What follows belongs to an exercise in optimizing a design on an open flow for small area and a short achievable clock period; a production flow would make more cautious choices.
Where RTL was checked, it was by simulation tests only, not by an equivalence proof against the original.
Not every run is shown, and edits may drop behaviour that the tests do not exercise.
Function not checked in runs 1 to 3: the RTL went through the layout flow alone.

$ cat flow/config.mk
export PLATFORM = sky130hd
export DESIGN_NAME = adaptive_filter
export DESIGN_NICKNAME = adaptive_filter
export VERILOG_FILES = /design/flow/design.v
export SDC_FILE = /design/flow/constraint.sdc
export NUM_CORES = 4
export LEC_CHECK = 0
export CAP_MARGIN = 20
export CORE_MARGIN = 2
export CORE_UTILIZATION = 40
export SLEW_MARGIN = 20
$ cat flow/run.sh
#!/bin/bash
# synth_recipe.tcl (not shown) runs the flow's synth.tcl, then flattens the netlist and writes it again
# the make line also repeats each setting of config.mk as NAME=value (left out here)
make -C /OpenROAD-flow-scripts/flow DESIGN_CONFIG=/design/flow/config.mk WORK_HOME=/design/flow/orfs CLKGATE_MAP_FILE= SYNTH_SCRIPT=/design/flow/synth_recipe.tcl finish
$ cat flow/constraint.sdc
create_clock -name core_clock -period 7.5 [get_ports {clk}]
set_input_delay 1.5000 -clock core_clock [delete_from_list [all_inputs] [get_ports {clk}]]
set_output_delay 1.5000 -clock core_clock [all_outputs]
set_load 0.01 [all_outputs]
$ cat flow/design.v
module adaptive_filter(
    input wire clk,
    input wire rst_n,
    input wire [31:0] input_signal,
    input wire [31:0] desired_signal,
    output wire [31:0] filtered_signal
);
reg [15:0] d0, d1, d2, d3, d4, d5, d6, d7;
reg [14:0] e5;       
reg [14:0] cn;       
reg [30:0] ps, pb;   
reg [30:0] fh;       
reg [3:0]  cnt;      
reg        st;       
assign filtered_signal = {fh, 1'b0};
wire [14:0] e  = desired_signal[14:0] - {fh[13:0], 1'b0};
wire [14:0] e5n = e + {e[12:0], 2'b00};
wire        ev = cnt[3] | (cnt[2:0] == 3'd7);
wire tu_1 = cn[12] ^ (e5[0] & d7[12]);
wire tu_2 = cn[12] & (e5[0] & d7[12]);
wire tu_3 = cn[13] ^ (e5[0] & d7[13]) ^ (e5[1] & d7[12]);
wire tu_4 = (cn[13] & (e5[0] & d7[13])) | ((e5[1] & d7[12]) & (cn[13] ^ (e5[0] & d7[13])));
wire tu_5 = (e5[2] & d7[11]) ^ (e5[3] & d7[10]);
wire tu_6 = (e5[2] & d7[11]) & (e5[3] & d7[10]);
wire tu_7 = cn[14] ^ (e5[0] & d7[14]) ^ (e5[1] & d7[13]);
wire tu_8 = (cn[14] & (e5[0] & d7[14])) | ((e5[1] & d7[13]) & (cn[14] ^ (e5[0] & d7[14])));
wire tu_9 = (e5[2] & d7[12]) ^ (e5[3] & d7[11]) ^ (e5[4] & d7[10]);
wire tu_10 = ((e5[2] & d7[12]) & (e5[3] & d7[11])) | ((e5[4] & d7[10]) & ((e5[2] & d7[12]) ^ (e5[3] & d7[11])));
wire tu_11 = (e5[5] & d7[9]) ^ (e5[6] & d7[8]);
wire tu_12 = (e5[5] & d7[9]) & (e5[6] & d7[8]);
wire tu_13 = cn[8] ^ (e5[0] & d7[8]);
wire tu_14 = cn[8] & (e5[0] & d7[8]);
wire tu_15 = cn[9] ^ (e5[0] & d7[9]) ^ (e5[1] & d7[8]);
wire tu_16 = (cn[9] & (e5[0] & d7[9])) | ((e5[1] & d7[8]) & (cn[9] ^ (e5[0] & d7[9])));
wire tu_17 = (e5[2] & d7[7]) ^ (e5[3] & d7[6]);
wire tu_18 = (e5[2] & d7[7]) & (e5[3] & d7[6]);
wire tu_19 = cn[10] ^ (e5[0] & d7[10]) ^ (e5[1] & d7[9]);
wire tu_20 = (cn[10] & (e5[0] & d7[10])) | ((e5[1] & d7[9]) & (cn[10] ^ (e5[0] & d7[10])));
wire tu_21 = (e5[2] & d7[8]) ^ (e5[3] & d7[7]) ^ (e5[4] & d7[6]);
wire tu_22 = ((e5[2] & d7[8]) & (e5[3] & d7[7])) | ((e5[4] & d7[6]) & ((e5[2] & d7[8]) ^ (e5[3] & d7[7])));
wire tu_23 = (e5[5] & d7[5]) ^ (e5[6] & d7[4]);
wire tu_24 = (e5[5] & d7[5]) & (e5[6] & d7[4]);
wire tu_25 = cn[11] ^ (e5[0] & d7[11]) ^ (e5[1] & d7[10]);
wire tu_26 = (cn[11] & (e5[0] & d7[11])) | ((e5[1] & d7[10]) & (cn[11] ^ (e5[0] & d7[11])));
wire tu_27 = (e5[2] & d7[9]) ^ (e5[3] & d7[8]) ^ (e5[4] & d7[7]);
wire tu_28 = ((e5[2] & d7[9]) & (e5[3] & d7[8])) | ((e5[4] & d7[7]) & ((e5[2] & d7[9]) ^ (e5[3] & d7[8])));
wire tu_29 = (e5[5] & d7[6]) ^ (e5[6] & d7[5]) ^ (e5[7] & d7[4]);
wire tu_30 = ((e5[5] & d7[6]) & (e5[6] & d7[5])) | ((e5[7] & d7[4]) & ((e5[5] & d7[6]) ^ (e5[6] & d7[5])));
wire tu_31 = (e5[8] & d7[3]) ^ (e5[9] & d7[2]);
wire tu_32 = (e5[8] & d7[3]) & (e5[9] & d7[2]);
wire tu_33 = (e5[1] & d7[11]) ^ (e5[2] & d7[10]) ^ (e5[3] & d7[9]);
wire tu_34 = ((e5[1] & d7[11]) & (e5[2] & d7[10])) | ((e5[3] & d7[9]) & ((e5[1] & d7[11]) ^ (e5[2] & d7[10])));
wire tu_35 = (e5[4] & d7[8]) ^ (e5[5] & d7[7]) ^ (e5[6] & d7[6]);
wire tu_36 = ((e5[4] & d7[8]) & (e5[5] & d7[7])) | ((e5[6] & d7[6]) & ((e5[4] & d7[8]) ^ (e5[5] & d7[7])));
wire tu_37 = (e5[7] & d7[5]) ^ (e5[8] & d7[4]) ^ (e5[9] & d7[3]);
wire tu_38 = ((e5[7] & d7[5]) & (e5[8] & d7[4])) | ((e5[9] & d7[3]) & ((e5[7] & d7[5]) ^ (e5[8] & d7[4])));
wire tu_39 = (e5[10] & d7[2]) ^ (e5[11] & d7[1]) ^ (e5[12] & d7[0]);
wire tu_40 = ((e5[10] & d7[2]) & (e5[11] & d7[1])) | ((e5[12] & d7[0]) & ((e5[10] & d7[2]) ^ (e5[11] & d7[1])));
wire tu_41 = (e5[4] & d7[9]) ^ (e5[5] & d7[8]) ^ (e5[6] & d7[7]);
wire tu_42 = ((e5[4] & d7[9]) & (e5[5] & d7[8])) | ((e5[6] & d7[7]) & ((e5[4] & d7[9]) ^ (e5[5] & d7[8])));
wire tu_43 = (e5[7] & d7[6]) ^ (e5[8] & d7[5]) ^ (e5[9] & d7[4]);
wire tu_44 = ((e5[7] & d7[6]) & (e5[8] & d7[5])) | ((e5[9] & d7[4]) & ((e5[7] & d7[6]) ^ (e5[8] & d7[5])));
wire tu_45 = (e5[10] & d7[3]) ^ (e5[11] & d7[2]) ^ (e5[12] & d7[1]);
wire tu_46 = ((e5[10] & d7[3]) & (e5[11] & d7[2])) | ((e5[12] & d7[1]) & ((e5[10] & d7[3]) ^ (e5[11] & d7[2])));
wire tu_47 = (e5[13] & d7[0]) ^ tu_2 ^ tu_5;
wire tu_48 = ((e5[13] & d7[0]) & tu_2) | (tu_5 & ((e5[13] & d7[0]) ^ tu_2));
wire tu_49 = (e5[7] & d7[7]) ^ (e5[8] & d7[6]) ^ (e5[9] & d7[5]);
wire tu_50 = ((e5[7] & d7[7]) & (e5[8] & d7[6])) | ((e5[9] & d7[5]) & ((e5[7] & d7[7]) ^ (e5[8] & d7[6])));
wire tu_51 = (e5[10] & d7[4]) ^ (e5[11] & d7[3]) ^ (e5[12] & d7[2]);
wire tu_52 = ((e5[10] & d7[4]) & (e5[11] & d7[3])) | ((e5[12] & d7[2]) & ((e5[10] & d7[4]) ^ (e5[11] & d7[3])));
wire tu_53 = (e5[13] & d7[1]) ^ (e5[14] & d7[0]) ^ tu_6;
wire tu_54 = ((e5[13] & d7[1]) & (e5[14] & d7[0])) | (tu_6 & ((e5[13] & d7[1]) ^ (e5[14] & d7[0])));
wire tu_55 = tu_11 ^ tu_4 ^ tu_7;
wire tu_56 = (tu_11 & tu_4) | (tu_7 & (tu_11 ^ tu_4));
wire tu_57 = cn[5] ^ (e5[0] & d7[5]);
wire tu_58 = cn[5] & (e5[0] & d7[5]);
wire tu_59 = cn[6] ^ (e5[0] & d7[6]) ^ (e5[1] & d7[5]);
wire tu_60 = (cn[6] & (e5[0] & d7[6])) | ((e5[1] & d7[5]) & (cn[6] ^ (e5[0] & d7[6])));
wire tu_61 = (e5[2] & d7[4]) ^ (e5[3] & d7[3]);
wire tu_62 = (e5[2] & d7[4]) & (e5[3] & d7[3]);
wire tu_63 = cn[7] ^ (e5[0] & d7[7]) ^ (e5[1] & d7[6]);
wire tu_64 = (cn[7] & (e5[0] & d7[7])) | ((e5[1] & d7[6]) & (cn[7] ^ (e5[0] & d7[7])));
wire tu_65 = (e5[2] & d7[5]) ^ (e5[3] & d7[4]) ^ (e5[4] & d7[3]);
wire tu_66 = ((e5[2] & d7[5]) & (e5[3] & d7[4])) | ((e5[4] & d7[3]) & ((e5[2] & d7[5]) ^ (e5[3] & d7[4])));
wire tu_67 = (e5[5] & d7[2]) ^ (e5[6] & d7[1]);
wire tu_68 = (e5[5] & d7[2]) & (e5[6] & d7[1]);
wire tu_69 = (e5[1] & d7[7]) ^ (e5[2] & d7[6]) ^ (e5[3] & d7[5]);
wire tu_70 = ((e5[1] & d7[7]) & (e5[2] & d7[6])) | ((e5[3] & d7[5]) & ((e5[1] & d7[7]) ^ (e5[2] & d7[6])));
wire tu_71 = (e5[4] & d7[4]) ^ (e5[5] & d7[3]) ^ (e5[6] & d7[2]);
wire tu_72 = ((e5[4] & d7[4]) & (e5[5] & d7[3])) | ((e5[6] & d7[2]) & ((e5[4] & d7[4]) ^ (e5[5] & d7[3])));
wire tu_73 = (e5[7] & d7[1]) ^ (e5[8] & d7[0]) ^ tu_13;
wire tu_74 = ((e5[7] & d7[1]) & (e5[8] & d7[0])) | (tu_13 & ((e5[7] & d7[1]) ^ (e5[8] & d7[0])));
wire tu_75 = (e5[4] & d7[5]) ^ (e5[5] & d7[4]) ^ (e5[6] & d7[3]);
wire tu_76 = ((e5[4] & d7[5]) & (e5[5] & d7[4])) | ((e5[6] & d7[3]) & ((e5[4] & d7[5]) ^ (e5[5] & d7[4])));
wire tu_77 = (e5[7] & d7[2]) ^ (e5[8] & d7[1]) ^ (e5[9] & d7[0]);
wire tu_78 = ((e5[7] & d7[2]) & (e5[8] & d7[1])) | ((e5[9] & d7[0]) & ((e5[7] & d7[2]) ^ (e5[8] & d7[1])));
wire tu_79 = tu_14 ^ tu_17 ^ tu_15;
wire tu_80 = (tu_14 & tu_17) | (tu_15 & (tu_14 ^ tu_17));
wire tu_81 = (e5[7] & d7[3]) ^ (e5[8] & d7[2]) ^ (e5[9] & d7[1]);
wire tu_82 = ((e5[7] & d7[3]) & (e5[8] & d7[2])) | ((e5[9] & d7[1]) & ((e5[7] & d7[3]) ^ (e5[8] & d7[2])));
wire tu_83 = (e5[10] & d7[0]) ^ tu_18 ^ tu_23;
wire tu_84 = ((e5[10] & d7[0]) & tu_18) | (tu_23 & ((e5[10] & d7[0]) ^ tu_18));
wire tu_85 = tu_16 ^ tu_19 ^ tu_21;
wire tu_86 = (tu_16 & tu_19) | (tu_21 & (tu_16 ^ tu_19));
wire tu_87 = (e5[10] & d7[1]) ^ (e5[11] & d7[0]) ^ tu_24;
wire tu_88 = ((e5[10] & d7[1]) & (e5[11] & d7[0])) | (tu_24 & ((e5[10] & d7[1]) ^ (e5[11] & d7[0])));
wire tu_89 = tu_31 ^ tu_20 ^ tu_22;
wire tu_90 = (tu_31 & tu_20) | (tu_22 & (tu_31 ^ tu_20));
wire tu_91 = tu_25 ^ tu_27 ^ tu_29;
wire tu_92 = (tu_25 & tu_27) | (tu_29 & (tu_25 ^ tu_27));
wire tu_93 = tu_32 ^ tu_1 ^ tu_26;
wire tu_94 = (tu_32 & tu_1) | (tu_26 & (tu_32 ^ tu_1));
wire tu_95 = tu_28 ^ tu_30 ^ tu_33;
wire tu_96 = (tu_28 & tu_30) | (tu_33 & (tu_28 ^ tu_30));
wire tu_97 = tu_35 ^ tu_37 ^ tu_39;
wire tu_98 = (tu_35 & tu_37) | (tu_39 & (tu_35 ^ tu_37));
wire tu_99 = tu_34 ^ tu_36 ^ tu_38;
wire tu_100 = (tu_34 & tu_36) | (tu_38 & (tu_34 ^ tu_36));
wire tu_101 = tu_40 ^ tu_41 ^ tu_43;
wire tu_102 = (tu_40 & tu_41) | (tu_43 & (tu_40 ^ tu_41));
wire tu_103 = tu_45 ^ tu_3 ^ tu_47;
wire tu_104 = (tu_45 & tu_3) | (tu_47 & (tu_45 ^ tu_3));
wire tu_105 = tu_42 ^ tu_44 ^ tu_46;
wire tu_106 = (tu_42 & tu_44) | (tu_46 & (tu_42 ^ tu_44));
wire tu_107 = tu_49 ^ tu_51 ^ tu_9;
wire tu_108 = (tu_49 & tu_51) | (tu_9 & (tu_49 ^ tu_51));
wire tu_109 = tu_48 ^ tu_53 ^ tu_55;
wire tu_110 = (tu_48 & tu_53) | (tu_55 & (tu_48 ^ tu_53));
wire tu_111 = cn[3] ^ (e5[0] & d7[3]);
wire tu_112 = cn[3] & (e5[0] & d7[3]);
wire tu_113 = cn[4] ^ (e5[0] & d7[4]) ^ (e5[1] & d7[3]);
wire tu_114 = (cn[4] & (e5[0] & d7[4])) | ((e5[1] & d7[3]) & (cn[4] ^ (e5[0] & d7[4])));
wire tu_115 = (e5[2] & d7[2]) ^ (e5[3] & d7[1]);
wire tu_116 = (e5[2] & d7[2]) & (e5[3] & d7[1]);
wire tu_117 = (e5[1] & d7[4]) ^ (e5[2] & d7[3]) ^ (e5[3] & d7[2]);
wire tu_118 = ((e5[1] & d7[4]) & (e5[2] & d7[3])) | ((e5[3] & d7[2]) & ((e5[1] & d7[4]) ^ (e5[2] & d7[3])));
wire tu_119 = (e5[4] & d7[1]) ^ (e5[5] & d7[0]) ^ tu_57;
wire tu_120 = ((e5[4] & d7[1]) & (e5[5] & d7[0])) | (tu_57 & ((e5[4] & d7[1]) ^ (e5[5] & d7[0])));
wire tu_121 = (e5[4] & d7[2]) ^ (e5[5] & d7[1]) ^ (e5[6] & d7[0]);
wire tu_122 = ((e5[4] & d7[2]) & (e5[5] & d7[1])) | ((e5[6] & d7[0]) & ((e5[4] & d7[2]) ^ (e5[5] & d7[1])));
wire tu_123 = tu_58 ^ tu_61 ^ tu_59;
wire tu_124 = (tu_58 & tu_61) | (tu_59 & (tu_58 ^ tu_61));
wire tu_125 = (e5[7] & d7[0]) ^ tu_62 ^ tu_67;
wire tu_126 = ((e5[7] & d7[0]) & tu_62) | (tu_67 & ((e5[7] & d7[0]) ^ tu_62));
wire tu_127 = tu_60 ^ tu_63 ^ tu_65;
wire tu_128 = (tu_60 & tu_63) | (tu_65 & (tu_60 ^ tu_63));
wire tu_129 = tu_68 ^ tu_64 ^ tu_66;
wire tu_130 = (tu_68 & tu_64) | (tu_66 & (tu_68 ^ tu_64));
wire tu_131 = tu_69 ^ tu_71 ^ tu_73;
wire tu_132 = (tu_69 & tu_71) | (tu_73 & (tu_69 ^ tu_71));
wire tu_133 = tu_70 ^ tu_72 ^ tu_75;
wire tu_134 = (tu_70 & tu_72) | (tu_75 & (tu_70 ^ tu_72));
wire tu_135 = tu_77 ^ tu_74 ^ tu_79;
wire tu_136 = (tu_77 & tu_74) | (tu_79 & (tu_77 ^ tu_74));
wire tu_137 = tu_76 ^ tu_78 ^ tu_81;
wire tu_138 = (tu_76 & tu_78) | (tu_81 & (tu_76 ^ tu_78));
wire tu_139 = tu_83 ^ tu_80 ^ tu_85;
wire tu_140 = (tu_83 & tu_80) | (tu_85 & (tu_83 ^ tu_80));
wire tu_141 = tu_82 ^ tu_84 ^ tu_87;
wire tu_142 = (tu_82 & tu_84) | (tu_87 & (tu_82 ^ tu_84));
wire tu_143 = tu_86 ^ tu_89 ^ tu_91;
wire tu_144 = (tu_86 & tu_89) | (tu_91 & (tu_86 ^ tu_89));
wire tu_145 = tu_88 ^ tu_90 ^ tu_92;
wire tu_146 = (tu_88 & tu_90) | (tu_92 & (tu_88 ^ tu_90));
wire tu_147 = tu_93 ^ tu_95 ^ tu_97;
wire tu_148 = (tu_93 & tu_95) | (tu_97 & (tu_93 ^ tu_95));
wire tu_149 = tu_94 ^ tu_96 ^ tu_98;
wire tu_150 = (tu_94 & tu_96) | (tu_98 & (tu_94 ^ tu_96));
wire tu_151 = tu_99 ^ tu_101 ^ tu_103;
wire tu_152 = (tu_99 & tu_101) | (tu_103 & (tu_99 ^ tu_101));
wire tu_153 = tu_100 ^ tu_102 ^ tu_105;
wire tu_154 = (tu_100 & tu_102) | (tu_105 & (tu_100 ^ tu_102));
wire tu_155 = tu_107 ^ tu_104 ^ tu_109;
wire tu_156 = (tu_107 & tu_104) | (tu_109 & (tu_107 ^ tu_104));
wire tu_157 = cn[2] ^ (e5[0] & d7[2]);
wire tu_158 = cn[2] & (e5[0] & d7[2]);
wire tu_159 = (e5[1] & d7[2]) ^ (e5[2] & d7[1]) ^ (e5[3] & d7[0]);
wire tu_160 = ((e5[1] & d7[2]) & (e5[2] & d7[1])) | ((e5[3] & d7[0]) & ((e5[1] & d7[2]) ^ (e5[2] & d7[1])));
wire tu_161 = (e5[4] & d7[0]) ^ tu_112 ^ tu_115;
wire tu_162 = ((e5[4] & d7[0]) & tu_112) | (tu_115 & ((e5[4] & d7[0]) ^ tu_112));
wire tu_163 = tu_116 ^ tu_114 ^ tu_117;
wire tu_164 = (tu_116 & tu_114) | (tu_117 & (tu_116 ^ tu_114));
wire tu_165 = tu_118 ^ tu_121 ^ tu_120;
wire tu_166 = (tu_118 & tu_121) | (tu_120 & (tu_118 ^ tu_121));
wire tu_167 = tu_122 ^ tu_125 ^ tu_124;
wire tu_168 = (tu_122 & tu_125) | (tu_124 & (tu_122 ^ tu_125));
wire tu_169 = tu_126 ^ tu_128 ^ tu_129;
wire tu_170 = (tu_126 & tu_128) | (tu_129 & (tu_126 ^ tu_128));
wire tu_171 = tu_130 ^ tu_133 ^ tu_132;
wire tu_172 = (tu_130 & tu_133) | (tu_132 & (tu_130 ^ tu_133));
wire tu_173 = tu_134 ^ tu_137 ^ tu_136;
wire tu_174 = (tu_134 & tu_137) | (tu_136 & (tu_134 ^ tu_137));
wire tu_175 = tu_138 ^ tu_141 ^ tu_140;
wire tu_176 = (tu_138 & tu_141) | (tu_140 & (tu_138 ^ tu_141));
wire tu_177 = tu_142 ^ tu_144 ^ tu_145;
wire tu_178 = (tu_142 & tu_144) | (tu_145 & (tu_142 ^ tu_144));
wire tu_179 = tu_146 ^ tu_148 ^ tu_149;
wire tu_180 = (tu_146 & tu_148) | (tu_149 & (tu_146 ^ tu_148));
wire tu_181 = tu_150 ^ tu_153 ^ tu_152;
wire tu_182 = (tu_150 & tu_153) | (tu_152 & (tu_150 ^ tu_153));
wire tu_183 = cn[1] ^ (e5[0] & d7[1]);
wire tu_184 = cn[1] & (e5[0] & d7[1]);
wire tu_185 = (e5[1] & d7[1]) ^ (e5[2] & d7[0]) ^ tu_157;
wire tu_186 = ((e5[1] & d7[1]) & (e5[2] & d7[0])) | (tu_157 & ((e5[1] & d7[1]) ^ (e5[2] & d7[0])));
wire tu_187 = tu_158 ^ tu_111 ^ tu_159;
wire tu_188 = (tu_158 & tu_111) | (tu_159 & (tu_158 ^ tu_111));
wire tu_189 = tu_160 ^ tu_113 ^ tu_161;
wire tu_190 = (tu_160 & tu_113) | (tu_161 & (tu_160 ^ tu_113));
wire tu_191 = tu_162 ^ tu_119 ^ tu_163;
wire tu_192 = (tu_162 & tu_119) | (tu_163 & (tu_162 ^ tu_119));
wire tu_193 = tu_164 ^ tu_123 ^ tu_165;
wire tu_194 = (tu_164 & tu_123) | (tu_165 & (tu_164 ^ tu_123));
wire tu_195 = tu_127 ^ tu_166 ^ tu_167;
wire tu_196 = (tu_127 & tu_166) | (tu_167 & (tu_127 ^ tu_166));
wire tu_197 = tu_168 ^ tu_131 ^ tu_169;
wire tu_198 = (tu_168 & tu_131) | (tu_169 & (tu_168 ^ tu_131));
wire tu_199 = tu_170 ^ tu_135 ^ tu_171;
wire tu_200 = (tu_170 & tu_135) | (tu_171 & (tu_170 ^ tu_135));
wire tu_201 = tu_139 ^ tu_172 ^ tu_173;
wire tu_202 = (tu_139 & tu_172) | (tu_173 & (tu_139 ^ tu_172));
wire tu_203 = tu_143 ^ tu_174 ^ tu_175;
wire tu_204 = (tu_143 & tu_174) | (tu_175 & (tu_143 ^ tu_174));
wire tu_205 = tu_147 ^ tu_176 ^ tu_177;
wire tu_206 = (tu_147 & tu_176) | (tu_177 & (tu_147 ^ tu_176));
wire tu_207 = tu_178 ^ tu_151 ^ tu_179;
wire tu_208 = (tu_178 & tu_151) | (tu_179 & (tu_178 ^ tu_151));
wire tu_209 = tu_180 ^ tu_155 ^ tu_181;
wire tu_210 = (tu_180 & tu_155) | (tu_181 & (tu_180 ^ tu_155));
wire [14:0] usa = {tu_208, tu_206, tu_204, tu_202, tu_200, tu_198, tu_196, tu_194, tu_192, tu_190, tu_188, tu_186, tu_184, (e5[1] & d7[0]), cn[0]};
wire [14:0] usb = {tu_209, tu_207, tu_205, tu_203, tu_201, tu_199, tu_197, tu_195, tu_193, tu_191, tu_189, tu_187, tu_185, tu_183, (e5[0] & d7[0])};
wire tp_1 = (cn[0] & d6[13]) ^ (cn[1] & d6[12]);
wire tp_2 = (cn[0] & d6[13]) & (cn[1] & d6[12]);
wire tp_3 = (cn[0] & d6[14]) ^ (cn[1] & d6[13]) ^ (cn[2] & d6[12]);
wire tp_4 = ((cn[0] & d6[14]) & (cn[1] & d6[13])) | ((cn[2] & d6[12]) & ((cn[0] & d6[14]) ^ (cn[1] & d6[13])));
wire tp_5 = (cn[3] & d6[11]) ^ (cn[4] & d6[10]);
wire tp_6 = (cn[3] & d6[11]) & (cn[4] & d6[10]);
wire tp_7 = (cn[0] & d6[15]) ^ (cn[1] & d6[14]) ^ (cn[2] & d6[13]);
wire tp_8 = ((cn[0] & d6[15]) & (cn[1] & d6[14])) | ((cn[2] & d6[13]) & ((cn[0] & d6[15]) ^ (cn[1] & d6[14])));
wire tp_9 = (cn[3] & d6[12]) ^ (cn[4] & d6[11]) ^ (cn[5] & d6[10]);
wire tp_10 = ((cn[3] & d6[12]) & (cn[4] & d6[11])) | ((cn[5] & d6[10]) & ((cn[3] & d6[12]) ^ (cn[4] & d6[11])));
wire tp_11 = (cn[1] & d6[15]) ^ (cn[2] & d6[14]) ^ (cn[3] & d6[13]);
wire tp_12 = ((cn[1] & d6[15]) & (cn[2] & d6[14])) | ((cn[3] & d6[13]) & ((cn[1] & d6[15]) ^ (cn[2] & d6[14])));
wire tp_13 = (cn[4] & d6[12]) ^ (cn[5] & d6[11]);
wire tp_14 = (cn[4] & d6[12]) & (cn[5] & d6[11]);
wire tp_15 = (cn[2] & d6[15]) ^ (cn[3] & d6[14]) ^ (cn[4] & d6[13]);
wire tp_16 = ((cn[2] & d6[15]) & (cn[3] & d6[14])) | ((cn[4] & d6[13]) & ((cn[2] & d6[15]) ^ (cn[3] & d6[14])));
wire tp_17 = (cn[0] & d6[9]) ^ (cn[1] & d6[8]);
wire tp_18 = (cn[0] & d6[9]) & (cn[1] & d6[8]);
wire tp_19 = (cn[0] & d6[10]) ^ (cn[1] & d6[9]) ^ (cn[2] & d6[8]);
wire tp_20 = ((cn[0] & d6[10]) & (cn[1] & d6[9])) | ((cn[2] & d6[8]) & ((cn[0] & d6[10]) ^ (cn[1] & d6[9])));
wire tp_21 = (cn[3] & d6[7]) ^ (cn[4] & d6[6]);
wire tp_22 = (cn[3] & d6[7]) & (cn[4] & d6[6]);
wire tp_23 = (cn[0] & d6[11]) ^ (cn[1] & d6[10]) ^ (cn[2] & d6[9]);
wire tp_24 = ((cn[0] & d6[11]) & (cn[1] & d6[10])) | ((cn[2] & d6[9]) & ((cn[0] & d6[11]) ^ (cn[1] & d6[10])));
wire tp_25 = (cn[3] & d6[8]) ^ (cn[4] & d6[7]) ^ (cn[5] & d6[6]);
wire tp_26 = ((cn[3] & d6[8]) & (cn[4] & d6[7])) | ((cn[5] & d6[6]) & ((cn[3] & d6[8]) ^ (cn[4] & d6[7])));
wire tp_27 = (cn[6] & d6[5]) ^ (cn[7] & d6[4]);
wire tp_28 = (cn[6] & d6[5]) & (cn[7] & d6[4]);
wire tp_29 = (cn[0] & d6[12]) ^ (cn[1] & d6[11]) ^ (cn[2] & d6[10]);
wire tp_30 = ((cn[0] & d6[12]) & (cn[1] & d6[11])) | ((cn[2] & d6[10]) & ((cn[0] & d6[12]) ^ (cn[1] & d6[11])));
wire tp_31 = (cn[3] & d6[9]) ^ (cn[4] & d6[8]) ^ (cn[5] & d6[7]);
wire tp_32 = ((cn[3] & d6[9]) & (cn[4] & d6[8])) | ((cn[5] & d6[7]) & ((cn[3] & d6[9]) ^ (cn[4] & d6[8])));
wire tp_33 = (cn[6] & d6[6]) ^ (cn[7] & d6[5]) ^ (cn[8] & d6[4]);
wire tp_34 = ((cn[6] & d6[6]) & (cn[7] & d6[5])) | ((cn[8] & d6[4]) & ((cn[6] & d6[6]) ^ (cn[7] & d6[5])));
wire tp_35 = (cn[9] & d6[3]) ^ (cn[10] & d6[2]);
wire tp_36 = (cn[9] & d6[3]) & (cn[10] & d6[2]);
wire tp_37 = (cn[2] & d6[11]) ^ (cn[3] & d6[10]) ^ (cn[4] & d6[9]);
wire tp_38 = ((cn[2] & d6[11]) & (cn[3] & d6[10])) | ((cn[4] & d6[9]) & ((cn[2] & d6[11]) ^ (cn[3] & d6[10])));
wire tp_39 = (cn[5] & d6[8]) ^ (cn[6] & d6[7]) ^ (cn[7] & d6[6]);
wire tp_40 = ((cn[5] & d6[8]) & (cn[6] & d6[7])) | ((cn[7] & d6[6]) & ((cn[5] & d6[8]) ^ (cn[6] & d6[7])));
wire tp_41 = (cn[8] & d6[5]) ^ (cn[9] & d6[4]) ^ (cn[10] & d6[3]);
wire tp_42 = ((cn[8] & d6[5]) & (cn[9] & d6[4])) | ((cn[10] & d6[3]) & ((cn[8] & d6[5]) ^ (cn[9] & d6[4])));
wire tp_43 = (cn[11] & d6[2]) ^ (cn[12] & d6[1]) ^ (cn[13] & d6[0]);
wire tp_44 = ((cn[11] & d6[2]) & (cn[12] & d6[1])) | ((cn[13] & d6[0]) & ((cn[11] & d6[2]) ^ (cn[12] & d6[1])));
wire tp_45 = (cn[5] & d6[9]) ^ (cn[6] & d6[8]) ^ (cn[7] & d6[7]);
wire tp_46 = ((cn[5] & d6[9]) & (cn[6] & d6[8])) | ((cn[7] & d6[7]) & ((cn[5] & d6[9]) ^ (cn[6] & d6[8])));
wire tp_47 = (cn[8] & d6[6]) ^ (cn[9] & d6[5]) ^ (cn[10] & d6[4]);
wire tp_48 = ((cn[8] & d6[6]) & (cn[9] & d6[5])) | ((cn[10] & d6[4]) & ((cn[8] & d6[6]) ^ (cn[9] & d6[5])));
wire tp_49 = (cn[11] & d6[3]) ^ (cn[12] & d6[2]) ^ (cn[13] & d6[1]);
wire tp_50 = ((cn[11] & d6[3]) & (cn[12] & d6[2])) | ((cn[13] & d6[1]) & ((cn[11] & d6[3]) ^ (cn[12] & d6[2])));
wire tp_51 = (cn[14] & d6[0]) ^ tp_2 ^ tp_5;
wire tp_52 = ((cn[14] & d6[0]) & tp_2) | (tp_5 & ((cn[14] & d6[0]) ^ tp_2));
wire tp_53 = (cn[6] & d6[9]) ^ (cn[7] & d6[8]) ^ (cn[8] & d6[7]);
wire tp_54 = ((cn[6] & d6[9]) & (cn[7] & d6[8])) | ((cn[8] & d6[7]) & ((cn[6] & d6[9]) ^ (cn[7] & d6[8])));
wire tp_55 = (cn[9] & d6[6]) ^ (cn[10] & d6[5]) ^ (cn[11] & d6[4]);
wire tp_56 = ((cn[9] & d6[6]) & (cn[10] & d6[5])) | ((cn[11] & d6[4]) & ((cn[9] & d6[6]) ^ (cn[10] & d6[5])));
wire tp_57 = (cn[12] & d6[3]) ^ (cn[13] & d6[2]) ^ (cn[14] & d6[1]);
wire tp_58 = ((cn[12] & d6[3]) & (cn[13] & d6[2])) | ((cn[14] & d6[1]) & ((cn[12] & d6[3]) ^ (cn[13] & d6[2])));
wire tp_59 = tp_6 ^ tp_4 ^ tp_7;
wire tp_60 = (tp_6 & tp_4) | (tp_7 & (tp_6 ^ tp_4));
wire tp_61 = (cn[6] & d6[10]) ^ (cn[7] & d6[9]) ^ (cn[8] & d6[8]);
wire tp_62 = ((cn[6] & d6[10]) & (cn[7] & d6[9])) | ((cn[8] & d6[8]) & ((cn[6] & d6[10]) ^ (cn[7] & d6[9])));
wire tp_63 = (cn[9] & d6[7]) ^ (cn[10] & d6[6]) ^ (cn[11] & d6[5]);
wire tp_64 = ((cn[9] & d6[7]) & (cn[10] & d6[6])) | ((cn[11] & d6[5]) & ((cn[9] & d6[7]) ^ (cn[10] & d6[6])));
wire tp_65 = (cn[12] & d6[4]) ^ (cn[13] & d6[3]) ^ (cn[14] & d6[2]);
wire tp_66 = ((cn[12] & d6[4]) & (cn[13] & d6[3])) | ((cn[14] & d6[2]) & ((cn[12] & d6[4]) ^ (cn[13] & d6[3])));
wire tp_67 = tp_13 ^ tp_8 ^ tp_10;
wire tp_68 = (tp_13 & tp_8) | (tp_10 & (tp_13 ^ tp_8));
wire tp_69 = (cn[5] & d6[12]) ^ (cn[6] & d6[11]) ^ (cn[7] & d6[10]);
wire tp_70 = ((cn[5] & d6[12]) & (cn[6] & d6[11])) | ((cn[7] & d6[10]) & ((cn[5] & d6[12]) ^ (cn[6] & d6[11])));
wire tp_71 = (cn[8] & d6[9]) ^ (cn[9] & d6[8]) ^ (cn[10] & d6[7]);
wire tp_72 = ((cn[8] & d6[9]) & (cn[9] & d6[8])) | ((cn[10] & d6[7]) & ((cn[8] & d6[9]) ^ (cn[9] & d6[8])));
wire tp_73 = (cn[11] & d6[6]) ^ (cn[12] & d6[5]) ^ (cn[13] & d6[4]);
wire tp_74 = ((cn[11] & d6[6]) & (cn[12] & d6[5])) | ((cn[13] & d6[4]) & ((cn[11] & d6[6]) ^ (cn[12] & d6[5])));
wire tp_75 = (cn[14] & d6[3]) ^ tp_14 ^ tp_12;
wire tp_76 = ((cn[14] & d6[3]) & tp_14) | (tp_12 & ((cn[14] & d6[3]) ^ tp_14));
wire tp_77 = (cn[3] & d6[15]) ^ (cn[4] & d6[14]) ^ (cn[5] & d6[13]);
wire tp_78 = ((cn[3] & d6[15]) & (cn[4] & d6[14])) | ((cn[5] & d6[13]) & ((cn[3] & d6[15]) ^ (cn[4] & d6[14])));
wire tp_79 = (cn[6] & d6[12]) ^ (cn[7] & d6[11]) ^ (cn[8] & d6[10]);
wire tp_80 = ((cn[6] & d6[12]) & (cn[7] & d6[11])) | ((cn[8] & d6[10]) & ((cn[6] & d6[12]) ^ (cn[7] & d6[11])));
wire tp_81 = (cn[9] & d6[9]) ^ (cn[10] & d6[8]) ^ (cn[11] & d6[7]);
wire tp_82 = ((cn[9] & d6[9]) & (cn[10] & d6[8])) | ((cn[11] & d6[7]) & ((cn[9] & d6[9]) ^ (cn[10] & d6[8])));
wire tp_83 = (cn[12] & d6[6]) ^ (cn[13] & d6[5]) ^ (cn[14] & d6[4]);
wire tp_84 = ((cn[12] & d6[6]) & (cn[13] & d6[5])) | ((cn[14] & d6[4]) & ((cn[12] & d6[6]) ^ (cn[13] & d6[5])));
wire tp_85 = (cn[4] & d6[15]) ^ (cn[5] & d6[14]) ^ (cn[6] & d6[13]);
wire tp_86 = ((cn[4] & d6[15]) & (cn[5] & d6[14])) | ((cn[6] & d6[13]) & ((cn[4] & d6[15]) ^ (cn[5] & d6[14])));
wire tp_87 = (cn[7] & d6[12]) ^ (cn[8] & d6[11]) ^ (cn[9] & d6[10]);
wire tp_88 = ((cn[7] & d6[12]) & (cn[8] & d6[11])) | ((cn[9] & d6[10]) & ((cn[7] & d6[12]) ^ (cn[8] & d6[11])));
wire tp_89 = (cn[10] & d6[9]) ^ (cn[11] & d6[8]) ^ (cn[12] & d6[7]);
wire tp_90 = ((cn[10] & d6[9]) & (cn[11] & d6[8])) | ((cn[12] & d6[7]) & ((cn[10] & d6[9]) ^ (cn[11] & d6[8])));
wire tp_91 = (cn[5] & d6[15]) ^ (cn[6] & d6[14]) ^ (cn[7] & d6[13]);
wire tp_92 = ((cn[5] & d6[15]) & (cn[6] & d6[14])) | ((cn[7] & d6[13]) & ((cn[5] & d6[15]) ^ (cn[6] & d6[14])));
wire tp_93 = (cn[8] & d6[12]) ^ (cn[9] & d6[11]) ^ (cn[10] & d6[10]);
wire tp_94 = ((cn[8] & d6[12]) & (cn[9] & d6[11])) | ((cn[10] & d6[10]) & ((cn[8] & d6[12]) ^ (cn[9] & d6[11])));
wire tp_95 = (cn[6] & d6[15]) ^ (cn[7] & d6[14]) ^ (cn[8] & d6[13]);
wire tp_96 = ((cn[6] & d6[15]) & (cn[7] & d6[14])) | ((cn[8] & d6[13]) & ((cn[6] & d6[15]) ^ (cn[7] & d6[14])));
wire tp_97 = (cn[0] & d6[6]) ^ (cn[1] & d6[5]);
wire tp_98 = (cn[0] & d6[6]) & (cn[1] & d6[5]);
wire tp_99 = (cn[0] & d6[7]) ^ (cn[1] & d6[6]) ^ (cn[2] & d6[5]);
wire tp_100 = ((cn[0] & d6[7]) & (cn[1] & d6[6])) | ((cn[2] & d6[5]) & ((cn[0] & d6[7]) ^ (cn[1] & d6[6])));
wire tp_101 = (cn[3] & d6[4]) ^ (cn[4] & d6[3]);
wire tp_102 = (cn[3] & d6[4]) & (cn[4] & d6[3]);
wire tp_103 = (cn[0] & d6[8]) ^ (cn[1] & d6[7]) ^ (cn[2] & d6[6]);
wire tp_104 = ((cn[0] & d6[8]) & (cn[1] & d6[7])) | ((cn[2] & d6[6]) & ((cn[0] & d6[8]) ^ (cn[1] & d6[7])));
wire tp_105 = (cn[3] & d6[5]) ^ (cn[4] & d6[4]) ^ (cn[5] & d6[3]);
wire tp_106 = ((cn[3] & d6[5]) & (cn[4] & d6[4])) | ((cn[5] & d6[3]) & ((cn[3] & d6[5]) ^ (cn[4] & d6[4])));
wire tp_107 = (cn[6] & d6[2]) ^ (cn[7] & d6[1]);
wire tp_108 = (cn[6] & d6[2]) & (cn[7] & d6[1]);
wire tp_109 = (cn[2] & d6[7]) ^ (cn[3] & d6[6]) ^ (cn[4] & d6[5]);
wire tp_110 = ((cn[2] & d6[7]) & (cn[3] & d6[6])) | ((cn[4] & d6[5]) & ((cn[2] & d6[7]) ^ (cn[3] & d6[6])));
wire tp_111 = (cn[5] & d6[4]) ^ (cn[6] & d6[3]) ^ (cn[7] & d6[2]);
wire tp_112 = ((cn[5] & d6[4]) & (cn[6] & d6[3])) | ((cn[7] & d6[2]) & ((cn[5] & d6[4]) ^ (cn[6] & d6[3])));
wire tp_113 = (cn[8] & d6[1]) ^ (cn[9] & d6[0]) ^ tp_17;
wire tp_114 = ((cn[8] & d6[1]) & (cn[9] & d6[0])) | (tp_17 & ((cn[8] & d6[1]) ^ (cn[9] & d6[0])));
wire tp_115 = (cn[5] & d6[5]) ^ (cn[6] & d6[4]) ^ (cn[7] & d6[3]);
wire tp_116 = ((cn[5] & d6[5]) & (cn[6] & d6[4])) | ((cn[7] & d6[3]) & ((cn[5] & d6[5]) ^ (cn[6] & d6[4])));
wire tp_117 = (cn[8] & d6[2]) ^ (cn[9] & d6[1]) ^ (cn[10] & d6[0]);
wire tp_118 = ((cn[8] & d6[2]) & (cn[9] & d6[1])) | ((cn[10] & d6[0]) & ((cn[8] & d6[2]) ^ (cn[9] & d6[1])));
wire tp_119 = tp_18 ^ tp_21 ^ tp_19;
wire tp_120 = (tp_18 & tp_21) | (tp_19 & (tp_18 ^ tp_21));
wire tp_121 = (cn[8] & d6[3]) ^ (cn[9] & d6[2]) ^ (cn[10] & d6[1]);
wire tp_122 = ((cn[8] & d6[3]) & (cn[9] & d6[2])) | ((cn[10] & d6[1]) & ((cn[8] & d6[3]) ^ (cn[9] & d6[2])));
wire tp_123 = (cn[11] & d6[0]) ^ tp_22 ^ tp_27;
wire tp_124 = ((cn[11] & d6[0]) & tp_22) | (tp_27 & ((cn[11] & d6[0]) ^ tp_22));
wire tp_125 = tp_20 ^ tp_23 ^ tp_25;
wire tp_126 = (tp_20 & tp_23) | (tp_25 & (tp_20 ^ tp_23));
wire tp_127 = (cn[11] & d6[1]) ^ (cn[12] & d6[0]) ^ tp_28;
wire tp_128 = ((cn[11] & d6[1]) & (cn[12] & d6[0])) | (tp_28 & ((cn[11] & d6[1]) ^ (cn[12] & d6[0])));
wire tp_129 = tp_35 ^ tp_24 ^ tp_26;
wire tp_130 = (tp_35 & tp_24) | (tp_26 & (tp_35 ^ tp_24));
wire tp_131 = tp_29 ^ tp_31 ^ tp_33;
wire tp_132 = (tp_29 & tp_31) | (tp_33 & (tp_29 ^ tp_31));
wire tp_133 = tp_36 ^ tp_1 ^ tp_30;
wire tp_134 = (tp_36 & tp_1) | (tp_30 & (tp_36 ^ tp_1));
wire tp_135 = tp_32 ^ tp_34 ^ tp_37;
wire tp_136 = (tp_32 & tp_34) | (tp_37 & (tp_32 ^ tp_34));
wire tp_137 = tp_39 ^ tp_41 ^ tp_43;
wire tp_138 = (tp_39 & tp_41) | (tp_43 & (tp_39 ^ tp_41));
wire tp_139 = tp_38 ^ tp_40 ^ tp_42;
wire tp_140 = (tp_38 & tp_40) | (tp_42 & (tp_38 ^ tp_40));
wire tp_141 = tp_44 ^ tp_45 ^ tp_47;
wire tp_142 = (tp_44 & tp_45) | (tp_47 & (tp_44 ^ tp_45));
wire tp_143 = tp_49 ^ tp_3 ^ tp_51;
wire tp_144 = (tp_49 & tp_3) | (tp_51 & (tp_49 ^ tp_3));
wire tp_145 = tp_46 ^ tp_48 ^ tp_50;
wire tp_146 = (tp_46 & tp_48) | (tp_50 & (tp_46 ^ tp_48));
wire tp_147 = tp_53 ^ tp_55 ^ tp_57;
wire tp_148 = (tp_53 & tp_55) | (tp_57 & (tp_53 ^ tp_55));
wire tp_149 = tp_9 ^ tp_52 ^ tp_59;
wire tp_150 = (tp_9 & tp_52) | (tp_59 & (tp_9 ^ tp_52));
wire tp_151 = tp_54 ^ tp_56 ^ tp_58;
wire tp_152 = (tp_54 & tp_56) | (tp_58 & (tp_54 ^ tp_56));
wire tp_153 = tp_61 ^ tp_63 ^ tp_65;
wire tp_154 = (tp_61 & tp_63) | (tp_65 & (tp_61 ^ tp_63));
wire tp_155 = tp_11 ^ tp_60 ^ tp_67;
wire tp_156 = (tp_11 & tp_60) | (tp_67 & (tp_11 ^ tp_60));
wire tp_157 = tp_62 ^ tp_64 ^ tp_66;
wire tp_158 = (tp_62 & tp_64) | (tp_66 & (tp_62 ^ tp_64));
wire tp_159 = tp_69 ^ tp_71 ^ tp_73;
wire tp_160 = (tp_69 & tp_71) | (tp_73 & (tp_69 ^ tp_71));
wire tp_161 = tp_15 ^ tp_68 ^ tp_75;
wire tp_162 = (tp_15 & tp_68) | (tp_75 & (tp_15 ^ tp_68));
wire tp_163 = tp_70 ^ tp_72 ^ tp_74;
wire tp_164 = (tp_70 & tp_72) | (tp_74 & (tp_70 ^ tp_72));
wire tp_165 = tp_16 ^ tp_77 ^ tp_79;
wire tp_166 = (tp_16 & tp_77) | (tp_79 & (tp_16 ^ tp_77));
wire tp_167 = tp_81 ^ tp_83 ^ tp_76;
wire tp_168 = (tp_81 & tp_83) | (tp_76 & (tp_81 ^ tp_83));
wire tp_169 = (cn[13] & d6[6]) ^ (cn[14] & d6[5]) ^ tp_78;
wire tp_170 = ((cn[13] & d6[6]) & (cn[14] & d6[5])) | (tp_78 & ((cn[13] & d6[6]) ^ (cn[14] & d6[5])));
wire tp_171 = tp_80 ^ tp_82 ^ tp_84;
wire tp_172 = (tp_80 & tp_82) | (tp_84 & (tp_80 ^ tp_82));
wire tp_173 = tp_85 ^ tp_87 ^ tp_89;
wire tp_174 = (tp_85 & tp_87) | (tp_89 & (tp_85 ^ tp_87));
wire tp_175 = (cn[11] & d6[9]) ^ (cn[12] & d6[8]) ^ (cn[13] & d6[7]);
wire tp_176 = ((cn[11] & d6[9]) & (cn[12] & d6[8])) | ((cn[13] & d6[7]) & ((cn[11] & d6[9]) ^ (cn[12] & d6[8])));
wire tp_177 = (cn[14] & d6[6]) ^ tp_86 ^ tp_88;
wire tp_178 = ((cn[14] & d6[6]) & tp_86) | (tp_88 & ((cn[14] & d6[6]) ^ tp_86));
wire tp_179 = tp_90 ^ tp_91 ^ tp_93;
wire tp_180 = (tp_90 & tp_91) | (tp_93 & (tp_90 ^ tp_91));
wire tp_181 = (cn[9] & d6[12]) ^ (cn[10] & d6[11]) ^ (cn[11] & d6[10]);
wire tp_182 = ((cn[9] & d6[12]) & (cn[10] & d6[11])) | ((cn[11] & d6[10]) & ((cn[9] & d6[12]) ^ (cn[10] & d6[11])));
wire tp_183 = (cn[12] & d6[9]) ^ (cn[13] & d6[8]) ^ (cn[14] & d6[7]);
wire tp_184 = ((cn[12] & d6[9]) & (cn[13] & d6[8])) | ((cn[14] & d6[7]) & ((cn[12] & d6[9]) ^ (cn[13] & d6[8])));
wire tp_185 = tp_92 ^ tp_94 ^ tp_95;
wire tp_186 = (tp_92 & tp_94) | (tp_95 & (tp_92 ^ tp_94));
wire tp_187 = (cn[7] & d6[15]) ^ (cn[8] & d6[14]) ^ (cn[9] & d6[13]);
wire tp_188 = ((cn[7] & d6[15]) & (cn[8] & d6[14])) | ((cn[9] & d6[13]) & ((cn[7] & d6[15]) ^ (cn[8] & d6[14])));
wire tp_189 = (cn[10] & d6[12]) ^ (cn[11] & d6[11]) ^ (cn[12] & d6[10]);
wire tp_190 = ((cn[10] & d6[12]) & (cn[11] & d6[11])) | ((cn[12] & d6[10]) & ((cn[10] & d6[12]) ^ (cn[11] & d6[11])));
wire tp_191 = (cn[13] & d6[9]) ^ (cn[14] & d6[8]) ^ tp_96;
wire tp_192 = ((cn[13] & d6[9]) & (cn[14] & d6[8])) | (tp_96 & ((cn[13] & d6[9]) ^ (cn[14] & d6[8])));
wire tp_193 = (cn[8] & d6[15]) ^ (cn[9] & d6[14]) ^ (cn[10] & d6[13]);
wire tp_194 = ((cn[8] & d6[15]) & (cn[9] & d6[14])) | ((cn[10] & d6[13]) & ((cn[8] & d6[15]) ^ (cn[9] & d6[14])));
wire tp_195 = (cn[11] & d6[12]) ^ (cn[12] & d6[11]) ^ (cn[13] & d6[10]);
wire tp_196 = ((cn[11] & d6[12]) & (cn[12] & d6[11])) | ((cn[13] & d6[10]) & ((cn[11] & d6[12]) ^ (cn[12] & d6[11])));
wire tp_197 = (cn[9] & d6[15]) ^ (cn[10] & d6[14]) ^ (cn[11] & d6[13]);
wire tp_198 = ((cn[9] & d6[15]) & (cn[10] & d6[14])) | ((cn[11] & d6[13]) & ((cn[9] & d6[15]) ^ (cn[10] & d6[14])));
wire tp_199 = (cn[0] & d6[4]) ^ (cn[1] & d6[3]);
wire tp_200 = (cn[0] & d6[4]) & (cn[1] & d6[3]);
wire tp_201 = (cn[0] & d6[5]) ^ (cn[1] & d6[4]) ^ (cn[2] & d6[3]);
wire tp_202 = ((cn[0] & d6[5]) & (cn[1] & d6[4])) | ((cn[2] & d6[3]) & ((cn[0] & d6[5]) ^ (cn[1] & d6[4])));
wire tp_203 = (cn[3] & d6[2]) ^ (cn[4] & d6[1]);
wire tp_204 = (cn[3] & d6[2]) & (cn[4] & d6[1]);
wire tp_205 = (cn[2] & d6[4]) ^ (cn[3] & d6[3]) ^ (cn[4] & d6[2]);
wire tp_206 = ((cn[2] & d6[4]) & (cn[3] & d6[3])) | ((cn[4] & d6[2]) & ((cn[2] & d6[4]) ^ (cn[3] & d6[3])));
wire tp_207 = (cn[5] & d6[1]) ^ (cn[6] & d6[0]) ^ tp_97;
wire tp_208 = ((cn[5] & d6[1]) & (cn[6] & d6[0])) | (tp_97 & ((cn[5] & d6[1]) ^ (cn[6] & d6[0])));
wire tp_209 = (cn[5] & d6[2]) ^ (cn[6] & d6[1]) ^ (cn[7] & d6[0]);
wire tp_210 = ((cn[5] & d6[2]) & (cn[6] & d6[1])) | ((cn[7] & d6[0]) & ((cn[5] & d6[2]) ^ (cn[6] & d6[1])));
wire tp_211 = tp_98 ^ tp_101 ^ tp_99;
wire tp_212 = (tp_98 & tp_101) | (tp_99 & (tp_98 ^ tp_101));
wire tp_213 = (cn[8] & d6[0]) ^ tp_102 ^ tp_107;
wire tp_214 = ((cn[8] & d6[0]) & tp_102) | (tp_107 & ((cn[8] & d6[0]) ^ tp_102));
wire tp_215 = tp_100 ^ tp_103 ^ tp_105;
wire tp_216 = (tp_100 & tp_103) | (tp_105 & (tp_100 ^ tp_103));
wire tp_217 = tp_108 ^ tp_104 ^ tp_106;
wire tp_218 = (tp_108 & tp_104) | (tp_106 & (tp_108 ^ tp_104));
wire tp_219 = tp_109 ^ tp_111 ^ tp_113;
wire tp_220 = (tp_109 & tp_111) | (tp_113 & (tp_109 ^ tp_111));
wire tp_221 = tp_110 ^ tp_112 ^ tp_115;
wire tp_222 = (tp_110 & tp_112) | (tp_115 & (tp_110 ^ tp_112));
wire tp_223 = tp_117 ^ tp_114 ^ tp_119;
wire tp_224 = (tp_117 & tp_114) | (tp_119 & (tp_117 ^ tp_114));
wire tp_225 = tp_116 ^ tp_118 ^ tp_121;
wire tp_226 = (tp_116 & tp_118) | (tp_121 & (tp_116 ^ tp_118));
wire tp_227 = tp_123 ^ tp_120 ^ tp_125;
wire tp_228 = (tp_123 & tp_120) | (tp_125 & (tp_123 ^ tp_120));
wire tp_229 = tp_122 ^ tp_124 ^ tp_127;
wire tp_230 = (tp_122 & tp_124) | (tp_127 & (tp_122 ^ tp_124));
wire tp_231 = tp_126 ^ tp_129 ^ tp_131;
wire tp_232 = (tp_126 & tp_129) | (tp_131 & (tp_126 ^ tp_129));
wire tp_233 = tp_128 ^ tp_130 ^ tp_132;
wire tp_234 = (tp_128 & tp_130) | (tp_132 & (tp_128 ^ tp_130));
wire tp_235 = tp_133 ^ tp_135 ^ tp_137;
wire tp_236 = (tp_133 & tp_135) | (tp_137 & (tp_133 ^ tp_135));
wire tp_237 = tp_134 ^ tp_136 ^ tp_138;
wire tp_238 = (tp_134 & tp_136) | (tp_138 & (tp_134 ^ tp_136));
wire tp_239 = tp_139 ^ tp_141 ^ tp_143;
wire tp_240 = (tp_139 & tp_141) | (tp_143 & (tp_139 ^ tp_141));
wire tp_241 = tp_140 ^ tp_142 ^ tp_145;
wire tp_242 = (tp_140 & tp_142) | (tp_145 & (tp_140 ^ tp_142));
wire tp_243 = tp_147 ^ tp_144 ^ tp_149;
wire tp_244 = (tp_147 & tp_144) | (tp_149 & (tp_147 ^ tp_144));
wire tp_245 = tp_146 ^ tp_148 ^ tp_151;
wire tp_246 = (tp_146 & tp_148) | (tp_151 & (tp_146 ^ tp_148));
wire tp_247 = tp_153 ^ tp_150 ^ tp_155;
wire tp_248 = (tp_153 & tp_150) | (tp_155 & (tp_153 ^ tp_150));
wire tp_249 = tp_152 ^ tp_154 ^ tp_157;
wire tp_250 = (tp_152 & tp_154) | (tp_157 & (tp_152 ^ tp_154));
wire tp_251 = tp_159 ^ tp_156 ^ tp_161;
wire tp_252 = (tp_159 & tp_156) | (tp_161 & (tp_159 ^ tp_156));
wire tp_253 = tp_158 ^ tp_160 ^ tp_163;
wire tp_254 = (tp_158 & tp_160) | (tp_163 & (tp_158 ^ tp_160));
wire tp_255 = tp_165 ^ tp_167 ^ tp_162;
wire tp_256 = (tp_165 & tp_167) | (tp_162 & (tp_165 ^ tp_167));
wire tp_257 = tp_164 ^ tp_166 ^ tp_169;
wire tp_258 = (tp_164 & tp_166) | (tp_169 & (tp_164 ^ tp_166));
wire tp_259 = tp_171 ^ tp_173 ^ tp_168;
wire tp_260 = (tp_171 & tp_173) | (tp_168 & (tp_171 ^ tp_173));
wire tp_261 = tp_175 ^ tp_170 ^ tp_172;
wire tp_262 = (tp_175 & tp_170) | (tp_172 & (tp_175 ^ tp_170));
wire tp_263 = tp_174 ^ tp_177 ^ tp_179;
wire tp_264 = (tp_174 & tp_177) | (tp_179 & (tp_174 ^ tp_177));
wire tp_265 = tp_176 ^ tp_181 ^ tp_183;
wire tp_266 = (tp_176 & tp_181) | (tp_183 & (tp_176 ^ tp_181));
wire tp_267 = tp_178 ^ tp_180 ^ tp_185;
wire tp_268 = (tp_178 & tp_180) | (tp_185 & (tp_178 ^ tp_180));
wire tp_269 = tp_182 ^ tp_184 ^ tp_187;
wire tp_270 = (tp_182 & tp_184) | (tp_187 & (tp_182 ^ tp_184));
wire tp_271 = tp_189 ^ tp_186 ^ tp_191;
wire tp_272 = (tp_189 & tp_186) | (tp_191 & (tp_189 ^ tp_186));
wire tp_273 = (cn[14] & d6[9]) ^ tp_188 ^ tp_190;
wire tp_274 = ((cn[14] & d6[9]) & tp_188) | (tp_190 & ((cn[14] & d6[9]) ^ tp_188));
wire tp_275 = tp_193 ^ tp_195 ^ tp_192;
wire tp_276 = (tp_193 & tp_195) | (tp_192 & (tp_193 ^ tp_195));
wire tp_277 = (cn[12] & d6[12]) ^ (cn[13] & d6[11]) ^ (cn[14] & d6[10]);
wire tp_278 = ((cn[12] & d6[12]) & (cn[13] & d6[11])) | ((cn[14] & d6[10]) & ((cn[12] & d6[12]) ^ (cn[13] & d6[11])));
wire tp_279 = tp_194 ^ tp_196 ^ tp_197;
wire tp_280 = (tp_194 & tp_196) | (tp_197 & (tp_194 ^ tp_196));
wire tp_281 = (cn[10] & d6[15]) ^ (cn[11] & d6[14]) ^ (cn[12] & d6[13]);
wire tp_282 = ((cn[10] & d6[15]) & (cn[11] & d6[14])) | ((cn[12] & d6[13]) & ((cn[10] & d6[15]) ^ (cn[11] & d6[14])));
wire tp_283 = (cn[13] & d6[12]) ^ (cn[14] & d6[11]) ^ tp_198;
wire tp_284 = ((cn[13] & d6[12]) & (cn[14] & d6[11])) | (tp_198 & ((cn[13] & d6[12]) ^ (cn[14] & d6[11])));
wire tp_285 = (cn[11] & d6[15]) ^ (cn[12] & d6[14]) ^ (cn[13] & d6[13]);
wire tp_286 = ((cn[11] & d6[15]) & (cn[12] & d6[14])) | ((cn[13] & d6[13]) & ((cn[11] & d6[15]) ^ (cn[12] & d6[14])));
wire tp_287 = (cn[0] & d6[3]) ^ (cn[1] & d6[2]);
wire tp_288 = (cn[0] & d6[3]) & (cn[1] & d6[2]);
wire tp_289 = (cn[2] & d6[2]) ^ (cn[3] & d6[1]) ^ (cn[4] & d6[0]);
wire tp_290 = ((cn[2] & d6[2]) & (cn[3] & d6[1])) | ((cn[4] & d6[0]) & ((cn[2] & d6[2]) ^ (cn[3] & d6[1])));
wire tp_291 = (cn[5] & d6[0]) ^ tp_200 ^ tp_203;
wire tp_292 = ((cn[5] & d6[0]) & tp_200) | (tp_203 & ((cn[5] & d6[0]) ^ tp_200));
wire tp_293 = tp_204 ^ tp_202 ^ tp_205;
wire tp_294 = (tp_204 & tp_202) | (tp_205 & (tp_204 ^ tp_202));
wire tp_295 = tp_206 ^ tp_209 ^ tp_208;
wire tp_296 = (tp_206 & tp_209) | (tp_208 & (tp_206 ^ tp_209));
wire tp_297 = tp_210 ^ tp_213 ^ tp_212;
wire tp_298 = (tp_210 & tp_213) | (tp_212 & (tp_210 ^ tp_213));
wire tp_299 = tp_214 ^ tp_216 ^ tp_217;
wire tp_300 = (tp_214 & tp_216) | (tp_217 & (tp_214 ^ tp_216));
wire tp_301 = tp_218 ^ tp_221 ^ tp_220;
wire tp_302 = (tp_218 & tp_221) | (tp_220 & (tp_218 ^ tp_221));
wire tp_303 = tp_222 ^ tp_225 ^ tp_224;
wire tp_304 = (tp_222 & tp_225) | (tp_224 & (tp_222 ^ tp_225));
wire tp_305 = tp_226 ^ tp_229 ^ tp_228;
wire tp_306 = (tp_226 & tp_229) | (tp_228 & (tp_226 ^ tp_229));
wire tp_307 = tp_230 ^ tp_232 ^ tp_233;
wire tp_308 = (tp_230 & tp_232) | (tp_233 & (tp_230 ^ tp_232));
wire tp_309 = tp_234 ^ tp_236 ^ tp_237;
wire tp_310 = (tp_234 & tp_236) | (tp_237 & (tp_234 ^ tp_236));
wire tp_311 = tp_238 ^ tp_241 ^ tp_240;
wire tp_312 = (tp_238 & tp_241) | (tp_240 & (tp_238 ^ tp_241));
wire tp_313 = tp_242 ^ tp_245 ^ tp_244;
wire tp_314 = (tp_242 & tp_245) | (tp_244 & (tp_242 ^ tp_245));
wire tp_315 = tp_246 ^ tp_249 ^ tp_248;
wire tp_316 = (tp_246 & tp_249) | (tp_248 & (tp_246 ^ tp_249));
wire tp_317 = tp_250 ^ tp_253 ^ tp_252;
wire tp_318 = (tp_250 & tp_253) | (tp_252 & (tp_250 ^ tp_253));
wire tp_319 = tp_254 ^ tp_257 ^ tp_256;
wire tp_320 = (tp_254 & tp_257) | (tp_256 & (tp_254 ^ tp_257));
wire tp_321 = tp_261 ^ tp_258 ^ tp_263;
wire tp_322 = (tp_261 & tp_258) | (tp_263 & (tp_261 ^ tp_258));
wire tp_323 = tp_265 ^ tp_262 ^ tp_264;
wire tp_324 = (tp_265 & tp_262) | (tp_264 & (tp_265 ^ tp_262));
wire tp_325 = tp_266 ^ tp_269 ^ tp_268;
wire tp_326 = (tp_266 & tp_269) | (tp_268 & (tp_266 ^ tp_269));
wire tp_327 = tp_270 ^ tp_273 ^ tp_275;
wire tp_328 = (tp_270 & tp_273) | (tp_275 & (tp_270 ^ tp_273));
wire tp_329 = tp_277 ^ tp_274 ^ tp_279;
wire tp_330 = (tp_277 & tp_274) | (tp_279 & (tp_277 ^ tp_274));
wire tp_331 = tp_278 ^ tp_281 ^ tp_280;
wire tp_332 = (tp_278 & tp_281) | (tp_280 & (tp_278 ^ tp_281));
wire tp_333 = (cn[14] & d6[12]) ^ tp_282 ^ tp_285;
wire tp_334 = ((cn[14] & d6[12]) & tp_282) | (tp_285 & ((cn[14] & d6[12]) ^ tp_282));
wire tp_335 = (cn[12] & d6[15]) ^ (cn[13] & d6[14]) ^ (cn[14] & d6[13]);
wire tp_336 = ((cn[12] & d6[15]) & (cn[13] & d6[14])) | ((cn[14] & d6[13]) & ((cn[12] & d6[15]) ^ (cn[13] & d6[14])));
wire tp_337 = (cn[0] & d6[2]) ^ (cn[1] & d6[1]);
wire tp_338 = (cn[0] & d6[2]) & (cn[1] & d6[1]);
wire tp_339 = (cn[2] & d6[1]) ^ (cn[3] & d6[0]) ^ tp_287;
wire tp_340 = ((cn[2] & d6[1]) & (cn[3] & d6[0])) | (tp_287 & ((cn[2] & d6[1]) ^ (cn[3] & d6[0])));
wire tp_341 = tp_288 ^ tp_199 ^ tp_289;
wire tp_342 = (tp_288 & tp_199) | (tp_289 & (tp_288 ^ tp_199));
wire tp_343 = tp_290 ^ tp_201 ^ tp_291;
wire tp_344 = (tp_290 & tp_201) | (tp_291 & (tp_290 ^ tp_201));
wire tp_345 = tp_292 ^ tp_207 ^ tp_293;
wire tp_346 = (tp_292 & tp_207) | (tp_293 & (tp_292 ^ tp_207));
wire tp_347 = tp_294 ^ tp_211 ^ tp_295;
wire tp_348 = (tp_294 & tp_211) | (tp_295 & (tp_294 ^ tp_211));
wire tp_349 = tp_215 ^ tp_296 ^ tp_297;
wire tp_350 = (tp_215 & tp_296) | (tp_297 & (tp_215 ^ tp_296));
wire tp_351 = tp_298 ^ tp_219 ^ tp_299;
wire tp_352 = (tp_298 & tp_219) | (tp_299 & (tp_298 ^ tp_219));
wire tp_353 = tp_300 ^ tp_223 ^ tp_301;
wire tp_354 = (tp_300 & tp_223) | (tp_301 & (tp_300 ^ tp_223));
wire tp_355 = tp_227 ^ tp_302 ^ tp_303;
wire tp_356 = (tp_227 & tp_302) | (tp_303 & (tp_227 ^ tp_302));
wire tp_357 = tp_231 ^ tp_304 ^ tp_305;
wire tp_358 = (tp_231 & tp_304) | (tp_305 & (tp_231 ^ tp_304));
wire tp_359 = tp_235 ^ tp_306 ^ tp_307;
wire tp_360 = (tp_235 & tp_306) | (tp_307 & (tp_235 ^ tp_306));
wire tp_361 = tp_308 ^ tp_239 ^ tp_309;
wire tp_362 = (tp_308 & tp_239) | (tp_309 & (tp_308 ^ tp_239));
wire tp_363 = tp_310 ^ tp_243 ^ tp_311;
wire tp_364 = (tp_310 & tp_243) | (tp_311 & (tp_310 ^ tp_243));
wire tp_365 = tp_247 ^ tp_312 ^ tp_313;
wire tp_366 = (tp_247 & tp_312) | (tp_313 & (tp_247 ^ tp_312));
wire tp_367 = tp_251 ^ tp_314 ^ tp_315;
wire tp_368 = (tp_251 & tp_314) | (tp_315 & (tp_251 ^ tp_314));
wire tp_369 = tp_255 ^ tp_316 ^ tp_317;
wire tp_370 = (tp_255 & tp_316) | (tp_317 & (tp_255 ^ tp_316));
wire tp_371 = tp_259 ^ tp_318 ^ tp_319;
wire tp_372 = (tp_259 & tp_318) | (tp_319 & (tp_259 ^ tp_318));
wire tp_373 = tp_260 ^ tp_321 ^ tp_320;
wire tp_374 = (tp_260 & tp_321) | (tp_320 & (tp_260 ^ tp_321));
wire tp_375 = tp_267 ^ tp_322 ^ tp_323;
wire tp_376 = (tp_267 & tp_322) | (tp_323 & (tp_267 ^ tp_322));
wire tp_377 = tp_271 ^ tp_324 ^ tp_325;
wire tp_378 = (tp_271 & tp_324) | (tp_325 & (tp_271 ^ tp_324));
wire tp_379 = tp_272 ^ tp_326 ^ tp_327;
wire tp_380 = (tp_272 & tp_326) | (tp_327 & (tp_272 ^ tp_326));
wire tp_381 = tp_276 ^ tp_329 ^ tp_328;
wire tp_382 = (tp_276 & tp_329) | (tp_328 & (tp_276 ^ tp_329));
wire tp_383 = tp_283 ^ tp_330 ^ tp_331;
wire tp_384 = (tp_283 & tp_330) | (tp_331 & (tp_283 ^ tp_330));
wire tp_385 = tp_284 ^ tp_333 ^ tp_332;
wire tp_386 = (tp_284 & tp_333) | (tp_332 & (tp_284 ^ tp_333));
wire tp_387 = tp_286 ^ tp_335 ^ tp_334;
wire tp_388 = (tp_286 & tp_335) | (tp_334 & (tp_286 ^ tp_335));
wire tp_389 = (cn[13] & d6[15]) ^ (cn[14] & d6[14]) ^ tp_336;
wire tp_390 = ((cn[13] & d6[15]) & (cn[14] & d6[14])) | (tp_336 & ((cn[13] & d6[15]) ^ (cn[14] & d6[14])));
wire [30:0] psa = {1'b0, (cn[14] & d6[15]), tp_389, tp_387, tp_384, tp_383, tp_380, tp_378, tp_376, tp_375, tp_372, tp_370, tp_368, tp_366, tp_364, tp_362, tp_360, tp_358, tp_356, tp_354, tp_352, tp_350, tp_348, tp_346, tp_344, tp_342, tp_340, tp_338, (cn[2] & d6[0]), (cn[0] & d6[1]), (cn[0] & d6[0])};
wire [30:0] psb = {1'b0, tp_390, tp_388, tp_386, tp_385, tp_382, tp_381, tp_379, tp_377, tp_374, tp_373, tp_371, tp_369, tp_367, tp_365, tp_363, tp_361, tp_359, tp_357, tp_355, tp_353, tp_351, tp_349, tp_347, tp_345, tp_343, tp_341, tp_339, tp_337, (cn[1] & d6[0]), 1'b0};
always @(posedge clk) begin
    d0 <= input_signal[15:0];
    d1 <= d0; d2 <= d1; d3 <= d2; d4 <= d3; d5 <= d4; d6 <= d5; d7 <= d6;
    ps <= psa;
    pb <= psb;
end
always @(posedge clk or negedge rst_n) begin
    if (!rst_n) begin
        cnt <= 4'd0;
        st  <= 1'b0;
        e5  <= 15'd0;
        cn  <= 15'd0;
        fh  <= 31'd0;
    end else begin
        if (!cnt[3]) cnt <= cnt + 4'd1;
        st <= 1'b1;
        e5 <= ev ? e5n : 15'd0;
        cn <= usa + usb;
        fh <= st ? fh + ps + pb : 31'd0;
    end
end
endmodule
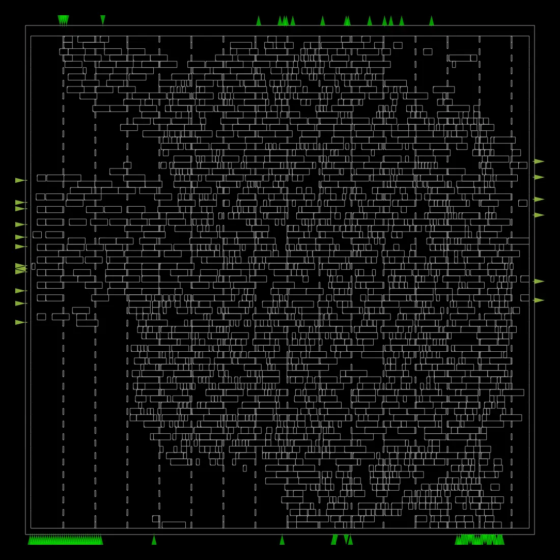
**Above:** run 1 (placed standard cells).
Seq/total area: 25.95%
# rows: 78
Finished Layout Cells: 2461
Core Area: 45580 um^2
seq_cells: 252

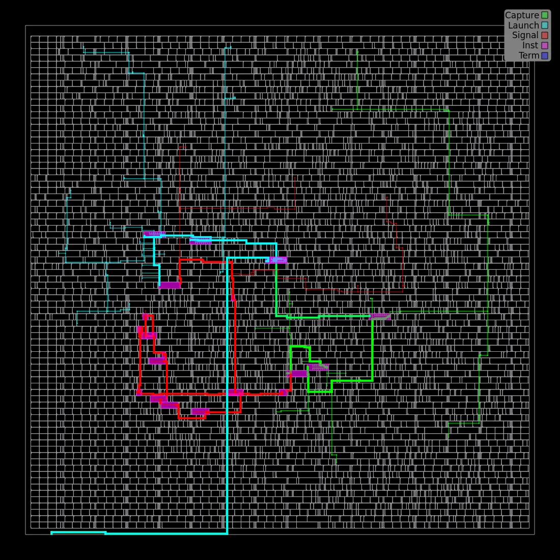
**Above:** run 1 (path with the least slack).
Tmin final: 5129 ps
Final TNS setup: 0 ps
Final Util: 45.46%
final setup margin: 2371 ps

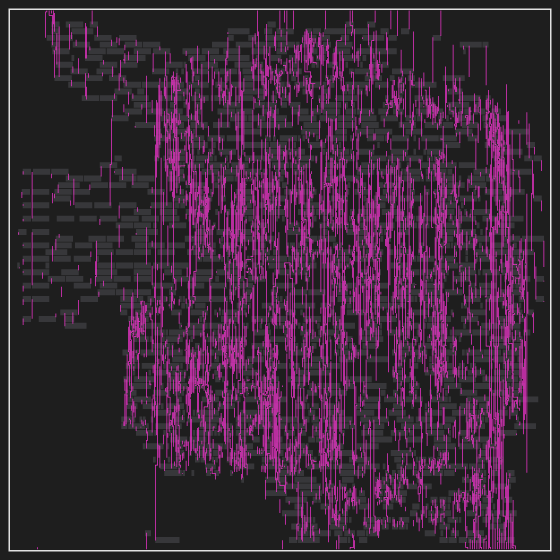
**Above:** run 1 (signal wires on met2).
longest straight run: 113 um
main direction: vertical
share of all routed wire: 49%
Vias: 11777
Routed WL: 41.15 mm
met2 Use GR: 31.01%

==> reports/metrics.yaml, run 1 <==
route:
  ant_nets: 0
  firstDrtPassIters: 5
  via_per_inst: 4.785
  wl_per_cell_um: 16.72
  drc_errors: 0
  drt-initial-drc-count: 653
cells_and_area:
  diodes: 0
  drive_gt1_share_pct: 3.708
  nets: 2296
  syn_to_final_growth_pct: 11.61
cts:
  cts_resized: 0
  htreeDepth: 1
  root_buffer: "clkbuf_16"
  cts_tree: "yes"
  clockBufferDepth: 3
  cts_made_buffers: 28
  cts_hold_buf: 0
  clock-sinks: 252
  post_cts_buffers: 0
  clk_pin_slew_ps: 60
  insertion_delay_ps: 570
hold_path:
  worstHoldEndpoint: "d5[10]$_DFF_P_"
  hold_path_class: "flip-flop to flip-flop"
  min-delay-start: "d4[10]$_DFF_P_"
  holdPathStages: 0
sta:
  finalHoldViolations: 0
  tightest_slew_ps: 1032
  drv_slew: 0
  slew_headroom_pct: 31.17
  setup_viol_count_final: 0
  skew_ps: 23.19
  rsz0062_at_grt: "false"
  finalCritPeriodShare_pct: 68.39
  fmax_ghz: 0.1950
global_route:
  grt_pass1_vias: 12793
  grt_pass1_wl_mm: 68.54
  overflow: 0
  track_usage_pct: 18.33
  antenna_found_initial: 0
  grt_max_degree: 67
critical_path:
  crit_type: "flip-flop to flip-flop"
  r2r_cells: 13
  r2r_start: "cn[9]$_DFF_PN0_"
  cp.required_ps: 7930
  worstSetupEndpointType: "flip-flop"
  worstReg2RegEnd: "cn[14]$_DFF_PN0_"
  worstSetupStartpointType: "flip-flop"
  arrival_ps: 5560
  r2r_setup_slack_ps: 2370
  crit_fanout: 17
logic_synthesis:
  syn_nets: 2252
  synth-async-reset-ratio_pct: 26.19
  synth-edff-count: 0
  synthDistinctLibCells: 63
  synth_fa_ha_area_share_pct: 38.10
  ys.flop_type: "dfxtp_1"
  synthesis.area_um2: 18560
  ys_seq_area_share_pct: 28.96
  synth_xor_area_share_pct: 3.680
  synth_area_per_cell_um2: 10.34
  synth_top_family_by_area: "adder cells"
  yosys.area_share.simple_pct: 15.18
  yosys_warnings: 1
  synth_cells: 1796
  synth-seq-cells: 252
  synth_compound_area_share_pct: 5.601
  muxShareOfSynthArea_pct: 0.2831
floorplan:
  die_area_um2: 48150
  die_y_um: 219.4
  initial_utilization_pct: 40.73
  io_pins: 98
  fp.dieW_um: 219.4
placed_design:
  dpl.hpwl_mm: 29.95
  io_buffers: 63
  pre_cts_ws_ps: 2142
  routabilityCongestion: 0.8470
outcome:
  status: "timing/DRC/antenna clean"
run:
  max_cap_viol_count: 0
==> run 1: worst max-delay path, cell delays in order, from the launching register on <==
cell and delay (ps):
dfrtp_1 770, inv_1 200, fa_1 560, fa_1 540, fa_1 460, fa_1 530, fa_1 550, inv_1 40
ha_1 310, or2_2 320, a21oi_1 150, a31oi_1 90, a31oi_1 350, xnor2_1 130
==> run 1: logic make-up after synthesis <==
logic type	after synthesis
simple gates	518
buf+inv	402
fa+ha+maj	390
flops	252
compound gates	149
xor+xnor	78
mux	5
other cells	2
==> run 1: Yosys cell counts (all sizes together), types with 2 or more instances <==
library cell	count	area share, %
a211oi	9	0.39
fa	292	31
o211ai	3	0.12
xor2	23	1.1
buf	3	0.094
o21a	6	0.24
and2	272	9.2
nand2b	8	0.27
or2	3	0.10
nand4	6	0.20
nand2	110	2.2
conb	2	0.040
o21bai	3	0.12
nor4	3	0.10
clkbuf	48	0.97
dfxtp	186	20
xnor2	55	2.6
nand3	12	0.38
or4	2	0.081
o31ai	4	0.16
nor2	58	1.2
o21ai	23	0.64
o31a	2	0.094
nand3b	2	0.081
and3	12	0.40
a2111oi	3	0.28
a21o	32	1.3
inv	351	7.1
mux2i	3	0.16
or3	3	0.10
mux2	2	0.12
ha	98	6.6
a221oi	3	0.18
a31oi	10	0.34
nor3	15	0.40
dfrtp	66	8.9
a21oi	39	1.1
a41oi	3	0.18
nor2b	9	0.30
==> run 1: worst max-delay path by stage <==
stage / end / startpoint / depth (start not counted) / slack, ps
final: cn[14]$_DFF_PN0_ / cn[9]$_DFF_PN0_ / 13 / 2370
after global routing: cn[14]$_DFF_PN0_ / cn[9]$_DFF_PN0_ / 13 / 2080
after CTS: cn[14]$_DFF_PN0_ / cn[9]$_DFF_PN0_ / 13 / 2330
after detailed placement: e5[14]$_DFF_PN0_ / desired_signal[1] / 19 / 2140
after global placement: e5[14]$_DFF_PN0_ / desired_signal[1] / 19 / 2110
after floorplan: e5[14]$_DFF_PN0_ / desired_signal[1] / 18 / 2860
==> run 1: layer usage <==
layer	wire (um)	up-vias	part of all wire, %	global-route usage [%]
met5	0	-	0	0
met4	1068	0	2.6	5.135
met3	1721	66	4.2	2.315
met2	20010	221	49	31.01
met1	18350	5980	45	24.72
li1	-	5510	-	-
==> run 1: layout make-up <==
type | count | area [um^2]
Fill cell | 4248 | 24860
Inverter | 351 | 1318
Multi-Input combinational cell | 1142 | 11670
Clock inverter | 14 | 153.9
Sequential cell | 252 | 5375
Timing Repair Buffer | 65 | 663.1
Tap cell | 600 | 750.7
Clock buffer | 37 | 784.5
==> run 1: state kept, by name (all words and copies together) (netlist names), 16 cells and up <==
signal and cells:
fh 31, pb 29, d1 16, d4 16
d3 16, d5 16, ps 30, d2 16
d6 16, d0 16
==> run 1: through the flow <==
step	hold WS [ps]	area, um^2	util [%]	instances
final	322.6	20720	45.46	2461
after global routing	330.9	20720	45.46	2461
after CTS	324.4	20690	45.40	2460
after detailed placement	312.1	19750	43.34	2409
after global placement	311.6	19750	43.34	2409
after floorplan	309.6	18560	-	1796
==> run 1: cell usage in the layout, fill, tap and decap left out, drive strengths merged, types with 4 or more instances in the layout <==
| master | instances |
|---|---|
| nor2 | 58 |
| clkbuf | 37 |
| xor2 | 23 |
| o21a | 6 |
| clkinv | 8 |
| nand4 | 6 |
| nor3 | 15 |
| ha | 98 |
| inv | 353 |
| o31ai | 4 |
| clkdlybuf4s50 | 62 |
| nand2b | 8 |
| dfrtp | 66 |
| a21oi | 39 |
| nor2b | 9 |
| xnor2 | 55 |
| and3 | 12 |
| fa | 292 |
| nand2 | 110 |
| dfxtp | 186 |
| a31oi | 10 |
| a211oi | 9 |
| and2 | 272 |
| a21o | 32 |
| nand3 | 12 |
| o21ai | 23 |
**Run 1: floorplan with the power grid**

Pins as bars on the die edge.
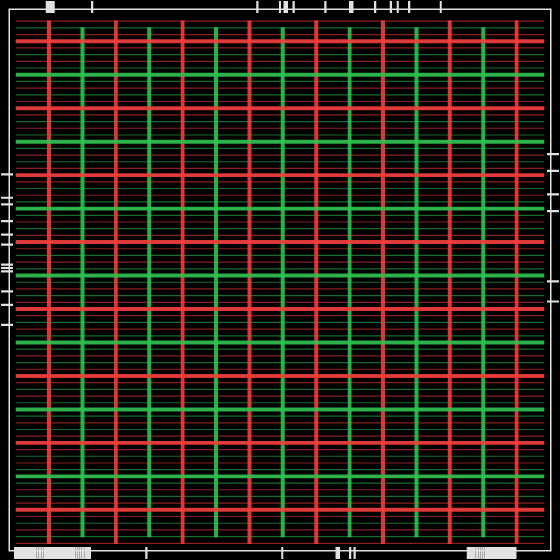

==> run 2, diff against run 1 <==
--- a/flow/config.mk
+++ b/flow/config.mk
@@ -9,3 +9,4 @@
 export CORE_MARGIN = 2
 export CORE_UTILIZATION = 40
+export SETUP_SLACK_MARGIN = 4
 export SLEW_MARGIN = 20
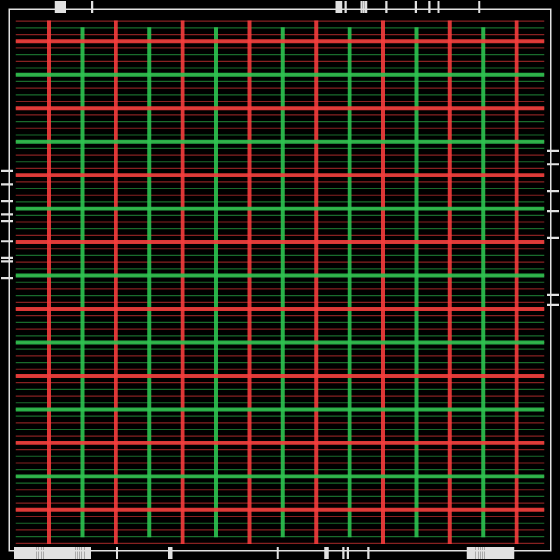
**Above:** run 2 (floorplan with the power grid).
Pins as bars on the die edge.
| colour | net |
|---|---|
| red | VSS |
| green | VDD |
rows: 78
met1 rails: 79
signal pins: 98
met4 straps: 15
DIE WIDTH: 219.4 um
Die Ht: 219.4 um

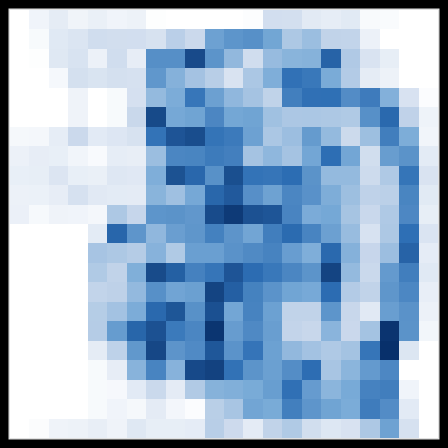
**Above:** run 2 (signal metal coverage by tile).
22 x 22 tiles, from white (low) to dark blue (high), scaled to the fullest tile. Values are wire area over tile area, all layers added.
emptiest ninth of the die: top left
tiles over half the peak: 35%
fullest tile: 0.41
nearly empty tiles: 16%
mean over tiles: 0.14
Routed WL: 44.04 mm
total track usage: 18.89%
WL/cell: 17.26 um
Vias: 12190

==> run 2 against run 1 <==
  * Count of clock-buffer cells in the layout grew 3
  * Worst hold slack got worse by 11 ps
  * Global-route usage up 0.56 points
  * Synthesized area stayed put
  * Sequential share of layout area shrank 1.5 points
  * Setup slack improved by 930 ps
  * Synthesized cell count unchanged
  * Flip-flop and latch count stayed put
  * Critical path depth unchanged
  * Largest cell class unchanged
  * Highest routed layer unchanged
==> reports/metrics.yaml, run 2 <==
hold_path:
  min-delay-start: "d4[3]$_DFF_P_"
  worstHoldEndpoint: "d5[3]$_DFF_P_"
  holdPathStages: 0  # unchanged
  hold_path_class: "flip-flop to flip-flop"
global_route:
  grt_max_degree: 67  # unchanged
  grt_pass1_vias: 13190  # +3.1%
  grt_pass1_wl_mm: 70.97  # +3.5%
  antenna_found_initial: 0  # unchanged
cts:
  root_buffer: "clkbuf_16"
  clk_pin_slew_ps: 60  # about the same
  clockBufferDepth: 3  # unchanged
  insertion_delay_ps: 580  # about the same
  cts_tree: "yes"
  clock-sinks: 252  # unchanged
  cts_made_buffers: 28  # unchanged
  htreeDepth: 1  # unchanged
  cts_hold_buf: 0  # unchanged
critical_path:
  crit_fanout: 4  # -13
  slowest_stage: "clkdlybuf4s50_1"
  r2r_cells: 14  # +1
  r2r_start: "e5[1]$_DFF_PN0_"
  max_stage_delay_ps: 410  # -360 ps
  r2r_setup_slack_ps: 3330  # +960 ps
  arrival_ps: 4710  # -850 ps
  worstSetupEndpointType: "flip-flop"
  cp.required_ps: 8010  # +80 ps
  worstReg2RegEnd: "cn[14]$_DFF_PN0_"
  worstSetupStartpointType: "input pin"
  crit_type: "input pin to flip-flop"
sta:
  finalCritPeriodShare_pct: 55.98  # -12 points
  drv_slew: 0  # unchanged
  tightest_slew_ps: 1142  # +109.6 ps
  rsz0062_at_grt: "true"
  finalSetupTns_ps: 0  # unchanged
  min_period_ps: 4199  # -930.3 ps
  setup_viol_count_final: 0  # unchanged
  skew_ps: 21.28  # -1.916 ps
  fmax_ghz: 0.2382  # +22%
  slew_headroom_pct: 23.58  # -7.6 points
  holdWs_ps: 311.8  # -10.81 ps
  finalHoldViolations: 0  # unchanged
logic_synthesis:
  yosys.area.top_type: "fa_1"
  ys_seq_area_share_pct: 28.96  # unchanged
  synthDistinctLibCells: 63  # unchanged
  yosysMostFrequentCell: "inv_1"
  synth-edff-count: 0  # unchanged
  synth_cells: 1796  # unchanged
  ys_top_cells_by_count: "inv_1 (351), fa_1 (292), and2_1 (272)"
  synth_top_area_share_pct: 31.49  # unchanged
  synth_area_leaders: "fa_1 (31%), dfxtp_1 (20%), and2_1 (9.2%), dfrtp_1 (8.9%), inv_1 (7.1%)"
  yosys_warnings: 1  # unchanged
  synthesis.area_um2: 18560  # unchanged
  ys.flop_type: "dfxtp_1"
  syn_nets: 2252  # unchanged
  synth-async-reset-ratio_pct: 26.19  # unchanged
  synth-seq-cells: 252  # unchanged
  synth_area_per_cell_um2: 10.34  # unchanged
cells_and_area:
  fin_area_um2: 22490  # +8.6%
  nets: 2387  # +4.0%
  reg_top3: "fh x31, ps x30, pb x29"
  diodes: 0  # unchanged
  drive_gt1_share_pct: 20.29  # +17 points
  syn_to_final_growth_pct: 21.16
  top_register: "fh"
  mostFrequentLayoutCells: "inv_1 (306), and2_1 (255), fa_1 (243), dfxtp_1 (162), nand2_1 (106)"
  largest_register_ffs: 31  # unchanged
  final_common_cell: "inv_1"
placed_design:
  routabilityCongestion: 0.8516  # +0.54%
  io_buffers: 63  # unchanged
  dpl.hpwl_mm: 30.50  # +1.8%
  place_area_um2: 19920  # +0.87%
floorplan:
  core_um2: 45580  # unchanged
  io_pins: 98  # unchanged
  rows: 78  # unchanged
  initial_utilization_pct: 40.73  # unchanged
  die_area_um2: 48150  # unchanged
route:
  firstDrtPassIters: 5  # unchanged
  drc_errors: 0  # unchanged
  via_per_inst: 4.777  # -0.18%
  ant_nets: 0  # unchanged
run:
  max_cap_viol_count: 0  # unchanged
outcome:
  status: "timing/DRC/antenna clean"
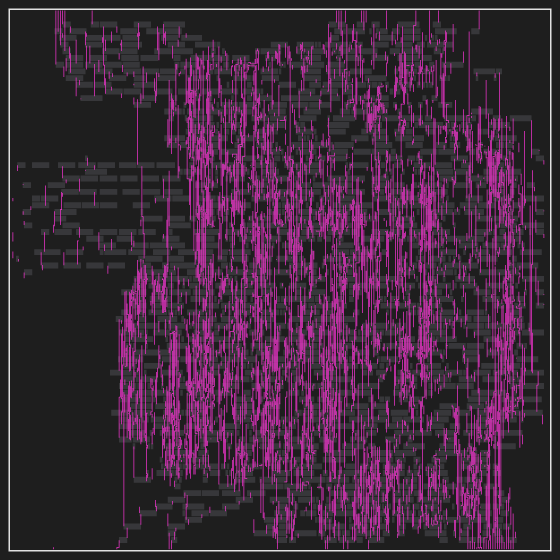
**Above:** run 2 (signal wires on met2).
main direction: vertical
share of all routed wire: 48%
longest straight run: 69.9 um
wire length on this layer: 20.9 mm
met2 Use GR: 31.14%

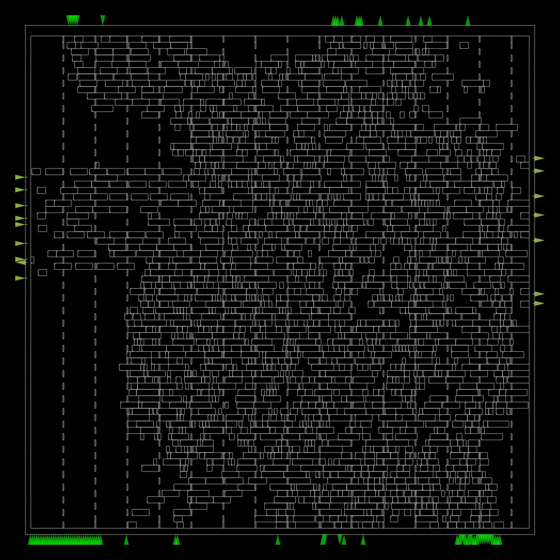
**Above:** run 2 (placed standard cells).
Finished Layout Cells: 2552
Final Util: 49.35%

run 2: critical path, delay by kind of cell:
family	cells	cell delay, ps
AND/OR/NAND/NOR	6	1230
AO/OA/AOI/OAI	3	720
adder cells (fa/ha/maj)	2	600
buffers and inverters	1	410
XOR/XNOR	1	230
run 2: final cells by class:
class	count	area, um^2	share of cell area, %
multi-input cells	1142	12480	55.49
flip-flops and latches	252	5488	24.40
repair buffers	156	1514	6.731
inverters	351	1333	5.925
clock buffers	40	837.1	3.722
well taps	600	750.7	3.338
clock inverters	11	90.09	0.4005
run 2: what timing repair did:
action	4_1_cts	5_1_grt
pin swaps	58	81
resized for setup	141	161
setup endpoints to repair	36	38
setup buffers	56	36
run 2: how the worst max path moves through the flow:
stage	slack [ps]	endpoint	cells after the start	start
2_1_floorplan	3090	e5[14]$_DFF_PN0_	18	desired_signal[1]
3_3_place_gp	2230	e5[14]$_DFF_PN0_	19	desired_signal[1]
3_5_place_dp	2160	e5[14]$_DFF_PN0_	20	desired_signal[1]
4_1_cts	3310	cn[14]$_DFF_PN0_	11	d7[0]$_DFF_P_
5_1_grt	3160	e5[14]$_DFF_PN0_	20	desired_signal[1]
6_report	3300	e5[14]$_DFF_PN0_	13	desired_signal[6]
run 2: cells by family after synthesis:
| family | share of synthesized area, % |
|---|---|
| muxes | 0.2831 |
| adders and majority gates | 38.10 |
| DFF | 28.96 |
| other | 0.04046 |
| xor gates and xnor gates | 3.680 |
| and+or+nand+nor | 15.18 |
| buffers and inverters | 8.163 |
| AOI/OAI and AO/OA | 5.601 |
run 2: per-layer routing:
layer	wire length [um]	global-route usage, %
met5	0	0
met4	1223	5.856
met1	19980	25.73
met2	20940	31.14
met3	1890	2.703
run 2: through the flow:
stage / setup WS [ps] / instances
floorplan: 3094 / 1796
global placement: 2233 / 2409
detailed placement: 2165 / 2409
CTS: 3310 / 2516
global route: 3161 / 2552
finish: 3301 / 2552
**Run 2: nets reached from selected ports**

The bar under the picture is 50 um long.
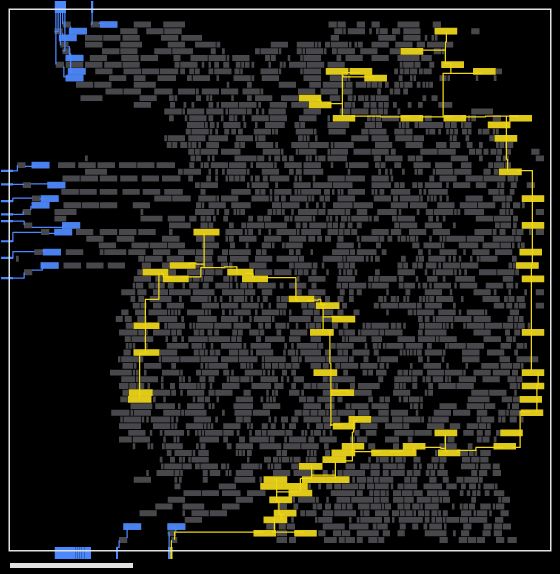

==> run 3, diff against run 2 <==
--- a/flow/config.mk
+++ b/flow/config.mk
@@ -9,4 +9,4 @@
 export CORE_MARGIN = 2
 export CORE_UTILIZATION = 40
-export SETUP_SLACK_MARGIN = 4
+export SETUP_SLACK_MARGIN = 3
 export SLEW_MARGIN = 20
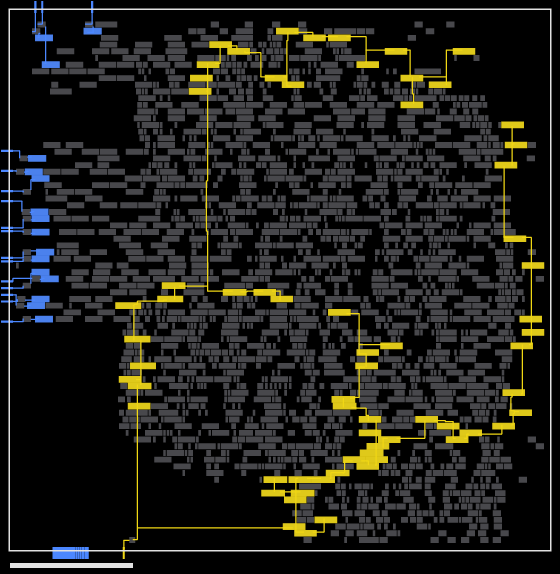
**Above:** run 3 (nets reached from selected ports).
The bar under the picture is 50 um long.
| colour | port | bits | direction | edge | end cells | buffers | wire |
|---|---|---|---|---|---|---|---|
| yellow | rst_n | 1 | input | bottom | 66 | 1 | 850 um |
| blue | input_signal | 32 | input | 16 bottom, 13 left, 3 top | 16 | 16 | 166 um |
IO Count: 98
PortBufs: 63

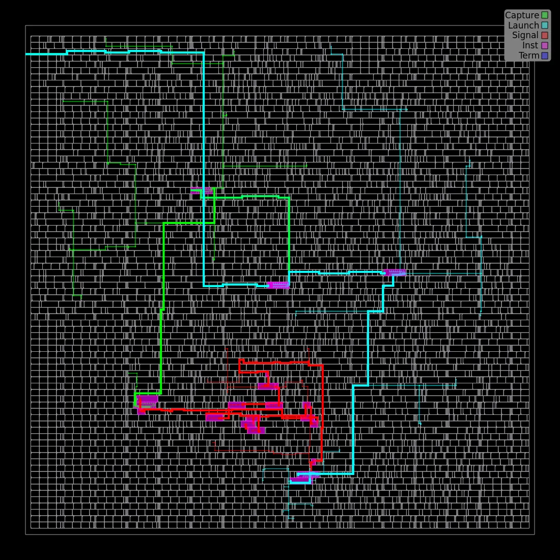
**Above:** run 3 (path with the least slack).
Finished Layout Cells: 2488
final setup margin: 3149 ps
Tmin final: 4351 ps
Final Util: 46.27%

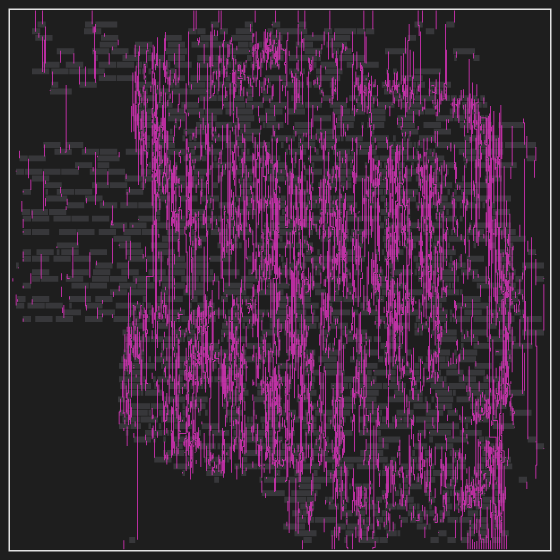
**Above:** run 3 (signal wires on met2).
wire length on this layer: 20000 um
share of all routed wire: 48%
longest straight run: 86.0 um
nets with wire on the layer: 1942
main direction: vertical

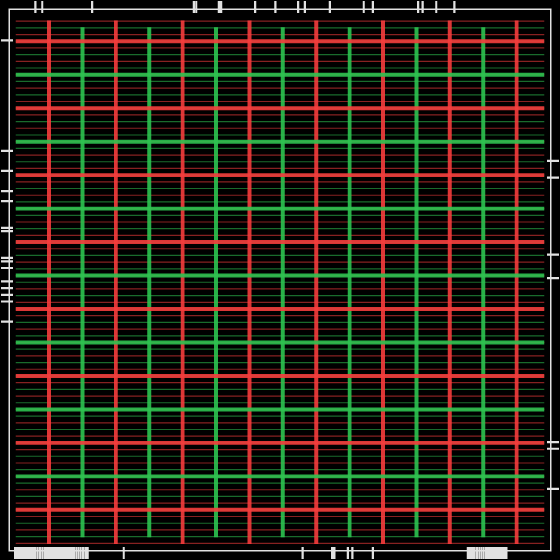
**Above:** run 3 (floorplan with the power grid).
Pins as bars on the die edge.
| colour | net |
|---|---|
| green | VDD |
| red | VSS |
signal pins: 98
met1 rails: 79
met4 straps: 15

==> run 3 against run 2 <==
  * Critical path depth is 1 higher
  * Register-to-register slack worse by 180 ps
  * Utilization decreased by 3.1 points
  * Design area is 6.2% lower
  * Flip-flop and latch count is the same
  * Non-clock buffer count shrank 67
==> reports/metrics.yaml, run 3 <==
outcome:
  status: "timing/DRC/antenna clean"
floorplan:
  initial_utilization_pct: 40.73  # unchanged
  die_y_um: 219.4  # unchanged
  rows: 78  # unchanged
  die_area_um2: 48150  # unchanged
  fp.dieW_um: 219.4  # unchanged
  core_um2: 45580  # unchanged
sta:
  rsz0062_at_grt: "true"
  finalSetupTns_ps: 0  # unchanged
  finalCritPeriodShare_pct: 58.01  # +2.0 points
  setup_viol_count_final: 0  # unchanged
  skew_ps: 12.21  # -9.066 ps
  holdWs_ps: 322.0  # +10.16 ps
  drv_slew: 0  # unchanged
  fmax_ghz: 0.2298  # -3.5%
  finalHoldViolations: 0  # unchanged
  slew_headroom_pct: 33.86  # +10 points
  tightest_slew_ps: 992.2  # -149.9 ps
cells_and_area:
  largest_register_ffs: 31  # unchanged
  drive_gt1_share_pct: 7.574  # -13 points
  syn_to_final_growth_pct: 13.60
  fill_cells: 4174
  reg_top3: "fh x31, ps x30, pb x29"
  fin_area_um2: 21090  # -6.2%
  mostFrequentLayoutCells: "inv_1 (350), fa_1 (289), and2_1 (271), dfxtp_1 (177), nand2_1 (110)"
  top_register: "fh"
  nets: 2321  # -2.8%
  diodes: 0  # unchanged
  final_common_cell: "inv_1"
hold_path:
  min-delay-start: "d4[0]$_DFF_P_"
  holdPathStages: 0  # unchanged
  worstHoldEndpoint: "d5[0]$_DFF_P_"
  hold_path_class: "flip-flop to flip-flop"
logic_synthesis:
  synth_cells: 1796  # unchanged
  ys_seq_area_share_pct: 28.96  # unchanged
  ys_top_cells_by_count: "inv_1 (351), fa_1 (292), and2_1 (272)"
  synth-async-reset-ratio_pct: 26.19  # unchanged
  synth-edff-count: 0  # unchanged
  synthesis.area_um2: 18560  # unchanged
  synth_area_leaders: "fa_1 (31%), dfxtp_1 (20%), and2_1 (9.2%), dfrtp_1 (8.9%), inv_1 (7.1%)"
  syn_nets: 2252  # unchanged
  synthDistinctLibCells: 63  # unchanged
  yosys.area.top_type: "fa_1"
  synth_top_area_share_pct: 31.49  # unchanged
  yosys_warnings: 1  # unchanged
  synth-seq-cells: 252  # unchanged
  yosysMostFrequentCell: "inv_1"
  synth_area_per_cell_um2: 10.34  # unchanged
  ys.flop_type: "dfxtp_1"
critical_path:
  worstReg2RegEnd: "cn[14]$_DFF_PN0_"
  slowest_stage: "fa_1"
  arrival_ps: 4850  # +140 ps
  worstSetupEndpointType: "flip-flop"
  max_stage_delay_ps: 500  # +90 ps
  crit_fanout: 6  # +2
  r2r_start: "e5[3]$_DFF_PN0_"
  cp.required_ps: 8000  # about the same
  r2r_cells: 14  # unchanged
  crit_top_cell: "fa_1"
  r2r_setup_slack_ps: 3150  # -180 ps
  worstSetupStartpointType: "flip-flop"
  crit_path_cell_trace: "buf_2, nand2_1, fa_1, inv_1, fa_1, fa_1, fa_1, fa_1, xnor2_2, xnor2_2, xnor2_1, xnor2_1, xnor2_2, xnor2_1"
  crit_type: "flip-flop to flip-flop"
cts:
  cts_tree: "yes"
  cts_made_buffers: 29  # +3.6%
  clock-sinks: 252  # unchanged
  clockBufferDepth: 3  # unchanged
  insertion_delay_ps: 580  # about the same
  root_buffer: "clkbuf_16"
  clk_pin_slew_ps: 60  # about the same
  htreeDepth: 1  # unchanged
placed_design:
  dpl.hpwl_mm: 29.92  # -1.9%
  place_area_um2: 19780  # -0.71%
  routabilityCongestion: 0.8571  # +0.65%
  dpl.cell_count: 2411  # +0.083%
route:
  wl_per_cell_um: 16.79  # -2.7%
  ant_nets: 0  # unchanged
  num_vias: 11999  # -1.6%
  firstDrtPassIters: 5  # unchanged
  via_per_inst: 4.823  # +0.97%
  drc_errors: 0  # unchanged
  drt-initial-drc-count: 668
  totalWireLength_mm: 41.78  # -5.1%
global_route:
  antenna_found_initial: 0  # unchanged
  track_usage_pct: 18.45  # -0.44 points
  grt_pass1_vias: 12875  # -2.4%
  grt_max_degree: 67  # unchanged
  overflow: 0
  grt_pass1_wl_mm: 68.74  # -3.2%
run:
  max_cap_viol_count: 0  # unchanged
## run 3: critical path, delay by kind of cell, from the launching register on
kind	cells	cell delay, ps
xor gates and xnor gates	6	1060
adders and majority gates	5	2350
buffers and inverters	2	290
DFF	1	460
and+or+nand+nor	1	100
## run 3: cell type report
type | count | area [um^2] | area share [%]
inverters | 351 | 1318 | 6.248
well taps | 600 | 750.7 | 3.560
repair buffers | 89 | 833.3 | 3.952
clock inverters | 17 | 186.4 | 0.8841
clock buffers | 37 | 775.7 | 3.679
flip-flops and latches | 252 | 5423 | 25.71
multi-input cells | 1142 | 11800 | 55.96
## run 3: routing by layer
layer / GRT usage (%) / wire length, um / vias up
met3: 2.606 / 1835 / 80
met1: 24.69 / 18700 / 6071
met2: 30.88 / 19970 / 272
li1: - / - / 5576
met4: 5.923 / 1281 / 0
met5: 0 / 0 / -
## run 3: metrics by stage
step	worst slack [ps]
after global routing	2952
after global placement	2274
after floorplan	2981
final	3149
after CTS	3000
after detailed placement	2298
## run 3: worst max-delay path by stage
stage	from	to	depth (start not counted)
after floorplan	desired_signal[1]	e5[14]$_DFF_PN0_	18
after global placement	desired_signal[1]	e5[14]$_DFF_PN0_	20
after detailed placement	desired_signal[1]	e5[14]$_DFF_PN0_	19
after CTS	cn[9]$_DFF_PN0_	cn[13]$_DFF_PN0_	13
after global routing	d7[0]$_DFF_P_	cn[14]$_DFF_PN0_	14
final	e5[3]$_DFF_PN0_	cn[14]$_DFF_PN0_	14
## run 3: repair_timing
action	in CTS	in global routing
hold buffers	0	0
setup endpoints to repair	6	4
pin swaps	3	25
setup buffers	5	18
resized for setup	26	34
## run 3: cells by family after synthesis
logic type,share of synthesized area [%]
AO/OA/AOI/OAI,5.601
XOR/XNOR,3.680
adder cells (fa/ha/maj),38.10
buffers and inverters,8.163
flip-flops,28.96
multiplexers,0.2831
other,0.04046
AND/OR/NAND/NOR,15.18
**Run 3: signal metal coverage by tile**

22 x 22 tiles, from white (low) to dark blue (high), scaled to the fullest tile. Values are wire area over tile area, all layers added.
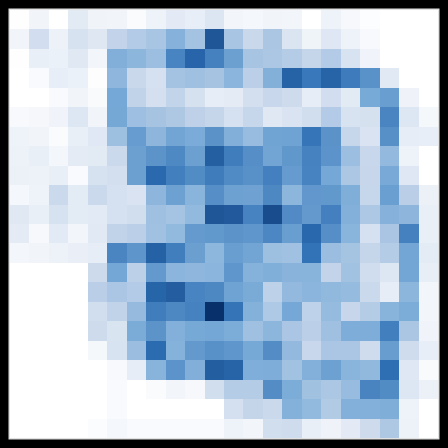

--- run 4 (changed files replaced; the others as in run 3) ---
==> flow/design.v <==
module adaptive_filter(
    input wire clk,
    input wire rst_n,
    input wire [31:0] input_signal,
    input wire [31:0] desired_signal,
    output wire [31:0] filtered_signal
);
reg [15:0] d0, d1, d2, d3, d4, d5, d6;
reg [17:0] t6;       
reg [14:0] q7, t7;   
reg [14:0] e;        
reg [14:0] cnh;      
reg [30:0] ps, pb;   
reg [30:0] fh;       
reg [3:0]  cnt;      
reg        st;       
assign filtered_signal = {fh, 1'b0};
wire ev = cnt[3] | (cnt[2:0] == 3'd7);
wire es1_0 = e[0] & ~e[1];
wire es2_0 = ~e[0] & e[1];
wire es3_0 = e[0] & e[1];
wire es1_1 = e[2] & ~e[3];
wire es2_1 = ~e[2] & e[3];
wire es3_1 = e[2] & e[3];
wire es1_2 = e[4] & ~e[5];
wire es2_2 = ~e[4] & e[5];
wire es3_2 = e[4] & e[5];
wire es1_3 = e[6] & ~e[7];
wire es2_3 = ~e[6] & e[7];
wire es3_3 = e[6] & e[7];
wire es1_4 = e[8] & ~e[9];
wire es2_4 = ~e[8] & e[9];
wire es3_4 = e[8] & e[9];
wire es1_5 = e[10] & ~e[11];
wire es2_5 = ~e[10] & e[11];
wire es3_5 = e[10] & e[11];
wire es1_6 = e[12] & ~e[13];
wire es2_6 = ~e[12] & e[13];
wire es3_6 = e[12] & e[13];
wire tu_1 = cnh[10] ^ ((es1_0 & q7[10]) | (es2_0 & q7[9]) | (es3_0 & t7[10]));
wire tu_2 = cnh[10] & ((es1_0 & q7[10]) | (es2_0 & q7[9]) | (es3_0 & t7[10]));
wire tu_3 = cnh[11] ^ ((es1_0 & q7[11]) | (es2_0 & q7[10]) | (es3_0 & t7[11])) ^ ((es1_1 & q7[9]) | (es2_1 & q7[8]) | (es3_1 & t7[9]));
wire tu_4 = (cnh[11] & ((es1_0 & q7[11]) | (es2_0 & q7[10]) | (es3_0 & t7[11]))) | (((es1_1 & q7[9]) | (es2_1 & q7[8]) | (es3_1 & t7[9])) & (cnh[11] ^ ((es1_0 & q7[11]) | (es2_0 & q7[10]) | (es3_0 & t7[11]))));
wire tu_5 = cnh[12] ^ ((es1_0 & q7[12]) | (es2_0 & q7[11]) | (es3_0 & t7[12])) ^ ((es1_1 & q7[10]) | (es2_1 & q7[9]) | (es3_1 & t7[10]));
wire tu_6 = (cnh[12] & ((es1_0 & q7[12]) | (es2_0 & q7[11]) | (es3_0 & t7[12]))) | (((es1_1 & q7[10]) | (es2_1 & q7[9]) | (es3_1 & t7[10])) & (cnh[12] ^ ((es1_0 & q7[12]) | (es2_0 & q7[11]) | (es3_0 & t7[12]))));
wire tu_7 = ((es1_2 & q7[8]) | (es2_2 & q7[7]) | (es3_2 & t7[8])) ^ ((es1_3 & q7[6]) | (es2_3 & q7[5]) | (es3_3 & t7[6]));
wire tu_8 = ((es1_2 & q7[8]) | (es2_2 & q7[7]) | (es3_2 & t7[8])) & ((es1_3 & q7[6]) | (es2_3 & q7[5]) | (es3_3 & t7[6]));
wire tu_9 = cnh[13] ^ ((es1_0 & q7[13]) | (es2_0 & q7[12]) | (es3_0 & t7[13])) ^ ((es1_1 & q7[11]) | (es2_1 & q7[10]) | (es3_1 & t7[11]));
wire tu_10 = (cnh[13] & ((es1_0 & q7[13]) | (es2_0 & q7[12]) | (es3_0 & t7[13]))) | (((es1_1 & q7[11]) | (es2_1 & q7[10]) | (es3_1 & t7[11])) & (cnh[13] ^ ((es1_0 & q7[13]) | (es2_0 & q7[12]) | (es3_0 & t7[13]))));
wire tu_11 = ((es1_2 & q7[9]) | (es2_2 & q7[8]) | (es3_2 & t7[9])) ^ ((es1_3 & q7[7]) | (es2_3 & q7[6]) | (es3_3 & t7[7])) ^ ((es1_4 & q7[5]) | (es2_4 & q7[4]) | (es3_4 & t7[5]));
wire tu_12 = (((es1_2 & q7[9]) | (es2_2 & q7[8]) | (es3_2 & t7[9])) & ((es1_3 & q7[7]) | (es2_3 & q7[6]) | (es3_3 & t7[7]))) | (((es1_4 & q7[5]) | (es2_4 & q7[4]) | (es3_4 & t7[5])) & (((es1_2 & q7[9]) | (es2_2 & q7[8]) | (es3_2 & t7[9])) ^ ((es1_3 & q7[7]) | (es2_3 & q7[6]) | (es3_3 & t7[7]))));
wire tu_13 = cnh[14] ^ ((es1_0 & q7[14]) | (es2_0 & q7[13]) | (es3_0 & t7[14])) ^ ((es1_1 & q7[12]) | (es2_1 & q7[11]) | (es3_1 & t7[12]));
wire tu_14 = (cnh[14] & ((es1_0 & q7[14]) | (es2_0 & q7[13]) | (es3_0 & t7[14]))) | (((es1_1 & q7[12]) | (es2_1 & q7[11]) | (es3_1 & t7[12])) & (cnh[14] ^ ((es1_0 & q7[14]) | (es2_0 & q7[13]) | (es3_0 & t7[14]))));
wire tu_15 = ((es1_2 & q7[10]) | (es2_2 & q7[9]) | (es3_2 & t7[10])) ^ ((es1_3 & q7[8]) | (es2_3 & q7[7]) | (es3_3 & t7[8])) ^ ((es1_4 & q7[6]) | (es2_4 & q7[5]) | (es3_4 & t7[6]));
wire tu_16 = (((es1_2 & q7[10]) | (es2_2 & q7[9]) | (es3_2 & t7[10])) & ((es1_3 & q7[8]) | (es2_3 & q7[7]) | (es3_3 & t7[8]))) | (((es1_4 & q7[6]) | (es2_4 & q7[5]) | (es3_4 & t7[6])) & (((es1_2 & q7[10]) | (es2_2 & q7[9]) | (es3_2 & t7[10])) ^ ((es1_3 & q7[8]) | (es2_3 & q7[7]) | (es3_3 & t7[8]))));
wire tu_17 = ((es1_5 & q7[4]) | (es2_5 & q7[3]) | (es3_5 & t7[4])) ^ ((es1_6 & q7[2]) | (es2_6 & q7[1]) | (es3_6 & t7[2]));
wire tu_18 = ((es1_5 & q7[4]) | (es2_5 & q7[3]) | (es3_5 & t7[4])) & ((es1_6 & q7[2]) | (es2_6 & q7[1]) | (es3_6 & t7[2]));
wire tu_19 = cnh[6] ^ ((es1_0 & q7[6]) | (es2_0 & q7[5]) | (es3_0 & t7[6]));
wire tu_20 = cnh[6] & ((es1_0 & q7[6]) | (es2_0 & q7[5]) | (es3_0 & t7[6]));
wire tu_21 = cnh[7] ^ ((es1_0 & q7[7]) | (es2_0 & q7[6]) | (es3_0 & t7[7])) ^ ((es1_1 & q7[5]) | (es2_1 & q7[4]) | (es3_1 & t7[5]));
wire tu_22 = (cnh[7] & ((es1_0 & q7[7]) | (es2_0 & q7[6]) | (es3_0 & t7[7]))) | (((es1_1 & q7[5]) | (es2_1 & q7[4]) | (es3_1 & t7[5])) & (cnh[7] ^ ((es1_0 & q7[7]) | (es2_0 & q7[6]) | (es3_0 & t7[7]))));
wire tu_23 = cnh[8] ^ ((es1_0 & q7[8]) | (es2_0 & q7[7]) | (es3_0 & t7[8])) ^ ((es1_1 & q7[6]) | (es2_1 & q7[5]) | (es3_1 & t7[6]));
wire tu_24 = (cnh[8] & ((es1_0 & q7[8]) | (es2_0 & q7[7]) | (es3_0 & t7[8]))) | (((es1_1 & q7[6]) | (es2_1 & q7[5]) | (es3_1 & t7[6])) & (cnh[8] ^ ((es1_0 & q7[8]) | (es2_0 & q7[7]) | (es3_0 & t7[8]))));
wire tu_25 = ((es1_2 & q7[4]) | (es2_2 & q7[3]) | (es3_2 & t7[4])) ^ ((es1_3 & q7[2]) | (es2_3 & q7[1]) | (es3_3 & t7[2]));
wire tu_26 = ((es1_2 & q7[4]) | (es2_2 & q7[3]) | (es3_2 & t7[4])) & ((es1_3 & q7[2]) | (es2_3 & q7[1]) | (es3_3 & t7[2]));
wire tu_27 = cnh[9] ^ ((es1_0 & q7[9]) | (es2_0 & q7[8]) | (es3_0 & t7[9])) ^ ((es1_1 & q7[7]) | (es2_1 & q7[6]) | (es3_1 & t7[7]));
wire tu_28 = (cnh[9] & ((es1_0 & q7[9]) | (es2_0 & q7[8]) | (es3_0 & t7[9]))) | (((es1_1 & q7[7]) | (es2_1 & q7[6]) | (es3_1 & t7[7])) & (cnh[9] ^ ((es1_0 & q7[9]) | (es2_0 & q7[8]) | (es3_0 & t7[9]))));
wire tu_29 = ((es1_2 & q7[5]) | (es2_2 & q7[4]) | (es3_2 & t7[5])) ^ ((es1_3 & q7[3]) | (es2_3 & q7[2]) | (es3_3 & t7[3])) ^ ((es1_4 & q7[1]) | (es2_4 & q7[0]) | (es3_4 & t7[1]));
wire tu_30 = (((es1_2 & q7[5]) | (es2_2 & q7[4]) | (es3_2 & t7[5])) & ((es1_3 & q7[3]) | (es2_3 & q7[2]) | (es3_3 & t7[3]))) | (((es1_4 & q7[1]) | (es2_4 & q7[0]) | (es3_4 & t7[1])) & (((es1_2 & q7[5]) | (es2_2 & q7[4]) | (es3_2 & t7[5])) ^ ((es1_3 & q7[3]) | (es2_3 & q7[2]) | (es3_3 & t7[3]))));
wire tu_31 = ((es1_1 & q7[8]) | (es2_1 & q7[7]) | (es3_1 & t7[8])) ^ ((es1_2 & q7[6]) | (es2_2 & q7[5]) | (es3_2 & t7[6])) ^ ((es1_3 & q7[4]) | (es2_3 & q7[3]) | (es3_3 & t7[4]));
wire tu_32 = (((es1_1 & q7[8]) | (es2_1 & q7[7]) | (es3_1 & t7[8])) & ((es1_2 & q7[6]) | (es2_2 & q7[5]) | (es3_2 & t7[6]))) | (((es1_3 & q7[4]) | (es2_3 & q7[3]) | (es3_3 & t7[4])) & (((es1_1 & q7[8]) | (es2_1 & q7[7]) | (es3_1 & t7[8])) ^ ((es1_2 & q7[6]) | (es2_2 & q7[5]) | (es3_2 & t7[6]))));
wire tu_33 = ((es1_4 & q7[2]) | (es2_4 & q7[1]) | (es3_4 & t7[2])) ^ ((es1_5 & q7[0]) | (es3_5 & t7[0])) ^ tu_1;
wire tu_34 = (((es1_4 & q7[2]) | (es2_4 & q7[1]) | (es3_4 & t7[2])) & ((es1_5 & q7[0]) | (es3_5 & t7[0]))) | (tu_1 & (((es1_4 & q7[2]) | (es2_4 & q7[1]) | (es3_4 & t7[2])) ^ ((es1_5 & q7[0]) | (es3_5 & t7[0]))));
wire tu_35 = ((es1_2 & q7[7]) | (es2_2 & q7[6]) | (es3_2 & t7[7])) ^ ((es1_3 & q7[5]) | (es2_3 & q7[4]) | (es3_3 & t7[5])) ^ ((es1_4 & q7[3]) | (es2_4 & q7[2]) | (es3_4 & t7[3]));
wire tu_36 = (((es1_2 & q7[7]) | (es2_2 & q7[6]) | (es3_2 & t7[7])) & ((es1_3 & q7[5]) | (es2_3 & q7[4]) | (es3_3 & t7[5]))) | (((es1_4 & q7[3]) | (es2_4 & q7[2]) | (es3_4 & t7[3])) & (((es1_2 & q7[7]) | (es2_2 & q7[6]) | (es3_2 & t7[7])) ^ ((es1_3 & q7[5]) | (es2_3 & q7[4]) | (es3_3 & t7[5]))));
wire tu_37 = ((es1_5 & q7[1]) | (es2_5 & q7[0]) | (es3_5 & t7[1])) ^ tu_2 ^ tu_3;
wire tu_38 = (((es1_5 & q7[1]) | (es2_5 & q7[0]) | (es3_5 & t7[1])) & tu_2) | (tu_3 & (((es1_5 & q7[1]) | (es2_5 & q7[0]) | (es3_5 & t7[1])) ^ tu_2));
wire tu_39 = ((es1_4 & q7[4]) | (es2_4 & q7[3]) | (es3_4 & t7[4])) ^ ((es1_5 & q7[2]) | (es2_5 & q7[1]) | (es3_5 & t7[2])) ^ ((es1_6 & q7[0]) | (es3_6 & t7[0]));
wire tu_40 = (((es1_4 & q7[4]) | (es2_4 & q7[3]) | (es3_4 & t7[4])) & ((es1_5 & q7[2]) | (es2_5 & q7[1]) | (es3_5 & t7[2]))) | (((es1_6 & q7[0]) | (es3_6 & t7[0])) & (((es1_4 & q7[4]) | (es2_4 & q7[3]) | (es3_4 & t7[4])) ^ ((es1_5 & q7[2]) | (es2_5 & q7[1]) | (es3_5 & t7[2]))));
wire tu_41 = tu_7 ^ tu_4 ^ tu_5;
wire tu_42 = (tu_7 & tu_4) | (tu_5 & (tu_7 ^ tu_4));
wire tu_43 = ((es1_5 & q7[3]) | (es2_5 & q7[2]) | (es3_5 & t7[3])) ^ ((es1_6 & q7[1]) | (es2_6 & q7[0]) | (es3_6 & t7[1])) ^ tu_8;
wire tu_44 = (((es1_5 & q7[3]) | (es2_5 & q7[2]) | (es3_5 & t7[3])) & ((es1_6 & q7[1]) | (es2_6 & q7[0]) | (es3_6 & t7[1]))) | (tu_8 & (((es1_5 & q7[3]) | (es2_5 & q7[2]) | (es3_5 & t7[3])) ^ ((es1_6 & q7[1]) | (es2_6 & q7[0]) | (es3_6 & t7[1]))));
wire tu_45 = tu_6 ^ tu_9 ^ tu_11;
wire tu_46 = (tu_6 & tu_9) | (tu_11 & (tu_6 ^ tu_9));
wire tu_47 = ((e[14] & q7[0])) ^ tu_17 ^ tu_10;
wire tu_48 = (((e[14] & q7[0])) & tu_17) | (tu_10 & (((e[14] & q7[0])) ^ tu_17));
wire tu_49 = tu_12 ^ tu_13 ^ tu_15;
wire tu_50 = (tu_12 & tu_13) | (tu_15 & (tu_12 ^ tu_13));
wire tu_51 = cnh[4] ^ ((es1_0 & q7[4]) | (es2_0 & q7[3]) | (es3_0 & t7[4]));
wire tu_52 = cnh[4] & ((es1_0 & q7[4]) | (es2_0 & q7[3]) | (es3_0 & t7[4]));
wire tu_53 = cnh[5] ^ ((es1_0 & q7[5]) | (es2_0 & q7[4]) | (es3_0 & t7[5])) ^ ((es1_1 & q7[3]) | (es2_1 & q7[2]) | (es3_1 & t7[3]));
wire tu_54 = (cnh[5] & ((es1_0 & q7[5]) | (es2_0 & q7[4]) | (es3_0 & t7[5]))) | (((es1_1 & q7[3]) | (es2_1 & q7[2]) | (es3_1 & t7[3])) & (cnh[5] ^ ((es1_0 & q7[5]) | (es2_0 & q7[4]) | (es3_0 & t7[5]))));
wire tu_55 = ((es1_1 & q7[4]) | (es2_1 & q7[3]) | (es3_1 & t7[4])) ^ ((es1_2 & q7[2]) | (es2_2 & q7[1]) | (es3_2 & t7[2])) ^ ((es1_3 & q7[0]) | (es3_3 & t7[0]));
wire tu_56 = (((es1_1 & q7[4]) | (es2_1 & q7[3]) | (es3_1 & t7[4])) & ((es1_2 & q7[2]) | (es2_2 & q7[1]) | (es3_2 & t7[2]))) | (((es1_3 & q7[0]) | (es3_3 & t7[0])) & (((es1_1 & q7[4]) | (es2_1 & q7[3]) | (es3_1 & t7[4])) ^ ((es1_2 & q7[2]) | (es2_2 & q7[1]) | (es3_2 & t7[2]))));
wire tu_57 = ((es1_2 & q7[3]) | (es2_2 & q7[2]) | (es3_2 & t7[3])) ^ ((es1_3 & q7[1]) | (es2_3 & q7[0]) | (es3_3 & t7[1])) ^ tu_20;
wire tu_58 = (((es1_2 & q7[3]) | (es2_2 & q7[2]) | (es3_2 & t7[3])) & ((es1_3 & q7[1]) | (es2_3 & q7[0]) | (es3_3 & t7[1]))) | (tu_20 & (((es1_2 & q7[3]) | (es2_2 & q7[2]) | (es3_2 & t7[3])) ^ ((es1_3 & q7[1]) | (es2_3 & q7[0]) | (es3_3 & t7[1]))));
wire tu_59 = ((es1_4 & q7[0]) | (es3_4 & t7[0])) ^ tu_25 ^ tu_22;
wire tu_60 = (((es1_4 & q7[0]) | (es3_4 & t7[0])) & tu_25) | (tu_22 & (((es1_4 & q7[0]) | (es3_4 & t7[0])) ^ tu_25));
wire tu_61 = tu_26 ^ tu_24 ^ tu_27;
wire tu_62 = (tu_26 & tu_24) | (tu_27 & (tu_26 ^ tu_24));
wire tu_63 = tu_28 ^ tu_30 ^ tu_31;
wire tu_64 = (tu_28 & tu_30) | (tu_31 & (tu_28 ^ tu_30));
wire tu_65 = tu_32 ^ tu_35 ^ tu_34;
wire tu_66 = (tu_32 & tu_35) | (tu_34 & (tu_32 ^ tu_35));
wire tu_67 = tu_36 ^ tu_39 ^ tu_38;
wire tu_68 = (tu_36 & tu_39) | (tu_38 & (tu_36 ^ tu_39));
wire tu_69 = tu_40 ^ tu_43 ^ tu_42;
wire tu_70 = (tu_40 & tu_43) | (tu_42 & (tu_40 ^ tu_43));
wire tu_71 = tu_44 ^ tu_46 ^ tu_47;
wire tu_72 = (tu_44 & tu_46) | (tu_47 & (tu_44 ^ tu_46));
wire tu_73 = cnh[2] ^ ((es1_0 & q7[2]) | (es2_0 & q7[1]) | (es3_0 & t7[2]));
wire tu_74 = cnh[2] & ((es1_0 & q7[2]) | (es2_0 & q7[1]) | (es3_0 & t7[2]));
wire tu_75 = cnh[3] ^ ((es1_0 & q7[3]) | (es2_0 & q7[2]) | (es3_0 & t7[3])) ^ ((es1_1 & q7[1]) | (es2_1 & q7[0]) | (es3_1 & t7[1]));
wire tu_76 = (cnh[3] & ((es1_0 & q7[3]) | (es2_0 & q7[2]) | (es3_0 & t7[3]))) | (((es1_1 & q7[1]) | (es2_1 & q7[0]) | (es3_1 & t7[1])) & (cnh[3] ^ ((es1_0 & q7[3]) | (es2_0 & q7[2]) | (es3_0 & t7[3]))));
wire tu_77 = ((es1_1 & q7[2]) | (es2_1 & q7[1]) | (es3_1 & t7[2])) ^ ((es1_2 & q7[0]) | (es3_2 & t7[0])) ^ tu_51;
wire tu_78 = (((es1_1 & q7[2]) | (es2_1 & q7[1]) | (es3_1 & t7[2])) & ((es1_2 & q7[0]) | (es3_2 & t7[0]))) | (tu_51 & (((es1_1 & q7[2]) | (es2_1 & q7[1]) | (es3_1 & t7[2])) ^ ((es1_2 & q7[0]) | (es3_2 & t7[0]))));
wire tu_79 = ((es1_2 & q7[1]) | (es2_2 & q7[0]) | (es3_2 & t7[1])) ^ tu_52 ^ tu_53;
wire tu_80 = (((es1_2 & q7[1]) | (es2_2 & q7[0]) | (es3_2 & t7[1])) & tu_52) | (tu_53 & (((es1_2 & q7[1]) | (es2_2 & q7[0]) | (es3_2 & t7[1])) ^ tu_52));
wire tu_81 = tu_19 ^ tu_54 ^ tu_55;
wire tu_82 = (tu_19 & tu_54) | (tu_55 & (tu_19 ^ tu_54));
wire tu_83 = tu_56 ^ tu_21 ^ tu_57;
wire tu_84 = (tu_56 & tu_21) | (tu_57 & (tu_56 ^ tu_21));
wire tu_85 = tu_23 ^ tu_58 ^ tu_59;
wire tu_86 = (tu_23 & tu_58) | (tu_59 & (tu_23 ^ tu_58));
wire tu_87 = tu_29 ^ tu_60 ^ tu_61;
wire tu_88 = (tu_29 & tu_60) | (tu_61 & (tu_29 ^ tu_60));
wire tu_89 = tu_33 ^ tu_62 ^ tu_63;
wire tu_90 = (tu_33 & tu_62) | (tu_63 & (tu_33 ^ tu_62));
wire tu_91 = tu_64 ^ tu_37 ^ tu_65;
wire tu_92 = (tu_64 & tu_37) | (tu_65 & (tu_64 ^ tu_37));
wire tu_93 = tu_41 ^ tu_66 ^ tu_67;
wire tu_94 = (tu_41 & tu_66) | (tu_67 & (tu_41 ^ tu_66));
wire tu_95 = tu_45 ^ tu_68 ^ tu_69;
wire tu_96 = (tu_45 & tu_68) | (tu_69 & (tu_45 ^ tu_68));
wire tu_97 = tu_49 ^ tu_70 ^ tu_71;
wire tu_98 = (tu_49 & tu_70) | (tu_71 & (tu_49 ^ tu_70));
wire [14:0] usa = {tu_96, tu_94, tu_92, tu_90, tu_88, tu_86, tu_84, tu_82, tu_80, tu_78, tu_76, tu_74, ((es1_1 & q7[0]) | (es3_1 & t7[0])), cnh[1], cnh[0]};
wire [14:0] usb = {tu_97, tu_95, tu_93, tu_91, tu_89, tu_87, tu_85, tu_83, tu_81, tu_79, tu_77, tu_75, tu_73, ((es1_0 & q7[1]) | (es2_0 & q7[0]) | (es3_0 & t7[1])), ((es1_0 & q7[0]) | (es3_0 & t7[0]))};
wire cs1_0 = cnh[0] & ~cnh[1];
wire cs2_0 = ~cnh[0] & cnh[1];
wire cs3_0 = cnh[0] & cnh[1];
wire cs1_1 = cnh[2] & ~cnh[3];
wire cs2_1 = ~cnh[2] & cnh[3];
wire cs3_1 = cnh[2] & cnh[3];
wire cs1_2 = cnh[4] & ~cnh[5];
wire cs2_2 = ~cnh[4] & cnh[5];
wire cs3_2 = cnh[4] & cnh[5];
wire cs1_3 = cnh[6] & ~cnh[7];
wire cs2_3 = ~cnh[6] & cnh[7];
wire cs3_3 = cnh[6] & cnh[7];
wire cs1_4 = cnh[8] & ~cnh[9];
wire cs2_4 = ~cnh[8] & cnh[9];
wire cs3_4 = cnh[8] & cnh[9];
wire cs1_5 = cnh[10] & ~cnh[11];
wire cs2_5 = ~cnh[10] & cnh[11];
wire cs3_5 = cnh[10] & cnh[11];
wire cs1_6 = cnh[12] & ~cnh[13];
wire cs2_6 = ~cnh[12] & cnh[13];
wire cs3_6 = cnh[12] & cnh[13];
wire tp_1 = ((cs1_0 & d6[12]) | (cs2_0 & d6[11]) | (cs3_0 & t6[12])) ^ ((cs1_1 & d6[10]) | (cs2_1 & d6[9]) | (cs3_1 & t6[10]));
wire tp_2 = ((cs1_0 & d6[12]) | (cs2_0 & d6[11]) | (cs3_0 & t6[12])) & ((cs1_1 & d6[10]) | (cs2_1 & d6[9]) | (cs3_1 & t6[10]));
wire tp_3 = ((cs1_0 & d6[13]) | (cs2_0 & d6[12]) | (cs3_0 & t6[13])) ^ ((cs1_1 & d6[11]) | (cs2_1 & d6[10]) | (cs3_1 & t6[11])) ^ ((cs1_2 & d6[9]) | (cs2_2 & d6[8]) | (cs3_2 & t6[9]));
wire tp_4 = (((cs1_0 & d6[13]) | (cs2_0 & d6[12]) | (cs3_0 & t6[13])) & ((cs1_1 & d6[11]) | (cs2_1 & d6[10]) | (cs3_1 & t6[11]))) | (((cs1_2 & d6[9]) | (cs2_2 & d6[8]) | (cs3_2 & t6[9])) & (((cs1_0 & d6[13]) | (cs2_0 & d6[12]) | (cs3_0 & t6[13])) ^ ((cs1_1 & d6[11]) | (cs2_1 & d6[10]) | (cs3_1 & t6[11]))));
wire tp_5 = ((cs1_0 & d6[14]) | (cs2_0 & d6[13]) | (cs3_0 & t6[14])) ^ ((cs1_1 & d6[12]) | (cs2_1 & d6[11]) | (cs3_1 & t6[12])) ^ ((cs1_2 & d6[10]) | (cs2_2 & d6[9]) | (cs3_2 & t6[10]));
wire tp_6 = (((cs1_0 & d6[14]) | (cs2_0 & d6[13]) | (cs3_0 & t6[14])) & ((cs1_1 & d6[12]) | (cs2_1 & d6[11]) | (cs3_1 & t6[12]))) | (((cs1_2 & d6[10]) | (cs2_2 & d6[9]) | (cs3_2 & t6[10])) & (((cs1_0 & d6[14]) | (cs2_0 & d6[13]) | (cs3_0 & t6[14])) ^ ((cs1_1 & d6[12]) | (cs2_1 & d6[11]) | (cs3_1 & t6[12]))));
wire tp_7 = ((cs1_3 & d6[8]) | (cs2_3 & d6[7]) | (cs3_3 & t6[8])) ^ ((cs1_4 & d6[6]) | (cs2_4 & d6[5]) | (cs3_4 & t6[6]));
wire tp_8 = ((cs1_3 & d6[8]) | (cs2_3 & d6[7]) | (cs3_3 & t6[8])) & ((cs1_4 & d6[6]) | (cs2_4 & d6[5]) | (cs3_4 & t6[6]));
wire tp_9 = ((cs1_0 & d6[15]) | (cs2_0 & d6[14]) | (cs3_0 & t6[15])) ^ ((cs1_1 & d6[13]) | (cs2_1 & d6[12]) | (cs3_1 & t6[13])) ^ ((cs1_2 & d6[11]) | (cs2_2 & d6[10]) | (cs3_2 & t6[11]));
wire tp_10 = (((cs1_0 & d6[15]) | (cs2_0 & d6[14]) | (cs3_0 & t6[15])) & ((cs1_1 & d6[13]) | (cs2_1 & d6[12]) | (cs3_1 & t6[13]))) | (((cs1_2 & d6[11]) | (cs2_2 & d6[10]) | (cs3_2 & t6[11])) & (((cs1_0 & d6[15]) | (cs2_0 & d6[14]) | (cs3_0 & t6[15])) ^ ((cs1_1 & d6[13]) | (cs2_1 & d6[12]) | (cs3_1 & t6[13]))));
wire tp_11 = ((cs1_3 & d6[9]) | (cs2_3 & d6[8]) | (cs3_3 & t6[9])) ^ ((cs1_4 & d6[7]) | (cs2_4 & d6[6]) | (cs3_4 & t6[7])) ^ ((cs1_5 & d6[5]) | (cs2_5 & d6[4]) | (cs3_5 & t6[5]));
wire tp_12 = (((cs1_3 & d6[9]) | (cs2_3 & d6[8]) | (cs3_3 & t6[9])) & ((cs1_4 & d6[7]) | (cs2_4 & d6[6]) | (cs3_4 & t6[7]))) | (((cs1_5 & d6[5]) | (cs2_5 & d6[4]) | (cs3_5 & t6[5])) & (((cs1_3 & d6[9]) | (cs2_3 & d6[8]) | (cs3_3 & t6[9])) ^ ((cs1_4 & d6[7]) | (cs2_4 & d6[6]) | (cs3_4 & t6[7]))));
wire tp_13 = ((cs2_0 & d6[15]) | (cs3_0 & t6[16])) ^ ((cs1_1 & d6[14]) | (cs2_1 & d6[13]) | (cs3_1 & t6[14])) ^ ((cs1_2 & d6[12]) | (cs2_2 & d6[11]) | (cs3_2 & t6[12]));
wire tp_14 = (((cs2_0 & d6[15]) | (cs3_0 & t6[16])) & ((cs1_1 & d6[14]) | (cs2_1 & d6[13]) | (cs3_1 & t6[14]))) | (((cs1_2 & d6[12]) | (cs2_2 & d6[11]) | (cs3_2 & t6[12])) & (((cs2_0 & d6[15]) | (cs3_0 & t6[16])) ^ ((cs1_1 & d6[14]) | (cs2_1 & d6[13]) | (cs3_1 & t6[14]))));
wire tp_15 = ((cs1_3 & d6[10]) | (cs2_3 & d6[9]) | (cs3_3 & t6[10])) ^ ((cs1_4 & d6[8]) | (cs2_4 & d6[7]) | (cs3_4 & t6[8])) ^ ((cs1_5 & d6[6]) | (cs2_5 & d6[5]) | (cs3_5 & t6[6]));
wire tp_16 = (((cs1_3 & d6[10]) | (cs2_3 & d6[9]) | (cs3_3 & t6[10])) & ((cs1_4 & d6[8]) | (cs2_4 & d6[7]) | (cs3_4 & t6[8]))) | (((cs1_5 & d6[6]) | (cs2_5 & d6[5]) | (cs3_5 & t6[6])) & (((cs1_3 & d6[10]) | (cs2_3 & d6[9]) | (cs3_3 & t6[10])) ^ ((cs1_4 & d6[8]) | (cs2_4 & d6[7]) | (cs3_4 & t6[8]))));
wire tp_17 = ((cs3_0 & t6[17])) ^ ((cs1_1 & d6[15]) | (cs2_1 & d6[14]) | (cs3_1 & t6[15])) ^ ((cs1_2 & d6[13]) | (cs2_2 & d6[12]) | (cs3_2 & t6[13]));
wire tp_18 = (((cs3_0 & t6[17])) & ((cs1_1 & d6[15]) | (cs2_1 & d6[14]) | (cs3_1 & t6[15]))) | (((cs1_2 & d6[13]) | (cs2_2 & d6[12]) | (cs3_2 & t6[13])) & (((cs3_0 & t6[17])) ^ ((cs1_1 & d6[15]) | (cs2_1 & d6[14]) | (cs3_1 & t6[15]))));
wire tp_19 = ((cs1_3 & d6[11]) | (cs2_3 & d6[10]) | (cs3_3 & t6[11])) ^ ((cs1_4 & d6[9]) | (cs2_4 & d6[8]) | (cs3_4 & t6[9])) ^ ((cs1_5 & d6[7]) | (cs2_5 & d6[6]) | (cs3_5 & t6[7]));
wire tp_20 = (((cs1_3 & d6[11]) | (cs2_3 & d6[10]) | (cs3_3 & t6[11])) & ((cs1_4 & d6[9]) | (cs2_4 & d6[8]) | (cs3_4 & t6[9]))) | (((cs1_5 & d6[7]) | (cs2_5 & d6[6]) | (cs3_5 & t6[7])) & (((cs1_3 & d6[11]) | (cs2_3 & d6[10]) | (cs3_3 & t6[11])) ^ ((cs1_4 & d6[9]) | (cs2_4 & d6[8]) | (cs3_4 & t6[9]))));
wire tp_21 = ((cs2_1 & d6[15]) | (cs3_1 & t6[16])) ^ ((cs1_2 & d6[14]) | (cs2_2 & d6[13]) | (cs3_2 & t6[14])) ^ ((cs1_3 & d6[12]) | (cs2_3 & d6[11]) | (cs3_3 & t6[12]));
wire tp_22 = (((cs2_1 & d6[15]) | (cs3_1 & t6[16])) & ((cs1_2 & d6[14]) | (cs2_2 & d6[13]) | (cs3_2 & t6[14]))) | (((cs1_3 & d6[12]) | (cs2_3 & d6[11]) | (cs3_3 & t6[12])) & (((cs2_1 & d6[15]) | (cs3_1 & t6[16])) ^ ((cs1_2 & d6[14]) | (cs2_2 & d6[13]) | (cs3_2 & t6[14]))));
wire tp_23 = ((cs1_4 & d6[10]) | (cs2_4 & d6[9]) | (cs3_4 & t6[10])) ^ ((cs1_5 & d6[8]) | (cs2_5 & d6[7]) | (cs3_5 & t6[8]));
wire tp_24 = ((cs1_4 & d6[10]) | (cs2_4 & d6[9]) | (cs3_4 & t6[10])) & ((cs1_5 & d6[8]) | (cs2_5 & d6[7]) | (cs3_5 & t6[8]));
wire tp_25 = ((cs3_1 & t6[17])) ^ ((cs1_2 & d6[15]) | (cs2_2 & d6[14]) | (cs3_2 & t6[15])) ^ ((cs1_3 & d6[13]) | (cs2_3 & d6[12]) | (cs3_3 & t6[13]));
wire tp_26 = (((cs3_1 & t6[17])) & ((cs1_2 & d6[15]) | (cs2_2 & d6[14]) | (cs3_2 & t6[15]))) | (((cs1_3 & d6[13]) | (cs2_3 & d6[12]) | (cs3_3 & t6[13])) & (((cs3_1 & t6[17])) ^ ((cs1_2 & d6[15]) | (cs2_2 & d6[14]) | (cs3_2 & t6[15]))));
wire tp_27 = ((cs1_4 & d6[11]) | (cs2_4 & d6[10]) | (cs3_4 & t6[11])) ^ ((cs1_5 & d6[9]) | (cs2_5 & d6[8]) | (cs3_5 & t6[9]));
wire tp_28 = ((cs1_4 & d6[11]) | (cs2_4 & d6[10]) | (cs3_4 & t6[11])) & ((cs1_5 & d6[9]) | (cs2_5 & d6[8]) | (cs3_5 & t6[9]));
wire tp_29 = ((cs2_2 & d6[15]) | (cs3_2 & t6[16])) ^ ((cs1_3 & d6[14]) | (cs2_3 & d6[13]) | (cs3_3 & t6[14])) ^ ((cs1_4 & d6[12]) | (cs2_4 & d6[11]) | (cs3_4 & t6[12]));
wire tp_30 = (((cs2_2 & d6[15]) | (cs3_2 & t6[16])) & ((cs1_3 & d6[14]) | (cs2_3 & d6[13]) | (cs3_3 & t6[14]))) | (((cs1_4 & d6[12]) | (cs2_4 & d6[11]) | (cs3_4 & t6[12])) & (((cs2_2 & d6[15]) | (cs3_2 & t6[16])) ^ ((cs1_3 & d6[14]) | (cs2_3 & d6[13]) | (cs3_3 & t6[14]))));
wire tp_31 = ((cs3_2 & t6[17])) ^ ((cs1_3 & d6[15]) | (cs2_3 & d6[14]) | (cs3_3 & t6[15]));
wire tp_32 = ((cs3_2 & t6[17])) & ((cs1_3 & d6[15]) | (cs2_3 & d6[14]) | (cs3_3 & t6[15]));
wire tp_33 = ((cs1_0 & d6[8]) | (cs2_0 & d6[7]) | (cs3_0 & t6[8])) ^ ((cs1_1 & d6[6]) | (cs2_1 & d6[5]) | (cs3_1 & t6[6]));
wire tp_34 = ((cs1_0 & d6[8]) | (cs2_0 & d6[7]) | (cs3_0 & t6[8])) & ((cs1_1 & d6[6]) | (cs2_1 & d6[5]) | (cs3_1 & t6[6]));
wire tp_35 = ((cs1_0 & d6[9]) | (cs2_0 & d6[8]) | (cs3_0 & t6[9])) ^ ((cs1_1 & d6[7]) | (cs2_1 & d6[6]) | (cs3_1 & t6[7])) ^ ((cs1_2 & d6[5]) | (cs2_2 & d6[4]) | (cs3_2 & t6[5]));
wire tp_36 = (((cs1_0 & d6[9]) | (cs2_0 & d6[8]) | (cs3_0 & t6[9])) & ((cs1_1 & d6[7]) | (cs2_1 & d6[6]) | (cs3_1 & t6[7]))) | (((cs1_2 & d6[5]) | (cs2_2 & d6[4]) | (cs3_2 & t6[5])) & (((cs1_0 & d6[9]) | (cs2_0 & d6[8]) | (cs3_0 & t6[9])) ^ ((cs1_1 & d6[7]) | (cs2_1 & d6[6]) | (cs3_1 & t6[7]))));
wire tp_37 = ((cs1_0 & d6[10]) | (cs2_0 & d6[9]) | (cs3_0 & t6[10])) ^ ((cs1_1 & d6[8]) | (cs2_1 & d6[7]) | (cs3_1 & t6[8])) ^ ((cs1_2 & d6[6]) | (cs2_2 & d6[5]) | (cs3_2 & t6[6]));
wire tp_38 = (((cs1_0 & d6[10]) | (cs2_0 & d6[9]) | (cs3_0 & t6[10])) & ((cs1_1 & d6[8]) | (cs2_1 & d6[7]) | (cs3_1 & t6[8]))) | (((cs1_2 & d6[6]) | (cs2_2 & d6[5]) | (cs3_2 & t6[6])) & (((cs1_0 & d6[10]) | (cs2_0 & d6[9]) | (cs3_0 & t6[10])) ^ ((cs1_1 & d6[8]) | (cs2_1 & d6[7]) | (cs3_1 & t6[8]))));
wire tp_39 = ((cs1_3 & d6[4]) | (cs2_3 & d6[3]) | (cs3_3 & t6[4])) ^ ((cs1_4 & d6[2]) | (cs2_4 & d6[1]) | (cs3_4 & t6[2]));
wire tp_40 = ((cs1_3 & d6[4]) | (cs2_3 & d6[3]) | (cs3_3 & t6[4])) & ((cs1_4 & d6[2]) | (cs2_4 & d6[1]) | (cs3_4 & t6[2]));
wire tp_41 = ((cs1_0 & d6[11]) | (cs2_0 & d6[10]) | (cs3_0 & t6[11])) ^ ((cs1_1 & d6[9]) | (cs2_1 & d6[8]) | (cs3_1 & t6[9])) ^ ((cs1_2 & d6[7]) | (cs2_2 & d6[6]) | (cs3_2 & t6[7]));
wire tp_42 = (((cs1_0 & d6[11]) | (cs2_0 & d6[10]) | (cs3_0 & t6[11])) & ((cs1_1 & d6[9]) | (cs2_1 & d6[8]) | (cs3_1 & t6[9]))) | (((cs1_2 & d6[7]) | (cs2_2 & d6[6]) | (cs3_2 & t6[7])) & (((cs1_0 & d6[11]) | (cs2_0 & d6[10]) | (cs3_0 & t6[11])) ^ ((cs1_1 & d6[9]) | (cs2_1 & d6[8]) | (cs3_1 & t6[9]))));
wire tp_43 = ((cs1_3 & d6[5]) | (cs2_3 & d6[4]) | (cs3_3 & t6[5])) ^ ((cs1_4 & d6[3]) | (cs2_4 & d6[2]) | (cs3_4 & t6[3])) ^ ((cs1_5 & d6[1]) | (cs2_5 & d6[0]) | (cs3_5 & t6[1]));
wire tp_44 = (((cs1_3 & d6[5]) | (cs2_3 & d6[4]) | (cs3_3 & t6[5])) & ((cs1_4 & d6[3]) | (cs2_4 & d6[2]) | (cs3_4 & t6[3]))) | (((cs1_5 & d6[1]) | (cs2_5 & d6[0]) | (cs3_5 & t6[1])) & (((cs1_3 & d6[5]) | (cs2_3 & d6[4]) | (cs3_3 & t6[5])) ^ ((cs1_4 & d6[3]) | (cs2_4 & d6[2]) | (cs3_4 & t6[3]))));
wire tp_45 = ((cs1_2 & d6[8]) | (cs2_2 & d6[7]) | (cs3_2 & t6[8])) ^ ((cs1_3 & d6[6]) | (cs2_3 & d6[5]) | (cs3_3 & t6[6])) ^ ((cs1_4 & d6[4]) | (cs2_4 & d6[3]) | (cs3_4 & t6[4]));
wire tp_46 = (((cs1_2 & d6[8]) | (cs2_2 & d6[7]) | (cs3_2 & t6[8])) & ((cs1_3 & d6[6]) | (cs2_3 & d6[5]) | (cs3_3 & t6[6]))) | (((cs1_4 & d6[4]) | (cs2_4 & d6[3]) | (cs3_4 & t6[4])) & (((cs1_2 & d6[8]) | (cs2_2 & d6[7]) | (cs3_2 & t6[8])) ^ ((cs1_3 & d6[6]) | (cs2_3 & d6[5]) | (cs3_3 & t6[6]))));
wire tp_47 = ((cs1_5 & d6[2]) | (cs2_5 & d6[1]) | (cs3_5 & t6[2])) ^ ((cs1_6 & d6[0]) | (cs3_6 & t6[0])) ^ tp_1;
wire tp_48 = (((cs1_5 & d6[2]) | (cs2_5 & d6[1]) | (cs3_5 & t6[2])) & ((cs1_6 & d6[0]) | (cs3_6 & t6[0]))) | (tp_1 & (((cs1_5 & d6[2]) | (cs2_5 & d6[1]) | (cs3_5 & t6[2])) ^ ((cs1_6 & d6[0]) | (cs3_6 & t6[0]))));
wire tp_49 = ((cs1_3 & d6[7]) | (cs2_3 & d6[6]) | (cs3_3 & t6[7])) ^ ((cs1_4 & d6[5]) | (cs2_4 & d6[4]) | (cs3_4 & t6[5])) ^ ((cs1_5 & d6[3]) | (cs2_5 & d6[2]) | (cs3_5 & t6[3]));
wire tp_50 = (((cs1_3 & d6[7]) | (cs2_3 & d6[6]) | (cs3_3 & t6[7])) & ((cs1_4 & d6[5]) | (cs2_4 & d6[4]) | (cs3_4 & t6[5]))) | (((cs1_5 & d6[3]) | (cs2_5 & d6[2]) | (cs3_5 & t6[3])) & (((cs1_3 & d6[7]) | (cs2_3 & d6[6]) | (cs3_3 & t6[7])) ^ ((cs1_4 & d6[5]) | (cs2_4 & d6[4]) | (cs3_4 & t6[5]))));
wire tp_51 = ((cs1_6 & d6[1]) | (cs2_6 & d6[0]) | (cs3_6 & t6[1])) ^ tp_2 ^ tp_3;
wire tp_52 = (((cs1_6 & d6[1]) | (cs2_6 & d6[0]) | (cs3_6 & t6[1])) & tp_2) | (tp_3 & (((cs1_6 & d6[1]) | (cs2_6 & d6[0]) | (cs3_6 & t6[1])) ^ tp_2));
wire tp_53 = ((cs1_5 & d6[4]) | (cs2_5 & d6[3]) | (cs3_5 & t6[4])) ^ ((cs1_6 & d6[2]) | (cs2_6 & d6[1]) | (cs3_6 & t6[2])) ^ ((cnh[14] & d6[0]));
wire tp_54 = (((cs1_5 & d6[4]) | (cs2_5 & d6[3]) | (cs3_5 & t6[4])) & ((cs1_6 & d6[2]) | (cs2_6 & d6[1]) | (cs3_6 & t6[2]))) | (((cnh[14] & d6[0])) & (((cs1_5 & d6[4]) | (cs2_5 & d6[3]) | (cs3_5 & t6[4])) ^ ((cs1_6 & d6[2]) | (cs2_6 & d6[1]) | (cs3_6 & t6[2]))));
wire tp_55 = tp_7 ^ tp_4 ^ tp_5;
wire tp_56 = (tp_7 & tp_4) | (tp_5 & (tp_7 ^ tp_4));
wire tp_57 = ((cs1_6 & d6[3]) | (cs2_6 & d6[2]) | (cs3_6 & t6[3])) ^ ((cnh[14] & d6[1])) ^ tp_8;
wire tp_58 = (((cs1_6 & d6[3]) | (cs2_6 & d6[2]) | (cs3_6 & t6[3])) & ((cnh[14] & d6[1]))) | (tp_8 & (((cs1_6 & d6[3]) | (cs2_6 & d6[2]) | (cs3_6 & t6[3])) ^ ((cnh[14] & d6[1]))));
wire tp_59 = tp_6 ^ tp_9 ^ tp_11;
wire tp_60 = (tp_6 & tp_9) | (tp_11 & (tp_6 ^ tp_9));
wire tp_61 = ((cs1_6 & d6[4]) | (cs2_6 & d6[3]) | (cs3_6 & t6[4])) ^ ((cnh[14] & d6[2])) ^ tp_10;
wire tp_62 = (((cs1_6 & d6[4]) | (cs2_6 & d6[3]) | (cs3_6 & t6[4])) & ((cnh[14] & d6[2]))) | (tp_10 & (((cs1_6 & d6[4]) | (cs2_6 & d6[3]) | (cs3_6 & t6[4])) ^ ((cnh[14] & d6[2]))));
wire tp_63 = tp_12 ^ tp_13 ^ tp_15;
wire tp_64 = (tp_12 & tp_13) | (tp_15 & (tp_12 ^ tp_13));
wire tp_65 = ((cs1_6 & d6[5]) | (cs2_6 & d6[4]) | (cs3_6 & t6[5])) ^ ((cnh[14] & d6[3])) ^ tp_14;
wire tp_66 = (((cs1_6 & d6[5]) | (cs2_6 & d6[4]) | (cs3_6 & t6[5])) & ((cnh[14] & d6[3]))) | (tp_14 & (((cs1_6 & d6[5]) | (cs2_6 & d6[4]) | (cs3_6 & t6[5])) ^ ((cnh[14] & d6[3]))));
wire tp_67 = tp_16 ^ tp_17 ^ tp_19;
wire tp_68 = (tp_16 & tp_17) | (tp_19 & (tp_16 ^ tp_17));
wire tp_69 = ((cs1_6 & d6[6]) | (cs2_6 & d6[5]) | (cs3_6 & t6[6])) ^ ((cnh[14] & d6[4])) ^ tp_23;
wire tp_70 = (((cs1_6 & d6[6]) | (cs2_6 & d6[5]) | (cs3_6 & t6[6])) & ((cnh[14] & d6[4]))) | (tp_23 & (((cs1_6 & d6[6]) | (cs2_6 & d6[5]) | (cs3_6 & t6[6])) ^ ((cnh[14] & d6[4]))));
wire tp_71 = tp_18 ^ tp_20 ^ tp_21;
wire tp_72 = (tp_18 & tp_20) | (tp_21 & (tp_18 ^ tp_20));
wire tp_73 = ((cs1_6 & d6[7]) | (cs2_6 & d6[6]) | (cs3_6 & t6[7])) ^ ((cnh[14] & d6[5])) ^ tp_24;
wire tp_74 = (((cs1_6 & d6[7]) | (cs2_6 & d6[6]) | (cs3_6 & t6[7])) & ((cnh[14] & d6[5]))) | (tp_24 & (((cs1_6 & d6[7]) | (cs2_6 & d6[6]) | (cs3_6 & t6[7])) ^ ((cnh[14] & d6[5]))));
wire tp_75 = tp_27 ^ tp_22 ^ tp_25;
wire tp_76 = (tp_27 & tp_22) | (tp_25 & (tp_27 ^ tp_22));
wire tp_77 = ((cs1_5 & d6[10]) | (cs2_5 & d6[9]) | (cs3_5 & t6[10])) ^ ((cs1_6 & d6[8]) | (cs2_6 & d6[7]) | (cs3_6 & t6[8])) ^ ((cnh[14] & d6[6]));
wire tp_78 = (((cs1_5 & d6[10]) | (cs2_5 & d6[9]) | (cs3_5 & t6[10])) & ((cs1_6 & d6[8]) | (cs2_6 & d6[7]) | (cs3_6 & t6[8]))) | (((cnh[14] & d6[6])) & (((cs1_5 & d6[10]) | (cs2_5 & d6[9]) | (cs3_5 & t6[10])) ^ ((cs1_6 & d6[8]) | (cs2_6 & d6[7]) | (cs3_6 & t6[8]))));
wire tp_79 = tp_28 ^ tp_26 ^ tp_29;
wire tp_80 = (tp_28 & tp_26) | (tp_29 & (tp_28 ^ tp_26));
wire tp_81 = ((cs1_4 & d6[13]) | (cs2_4 & d6[12]) | (cs3_4 & t6[13])) ^ ((cs1_5 & d6[11]) | (cs2_5 & d6[10]) | (cs3_5 & t6[11])) ^ ((cs1_6 & d6[9]) | (cs2_6 & d6[8]) | (cs3_6 & t6[9]));
wire tp_82 = (((cs1_4 & d6[13]) | (cs2_4 & d6[12]) | (cs3_4 & t6[13])) & ((cs1_5 & d6[11]) | (cs2_5 & d6[10]) | (cs3_5 & t6[11]))) | (((cs1_6 & d6[9]) | (cs2_6 & d6[8]) | (cs3_6 & t6[9])) & (((cs1_4 & d6[13]) | (cs2_4 & d6[12]) | (cs3_4 & t6[13])) ^ ((cs1_5 & d6[11]) | (cs2_5 & d6[10]) | (cs3_5 & t6[11]))));
wire tp_83 = ((cnh[14] & d6[7])) ^ tp_31 ^ tp_30;
wire tp_84 = (((cnh[14] & d6[7])) & tp_31) | (tp_30 & (((cnh[14] & d6[7])) ^ tp_31));
wire tp_85 = ((cs2_3 & d6[15]) | (cs3_3 & t6[16])) ^ ((cs1_4 & d6[14]) | (cs2_4 & d6[13]) | (cs3_4 & t6[14])) ^ ((cs1_5 & d6[12]) | (cs2_5 & d6[11]) | (cs3_5 & t6[12]));
wire tp_86 = (((cs2_3 & d6[15]) | (cs3_3 & t6[16])) & ((cs1_4 & d6[14]) | (cs2_4 & d6[13]) | (cs3_4 & t6[14]))) | (((cs1_5 & d6[12]) | (cs2_5 & d6[11]) | (cs3_5 & t6[12])) & (((cs2_3 & d6[15]) | (cs3_3 & t6[16])) ^ ((cs1_4 & d6[14]) | (cs2_4 & d6[13]) | (cs3_4 & t6[14]))));
wire tp_87 = ((cs1_6 & d6[10]) | (cs2_6 & d6[9]) | (cs3_6 & t6[10])) ^ ((cnh[14] & d6[8])) ^ tp_32;
wire tp_88 = (((cs1_6 & d6[10]) | (cs2_6 & d6[9]) | (cs3_6 & t6[10])) & ((cnh[14] & d6[8]))) | (tp_32 & (((cs1_6 & d6[10]) | (cs2_6 & d6[9]) | (cs3_6 & t6[10])) ^ ((cnh[14] & d6[8]))));
wire tp_89 = ((cs3_3 & t6[17])) ^ ((cs1_4 & d6[15]) | (cs2_4 & d6[14]) | (cs3_4 & t6[15])) ^ ((cs1_5 & d6[13]) | (cs2_5 & d6[12]) | (cs3_5 & t6[13]));
wire tp_90 = (((cs3_3 & t6[17])) & ((cs1_4 & d6[15]) | (cs2_4 & d6[14]) | (cs3_4 & t6[15]))) | (((cs1_5 & d6[13]) | (cs2_5 & d6[12]) | (cs3_5 & t6[13])) & (((cs3_3 & t6[17])) ^ ((cs1_4 & d6[15]) | (cs2_4 & d6[14]) | (cs3_4 & t6[15]))));
wire tp_91 = ((cs1_6 & d6[11]) | (cs2_6 & d6[10]) | (cs3_6 & t6[11])) ^ ((cnh[14] & d6[9]));
wire tp_92 = ((cs1_6 & d6[11]) | (cs2_6 & d6[10]) | (cs3_6 & t6[11])) & ((cnh[14] & d6[9]));
wire tp_93 = ((cs2_4 & d6[15]) | (cs3_4 & t6[16])) ^ ((cs1_5 & d6[14]) | (cs2_5 & d6[13]) | (cs3_5 & t6[14])) ^ ((cs1_6 & d6[12]) | (cs2_6 & d6[11]) | (cs3_6 & t6[12]));
wire tp_94 = (((cs2_4 & d6[15]) | (cs3_4 & t6[16])) & ((cs1_5 & d6[14]) | (cs2_5 & d6[13]) | (cs3_5 & t6[14]))) | (((cs1_6 & d6[12]) | (cs2_6 & d6[11]) | (cs3_6 & t6[12])) & (((cs2_4 & d6[15]) | (cs3_4 & t6[16])) ^ ((cs1_5 & d6[14]) | (cs2_5 & d6[13]) | (cs3_5 & t6[14]))));
wire tp_95 = ((cs3_4 & t6[17])) ^ ((cs1_5 & d6[15]) | (cs2_5 & d6[14]) | (cs3_5 & t6[15]));
wire tp_96 = ((cs3_4 & t6[17])) & ((cs1_5 & d6[15]) | (cs2_5 & d6[14]) | (cs3_5 & t6[15]));
wire tp_97 = ((cs1_0 & d6[6]) | (cs2_0 & d6[5]) | (cs3_0 & t6[6])) ^ ((cs1_1 & d6[4]) | (cs2_1 & d6[3]) | (cs3_1 & t6[4]));
wire tp_98 = ((cs1_0 & d6[6]) | (cs2_0 & d6[5]) | (cs3_0 & t6[6])) & ((cs1_1 & d6[4]) | (cs2_1 & d6[3]) | (cs3_1 & t6[4]));
wire tp_99 = ((cs1_0 & d6[7]) | (cs2_0 & d6[6]) | (cs3_0 & t6[7])) ^ ((cs1_1 & d6[5]) | (cs2_1 & d6[4]) | (cs3_1 & t6[5])) ^ ((cs1_2 & d6[3]) | (cs2_2 & d6[2]) | (cs3_2 & t6[3]));
wire tp_100 = (((cs1_0 & d6[7]) | (cs2_0 & d6[6]) | (cs3_0 & t6[7])) & ((cs1_1 & d6[5]) | (cs2_1 & d6[4]) | (cs3_1 & t6[5]))) | (((cs1_2 & d6[3]) | (cs2_2 & d6[2]) | (cs3_2 & t6[3])) & (((cs1_0 & d6[7]) | (cs2_0 & d6[6]) | (cs3_0 & t6[7])) ^ ((cs1_1 & d6[5]) | (cs2_1 & d6[4]) | (cs3_1 & t6[5]))));
wire tp_101 = ((cs1_2 & d6[4]) | (cs2_2 & d6[3]) | (cs3_2 & t6[4])) ^ ((cs1_3 & d6[2]) | (cs2_3 & d6[1]) | (cs3_3 & t6[2])) ^ ((cs1_4 & d6[0]) | (cs3_4 & t6[0]));
wire tp_102 = (((cs1_2 & d6[4]) | (cs2_2 & d6[3]) | (cs3_2 & t6[4])) & ((cs1_3 & d6[2]) | (cs2_3 & d6[1]) | (cs3_3 & t6[2]))) | (((cs1_4 & d6[0]) | (cs3_4 & t6[0])) & (((cs1_2 & d6[4]) | (cs2_2 & d6[3]) | (cs3_2 & t6[4])) ^ ((cs1_3 & d6[2]) | (cs2_3 & d6[1]) | (cs3_3 & t6[2]))));
wire tp_103 = ((cs1_3 & d6[3]) | (cs2_3 & d6[2]) | (cs3_3 & t6[3])) ^ ((cs1_4 & d6[1]) | (cs2_4 & d6[0]) | (cs3_4 & t6[1])) ^ tp_34;
wire tp_104 = (((cs1_3 & d6[3]) | (cs2_3 & d6[2]) | (cs3_3 & t6[3])) & ((cs1_4 & d6[1]) | (cs2_4 & d6[0]) | (cs3_4 & t6[1]))) | (tp_34 & (((cs1_3 & d6[3]) | (cs2_3 & d6[2]) | (cs3_3 & t6[3])) ^ ((cs1_4 & d6[1]) | (cs2_4 & d6[0]) | (cs3_4 & t6[1]))));
wire tp_105 = ((cs1_5 & d6[0]) | (cs3_5 & t6[0])) ^ tp_39 ^ tp_36;
wire tp_106 = (((cs1_5 & d6[0]) | (cs3_5 & t6[0])) & tp_39) | (tp_36 & (((cs1_5 & d6[0]) | (cs3_5 & t6[0])) ^ tp_39));
wire tp_107 = tp_40 ^ tp_38 ^ tp_41;
wire tp_108 = (tp_40 & tp_38) | (tp_41 & (tp_40 ^ tp_38));
wire tp_109 = tp_42 ^ tp_44 ^ tp_45;
wire tp_110 = (tp_42 & tp_44) | (tp_45 & (tp_42 ^ tp_44));
wire tp_111 = tp_46 ^ tp_49 ^ tp_48;
wire tp_112 = (tp_46 & tp_49) | (tp_48 & (tp_46 ^ tp_49));
wire tp_113 = tp_50 ^ tp_53 ^ tp_52;
wire tp_114 = (tp_50 & tp_53) | (tp_52 & (tp_50 ^ tp_53));
wire tp_115 = tp_54 ^ tp_57 ^ tp_56;
wire tp_116 = (tp_54 & tp_57) | (tp_56 & (tp_54 ^ tp_57));
wire tp_117 = tp_58 ^ tp_60 ^ tp_61;
wire tp_118 = (tp_58 & tp_60) | (tp_61 & (tp_58 ^ tp_60));
wire tp_119 = tp_62 ^ tp_64 ^ tp_65;
wire tp_120 = (tp_62 & tp_64) | (tp_65 & (tp_62 ^ tp_64));
wire tp_121 = tp_66 ^ tp_69 ^ tp_68;
wire tp_122 = (tp_66 & tp_69) | (tp_68 & (tp_66 ^ tp_69));
wire tp_123 = tp_70 ^ tp_73 ^ tp_72;
wire tp_124 = (tp_70 & tp_73) | (tp_72 & (tp_70 ^ tp_73));
wire tp_125 = tp_77 ^ tp_74 ^ tp_76;
wire tp_126 = (tp_77 & tp_74) | (tp_76 & (tp_77 ^ tp_74));
wire tp_127 = tp_78 ^ tp_81 ^ tp_80;
wire tp_128 = (tp_78 & tp_81) | (tp_80 & (tp_78 ^ tp_81));
wire tp_129 = tp_82 ^ tp_85 ^ tp_87;
wire tp_130 = (tp_82 & tp_85) | (tp_87 & (tp_82 ^ tp_85));
wire tp_131 = tp_91 ^ tp_86 ^ tp_89;
wire tp_132 = (tp_91 & tp_86) | (tp_89 & (tp_91 ^ tp_86));
wire tp_133 = ((cnh[14] & d6[10])) ^ tp_92 ^ tp_90;
wire tp_134 = (((cnh[14] & d6[10])) & tp_92) | (tp_90 & (((cnh[14] & d6[10])) ^ tp_92));
wire tp_135 = ((cs1_6 & d6[13]) | (cs2_6 & d6[12]) | (cs3_6 & t6[13])) ^ ((cnh[14] & d6[11])) ^ tp_95;
wire tp_136 = (((cs1_6 & d6[13]) | (cs2_6 & d6[12]) | (cs3_6 & t6[13])) & ((cnh[14] & d6[11]))) | (tp_95 & (((cs1_6 & d6[13]) | (cs2_6 & d6[12]) | (cs3_6 & t6[13])) ^ ((cnh[14] & d6[11]))));
wire tp_137 = ((cs2_5 & d6[15]) | (cs3_5 & t6[16])) ^ ((cs1_6 & d6[14]) | (cs2_6 & d6[13]) | (cs3_6 & t6[14])) ^ ((cnh[14] & d6[12]));
wire tp_138 = (((cs2_5 & d6[15]) | (cs3_5 & t6[16])) & ((cs1_6 & d6[14]) | (cs2_6 & d6[13]) | (cs3_6 & t6[14]))) | (((cnh[14] & d6[12])) & (((cs2_5 & d6[15]) | (cs3_5 & t6[16])) ^ ((cs1_6 & d6[14]) | (cs2_6 & d6[13]) | (cs3_6 & t6[14]))));
wire tp_139 = ((cs3_5 & t6[17])) ^ ((cs1_6 & d6[15]) | (cs2_6 & d6[14]) | (cs3_6 & t6[15]));
wire tp_140 = ((cs3_5 & t6[17])) & ((cs1_6 & d6[15]) | (cs2_6 & d6[14]) | (cs3_6 & t6[15]));
wire tp_141 = ((cs1_0 & d6[4]) | (cs2_0 & d6[3]) | (cs3_0 & t6[4])) ^ ((cs1_1 & d6[2]) | (cs2_1 & d6[1]) | (cs3_1 & t6[2]));
wire tp_142 = ((cs1_0 & d6[4]) | (cs2_0 & d6[3]) | (cs3_0 & t6[4])) & ((cs1_1 & d6[2]) | (cs2_1 & d6[1]) | (cs3_1 & t6[2]));
wire tp_143 = ((cs1_0 & d6[5]) | (cs2_0 & d6[4]) | (cs3_0 & t6[5])) ^ ((cs1_1 & d6[3]) | (cs2_1 & d6[2]) | (cs3_1 & t6[3])) ^ ((cs1_2 & d6[1]) | (cs2_2 & d6[0]) | (cs3_2 & t6[1]));
wire tp_144 = (((cs1_0 & d6[5]) | (cs2_0 & d6[4]) | (cs3_0 & t6[5])) & ((cs1_1 & d6[3]) | (cs2_1 & d6[2]) | (cs3_1 & t6[3]))) | (((cs1_2 & d6[1]) | (cs2_2 & d6[0]) | (cs3_2 & t6[1])) & (((cs1_0 & d6[5]) | (cs2_0 & d6[4]) | (cs3_0 & t6[5])) ^ ((cs1_1 & d6[3]) | (cs2_1 & d6[2]) | (cs3_1 & t6[3]))));
wire tp_145 = ((cs1_2 & d6[2]) | (cs2_2 & d6[1]) | (cs3_2 & t6[2])) ^ ((cs1_3 & d6[0]) | (cs3_3 & t6[0])) ^ tp_97;
wire tp_146 = (((cs1_2 & d6[2]) | (cs2_2 & d6[1]) | (cs3_2 & t6[2])) & ((cs1_3 & d6[0]) | (cs3_3 & t6[0]))) | (tp_97 & (((cs1_2 & d6[2]) | (cs2_2 & d6[1]) | (cs3_2 & t6[2])) ^ ((cs1_3 & d6[0]) | (cs3_3 & t6[0]))));
wire tp_147 = ((cs1_3 & d6[1]) | (cs2_3 & d6[0]) | (cs3_3 & t6[1])) ^ tp_98 ^ tp_99;
wire tp_148 = (((cs1_3 & d6[1]) | (cs2_3 & d6[0]) | (cs3_3 & t6[1])) & tp_98) | (tp_99 & (((cs1_3 & d6[1]) | (cs2_3 & d6[0]) | (cs3_3 & t6[1])) ^ tp_98));
wire tp_149 = tp_33 ^ tp_100 ^ tp_101;
wire tp_150 = (tp_33 & tp_100) | (tp_101 & (tp_33 ^ tp_100));
wire tp_151 = tp_102 ^ tp_35 ^ tp_103;
wire tp_152 = (tp_102 & tp_35) | (tp_103 & (tp_102 ^ tp_35));
wire tp_153 = tp_37 ^ tp_104 ^ tp_105;
wire tp_154 = (tp_37 & tp_104) | (tp_105 & (tp_37 ^ tp_104));
wire tp_155 = tp_43 ^ tp_106 ^ tp_107;
wire tp_156 = (tp_43 & tp_106) | (tp_107 & (tp_43 ^ tp_106));
wire tp_157 = tp_47 ^ tp_108 ^ tp_109;
wire tp_158 = (tp_47 & tp_108) | (tp_109 & (tp_47 ^ tp_108));
wire tp_159 = tp_110 ^ tp_51 ^ tp_111;
wire tp_160 = (tp_110 & tp_51) | (tp_111 & (tp_110 ^ tp_51));
wire tp_161 = tp_55 ^ tp_112 ^ tp_113;
wire tp_162 = (tp_55 & tp_112) | (tp_113 & (tp_55 ^ tp_112));
wire tp_163 = tp_59 ^ tp_114 ^ tp_115;
wire tp_164 = (tp_59 & tp_114) | (tp_115 & (tp_59 ^ tp_114));
wire tp_165 = tp_63 ^ tp_116 ^ tp_117;
wire tp_166 = (tp_63 & tp_116) | (tp_117 & (tp_63 ^ tp_116));
wire tp_167 = tp_67 ^ tp_118 ^ tp_119;
wire tp_168 = (tp_67 & tp_118) | (tp_119 & (tp_67 ^ tp_118));
wire tp_169 = tp_71 ^ tp_120 ^ tp_121;
wire tp_170 = (tp_71 & tp_120) | (tp_121 & (tp_71 ^ tp_120));
wire tp_171 = tp_75 ^ tp_122 ^ tp_123;
wire tp_172 = (tp_75 & tp_122) | (tp_123 & (tp_75 ^ tp_122));
wire tp_173 = tp_79 ^ tp_124 ^ tp_125;
wire tp_174 = (tp_79 & tp_124) | (tp_125 & (tp_79 ^ tp_124));
wire tp_175 = tp_83 ^ tp_126 ^ tp_127;
wire tp_176 = (tp_83 & tp_126) | (tp_127 & (tp_83 ^ tp_126));
wire tp_177 = tp_84 ^ tp_128 ^ tp_129;
wire tp_178 = (tp_84 & tp_128) | (tp_129 & (tp_84 ^ tp_128));
wire tp_179 = tp_88 ^ tp_131 ^ tp_130;
wire tp_180 = (tp_88 & tp_131) | (tp_130 & (tp_88 ^ tp_131));
wire tp_181 = tp_93 ^ tp_132 ^ tp_133;
wire tp_182 = (tp_93 & tp_132) | (tp_133 & (tp_93 ^ tp_132));
wire tp_183 = tp_94 ^ tp_134 ^ tp_135;
wire tp_184 = (tp_94 & tp_134) | (tp_135 & (tp_94 ^ tp_134));
wire tp_185 = tp_96 ^ tp_137 ^ tp_136;
wire tp_186 = (tp_96 & tp_137) | (tp_136 & (tp_96 ^ tp_137));
wire tp_187 = ((cnh[14] & d6[13])) ^ tp_139 ^ tp_138;
wire tp_188 = (((cnh[14] & d6[13])) & tp_139) | (tp_138 & (((cnh[14] & d6[13])) ^ tp_139));
wire tp_189 = ((cs2_6 & d6[15]) | (cs3_6 & t6[16])) ^ ((cnh[14] & d6[14])) ^ tp_140;
wire tp_190 = (((cs2_6 & d6[15]) | (cs3_6 & t6[16])) & ((cnh[14] & d6[14]))) | (tp_140 & (((cs2_6 & d6[15]) | (cs3_6 & t6[16])) ^ ((cnh[14] & d6[14]))));
wire tp_191 = ((cs3_6 & t6[17])) ^ ((cnh[14] & d6[15]));
wire tp_192 = ((cs3_6 & t6[17])) & ((cnh[14] & d6[15]));
wire [30:0] psa = {tp_192, tp_191, tp_189, tp_187, tp_184, tp_182, tp_181, tp_178, tp_176, tp_174, tp_172, tp_170, tp_168, tp_166, tp_164, tp_162, tp_160, tp_158, tp_156, tp_154, tp_152, tp_150, tp_148, tp_146, tp_144, tp_142, ((cs1_2 & d6[0]) | (cs3_2 & t6[0])), ((cs1_0 & d6[3]) | (cs2_0 & d6[2]) | (cs3_0 & t6[3])), ((cs1_0 & d6[2]) | (cs2_0 & d6[1]) | (cs3_0 & t6[2])), ((cs1_0 & d6[1]) | (cs2_0 & d6[0]) | (cs3_0 & t6[1])), ((cs1_0 & d6[0]) | (cs3_0 & t6[0]))};
wire [30:0] psb = {1'b0, tp_190, tp_188, tp_186, tp_185, tp_183, tp_180, tp_179, tp_177, tp_175, tp_173, tp_171, tp_169, tp_167, tp_165, tp_163, tp_161, tp_159, tp_157, tp_155, tp_153, tp_151, tp_149, tp_147, tp_145, tp_143, tp_141, ((cs1_1 & d6[1]) | (cs2_1 & d6[0]) | (cs3_1 & t6[1])), ((cs1_1 & d6[0]) | (cs3_1 & t6[0])), 1'b0, 1'b0};
always @(posedge clk) begin
    d0 <= input_signal[15:0];
    d1 <= d0; d2 <= d1; d3 <= d2; d4 <= d3; d5 <= d4; d6 <= d5;
    t6 <= {2'b00, d5} + {1'b0, d5, 1'b0};
    q7 <= d6[14:0] + {d6[12:0], 2'b00};
    t7 <= {d6[10:0], 4'b0000} - d6[14:0];
    ps <= psa;
    pb <= psb;
end
always @(posedge clk or negedge rst_n) begin
    if (!rst_n) begin
        cnt <= 4'd0;
        st  <= 1'b0;
        e   <= 15'd0;
        cnh <= 15'd0;
        fh  <= 31'd0;
    end else begin
        if (!cnt[3]) cnt <= cnt + 4'd1;
        st  <= 1'b1;
        e   <= ev ? desired_signal[14:0] - {fh[13:0], 1'b0} : 15'd0;
        cnh <= usa + usb;
        fh  <= st ? fh + ps + pb : 31'd0;
    end
end
endmodule
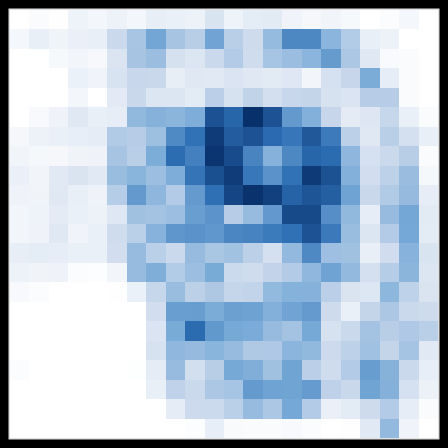
**Above:** run 4 (signal metal coverage by tile).
22 x 22 tiles, from white (low) to dark blue (high), scaled to the fullest tile. Values are wire area over tile area, all layers added.
nearly empty tiles: 17%
fullest tile: 0.57
densest ninth of the die: middle
emptiest ninth of the die: bottom left
mean over tiles: 0.15

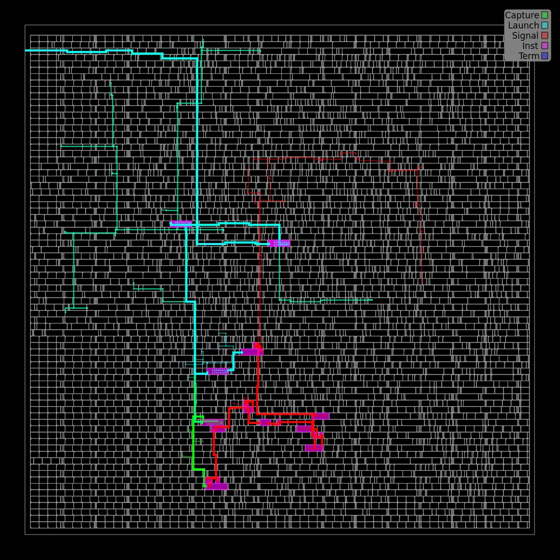
**Above:** run 4 (path with the least slack).
Finished Layout Cells: 2451
Tmin final: 4272 ps
Final Util: 45.84%
final setup margin: 3228 ps

==> run 4 against run 3 <==
  * Non-clock buffer count fell by 10
  * Maximum frequency rose by 1.8%
  * Flip-flop and latch count rose by 31
  * Design area fell by 3.5%
  * Count of clock-buffer cells in the layout did not move
  * Routed wire length rose by 5.3%
  * Critical path type unchanged
  * Highest routed layer unchanged
==> reports/metrics.yaml, run 4 <==
outcome:
  status: "timing/DRC/antenna clean"
logic_synthesis:
  synth-async-reset-ratio_pct: 23.32  # -2.9 points
  synthDistinctLibCells: 61  # -3.2%
  ys.flop_type: "dfxtp_1"
  yosys_warnings: 1  # unchanged
  yosysMostFrequentCell: "dfxtp_1"
  yosys.area.top_type: "dfxtp_1"
  synth_area_per_cell_um2: 9.976  # -3.5%
  synth_top_area_share_pct: 24.05  # -7.4 points
  synth_cells: 1811  # +0.84%
  synth-edff-count: 0  # unchanged
  synth-seq-cells: 283  # +12%
  ys_seq_area_share_pct: 33.19  # +4.2 points
  syn_nets: 2148  # -4.6%
  ys_top_cells_by_count: "dfxtp_1 (217), inv_1 (200), fa_1 (152)"
  synthesis.area_um2: 18070  # -2.7%
  synth_area_leaders: "dfxtp_1 (24%), fa_1 (17%), dfrtp_1 (9.1%), ha_1 (8.2%), mux2_2 (4.6%)"
route:
  wl_per_cell_um: 17.96  # +6.9%
  ant_nets: 0  # unchanged
  drc_errors: 0  # unchanged
  firstDrtPassIters: 6  # +1
  drt-initial-drc-count: 990  # +48%
  num_vias: 13069  # +8.9%
  totalWireLength_mm: 44.01  # +5.3%
  via_per_inst: 5.332  # +11%
cells_and_area:
  reg_top3: "fh x31, ps x31, pb x28"
  fin_area_um2: 20360  # -3.5%
  nets: 2171  # -6.5%
  syn_to_final_growth_pct: 12.69
  drive_gt1_share_pct: 9.091  # +1.5 points
  diodes: 0  # unchanged
  final_common_cell: "dfxtp_1"
  mostFrequentLayoutCells: "dfxtp_1 (217), inv_1 (200), fa_1 (152), ha_1 (119), nand2_1 (107)"
critical_path:
  crit_type: "flip-flop to flip-flop"
  worstSetupEndpointType: "flip-flop"
  r2r_cells: 14  # unchanged
  path_delay_family: "adder cells"
  worstReg2RegEnd: "cnh[14]$_DFF_PN0_"
  r2r_start: "cnh[7]$_DFF_PN0_"
  crit_fanout: 21  # +15
  path_buf_inv: 4  # +2
  slowest_stage: "inv_1"
  crit_top_cell: "inv_1"
  cp.required_ps: 7960  # -40 ps
  crit_path_cell_trace: "inv_1, fa_1, inv_1, fa_1, inv_1, fa_1, inv_1, ha_1, and2_1, o21ai_0, o21ai_0, o41ai_2, o21ai_0, xnor2_1"
  worstSetupStartpointType: "flip-flop"
  r2r_setup_slack_ps: 3230  # +80 ps
  max_stage_delay_ps: 660  # +160 ps
  arrival_ps: 4730  # -120 ps
placed_design:
  pre_cts_ws_ps: 2440  # +142.1 ps
  dpl.cell_count: 2393  # -0.75%
  dpl.hpwl_mm: 32.27  # +7.8%
  place_area_um2: 19220  # -2.9%
  io_buffers: 63  # unchanged
  routabilityCongestion: 0.8924  # +4.1%
sta:
  setup_viol_count_final: 0  # unchanged
  tightest_slew_ps: 1168  # +176.2 ps
  finalHoldViolations: 0  # unchanged
  finalSetupTns_ps: 0  # unchanged
  drv_slew: 0  # unchanged
  skew_ps: 13.52  # +1.311 ps
  fmax_ghz: 0.2341  # +1.8%
  rsz0062_at_grt: "false"
  slew_headroom_pct: 21.95  # -12 points
  finalCritPeriodShare_pct: 56.96  # -1.0 points
  holdWs_ps: 322.4  # +0.3980 ps
cts:
  clockBufferDepth: 3  # unchanged
  htreeDepth: 1  # unchanged
  cts_hold_buf: 0  # unchanged
  root_buffer: "clkbuf_16"
  insertion_delay_ps: 590  # about the same
  cts_made_buffers: 31  # +6.9%
  clk_pin_slew_ps: 60  # about the same
  post_cts_buffers: 0  # -5
  cts_tree: "yes"
  clock-sinks: 283  # +12%
floorplan:
  core_um2: 44410  # -2.6%
  initial_utilization_pct: 40.68  # -0.052 points
  rows: 77  # -1.3%
  io_pins: 98  # unchanged
  fp.dieW_um: 216.5  # -1.3%
  die_area_um2: 46880  # -2.6%
global_route:
  grt_pass1_wl_mm: 71.62  # +4.2%
  grt_pass1_vias: 13189  # +2.4%
  grt_max_degree: 67  # unchanged
  antenna_found_initial: 0  # unchanged
  track_usage_pct: 19.19  # +0.73 points
  overflow: 0  # unchanged
hold_path:
  worstHoldEndpoint: "d5[12]$_DFF_P_"
  holdPathStages: 0  # unchanged
  hold_path_class: "flip-flop to flip-flop"
  min-delay-start: "d4[12]$_DFF_P_"
run:
  max_cap_viol_count: 0  # unchanged
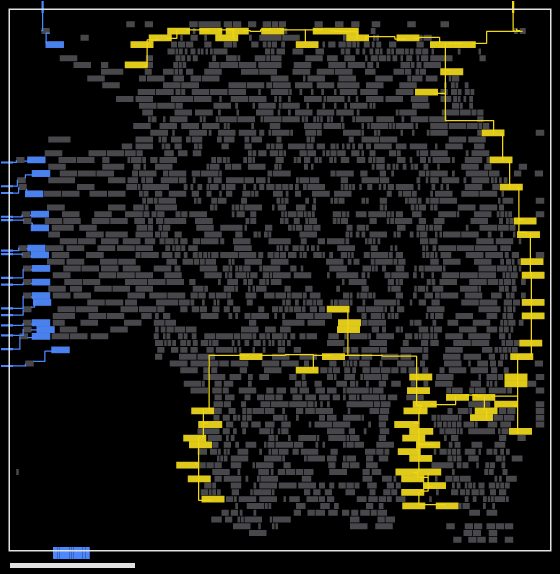
**Above:** run 4 (nets reached from selected ports).
The bar under the picture is 50 um long.
| colour | port | bits | direction | edge | end cells | buffers | wire |
|---|---|---|---|---|---|---|---|
| blue | input_signal | 32 | input | 16 bottom, 15 left, 1 top | 16 | 16 | 156 um |
| yellow | rst_n | 1 | input | top | 66 | 2 | 665 um |

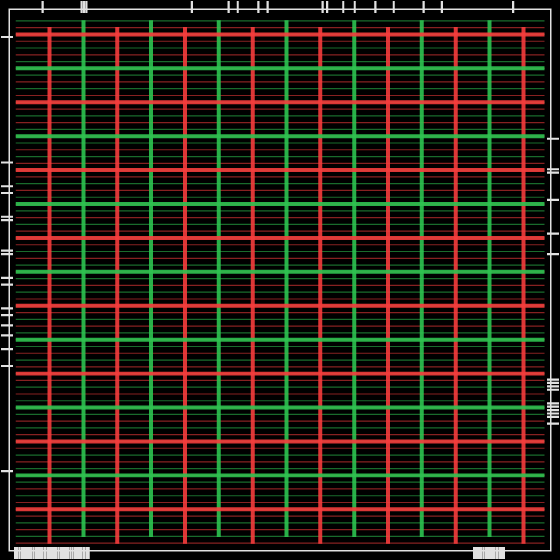
**Above:** run 4 (floorplan with the power grid).
Pins as bars on the die edge.
| colour | net |
|---|---|
| green | VDD |
| red | VSS |
signal pins: 98
met4 straps: 15
met1 rails: 78
rows: 77
Die Ht: 216.5 um

## run 4: cell types whose count changed in the layout (fill, tap and decap cells not counted), sizes merged, moves of 47 or more
cell   previous run  this run
o21ai            23       106
a22o              0        69
mux2              2        73
and2            272        35
a22oi             0        47
fa              292       152
inv             354       203
## run 4: worst max-delay path by stage
stage / depth (start not counted) / start / slack [ps] / endpoint
3_3_place_gp: 15 / e[0]$_DFF_PN0_ / 2510 / cnh[14]$_DFF_PN0_
5_1_grt: 14 / e[7]$_DFF_PN0_ / 3050 / cnh[14]$_DFF_PN0_
3_5_place_dp: 12 / e[0]$_DFF_PN0_ / 2440 / cnh[14]$_DFF_PN0_
2_1_floorplan: 17 / e[0]$_DFF_PN0_ / 3220 / cnh[14]$_DFF_PN0_
6_report: 14 / cnh[7]$_DFF_PN0_ / 3230 / cnh[14]$_DFF_PN0_
4_1_cts: 14 / e[5]$_DFF_PN0_ / 3030 / cnh[14]$_DFF_PN0_
## run 4: cells by family (layout without fill, tap and decap cells)
group | Yosys count | after routing | synth area share [%]
and+or+nand+nor | 362 | 362 | 9.613
adders and majority gates | 271 | 271 | 25.08
AOI/OAI and AO/OA | 389 | 389 | 14.34
xor gates and xnor gates | 94 | 94 | 4.557
muxes | 119 | 119 | 7.099
other | 2 | 2 | 0.04157
buffers and inverters | 291 | 339 | 6.074
DFF | 283 | 283 | 33.19
## run 4: layer usage
layer	routed length (um)	global-route usage (%)	up-vias	share of wire (%)
met3	2787	2.807	95	6.3
met2	20130	31.28	461	46
met1	19520	25.95	6343	44
met5	0	0	-	0
met4	1565	6.918	0	3.6
li1	-	-	6170	-
## run 4: timing repair
item / CTS / global route
gates resized for setup: 9 / 6
endpoints found under the setup margin: 4 / 2
pin swaps: 0 / 0
endpoints found under the hold margin: 0 / 0
## run 4: area by class of cell
class | count | area, um^2
clock inverters | 21 | 249.0
multi-input cells | 1237 | 11010
inverters | 202 | 758.2
clock buffers | 37 | 848.3
flip-flops and latches | 283 | 6003
well taps | 592 | 740.7
fillers | 4120 | 24060
repair buffers | 79 | 745.7
## run 4: per-stage QoR
| stage | util, % |
|---|---|
| floorplan | - |
| global placement | 43.26 |
| detailed placement | 43.27 |
| CTS | 45.80 |
| global route | 45.84 |
| finish | 45.84 |
**Run 4: placed standard cells**

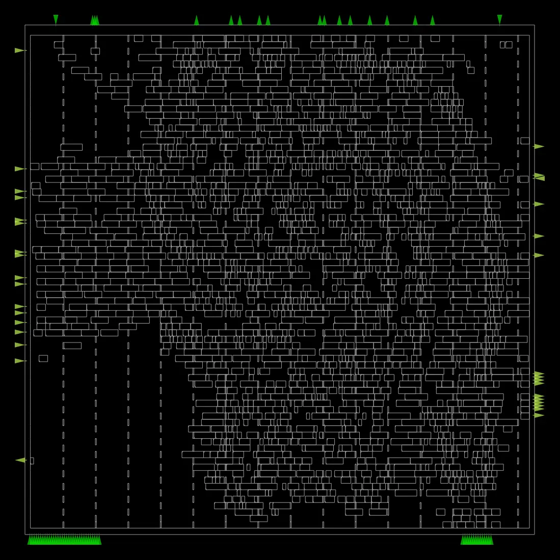

==> run 5, diff against run 4 <==
--- a/flow/config.mk
+++ b/flow/config.mk
@@ -9,4 +9,4 @@
 export CORE_MARGIN = 2
 export CORE_UTILIZATION = 40
-export SETUP_SLACK_MARGIN = 3
+export SETUP_SLACK_MARGIN = 3.5
 export SLEW_MARGIN = 20
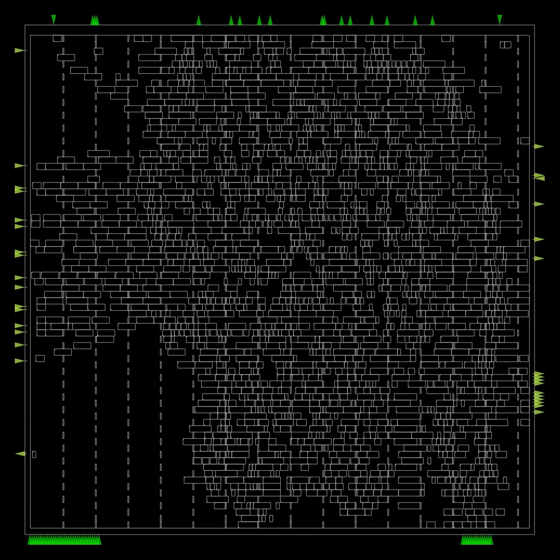
**Above:** run 5 (placed standard cells).
Fill cells: 4114
Finished Layout Cells: 2472

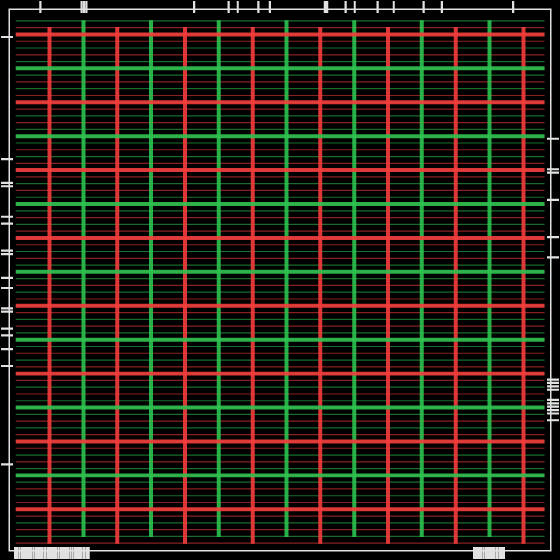
**Above:** run 5 (floorplan with the power grid).
Pins as bars on the die edge.
| colour | net |
|---|---|
| green | VDD |
| red | VSS |
met4 straps: 15
met1 rails: 78
rows: 77
signal pins: 98

==> run 5 against run 4 <==
  * Synthesized area did not move
  * Synthesized cell count unchanged
  * Critical path type unchanged
  * Still clean on timing, DRC and antenna
  * Worst hold slack better by 2.1 ps
==> reports/metrics.yaml, run 5 <==
logic_synthesis:
  synth_area_per_cell_um2: 9.976  # unchanged
  synth-async-reset-ratio_pct: 23.32  # unchanged
  synthesis.area_um2: 18070  # unchanged
  synth-edff-count: 0  # unchanged
  yosysMostFrequentCell: "dfxtp_1"
  synth_compound_area_share_pct: 14.34  # unchanged
  synth_fa_ha_area_share_pct: 25.08  # unchanged
  ys_seq_area_share_pct: 33.19  # unchanged
  yosys_warnings: 1  # unchanged
  synthDistinctLibCells: 61  # unchanged
  synth_cells: 1811  # unchanged
  ys_top_cells_by_count: "dfxtp_1 (217), inv_1 (200), fa_1 (152)"
  muxShareOfSynthArea_pct: 7.099  # unchanged
  synth_area_leaders: "dfxtp_1 (24%), fa_1 (17%), dfrtp_1 (9.1%), ha_1 (8.2%), mux2_2 (4.6%)"
  synth_top_family_by_area: "adder cells"
  synth_top_area_share_pct: 24.05  # unchanged
cts:
  clk_pin_slew_ps: 60  # about the same
  clockBufferDepth: 3  # unchanged
  cts_tree: "yes"
  clock-sinks: 283  # unchanged
  cts_hold_buf: 0  # unchanged
  root_buffer: "clkbuf_16"
  insertion_delay_ps: 590  # about the same
  htreeDepth: 1  # unchanged
critical_path:
  crit_fanout: 8  # -62%
  cp.required_ps: 8000  # +40 ps
  max_stage_delay_ps: 570  # -90 ps
  worstReg2RegEnd: "cnh[13]$_DFF_PN0_"
  slowest_stage: "fa_1"
  r2r_cells: 16  # +2
  path_delay_family: "adder cells"
  path_buf_inv: 4  # unchanged
  crit_type: "flip-flop to flip-flop"
  crit_path_cell_trace: "buf_6, nor2b_4, buf_6, a22o_1, ha_1, fa_1, inv_1, fa_1, inv_1, ha_4, and2_1, a31oi_1, nand3_1, a31o_2, a21oi_2, xnor2_1"
  worstSetupStartpointType: "flip-flop"
cells_and_area:
  multi_input_comb_area_um2: 11180  # +1.5%
  final_common_cell: "dfxtp_1"
  reg_top3: "fh x31, ps x31, pb x28"
  diodes: 0  # unchanged
  nets: 2196  # +1.2%
  fin_area_um2: 20670  # +1.6%
  drive_gt1_share_pct: 11.81  # +2.7 points
route:
  wl_per_cell_um: 18.19  # +1.3%
  num_vias: 13066  # -0.023%
  drt-initial-drc-count: 1036  # +4.6%
  ant_nets: 0  # unchanged
  via_per_inst: 5.286  # -0.87%
  drc_errors: 0  # unchanged
floorplan:
  die_y_um: 216.5  # unchanged
  fp.dieW_um: 216.5  # unchanged
  io_pins: 98  # unchanged
  rows: 77  # unchanged
  initial_utilization_pct: 40.68  # unchanged
  core_um2: 44410  # unchanged
  die_area_um2: 46880  # unchanged
sta:
  setup_viol_count_final: 0  # unchanged
  fmax_ghz: 0.2556  # +9.2%
  skew_ps: 15.45  # +1.926 ps
  rsz0062_at_grt: "true"
  finalHoldViolations: 0  # unchanged
  finalSetupTns_ps: 0  # unchanged
  drv_slew: 0  # unchanged
  slew_headroom_pct: 25.12  # +3.2 points
  holdWs_ps: 324.4  # +2.055 ps
outcome:
  status: "timing/DRC/antenna clean"
global_route:
  grt_pass1_vias: 13196  # +0.053%
  antenna_found_initial: 0  # unchanged
  grt_max_degree: 67  # unchanged
  track_usage_pct: 19.35  # +0.16 points
  grt_pass1_wl_mm: 72.28  # +0.93%
placed_design:
  place_area_um2: 19210  # about the same
  dpl.hpwl_mm: 32.42  # +0.47%
  io_buffers: 63  # unchanged
hold_path:
  worstHoldEndpoint: "d2[3]$_DFF_P_"
run:
  max_cap_viol_count: 0  # unchanged
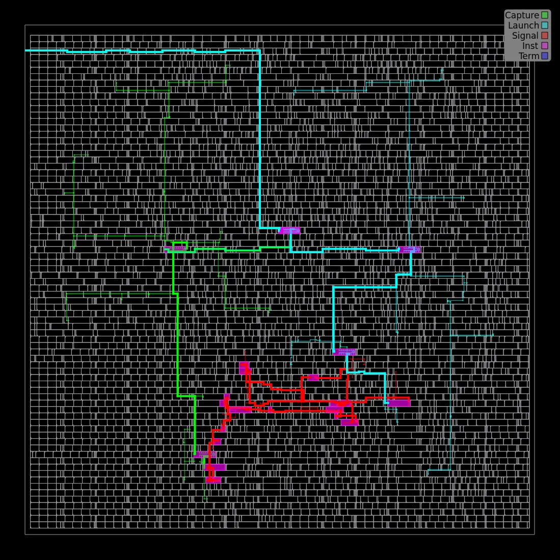
**Above:** run 5 (path with the least slack).
Tmin final: 3912 ps
final setup margin: 3588 ps
Final Util: 46.55%

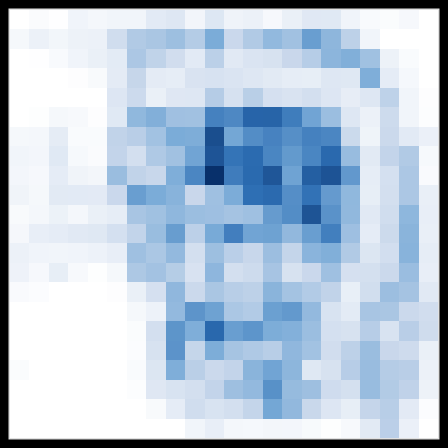
**Above:** run 5 (signal metal coverage by tile).
22 x 22 tiles, from white (low) to dark blue (high), scaled to the fullest tile. Values are wire area over tile area, all layers added.
emptiest ninth of the die: bottom left
tiles over half the peak: 12%
nearly empty tiles: 17%

-- run 5: cell counts after synthesis --
No cell type changed its count.
-- run 5: layer usage --
| layer | share of wire [%] | vias up | wire length, um | global-route usage (%) |
|---|---|---|---|---|
| li1 | - | 6218 | - | - |
| met1 | 45 | 6340 | 20290 | 26.02 |
| met2 | 46 | 416 | 20470 | 31.68 |
| met3 | 5.9 | 92 | 2656 | 3.354 |
| met4 | 3.5 | 0 | 1559 | 6.233 |
| met5 | 0 | - | 0 | 0 |
-- run 5: layout make-up --
class	count	area share, %
Timing Repair inverter	2	0.04841
Multi-Input combinational cell	1237	54.08
Timing Repair Buffer	102	4.569
Clock inverter	19	0.9864
Tap cell	592	3.583
Inverter	202	3.704
Sequential cell	283	29.06
Clock buffer	35	3.970
-- run 5: what timing repair did --
item                       CTS  global route
setup buffers               12            12
setup endpoints to repair    7             6
cloned                       2             0
resized for setup           26            33
pin swaps                    2            22
-- run 5: how the worst max path moves through the flow --
stage	endpoint	slack (ps)	startpoint	cells after the start
finish	cnh[13]$_DFF_PN0_	3590	e[0]$_DFF_PN0_	16
global route	cnh[12]$_DFF_PN0_	3490	e[0]$_DFF_PN0_	15
CTS	cnh[14]$_DFF_PN0_	3500	e[3]$_DFF_PN0_	15
detailed placement	cnh[14]$_DFF_PN0_	2630	e[0]$_DFF_PN0_	15
global placement	cnh[14]$_DFF_PN0_	2710	e[0]$_DFF_PN0_	12
floorplan	cnh[14]$_DFF_PN0_	3510	e[5]$_DFF_PN0_	15
-- run 5: logic make-up (layout without fill, tap and decap cells) --
kind of cell,count (synthesis),count (layout)
and+or+nand+nor,362,362
buffers and inverters,291,360
DFF,283,283
xor gates and xnor gates,94,94
adders and majority gates,271,271
other,2,2
muxes,119,119
AOI/OAI and AO/OA,389,389
-- run 5: stage by stage --
step | utilization (%) | std cells
after global routing | 46.55 | 2472
after detailed placement | 43.26 | 2392
after CTS | 45.98 | 2460
after global placement | 43.26 | 2392
after floorplan | - | 1811
final | 46.55 | 2472
**Run 5: signal wires on met2**

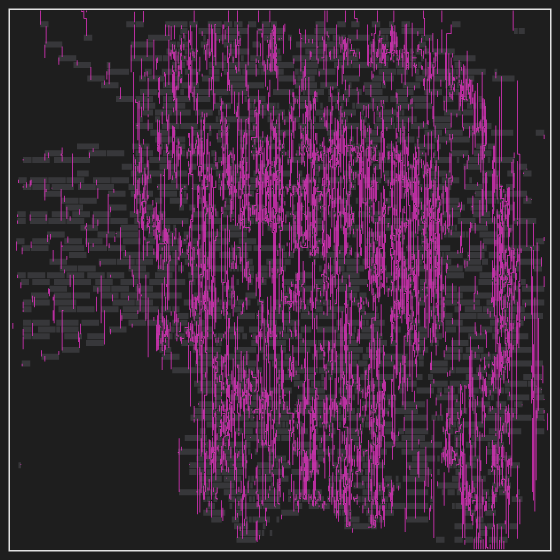

==> run 6, diff against run 5 <==
--- a/flow/config.mk
+++ b/flow/config.mk
@@ -9,4 +9,4 @@
 export CORE_MARGIN = 2
 export CORE_UTILIZATION = 40
-export SETUP_SLACK_MARGIN = 3.5
+export SETUP_SLACK_MARGIN = 4
 export SLEW_MARGIN = 20
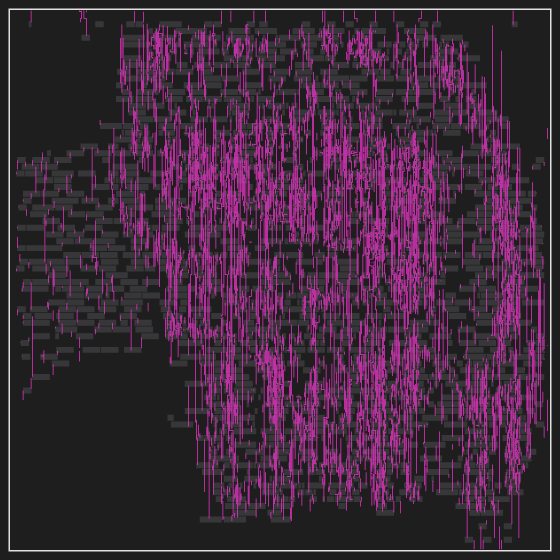
**Above:** run 6 (signal wires on met2).
main direction: vertical
share of all routed wire: 46%

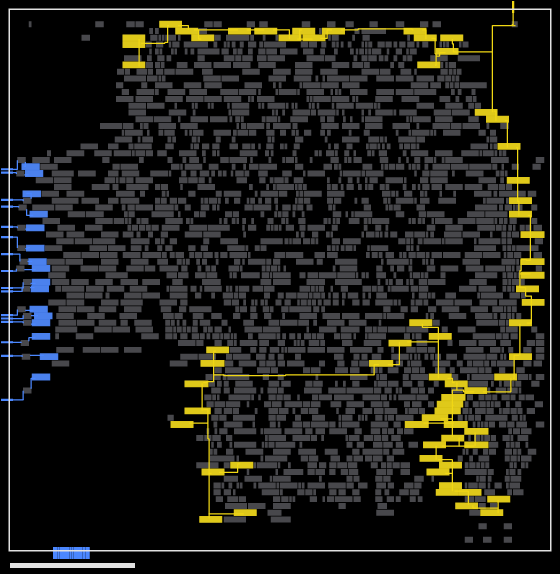
**Above:** run 6 (nets reached from selected ports).
The bar under the picture is 50 um long.
| colour | port | bits | direction | edge | end cells | buffers | wire |
|---|---|---|---|---|---|---|---|
| yellow | rst_n | 1 | input | top | 66 | 1 | 723 um |
| blue | input_signal | 32 | input | 16 left, 16 bottom | 16 | 16 | 131 um |

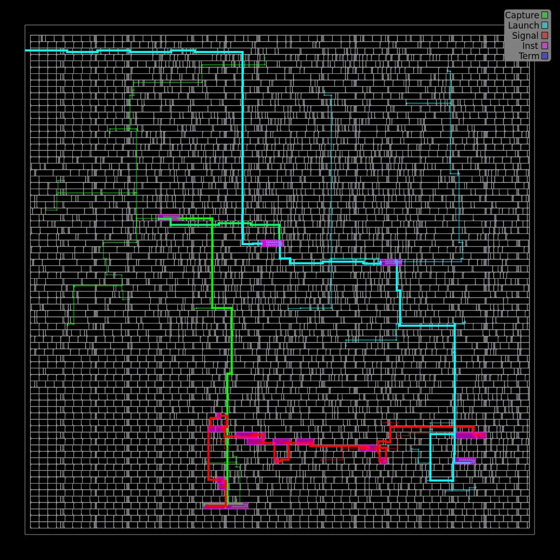
**Above:** run 6 (path with the least slack).
final setup margin: 3668 ps
Final Util: 48.10%
Tmin final: 3832 ps
Finished Layout Cells: 2514

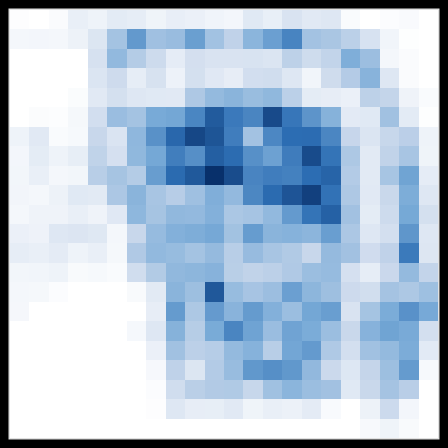
**Above:** run 6 (signal metal coverage by tile).
22 x 22 tiles, from white (low) to dark blue (high), scaled to the fullest tile. Values are wire area over tile area, all layers added.
fullest tile: 0.62
densest ninth of the die: middle
tiles over half the peak: 16%
Vias: 13395
WL/cell: 18.27 um
total track usage: 19.90%
Routed WL: 45.94 mm

==> run 6 against run 5 <==
  * Flip-flop and latch count unchanged
  * Via count increased by 2.5%
  * Global-route usage increased by 0.55 points
  * Synthesized area unchanged
  * Register-to-register slack improved by 80 ps
  * Clock skew decreased by 6.8 ps
  * Setup slack improved by 80 ps
==> reports/metrics.yaml, run 6 <==
outcome:
  status: "timing/DRC/antenna clean"
route:
  drc_errors: 0  # unchanged
  ant_nets: 0  # unchanged
  firstDrtPassIters: 6
  via_per_inst: 5.328  # +0.81%
  drt-initial-drc-count: 921  # -11%
logic_synthesis:
  yosys.area.top_type: "dfxtp_1"
  synth_cells: 1811  # unchanged
  muxShareOfSynthArea_pct: 7.099  # unchanged
  ys_seq_area_share_pct: 33.19  # unchanged
  synth_top_area_share_pct: 24.05  # unchanged
  synth-seq-cells: 283
  synth_compound_area_share_pct: 14.34  # unchanged
  synth-async-reset-ratio_pct: 23.32  # unchanged
  yosysMostFrequentCell: "dfxtp_1"
  synthesis.area_um2: 18070  # unchanged
  yosys.area_share.simple_pct: 9.613
  syn_nets: 2148
  synth_top_family_by_area: "adder cells"
  synth_xor_area_share_pct: 4.557
  ys_top_cells_by_count: "dfxtp_1 (217), inv_1 (200), fa_1 (152)"
  yosys_warnings: 1  # unchanged
  ys.flop_type: "dfxtp_1"
  synth_fa_ha_area_share_pct: 25.08  # unchanged
  synthDistinctLibCells: 61  # unchanged
  synth_area_per_cell_um2: 9.976  # unchanged
  synth-edff-count: 0  # unchanged
  synth_area_leaders: "dfxtp_1 (24%), fa_1 (17%), dfrtp_1 (9.1%), ha_1 (8.2%), mux2_2 (4.6%)"
critical_path:
  worstReg2RegEnd: "cnh[13]$_DFF_PN0_"
  crit_fanout: 6  # -2
  worstSetupStartpointType: "flip-flop"
  r2r_setup_slack_ps: 3670
  worstSetupEndpoint: "cnh[13]$_DFF_PN0_"
  cp.required_ps: 8000  # about the same
  crit_type: "flip-flop to flip-flop"
  r2r_cells: 15  # -1
  r2r_start: "e[7]$_DFF_PN0_"
  worstSetupEndpointType: "flip-flop"
  arrival_ps: 4330
  startpoint: "e[7]$_DFF_PN0_"
placed_design:
  io_buffers: 63  # unchanged
  routabilityCongestion: 0.8813
  pre_cts_ws_ps: 3011
  dpl.hpwl_mm: 32.45  # about the same
  place_area_um2: 19390  # +0.94%
floorplan:
  rows: 77  # unchanged
  die_area_um2: 46880  # unchanged
  io_pins: 98  # unchanged
  die_y_um: 216.5  # unchanged
  core_um2: 44410  # unchanged
  initial_utilization_pct: 40.68  # unchanged
  fp.dieW_um: 216.5  # unchanged
cells_and_area:
  drive_gt1_share_pct: 16.70  # +4.9 points
  mostFrequentLayoutCells: "dfxtp_1 (207), inv_1 (189), fa_1 (144), nand2_1 (107), o21ai_0 (100)"
  reg_top3: "fh x31, ps x31, pb x28"
  syn_to_final_growth_pct: 18.25
  nets: 2234  # +1.7%
  diodes: 0  # unchanged
  fin_area_um2: 21360  # +3.3%
  final_common_cell: "dfxtp_1"
sta:
  slew_headroom_pct: 34.35  # +9.2 points
  setup_viol_count_final: 0  # unchanged
  drv_slew: 0  # unchanged
  skew_ps: 8.675  # -6.773 ps
  finalSetupTns_ps: 0  # unchanged
  holdWs_ps: 321.0  # -3.464 ps
  fmax_ghz: 0.2609  # +2.1%
  tightest_slew_ps: 984.7
  rsz0062_at_grt: "true"
  finalHoldViolations: 0  # unchanged
  finalCritPeriodShare_pct: 51.10
cts:
  clockBufferDepth: 3  # unchanged
  cts_hold_buf: 0  # unchanged
  cts_made_buffers: 31
  clock-sinks: 283  # unchanged
  insertion_delay_ps: 580  # about the same
  htreeDepth: 1  # unchanged
  root_buffer: "clkbuf_16"
  cts_tree: "yes"
  clk_pin_slew_ps: 60  # about the same
hold_path:
  min-delay-start: "d4[13]$_DFF_P_"
  hold_path_class: "flip-flop to flip-flop"
run:
  max_cap_viol_count: 0  # unchanged
global_route:
  antenna_found_initial: 0  # unchanged
  overflow: 0
  grt_pass1_wl_mm: 74.24  # +2.7%
  grt_max_degree: 67  # unchanged
  grt_pass1_vias: 13634  # +3.3%
==> run 6: cell counts after synthesis <==
Identical to the previous run, type by type.
==> run 6: worst max-delay path: stages, from the launching register on <==
cell,delay (ps)
dfrtp_2,460
buf_6,140
buf_4,100
mux2_2,310
a22o_1,220
fa_1,490
fa_1,500
inv_1,60
fa_1,490
inv_2,50
ha_4,180
nor3_2,110
nand3_1,110
a31o_2,260
a21oi_2,140
xnor2_1,130
==> run 6: kinds of logic after synthesis <==
logic type                 Yosys count
buffers and inverters              291
and+or+nand+nor                    362
DFF                                283
adders and majority gates          271
other                                2
AOI/OAI and AO/OA                  389
muxes                              119
xor gates and xnor gates            94
==> run 6: stage by stage <==
step                      util, %  std cells
after floorplan                 -       1811
after global placement      43.66       2393
after detailed placement    43.67       2393
after CTS                   47.28       2494
after global routing        48.10       2514
final                       48.10       2514
==> run 6: layout make-up <==
class,instances,area [um^2]
Tap cell,592,740.7
Timing Repair inverter,2,10.01
Clock buffer,34,787.0
Sequential cell,283,6037
Clock inverter,24,301.5
Timing Repair Buffer,139,1221
Multi-Input combinational cell,1238,11500
Fill cell,4048,23050
Inverter,202,767.0
==> run 6: how the worst min path moves through the flow <==
| stage | to | depth (start not counted) |
|---|---|---|
| 4_1_cts | d2[4]$_DFF_P_ | 0 |
| 3_5_place_dp | d1[10]$_DFF_P_ | 0 |
| 3_3_place_gp | d1[13]$_DFF_P_ | 0 |
| 6_report | d5[13]$_DFF_P_ | 0 |
| 5_1_grt | d4[12]$_DFF_P_ | 0 |
| 2_1_floorplan | d1[0]$_DFF_P_ | 0 |
==> run 6: what timing repair did <==
| action | 4_1_cts | 5_1_grt |
|---|---|---|
| gates cloned | 3 | 0 |
| resized for setup | 42 | 54 |
| buffers inserted | 40 | 20 |
| pin swaps | 17 | 44 |
| setup endpoints to repair | 30 | 28 |
==> run 6: metal layers <==
layer  GRT usage [%]  vias up  wire, um
met2           32.34      456     21000
met1           26.83     6529     20400
met5               0        -         0
li1                -     6323         -
met3           3.046       87      2922
met4           7.374        0      1612
**Run 6: floorplan with the power grid**

Pins as bars on the die edge.
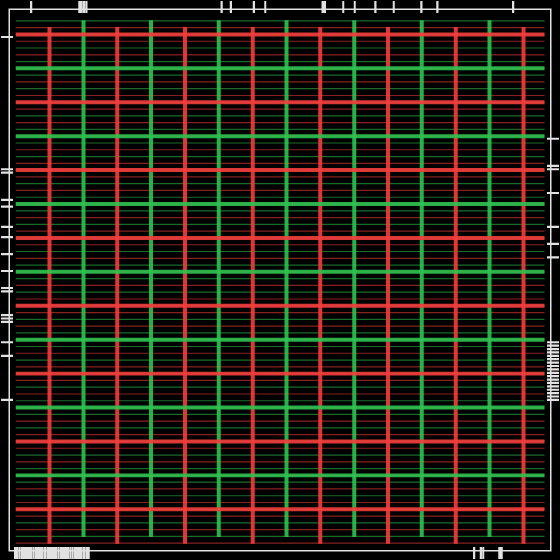

==> run 7, diff against run 6 <==
--- a/flow/config.mk
+++ b/flow/config.mk
@@ -8,5 +8,5 @@
 export CAP_MARGIN = 20
 export CORE_MARGIN = 2
-export CORE_UTILIZATION = 40
-export SETUP_SLACK_MARGIN = 4
+export CORE_UTILIZATION = 65
+export SETUP_SLACK_MARGIN = 3.5
 export SLEW_MARGIN = 20
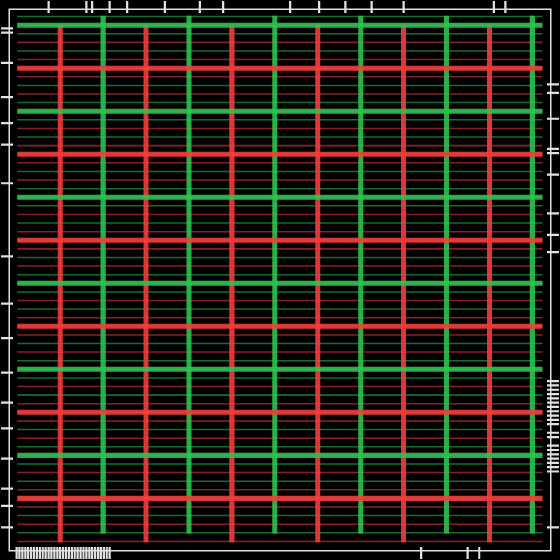
**Above:** run 7 (floorplan with the power grid).
Pins as bars on the die edge.
| colour | net |
|---|---|
| green | VDD |
| red | VSS |
rows: 61
met4 straps: 12
met5 straps: 12
met1 rails: 62
signal pins: 98

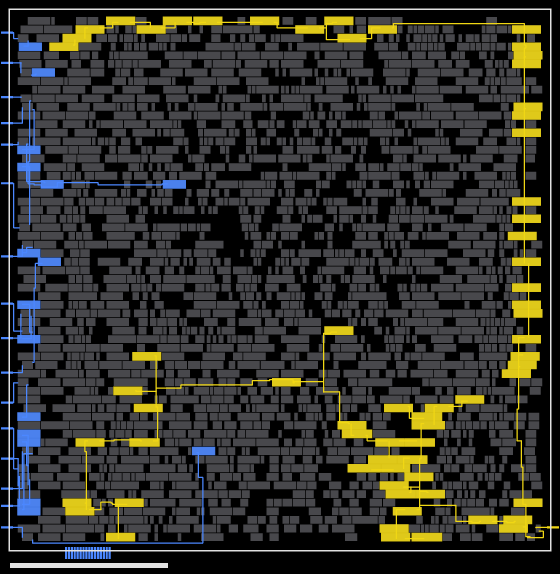
**Above:** run 7 (nets reached from selected ports).
The bar under the picture is 50 um long.
| colour | port | bits | direction | edge | end cells | buffers | wire |
|---|---|---|---|---|---|---|---|
| blue | input_signal | 32 | input | 16 left, 16 bottom | 16 | 16 | 497 um |
| yellow | rst_n | 1 | input | right | 66 | 2 | 669 um |

==> run 7 against run 6 <==
  * First-iteration DRC count is 18% higher
  * Die area is 38% lower
  * Critical path type unchanged
  * Non-clock buffer count is 34 lower
==> reports/metrics.yaml, run 7 <==
outcome:
  status: "timing/DRC/antenna clean"
placed_design:
  routabilityCongestion: 0.9391  # +6.6%
  io_buffers: 63  # unchanged
  pre_cts_ws_ps: 2572  # -439.0 ps
  dpl.hpwl_mm: 31.47  # -3.0%
logic_synthesis:
  ys_top_cells_by_count: "dfxtp_1 (217), inv_1 (200), fa_1 (152)"
  yosys.area.top_type: "dfxtp_1"
  synthesis.area_um2: 18070  # unchanged
  synth_area_per_cell_um2: 9.976  # unchanged
  synth-async-reset-ratio_pct: 23.32  # unchanged
  yosys_warnings: 1  # unchanged
  yosysMostFrequentCell: "dfxtp_1"
  synth_cells: 1811  # unchanged
  synth_area_leaders: "dfxtp_1 (24%), fa_1 (17%), dfrtp_1 (9.1%), ha_1 (8.2%), mux2_2 (4.6%)"
  synth-seq-cells: 283  # unchanged
  syn_nets: 2148  # unchanged
  synthDistinctLibCells: 61  # unchanged
  synth_top_area_share_pct: 24.05  # unchanged
  ys_seq_area_share_pct: 33.19  # unchanged
  ys.flop_type: "dfxtp_1"
  synth-edff-count: 0  # unchanged
cts:
  clockBufferDepth: 3  # unchanged
  clk_pin_slew_ps: 60  # about the same
  htreeDepth: 1  # unchanged
  cts_hold_buf: 0  # unchanged
  clock-sinks: 283  # unchanged
  cts_tree: "yes"
  cts_made_buffers: 30  # -3.2%
  insertion_delay_ps: 570  # about the same
  root_buffer: "clkbuf_16"
cells_and_area:
  diodes: 0  # unchanged
  drive_gt1_share_pct: 11.83  # -4.9 points
  reg_top3: "fh x31, ps x31, pb x28"
  syn_to_final_growth_pct: 13.10
  final_common_cell: "dfxtp_1"
  mostFrequentLayoutCells: "dfxtp_1 (216), inv_1 (198), fa_1 (149), ha_1 (113), nand2_1 (107)"
  nets: 2198  # -1.6%
  postLayoutCoreUtil_pct: 74.16  # +26 points
floorplan:
  io_pins: 98  # unchanged
  core_um2: 27550  # -38%
  rows: 61  # -21%
  fp.dieW_um: 170.7  # -21%
  die_y_um: 170.7  # -21%
  die_area_um2: 29140  # -38%
  initial_utilization_pct: 65.57  # +25 points
global_route:
  track_usage_pct: 31.41  # +12 points
  grt_pass1_vias: 13457  # -1.3%
  grt_max_degree: 67  # unchanged
  antenna_found_initial: 0  # unchanged
  overflow: 0  # unchanged
  grt_pass1_wl_mm: 71.57  # -3.6%
route:
  ant_nets: 0  # unchanged
  drc_errors: 0  # unchanged
  drt-initial-drc-count: 1091  # +18%
  wl_per_cell_um: 19.76  # +8.2%
  via_per_inst: 5.949  # +12%
  firstDrtPassIters: 5  # -1
sta:
  finalSetupTns_ps: 0  # unchanged
  tightest_slew_ps: 1080  # +95.52 ps
  fmax_ghz: 0.2488  # -4.6%
  setup_viol_count_final: 0  # unchanged
  rsz0062_at_grt: "true"
  min_period_ps: 4019  # +186.2 ps
  finalHoldViolations: 0  # unchanged
  slew_headroom_pct: 27.84  # -6.5 points
  drv_slew: 0  # unchanged
  finalCritPeriodShare_pct: 53.58  # +2.5 points
  setup_slack_ps: 3481  # -186.2 ps
  skew_ps: 18.26  # +9.588 ps
critical_path:
  cp.required_ps: 7960  # -40 ps
  max_stage_delay_ps: 560  # +60 ps
  worstSetupStartpointType: "flip-flop"
  crit_path_cell_trace: "buf_6, mux2_2, a22o_1, fa_1, fa_2, inv_1, fa_1, inv_1, fa_2, xnor2_2, xnor2_1, xnor2_1, xnor2_1, xnor2_1, xnor2_1"
  crit_type: "flip-flop to flip-flop"
  crit_top_cell: "xnor2_1"
  arrival_ps: 4470  # +140 ps
  crit_fanout: 6  # unchanged
  worstSetupEndpointType: "flip-flop"
  slowest_stage: "fa_1"
hold_path:
  hold_path_class: "flip-flop to flip-flop"
run:
  max_cap_viol_count: 0  # unchanged
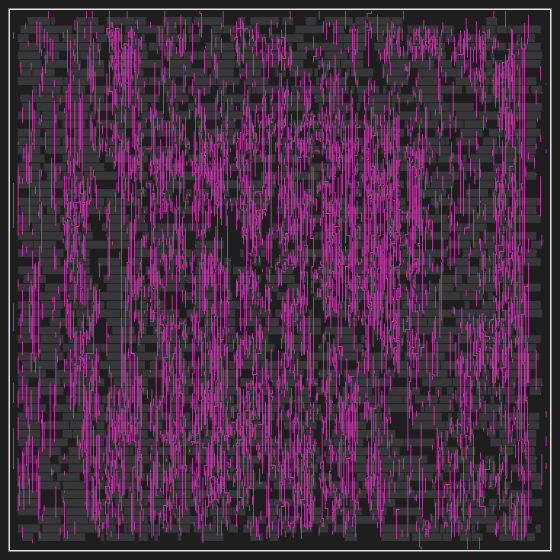
**Above:** run 7 (signal wires on met2).
nets with wire on the layer: 1825
longest straight run: 78.4 um
main direction: vertical
met2 Use GR: 49.13%
Vias: 13463
Routed WL: 44.73 mm

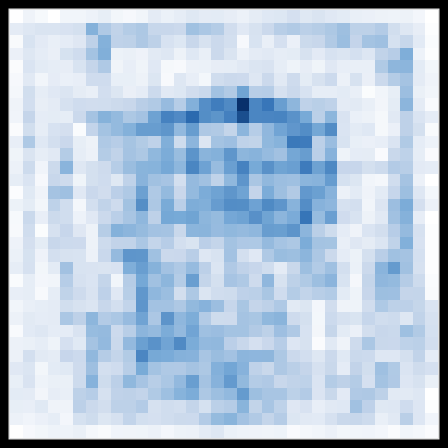
**Above:** run 7 (signal metal coverage by tile).
34 x 34 tiles, from white (low) to dark blue (high), scaled to the fullest tile. Values are wire area over tile area, all layers added.
densest ninth of the die: middle
mean over tiles: 0.25
fullest tile: 0.99
tiles over half the peak: 8.4%

run 7: cell counts after synthesis:
No cell type changed its count.
run 7: metal layers:
layer  routed length, um  part of all wire [%]  GRT usage [%]  up-vias
met5                   0                     0              0        -
li1                    -                     -              -     6215
met2               20160                    45          49.13      568
met3                3360                   7.5          5.158      116
met4                1765                   3.9          12.04        0
met1               19440                    43          44.05     6564
run 7: repair_timing:
item                       4_1_cts  5_1_grt
pin swaps                        6       17
resized for setup               28       23
cloned                           2        0
setup buffers                   13       13
setup endpoints to repair        7        8
run 7: final cells by class:
type                    instances  area [um^2]
multi-input cells            1237        11150
fillers                      1957         7121
flip-flops and latches        283         6013
repair buffers                105        964.7
clock buffers                  38        862.1
inverters                     202        765.7
well taps                     378        473.0
clock inverters                18        196.4
repair inverters                2        10.01
run 7: final timing paths:
kind | from | endpoint | slack, ps | cells after the start
max in group asynchronous | rst_n | e[1]$_DFF_PN0_ | 5650 | 2
min in group asynchronous | rst_n | cnt[1]$_DFFE_PN0N_ | 1160 | 2
hold reg to reg | d1[13]$_DFF_P_ | d2[13]$_DFF_P_ | 330 | 0
setup reg to reg | e[0]$_DFF_PN0_ | cnh[14]$_DFF_PN0_ | 3480 | 15
setup / recovery | e[0]$_DFF_PN0_ | cnh[14]$_DFF_PN0_ | 3480 | 15
hold / removal | d1[13]$_DFF_P_ | d2[13]$_DFF_P_ | 330 | 0
run 7: logic make-up (layout without fill, tap and decap cells):
| group | count (synthesis) | after routing | share of synthesized area, % |
|---|---|---|---|
| buffers and inverters | 291 | 365 | 6.074 |
| other | 2 | 2 | 0.04157 |
| DFF | 283 | 283 | 33.19 |
| AOI/OAI and AO/OA | 389 | 389 | 14.34 |
| muxes | 119 | 119 | 7.099 |
| and+or+nand+nor | 362 | 362 | 9.613 |
| adders and majority gates | 271 | 271 | 25.08 |
| xor gates and xnor gates | 94 | 94 | 4.557 |
run 7: critical path, delay by kind of cell (launching register included):
kind,cells,cell delay [ps]
xor gates and xnor gates,6,980
adders and majority gates,4,1650
buffers and inverters,3,250
AOI/OAI and AO/OA,1,220
muxes,1,260
DFF,1,540
run 7: metrics by stage:
step / instance area, um^2 / hold WS (ps) / std cells
2_1_floorplan: 18080 / 309.6 / 1811
3_3_place_gp: 18950 / 311.3 / 2179
3_5_place_dp: 18950 / 312.1 / 2179
4_1_cts: 20200 / 327.1 / 2250
5_1_grt: 20430 / 329.1 / 2263
6_report: 20430 / 325.9 / 2263
**Run 7: path with the least slack**

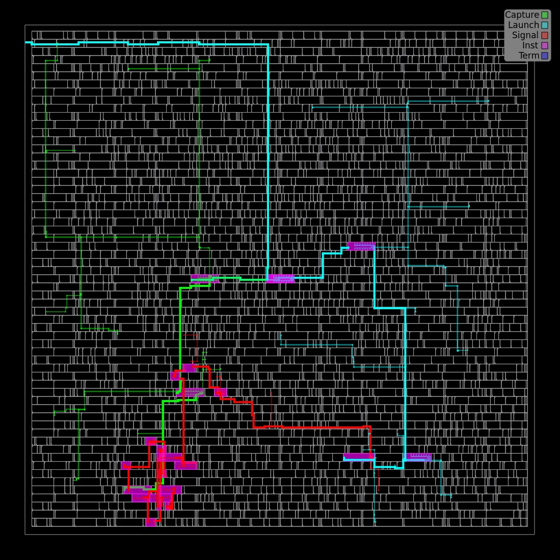

==> run 8, diff against run 7 <==
--- a/flow/config.mk
+++ b/flow/config.mk
@@ -8,5 +8,5 @@
 export CAP_MARGIN = 20
 export CORE_MARGIN = 2
-export CORE_UTILIZATION = 65
+export CORE_UTILIZATION = 55
 export SETUP_SLACK_MARGIN = 3.5
 export SLEW_MARGIN = 20
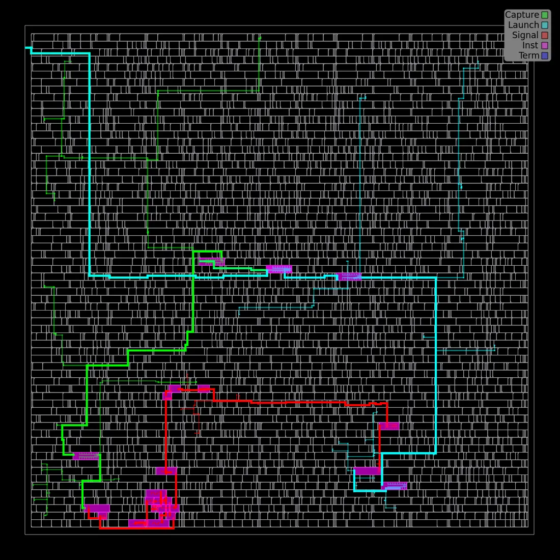
**Above:** run 8 (path with the least slack).
final setup margin: 3575 ps
Finished Layout Cells: 2330
Tmin final: 3925 ps
Final Util: 63.01%

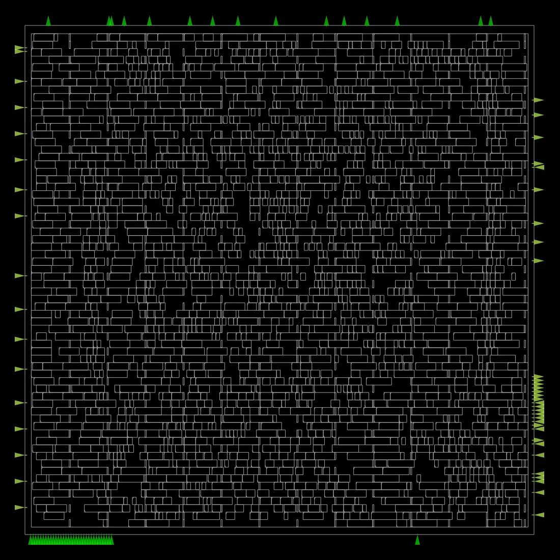
**Above:** run 8 (placed standard cells).
seq_cells: 283
Core Area: 32450 um^2

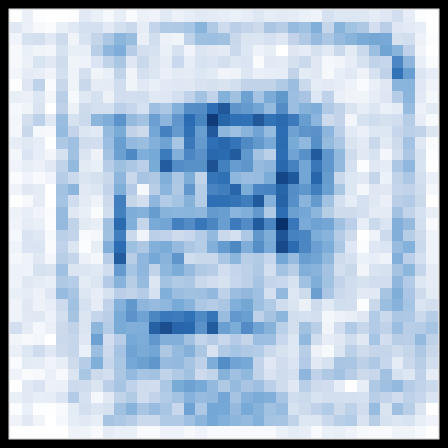
**Above:** run 8 (signal metal coverage by tile).
37 x 37 tiles, from white (low) to dark blue (high), scaled to the fullest tile. Values are wire area over tile area, all layers added.
mean over tiles: 0.21
emptiest ninth of the die: top left
fullest tile: 0.73
densest ninth of the die: middle
tiles over half the peak: 14%
total track usage: 26.45%
Routed WL: 44.20 mm
Vias: 13220

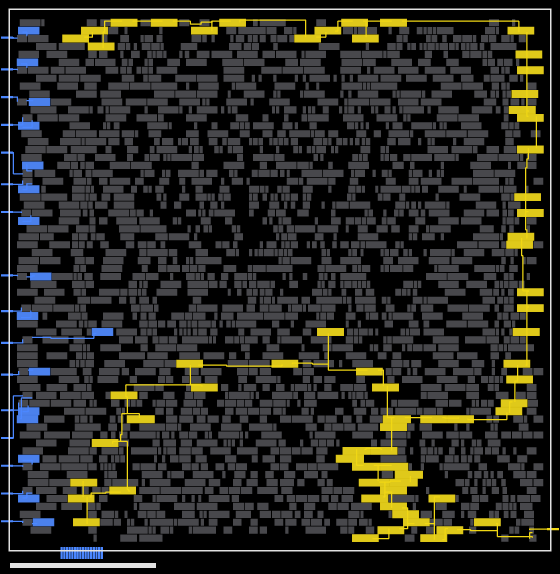
**Above:** run 8 (nets reached from selected ports).
The bar under the picture is 50 um long.
| colour | port | bits | direction | edge | end cells | buffers | wire |
|---|---|---|---|---|---|---|---|
| blue | input_signal | 32 | input | 16 left, 16 bottom | 16 | 16 | 175 um |
| yellow | rst_n | 1 | input | right | 66 | 2 | 679 um |

==> run 8 against run 7 <==
  * Still clean on timing, DRC and antenna
  * Flip-flop and latch count did not move
  * Non-clock buffer count rose by 5
  * Critical path type unchanged
==> reports/metrics.yaml, run 8 <==
critical_path:
  path_depth: 16  # +1
  slowest_stage: "fa_1"
  r2r_cells: 16  # +1
  crit_top_cell: "xnor2_1"
  r2r_start: "e[0]$_DFF_PN0_"
  crit_fanout: 7  # +1
  arrival_ps: 4410  # -60 ps
  worstSetupStartpointType: "flip-flop"
  crit_path_cell_trace: "buf_12, buf_6, mux2_2, a22o_1, fa_1, fa_2, inv_2, fa_1, inv_1, fa_2, xnor2_2, xnor2_1, xnor2_1, xnor2_1, xnor2_1, xnor2_1"
  worstSetupEndpointType: "flip-flop"
  path_buf_inv: 4  # +1
  startpoint: "e[0]$_DFF_PN0_"
  cp.required_ps: 7990  # +30 ps
  crit_type: "flip-flop to flip-flop"
  worstSetupEndpoint: "cnh[14]$_DFF_PN0_"
  worstReg2RegEnd: "cnh[14]$_DFF_PN0_"
logic_synthesis:
  synth_area_leaders: "dfxtp_1 (24%), fa_1 (17%), dfrtp_1 (9.1%), ha_1 (8.2%), mux2_2 (4.6%)"
  synth_area_per_cell_um2: 9.976  # unchanged
  synth-async-reset-ratio_pct: 23.32  # unchanged
  yosys_warnings: 1  # unchanged
  ys.flop_type: "dfxtp_1"
  synth_cells: 1811  # unchanged
  synthDistinctLibCells: 61  # unchanged
  synth-edff-count: 0  # unchanged
global_route:
  grt_pass1_wl_mm: 70.61  # -1.3%
  overflow: 0  # unchanged
  grt_max_degree: 67  # unchanged
cells_and_area:
  nets: 2203  # +0.23%
  syn_to_final_growth_pct: 13.19  # about the same
  drive_gt1_share_pct: 12.13  # +0.30 points
  reg_top3: "fh x31, ps x31, pb x28"
  diodes: 0  # unchanged
  mostFrequentLayoutCells: "dfxtp_1 (217), inv_1 (194), fa_1 (148), ha_1 (113), nand2_1 (107)"
route:
  wl_per_cell_um: 18.97  # -4.0%
  firstDrtPassIters: 5  # unchanged
  ant_nets: 0  # unchanged
cts:
  root_buffer: "clkbuf_16"
  htreeDepth: 1  # unchanged
  cts_tree: "yes"
  clock-sinks: 283  # unchanged
  cts_hold_buf: 0  # unchanged
  clockBufferDepth: 3  # unchanged
  clk_pin_slew_ps: 70  # about the same
floorplan:
  initial_utilization_pct: 55.67  # -9.9 points
  die_area_um2: 34310  # +18%
  die_y_um: 185.2  # +8.5%
  io_pins: 98  # unchanged
  rows: 66  # +8.2%
run:
  max_cap_viol_count: 0  # unchanged
sta:
  slew_headroom_pct: 30.32  # +2.5 points
  finalSetupTns_ps: 0  # unchanged
  rsz0062_at_grt: "true"
  skew_ps: 16.70  # -1.560 ps
  drv_slew: 0  # unchanged
  fmax_ghz: 0.2548  # +2.4%
  setup_viol_count_final: 0  # unchanged
placed_design:
  io_buffers: 63  # unchanged
  dpl.cell_count: 2250  # +3.3%
  dpl.hpwl_mm: 32.26  # +2.5%
hold_path:
  hold_path_class: "flip-flop to flip-flop"
outcome:
  status: "timing/DRC/antenna clean"
## run 8: layer usage
metal | share of wire (%) | vias to the layer above | track usage, %
met5 | 0 | - | 0
met4 | 3.4 | 0 | 9.333
met1 | 46 | 6465 | 37.42
met3 | 6.3 | 97 | 4.031
met2 | 44 | 425 | 41.28
li1 | - | 6233 | -
## run 8: stage by stage
stage	cell area [um^2]	utilization, %	setup slack, ps
after floorplan	18080	-	3510
after global placement	19090	58.81	2569
after global routing	20450	63.01	3451
after CTS	20290	62.51	3483
final	20450	63.01	3575
after detailed placement	19090	58.81	2541
## run 8: final cells by class
class	instances	area (um^2)	area share, %
clock buffers	43	889.6	4.350
flip-flops and latches	283	6010	29.39
multi-input cells	1238	11150	54.52
clock inverters	10	71.32	0.3488
well taps	442	553.0	2.704
repair inverters	2	10.01	0.04895
repair buffers	110	1002	4.901
inverters	202	765.7	3.744
## run 8: worst reg2reg max path: cells and delay by family, from the launching register on
family	cells	cell delay [ps]
xor+xnor	6	1000
compound gates	1	210
fa+ha+maj	4	1550
buf+inv	4	360
mux	1	260
flops	1	500
## run 8: cell families (layout without fill, tap and decap cells)
family / Yosys count / after routing / synth area share (%)
compound gates: 389 / 389 / 14.34
xor+xnor: 94 / 94 / 4.557
fa+ha+maj: 271 / 271 / 25.08
buf+inv: 291 / 367 / 6.074
flops: 283 / 283 / 33.19
mux: 119 / 119 / 7.099
other cells: 2 / 2 / 0.04157
simple gates: 362 / 363 / 9.613
## run 8: how the worst min path moves through the flow
stage | start | slack [ps] | depth (start not counted) | end
2_1_floorplan | d0[0]$_DFF_P_ | 310 | 0 | d1[0]$_DFF_P_
3_3_place_gp | d4[12]$_DFF_P_ | 310 | 0 | d5[12]$_DFF_P_
3_5_place_dp | d3[14]$_DFF_P_ | 310 | 0 | d4[14]$_DFF_P_
4_1_cts | d3[1]$_DFF_P_ | 320 | 0 | d4[1]$_DFF_P_
5_1_grt | d3[2]$_DFF_P_ | 330 | 0 | d4[2]$_DFF_P_
6_report | d3[1]$_DFF_P_ | 320 | 0 | d4[1]$_DFF_P_
## run 8: repair_timing
action                                  in CTS  in global routing
gates cloned                                 1                  2
pin swaps                                   10                 24
gates resized for setup                     27                 26
endpoints found under the setup margin       7                  8
buffers inserted                            16                  8
**Run 8: signal wires on met2**

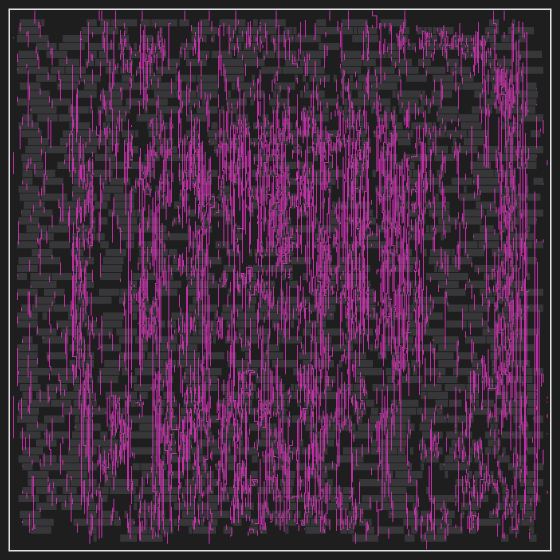

==> run 9, diff against run 8 <==
--- a/flow/config.mk
+++ b/flow/config.mk
@@ -9,4 +9,5 @@
 export CORE_MARGIN = 2
 export CORE_UTILIZATION = 55
+export CTS_BUF_LIST = sky130_fd_sc_hd__clkbuf_4 sky130_fd_sc_hd__clkbuf_8
 export SETUP_SLACK_MARGIN = 3.5
 export SLEW_MARGIN = 20
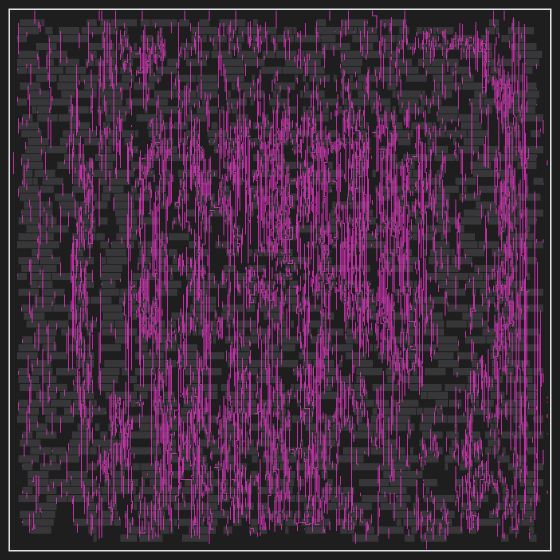
**Above:** run 9 (signal wires on met2).
nets with wire on the layer: 1826
main direction: vertical

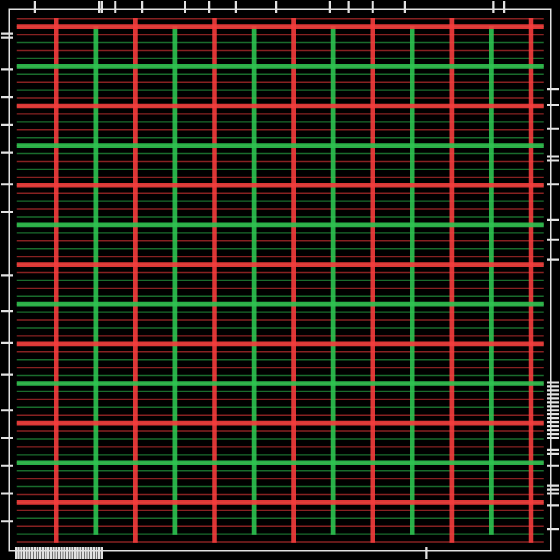
**Above:** run 9 (floorplan with the power grid).
Pins as bars on the die edge.
| colour | net |
|---|---|
| green | VDD |
| red | VSS |
rows: 66
met1 rails: 67
signal pins: 98
met5 straps: 13
DIE WIDTH: 185.2 um

==> run 9 against run 8 <==
  * Global-route usage is 0.25 points higher
  * Setup slack better by 9.4 ps
  * Maximum frequency is 0.24% higher
  * Highest routed layer unchanged
==> reports/metrics.yaml, run 9 <==
logic_synthesis:
  synth-async-reset-ratio_pct: 23.32  # unchanged
  syn_nets: 2148
  synthDistinctLibCells: 61  # unchanged
  synthesis.area_um2: 18070
  ys_top_cells_by_count: "dfxtp_1 (217), inv_1 (200), fa_1 (152)"
  synth_area_per_cell_um2: 9.976  # unchanged
  synth-edff-count: 0  # unchanged
  synth_top_area_share_pct: 24.05
  ys.flop_type: "dfxtp_1"
  synth_cells: 1811  # unchanged
  yosys.area.top_type: "dfxtp_1"
  synth-seq-cells: 283
  yosysMostFrequentCell: "dfxtp_1"
  synth_area_leaders: "dfxtp_1 (24%), fa_1 (17%), dfrtp_1 (9.1%), ha_1 (8.2%), mux2_2 (4.6%)"
  ys_seq_area_share_pct: 33.19
  yosys_warnings: 1  # unchanged
global_route:
  antenna_found_initial: 0
  grt_pass1_vias: 13327
  grt_pass1_wl_mm: 70.79  # +0.24%
  grt_max_degree: 67  # unchanged
  overflow: 0  # unchanged
route:
  drt-initial-drc-count: 915
  ant_nets: 0  # unchanged
  firstDrtPassIters: 5  # unchanged
  drc_errors: 0
  via_per_inst: 5.646
sta:
  holdWs_ps: 324.1
  finalSetupTns_ps: 0  # unchanged
  tightest_slew_ps: 1051
  drv_slew: 0  # unchanged
  setup_viol_count_final: 0  # unchanged
  slew_headroom_pct: 29.79  # -0.53 points
  rsz0062_at_grt: "true"
  min_period_ps: 3915  # -9.370 ps
  finalCritPeriodShare_pct: 52.20
  finalHoldViolations: 0
  fmax_ghz: 0.2554  # +0.24%
  skew_ps: 39.18  # +22.48 ps
critical_path:
  crit_top_cell: "fa_1"
  crit_fanout: 8  # +1
  worstSetupStartpointType: "flip-flop"
  crit_type: "flip-flop to flip-flop"
  cp.required_ps: 8000  # about the same
  max_stage_delay_ps: 550
  slowest_stage: "fa_1"
  arrival_ps: 4410  # about the same
  crit_path_cell_trace: "buf_6, mux2_2, a22o_1, fa_1, fa_1, inv_1, fa_1, inv_1, ha_4, nor3_2, nand3_1, a31o_2, a21oi_2, xnor2_1"
  worstSetupEndpointType: "flip-flop"
cts:
  cts_tree: "yes"
  root_buffer: "clkbuf_8"
  cts_hold_buf: 0  # unchanged
  insertion_delay_ps: 580
  htreeDepth: 2  # +1
  clk_pin_slew_ps: 60  # about the same
  cts_made_buffers: 47
  clockBufferDepth: 3  # unchanged
  clock-sinks: 283  # unchanged
placed_design:
  routabilityCongestion: 0.8931
  dpl.cell_count: 2250  # unchanged
  pre_cts_ws_ps: 2541  # unchanged
  dpl.hpwl_mm: 32.26  # unchanged
  place_area_um2: 19090  # unchanged
  io_buffers: 63  # unchanged
floorplan:
  initial_utilization_pct: 55.67  # unchanged
  die_area_um2: 34310  # unchanged
  io_pins: 98  # unchanged
  core_um2: 32450  # unchanged
  rows: 66  # unchanged
cells_and_area:
  syn_to_final_growth_pct: 13.39
  nets: 2217  # +0.64%
  drive_gt1_share_pct: 13.51  # +1.4 points
  final_common_cell: "dfxtp_1"
  diodes: 0  # unchanged
  reg_top3: "fh x31, ps x31, pb x28"
  fin_cells: 2359  # +1.2%
  mostFrequentLayoutCells: "dfxtp_1 (217), inv_1 (198), fa_1 (149), ha_1 (111), nand2_1 (107)"
  fill_cells: 2765
  fin_area_um2: 20480  # +0.17%
run:
  max_cap_viol_count: 0  # unchanged
hold_path:
  hold_path_class: "flip-flop to flip-flop"
outcome:
  status: "timing/DRC/antenna clean"
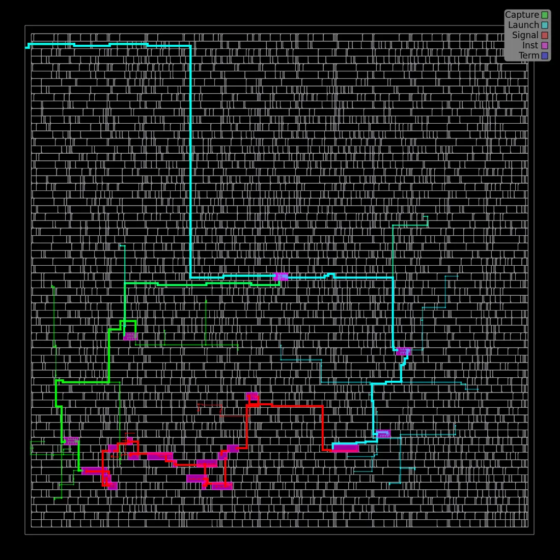
**Above:** run 9 (path with the least slack).
final setup margin: 3585 ps
Final Util: 63.12%

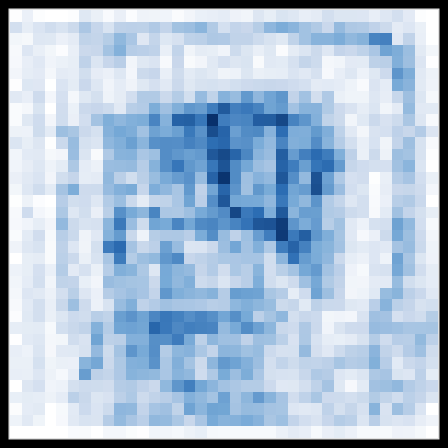
**Above:** run 9 (signal metal coverage by tile).
37 x 37 tiles, from white (low) to dark blue (high), scaled to the fullest tile. Values are wire area over tile area, all layers added.
fullest tile: 0.71
tiles over half the peak: 16%
densest ninth of the die: middle
mean over tiles: 0.21
nearly empty tiles: 2.8%
WL/cell: 18.80 um
total track usage: 26.70%
Vias: 13318
Routed WL: 44.35 mm

-- run 9: cell counts after synthesis --
Identical to the previous run, type by type.
-- run 9: timing repair --
action | 4_1_cts | 5_1_grt
endpoints found under the hold margin | 0 | 0
pin swaps | 11 | 18
resized for setup | 29 | 22
setup endpoints to repair | 7 | 9
setup buffers | 15 | 5
cloned | 1 | 2
-- run 9: logic make-up after synthesis --
group	count (synthesis)	synth area share, %
compound gates	389	14.34
simple gates	362	9.613
buf+inv	291	6.074
flops	283	33.19
fa+ha+maj	271	25.08
mux	119	7.099
xor+xnor	94	4.557
other cells	2	0.04157
-- run 9: stage by stage --
step	util [%]
finish	63.12
global placement	58.81
global route	63.12
floorplan	-
CTS	62.61
detailed placement	58.81
-- run 9: final timing paths --
path | start | end | slack [ps] | cells after the start
max reg2reg | e[3]$_DFF_PN0_ | cnh[13]$_DFF_PN0_ | 3580 | 14
max | e[3]$_DFF_PN0_ | cnh[13]$_DFF_PN0_ | 3580 | 14
max in group asynchronous | rst_n | e[0]$_DFF_PN0_ | 5680 | 2
min | d4[1]$_DFF_P_ | d5[1]$_DFF_P_ | 320 | 0
min reg2reg | d4[1]$_DFF_P_ | d5[1]$_DFF_P_ | 320 | 0
min in group asynchronous | rst_n | e[13]$_DFF_PN0_ | 1110 | 2
-- run 9: critical path: cells and delay by family (launching register included) --
kind            cells  cell delay [ps]
compound gates      3              570
buf+inv             3              260
simple gates        2              300
xor+xnor            1              130
fa+ha+maj           4             1770
flops               1              480
mux                 1              320
-- run 9: area by class of cell --
cell class                 count  area, um^2  area share (%)
tap                          442       553.0           2.700
multi-input combinational   1238       11190           54.61
clock inverter                20       142.6          0.6963
inverter                     202       765.7           3.738
timing repair inverter         2       10.01         0.04886
timing repair buffer         106       984.7           4.807
sequential                   283        6008           29.33
clock buffer                  66       833.3           4.068
-- run 9: metal layers --
metal | global-route usage (%) | share of wire (%) | routed length [um]
met5 | 0 | 0 | 0
met4 | 10.35 | 3.4 | 1507
met3 | 4.385 | 6.3 | 2800
met2 | 41.25 | 44 | 19460
met1 | 37.57 | 46 | 20590
**Run 9: nets reached from selected ports**

The bar under the picture is 50 um long.
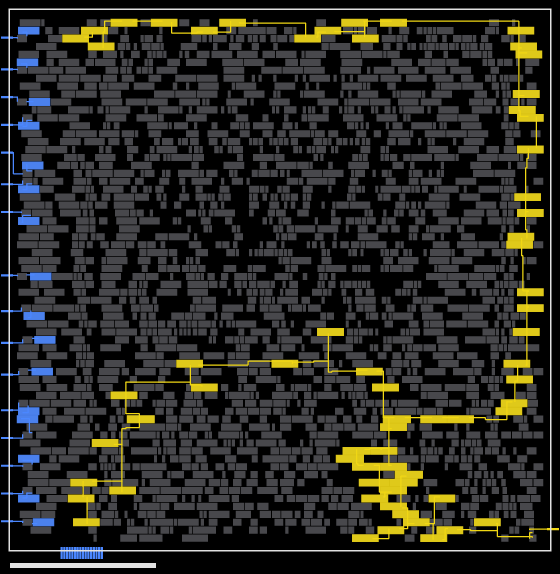

==> run 10, diff against run 9 <==
==> flow/flow/run.sh (new file) <==
#!/bin/bash
# Own layout flow: the standard flow (standard.sh, standard synthesis)
# unchanged, except that each input and output port gets a plain
# sky130_fd_sc_hd__buf_2 as its port buffer (the standard flow picks
# clkdlybuf4s50_1, a slower and larger delay cell). Every port is still
# buffered; the resizer may resize these buffers like any other.
set -euo pipefail
cd "$(dirname "$0")/.."
sed 's#^make \(.*\) "\${@:-finish}"$#make \1 "BUFFER_PORTS_ARGS=-buffer_cell sky130_fd_sc_hd__buf_2" "${@:-finish}"#' \
  standard.sh > own_standard.sh
grep -c BUFFER_PORTS_ARGS own_standard.sh > own_standard.check.log
bash own_standard.sh finish > own_flow.log 2>&1
==> flow/standard.sh (new file) <==
#!/bin/bash
# synth_recipe.tcl (not shown) runs the flow's synth.tcl, then flattens the netlist and writes it again
# the make line also repeats each setting of config.mk as NAME=value (left out here)
make -C /OpenROAD-flow-scripts/flow DESIGN_CONFIG=/design/flow/config.mk WORK_HOME=/design/flow/orfs CLKGATE_MAP_FILE= SYNTH_SCRIPT=/design/flow/synth_recipe.tcl "${@:-finish}"
--- a/flow/config.mk
+++ b/flow/config.mk
@@ -9,5 +9,4 @@
 export CORE_MARGIN = 2
 export CORE_UTILIZATION = 55
-export CTS_BUF_LIST = sky130_fd_sc_hd__clkbuf_4 sky130_fd_sc_hd__clkbuf_8
 export SETUP_SLACK_MARGIN = 3.5
 export SLEW_MARGIN = 20
removed: flow/run.sh
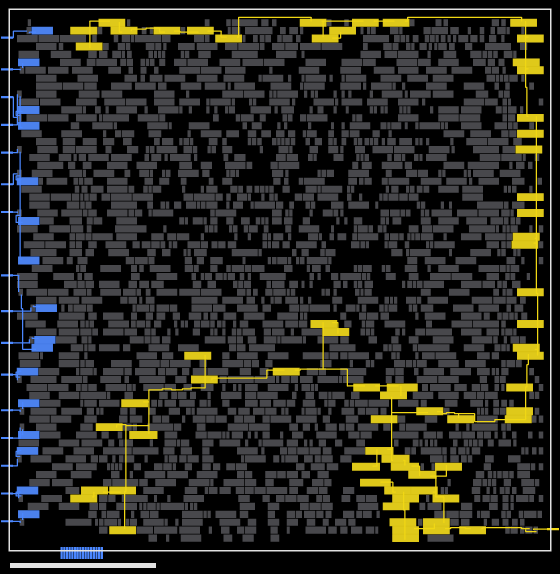
**Above:** run 10 (nets reached from selected ports).
The bar under the picture is 50 um long.
| colour | port | bits | direction | edge | end cells | buffers | wire |
|---|---|---|---|---|---|---|---|
| yellow | rst_n | 1 | input | right | 66 | 2 | 685 um |
| blue | input_signal | 32 | input | 16 left, 16 bottom | 16 | 16 | 210 um |

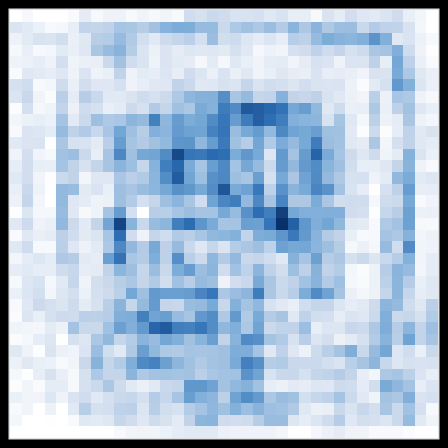
**Above:** run 10 (signal metal coverage by tile).
37 x 37 tiles, from white (low) to dark blue (high), scaled to the fullest tile. Values are wire area over tile area, all layers added.
nearly empty tiles: 3.0%
densest ninth of the die: middle
tiles over half the peak: 13%
fullest tile: 0.76
mean over tiles: 0.21

==> run 10 against run 9 <==
  * Count of clock-buffer cells in the layout fell by 26
  * Via count down 1.2%
  * Maximum frequency fell by 0.69%
  * Global-route usage down 0.11 points
  * Still clean
  * Non-clock buffer count stayed put
  * Cell count decreased by 1.4%
  * Clock skew decreased by 22 ps
==> reports/metrics.yaml, run 10 <==
route:
  wl_per_cell_um: 19.19  # +2.1%
  firstDrtPassIters: 5  # unchanged
  via_per_inst: 5.659  # +0.24%
  drt-initial-drc-count: 1029  # +12%
  ant_nets: 0  # unchanged
  totalWireLength_mm: 44.64  # +0.64%
  drc_errors: 0  # unchanged
  num_vias: 13163  # -1.2%
critical_path:
  crit_top_cell: "fa_1"
  worstSetupEndpointType: "flip-flop"
  crit_type: "flip-flop to flip-flop"
  arrival_ps: 4410  # about the same
  worstSetupStartpointType: "flip-flop"
  max_stage_delay_ps: 560  # about the same
  path_delay_family: "adder cells"
  slowest_stage: "fa_1"
  crit_path_cell_trace: "buf_4, mux2_2, a22oi_2, fa_1, fa_1, fa_1, fa_1, inv_1, ha_1, nand2_1, o21ai_1, xnor2_1"
  cp.required_ps: 7970  # -30 ps
  crit_fanout: 7  # -1
  path_buf_inv: 2  # -1
logic_synthesis:
  syn_nets: 2148  # unchanged
  synthDistinctLibCells: 61  # unchanged
  yosys.area.top_type: "dfxtp_1"
  ys_top_cells_by_count: "dfxtp_1 (217), inv_1 (200), fa_1 (152)"
  ys.flop_type: "dfxtp_1"
  synth_cells: 1811  # unchanged
  synth-edff-count: 0  # unchanged
  synth_top_area_share_pct: 24.05  # unchanged
  ys_seq_area_share_pct: 33.19  # unchanged
  yosysMostFrequentCell: "dfxtp_1"
  yosys_warnings: 1  # unchanged
  synth_area_per_cell_um2: 9.976  # unchanged
  synth-seq-cells: 283  # unchanged
  synth-async-reset-ratio_pct: 23.32  # unchanged
  synth_area_leaders: "dfxtp_1 (24%), fa_1 (17%), dfrtp_1 (9.1%), ha_1 (8.2%), mux2_2 (4.6%)"
  synthesis.area_um2: 18070  # unchanged
sta:
  fmax_ghz: 0.2537  # -0.69%
  slew_headroom_pct: 35.04  # +5.3 points
  tightest_slew_ps: 974.3  # -76.63 ps
  finalSetupTns_ps: 0  # unchanged
  drv_slew: 0  # unchanged
  rsz0062_at_grt: "true"
  setup_viol_count_final: 0  # unchanged
  skew_ps: 16.95  # -22.24 ps
  finalCritPeriodShare_pct: 52.56  # +0.36 points
  finalHoldViolations: 0  # unchanged
floorplan:
  fp.dieW_um: 185.2  # unchanged
  die_y_um: 185.2
  io_pins: 98  # unchanged
  die_area_um2: 34310  # unchanged
  core_um2: 32450  # unchanged
  initial_utilization_pct: 55.67  # unchanged
cts:
  insertion_delay_ps: 560  # -20 ps
  clk_pin_slew_ps: 60  # about the same
  htreeDepth: 1  # -1
  cts_made_buffers: 29  # -38%
  cts_tree: "yes"
  clock-sinks: 283  # unchanged
  cts_hold_buf: 0  # unchanged
  clockBufferDepth: 3  # unchanged
  root_buffer: "clkbuf_16"
global_route:
  track_usage_pct: 26.59  # -0.11 points
  grt_pass1_wl_mm: 70.98  # +0.27%
  antenna_found_initial: 0  # unchanged
  overflow: 0  # unchanged
  grt_max_degree: 67  # unchanged
  grt_pass1_vias: 13143  # -1.4%
cells_and_area:
  drive_gt1_share_pct: 15.07  # +1.6 points
  diodes: 0  # unchanged
  fin_area_um2: 20170  # -1.5%
  nets: 2198  # -0.86%
  reg_top3: "fh x31, ps x31, pb x28"
  final_common_cell: "dfxtp_1"
  mostFrequentLayoutCells: "dfxtp_1 (217), inv_1 (194), fa_1 (150), ha_1 (113), nand2_1 (107)"
  syn_to_final_growth_pct: 11.67
hold_path:
  hold_path_class: "flip-flop to flip-flop"
placed_design:
  dpl.hpwl_mm: 32.49  # +0.74%
  io_buffers: 63  # unchanged
  place_area_um2: 18760  # -1.7%
  routabilityCongestion: 0.9017  # +0.96%
run:
  max_cap_viol_count: 0  # unchanged
outcome:
  status: "timing/DRC/antenna clean"
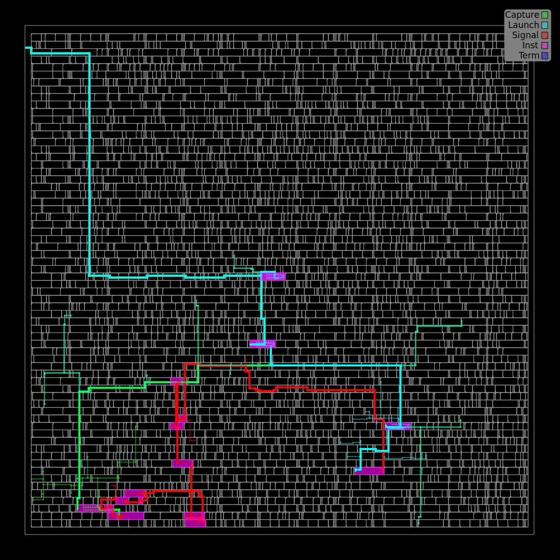
**Above:** run 10 (path with the least slack).
final setup margin: 3558 ps
Tmin final: 3942 ps
Finished Layout Cells: 2326
Final Util: 62.16%

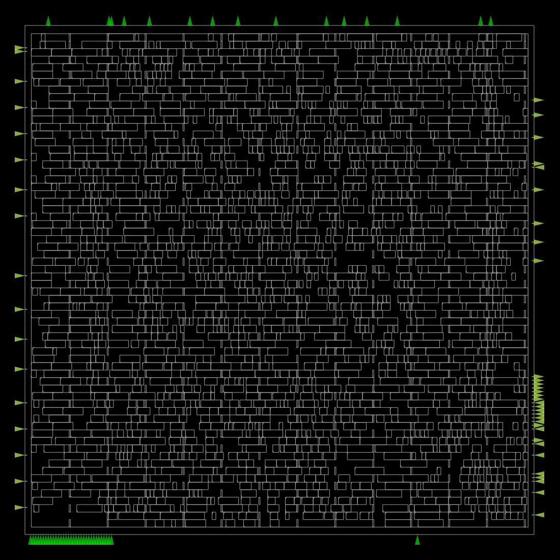
**Above:** run 10 (placed standard cells).
Fill cells: 2837
# Taps: 442
Seq/total area: 29.79%
# rows: 66

run 10: cell counts after synthesis:
Identical to the previous run, type by type.
run 10: worst register-to-register path, delay by kind of cell (launching register included):
| kind | cells | cell delay, ps |
|---|---|---|
| adder cells (fa/ha/maj) | 5 | 2340 |
| flip-flops | 1 | 540 |
| AO/OA/AOI/OAI | 2 | 300 |
| multiplexers | 1 | 280 |
| buffers and inverters | 2 | 220 |
| XOR/XNOR | 1 | 130 |
| AND/OR/NAND/NOR | 1 | 70 |
run 10: stage by stage:
step / setup WS, ps / instances / hold WS (ps) / utilization [%]
3_3_place_gp: 2519 / 2247 / 311.5 / 57.78
3_5_place_dp: 2442 / 2247 / 312.1 / 57.79
5_1_grt: 3372 / 2326 / 327.1 / 62.16
4_1_cts: 3486 / 2315 / 325.0 / 61.64
2_1_floorplan: 3510 / 1811 / 309.6 / -
6_report: 3558 / 2326 / 323.6 / 62.16
run 10: final cells by class:
type / count / area, um^2 / area share (%)
clock inverters: 14 / 161.4 / 0.8001
well taps: 442 / 553.0 / 2.741
inverters: 202 / 765.7 / 3.796
clock buffers: 40 / 880.8 / 4.366
repair buffers: 106 / 653.1 / 3.237
flip-flops and latches: 283 / 6011 / 29.79
repair inverters: 2 / 10.01 / 0.04962
multi-input cells: 1237 / 11140 / 55.22
run 10: timing repair:
item / CTS / global route
resized for setup: 26 / 26
pin swaps: 6 / 20
gates cloned: 0 / 2
setup buffers: 14 / 9
endpoints found under the setup margin: 8 / 8
run 10: worst paths after layout:
path	startpoint	to	slack, ps	cells past startpoint
worst max-delay path	e[0]$_DFF_PN0_	cnh[14]$_DFF_PN0_	3560	12
worst min-delay path	d3[2]$_DFF_P_	d4[2]$_DFF_P_	320	0
worst max register to register	e[0]$_DFF_PN0_	cnh[14]$_DFF_PN0_	3560	12
worst min register to register	d3[2]$_DFF_P_	d4[2]$_DFF_P_	320	0
max in group asynchronous	rst_n	e[1]$_DFF_PN0_	5650	2
min in group asynchronous	rst_n	e[0]$_DFF_PN0_	1160	2
run 10: per-layer routing:
metal	wire, um	global-route usage [%]
met1	20630	37.41
met2	19910	42.48
met3	2699	3.500
met4	1401	8.762
met5	0	0
run 10: cell families (layout without fill, tap and decap cells):
| kind of cell | after synthesis | after routing | share of synthesized area, % |
|---|---|---|---|
| xor gates and xnor gates | 94 | 94 | 4.557 |
| other | 2 | 2 | 0.04157 |
| muxes | 119 | 119 | 7.099 |
| and+or+nand+nor | 362 | 362 | 9.613 |
| AOI/OAI and AO/OA | 389 | 389 | 14.34 |
| adders and majority gates | 271 | 271 | 25.08 |
| DFF | 283 | 283 | 33.19 |
| buffers and inverters | 291 | 364 | 6.074 |
**Run 10: signal wires on met2**

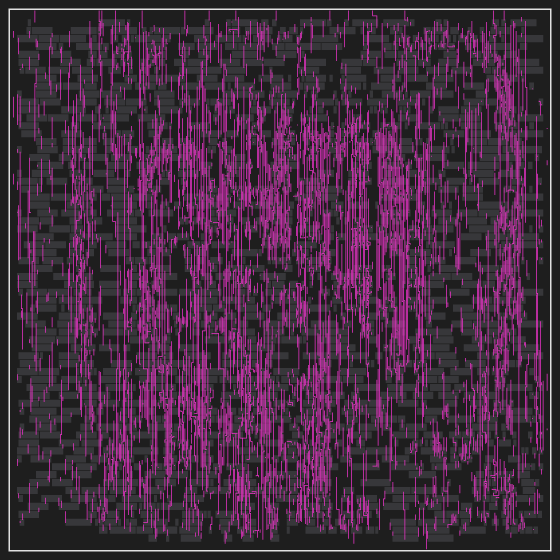

==> run 11, diff against run 10 <==
--- a/flow/config.mk
+++ b/flow/config.mk
@@ -9,4 +9,4 @@
 export CORE_MARGIN = 2
 export CORE_UTILIZATION = 55
-export SETUP_SLACK_MARGIN = 3.5
+export SETUP_SLACK_MARGIN = 3.7
 export SLEW_MARGIN = 20
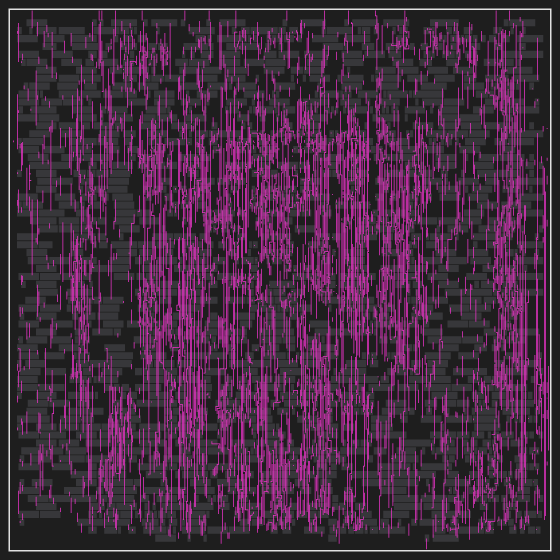
**Above:** run 11 (signal wires on met2).
nets with wire on the layer: 1766
wire length on this layer: 20.1 mm
main direction: vertical
share of all routed wire: 45%
Routed WL: 44.78 mm
Vias: 13129
met2 Use GR: 42.27%

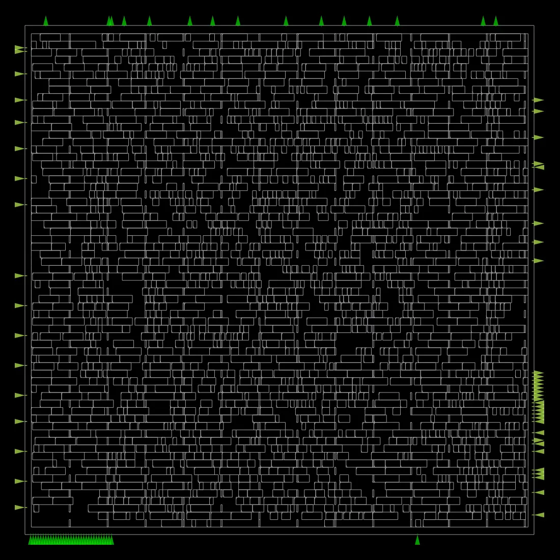
**Above:** run 11 (placed standard cells).
Fill cells: 2737
Final Util: 62.90%

==> run 11 against run 10 <==
  * Critical path depth increased by 3
  * Via count decreased by 0.26%
  * Critical endpoint is now cnh[12]$_DFF_PN0_
  * Largest cell class unchanged
  * Highest routed layer unchanged
==> reports/metrics.yaml, run 11 <==
cts:
  cts_hold_buf: 0  # unchanged
  cts_tree: "yes"
  root_buffer: "clkbuf_16"
  insertion_delay_ps: 580  # +20 ps
  clock-sinks: 283  # unchanged
  clockBufferDepth: 3  # unchanged
  clk_pin_slew_ps: 70  # about the same
  cts_made_buffers: 31  # +6.9%
  htreeDepth: 1  # unchanged
logic_synthesis:
  synth_area_per_cell_um2: 9.976  # unchanged
  synth_area_leaders: "dfxtp_1 (24%), fa_1 (17%), dfrtp_1 (9.1%), ha_1 (8.2%), mux2_2 (4.6%)"
  synth_cells: 1811  # unchanged
  synth-seq-cells: 283  # unchanged
  synthDistinctLibCells: 61  # unchanged
  ys_seq_area_share_pct: 33.19  # unchanged
  yosys_warnings: 1  # unchanged
  syn_nets: 2148  # unchanged
  synthesis.area_um2: 18070  # unchanged
  synth-edff-count: 0  # unchanged
  yosys.area.top_type: "dfxtp_1"
  yosysMostFrequentCell: "dfxtp_1"
  ys_top_cells_by_count: "dfxtp_1 (217), inv_1 (200), fa_1 (152)"
  synth_top_area_share_pct: 24.05  # unchanged
  synth-async-reset-ratio_pct: 23.32  # unchanged
  ys.flop_type: "dfxtp_1"
cells_and_area:
  multi_input_comb_area_um2: 11310  # +1.5%
  syn_to_final_growth_pct: 12.99
  layout.area.seq_um2: 6016  # about the same
  nets: 2203  # +0.23%
  drive_gt1_share_pct: 16.39  # +1.3 points
  mostFrequentLayoutCells: "dfxtp_1 (216), inv_1 (195), fa_1 (146), ha_1 (109), nand2_1 (107)"
  reg_top3: "fh x31, ps x31, pb x28"
  diodes: 0  # unchanged
  final_common_cell: "dfxtp_1"
floorplan:
  die_area_um2: 34310  # unchanged
  rows: 66  # unchanged
  io_pins: 98  # unchanged
  die_y_um: 185.2  # unchanged
  fp.dieW_um: 185.2  # unchanged
  initial_utilization_pct: 55.67  # unchanged
  core_um2: 32450  # unchanged
sta:
  holdWs_ps: 317.9  # -5.671 ps
  fmax_ghz: 0.2583  # +1.8%
  setup_viol_count_final: 0  # unchanged
  slew_headroom_pct: 35.24  # +0.19 points
  drv_slew: 0  # unchanged
  finalHoldViolations: 0  # unchanged
  finalCritPeriodShare_pct: 51.62  # -0.95 points
  tightest_slew_ps: 971.5  # -2.872 ps
  finalSetupTns_ps: 0  # unchanged
  skew_ps: 17.49  # +0.5393 ps
  rsz0062_at_grt: "true"
critical_path:
  r2r_cells: 15  # +3
  worstReg2RegEnd: "cnh[12]$_DFF_PN0_"
  worstSetupEndpointType: "flip-flop"
  startpoint: "e[0]$_DFF_PN0_"
  path_buf_inv: 5  # +3
  r2r_setup_slack_ps: 3630  # +70 ps
  crit_fanout: 5  # -2
  cp.required_ps: 7960  # about the same
  crit_top_cell: "fa_1"
  path_delay_family: "adder cells"
  path_depth: 15  # +3
  worstSetupStartpointType: "flip-flop"
  r2r_start: "e[0]$_DFF_PN0_"
  crit_path_cell_trace: "buf_6, buf_8, mux2_2, a22o_1, fa_2, inv_1, fa_1, fa_1, inv_2, ha_4, nand3_2, o21ai_4, o41ai_4, buf_4, xnor2_1"
  arrival_ps: 4330  # -80 ps
  worstSetupEndpoint: "cnh[12]$_DFF_PN0_"
  slowest_stage: "dfrtp_4"
  crit_type: "flip-flop to flip-flop"
  max_stage_delay_ps: 530  # -30 ps
placed_design:
  io_buffers: 63  # unchanged
  pre_cts_ws_ps: 2632  # +190.0 ps
  dpl.hpwl_mm: 32.46  # -0.11%
  routabilityCongestion: 0.9027  # +0.11%
route:
  ant_nets: 0  # unchanged
  via_per_inst: 5.628  # -0.56%
  wl_per_cell_um: 19.19  # about the same
  drc_errors: 0  # unchanged
  firstDrtPassIters: 7  # +2
  drt-initial-drc-count: 919  # -11%
outcome:
  status: "timing/DRC/antenna clean"
global_route:
  track_usage_pct: 26.87  # +0.28 points
  antenna_found_initial: 0  # unchanged
  grt_max_degree: 67  # unchanged
  overflow: 0  # unchanged
  grt_pass1_vias: 13314  # +1.3%
  grt_pass1_wl_mm: 71.67  # +0.97%
run:
  max_cap_viol_count: 0  # unchanged
hold_path:
  min-delay-start: "d0[0]$_DFF_P_"
  hold_path_class: "flip-flop to flip-flop"
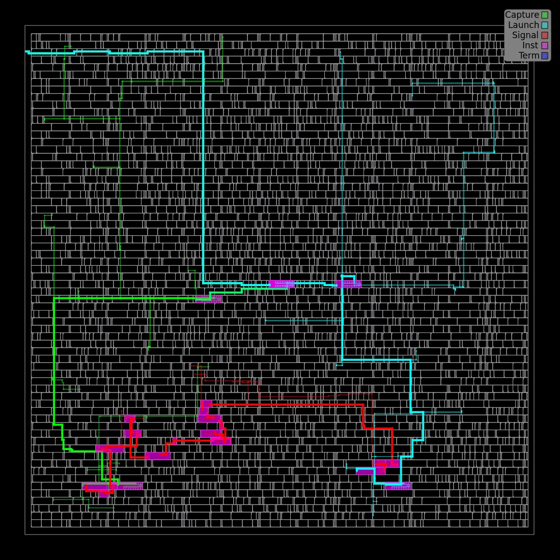
**Above:** run 11 (path with the least slack).
final setup margin: 3629 ps
Tmin final: 3871 ps
Finished Layout Cells: 2333

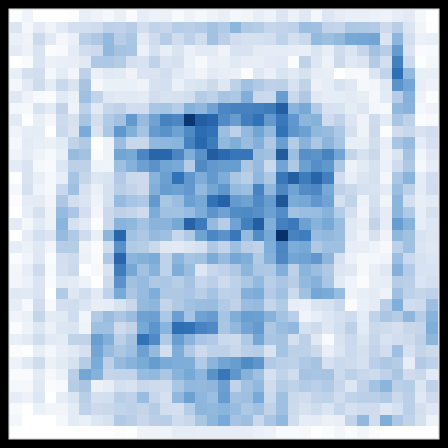
**Above:** run 11 (signal metal coverage by tile).
37 x 37 tiles, from white (low) to dark blue (high), scaled to the fullest tile. Values are wire area over tile area, all layers added.
fullest tile: 0.76
mean over tiles: 0.21
nearly empty tiles: 3.3%
densest ninth of the die: middle
tiles over half the peak: 13%

==> run 11: cell type report <==
class | count | area share [%]
timing repair inverter | 2 | 0.04903
sequential | 283 | 29.47
clock buffer | 45 | 4.505
timing repair buffer | 109 | 3.402
multi-input combinational | 1237 | 55.40
inverter | 202 | 3.751
tap | 442 | 2.709
clock inverter | 13 | 0.7110
==> run 11: kinds of logic (layout without fill, tap and decap cells) <==
group / count (synthesis) / after routing / synth area share [%]
fa+ha+maj: 271 / 271 / 25.08
xor+xnor: 94 / 94 / 4.557
simple gates: 362 / 362 / 9.613
compound gates: 389 / 389 / 14.34
mux: 119 / 119 / 7.099
flops: 283 / 283 / 33.19
buf+inv: 291 / 371 / 6.074
other cells: 2 / 2 / 0.04157
==> run 11: layer usage <==
metal | routed length [um] | vias to the layer above | part of all wire (%) | GRT usage, %
li1 | - | 6233 | - | -
met1 | 20580 | 6367 | 46 | 38.06
met2 | 20100 | 437 | 45 | 42.27
met3 | 2685 | 92 | 6.0 | 3.972
met4 | 1413 | 0 | 3.2 | 8.889
met5 | 0 | - | 0 | 0
==> run 11: how the worst min path moves through the flow <==
| stage | slack, ps | end | cells past startpoint |
|---|---|---|---|
| after global routing | 330 | d1[12]$_DFF_P_ | 0 |
| after global placement | 310 | d5[9]$_DFF_P_ | 0 |
| after floorplan | 310 | d1[0]$_DFF_P_ | 0 |
| after detailed placement | 310 | d1[12]$_DFF_P_ | 0 |
| final | 320 | d1[0]$_DFF_P_ | 0 |
| after CTS | 320 | d1[0]$_DFF_P_ | 0 |
==> run 11: metrics by stage <==
stage                     utilization, %  std cells  instance area, um^2
after global placement             57.86       2247                18780
after global routing               62.90       2333                20410
final                              62.90       2333                20410
after detailed placement           57.87       2247                18780
after CTS                          62.30       2329                20220
after floorplan                        -       1811                18120
==> run 11: timing repair <==
item / in CTS / in global routing
setup endpoints to repair: 13 / 14
gates cloned: 2 / 0
resized for setup: 51 / 36
buffers inserted: 22 / 4
pin swaps: 19 / 26

## Gallery

Placed standard cells.
panel A
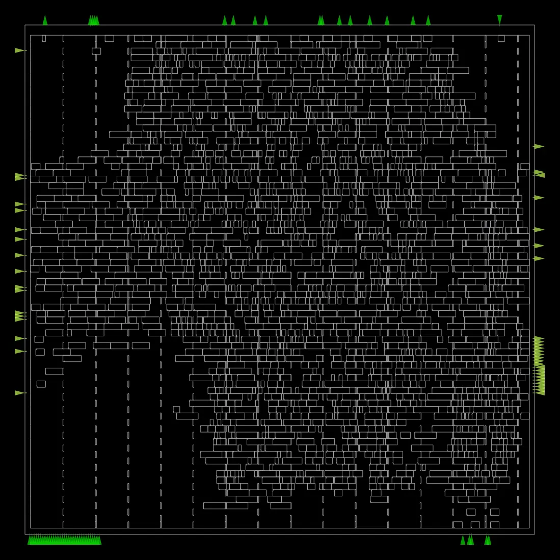
panel B
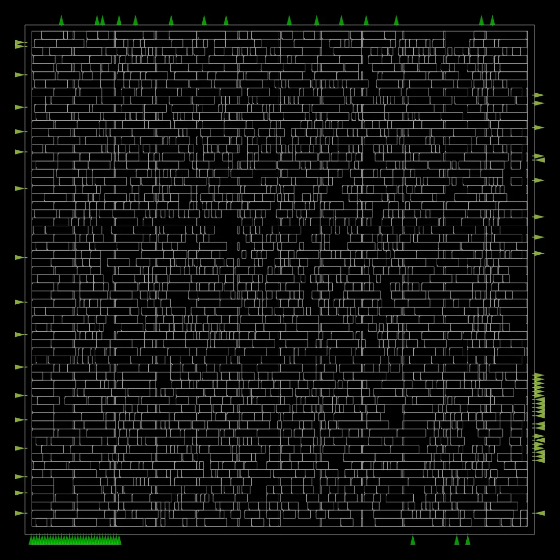
panel C
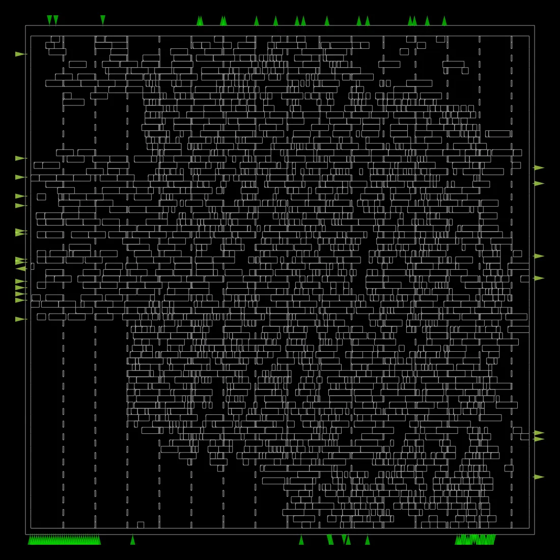
Panel C comes from run 3.
Panel A comes from run 6.
Panel B comes from run 7.
- highest utilization: panel B


==> gallery <==
Nets reached from selected ports.
The bar under the picture is 50 um long.
(a)
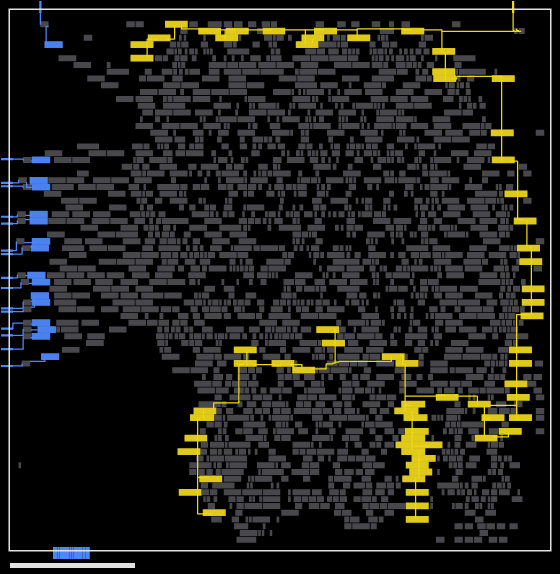
(b)
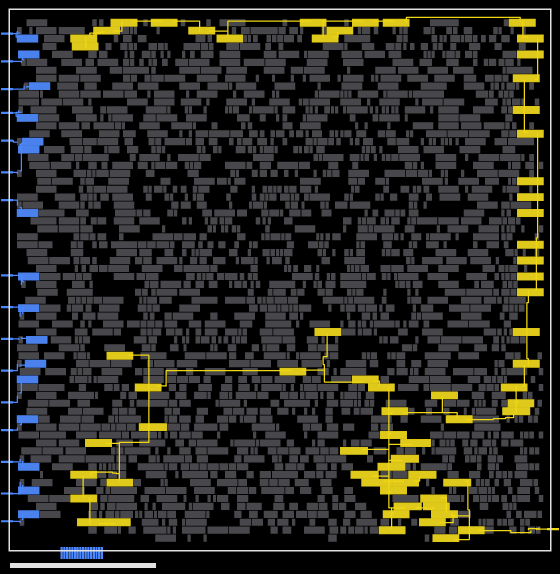
(c)
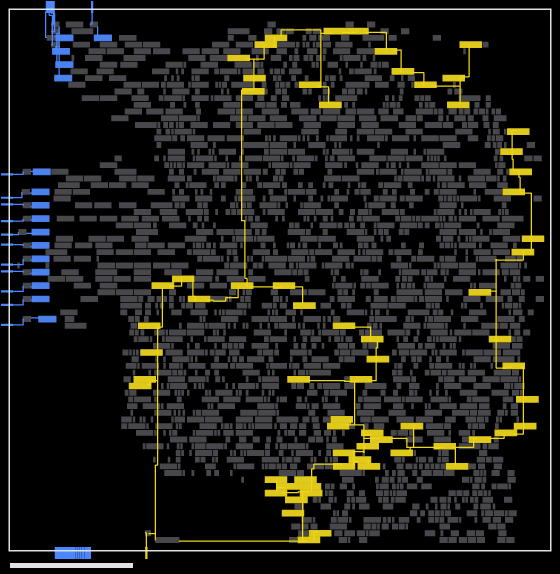
- smallest die: (b)
(c): run 1
(a): run 5
(b): run 11

Key to (c):
| colour | port | bits | direction | edge | end cells | buffers | wire |
|---|---|---|---|---|---|---|---|
| blue | input_signal | 32 | input | 16 bottom, 11 left, 5 top | 16 | 16 | 186 um |
| yellow | rst_n | 1 | input | bottom | 66 | 2 | 918 um |

port drivers added, routing unchanged:
No port has a modelled driver above. Below, the same layouts with a new extraction and two added sets of constraints. Step 1, drivers: a clkbuf_16 drives clk and a buf_2 each remaining input, both assumed. Step 2 times the ports against the registers' clock, not the clock port: input delays grow and output delays shrink by t, the midpoint of the rising clock arrivals with the driver on. Slacks: no drivers / after step 1 / after step 2; pairs: no drivers / after step 1.
| run | shift t [ns] | setup WS [ns] | worst setup path at the end |
|---|---|---|---|
| run 1 | 0.614 | 2.371 / 2.371 / 2.068 | input to register |
| run 2 | 0.623 | 3.301 / 3.325 / 2.702 | input to register |
| run 3 | 0.633 | 3.149 / 3.149 / 2.559 | input to register |
| run 4 | 0.634 | 3.228 / 3.228 / 3.228 | register to register |
| run 5 | 0.633 | 3.588 / 3.588 / 3.163 | input to register |
| run 6 | 0.635 | 3.668 / 3.668 / 3.409 | input to register |
| run 7 | 0.618 | 3.481 / 3.481 / 3.261 | input to register |
| run 8 | 0.610 | 3.575 / 3.575 / 3.338 | input to register |
| run 9 | 0.611 | 3.585 / 3.585 / 3.343 | input to register |
| run 10 | 0.599 | 3.558 / 3.558 / 3.558 | register to register |
| run 11 | 0.619 | 3.629 / 3.629 / 3.629 | register to register |
After both steps every run listed still meets setup and hold. The setup slack of run 2, which loses most, moves by +0.024 ns with the drivers and by -0.599 ns with both steps.
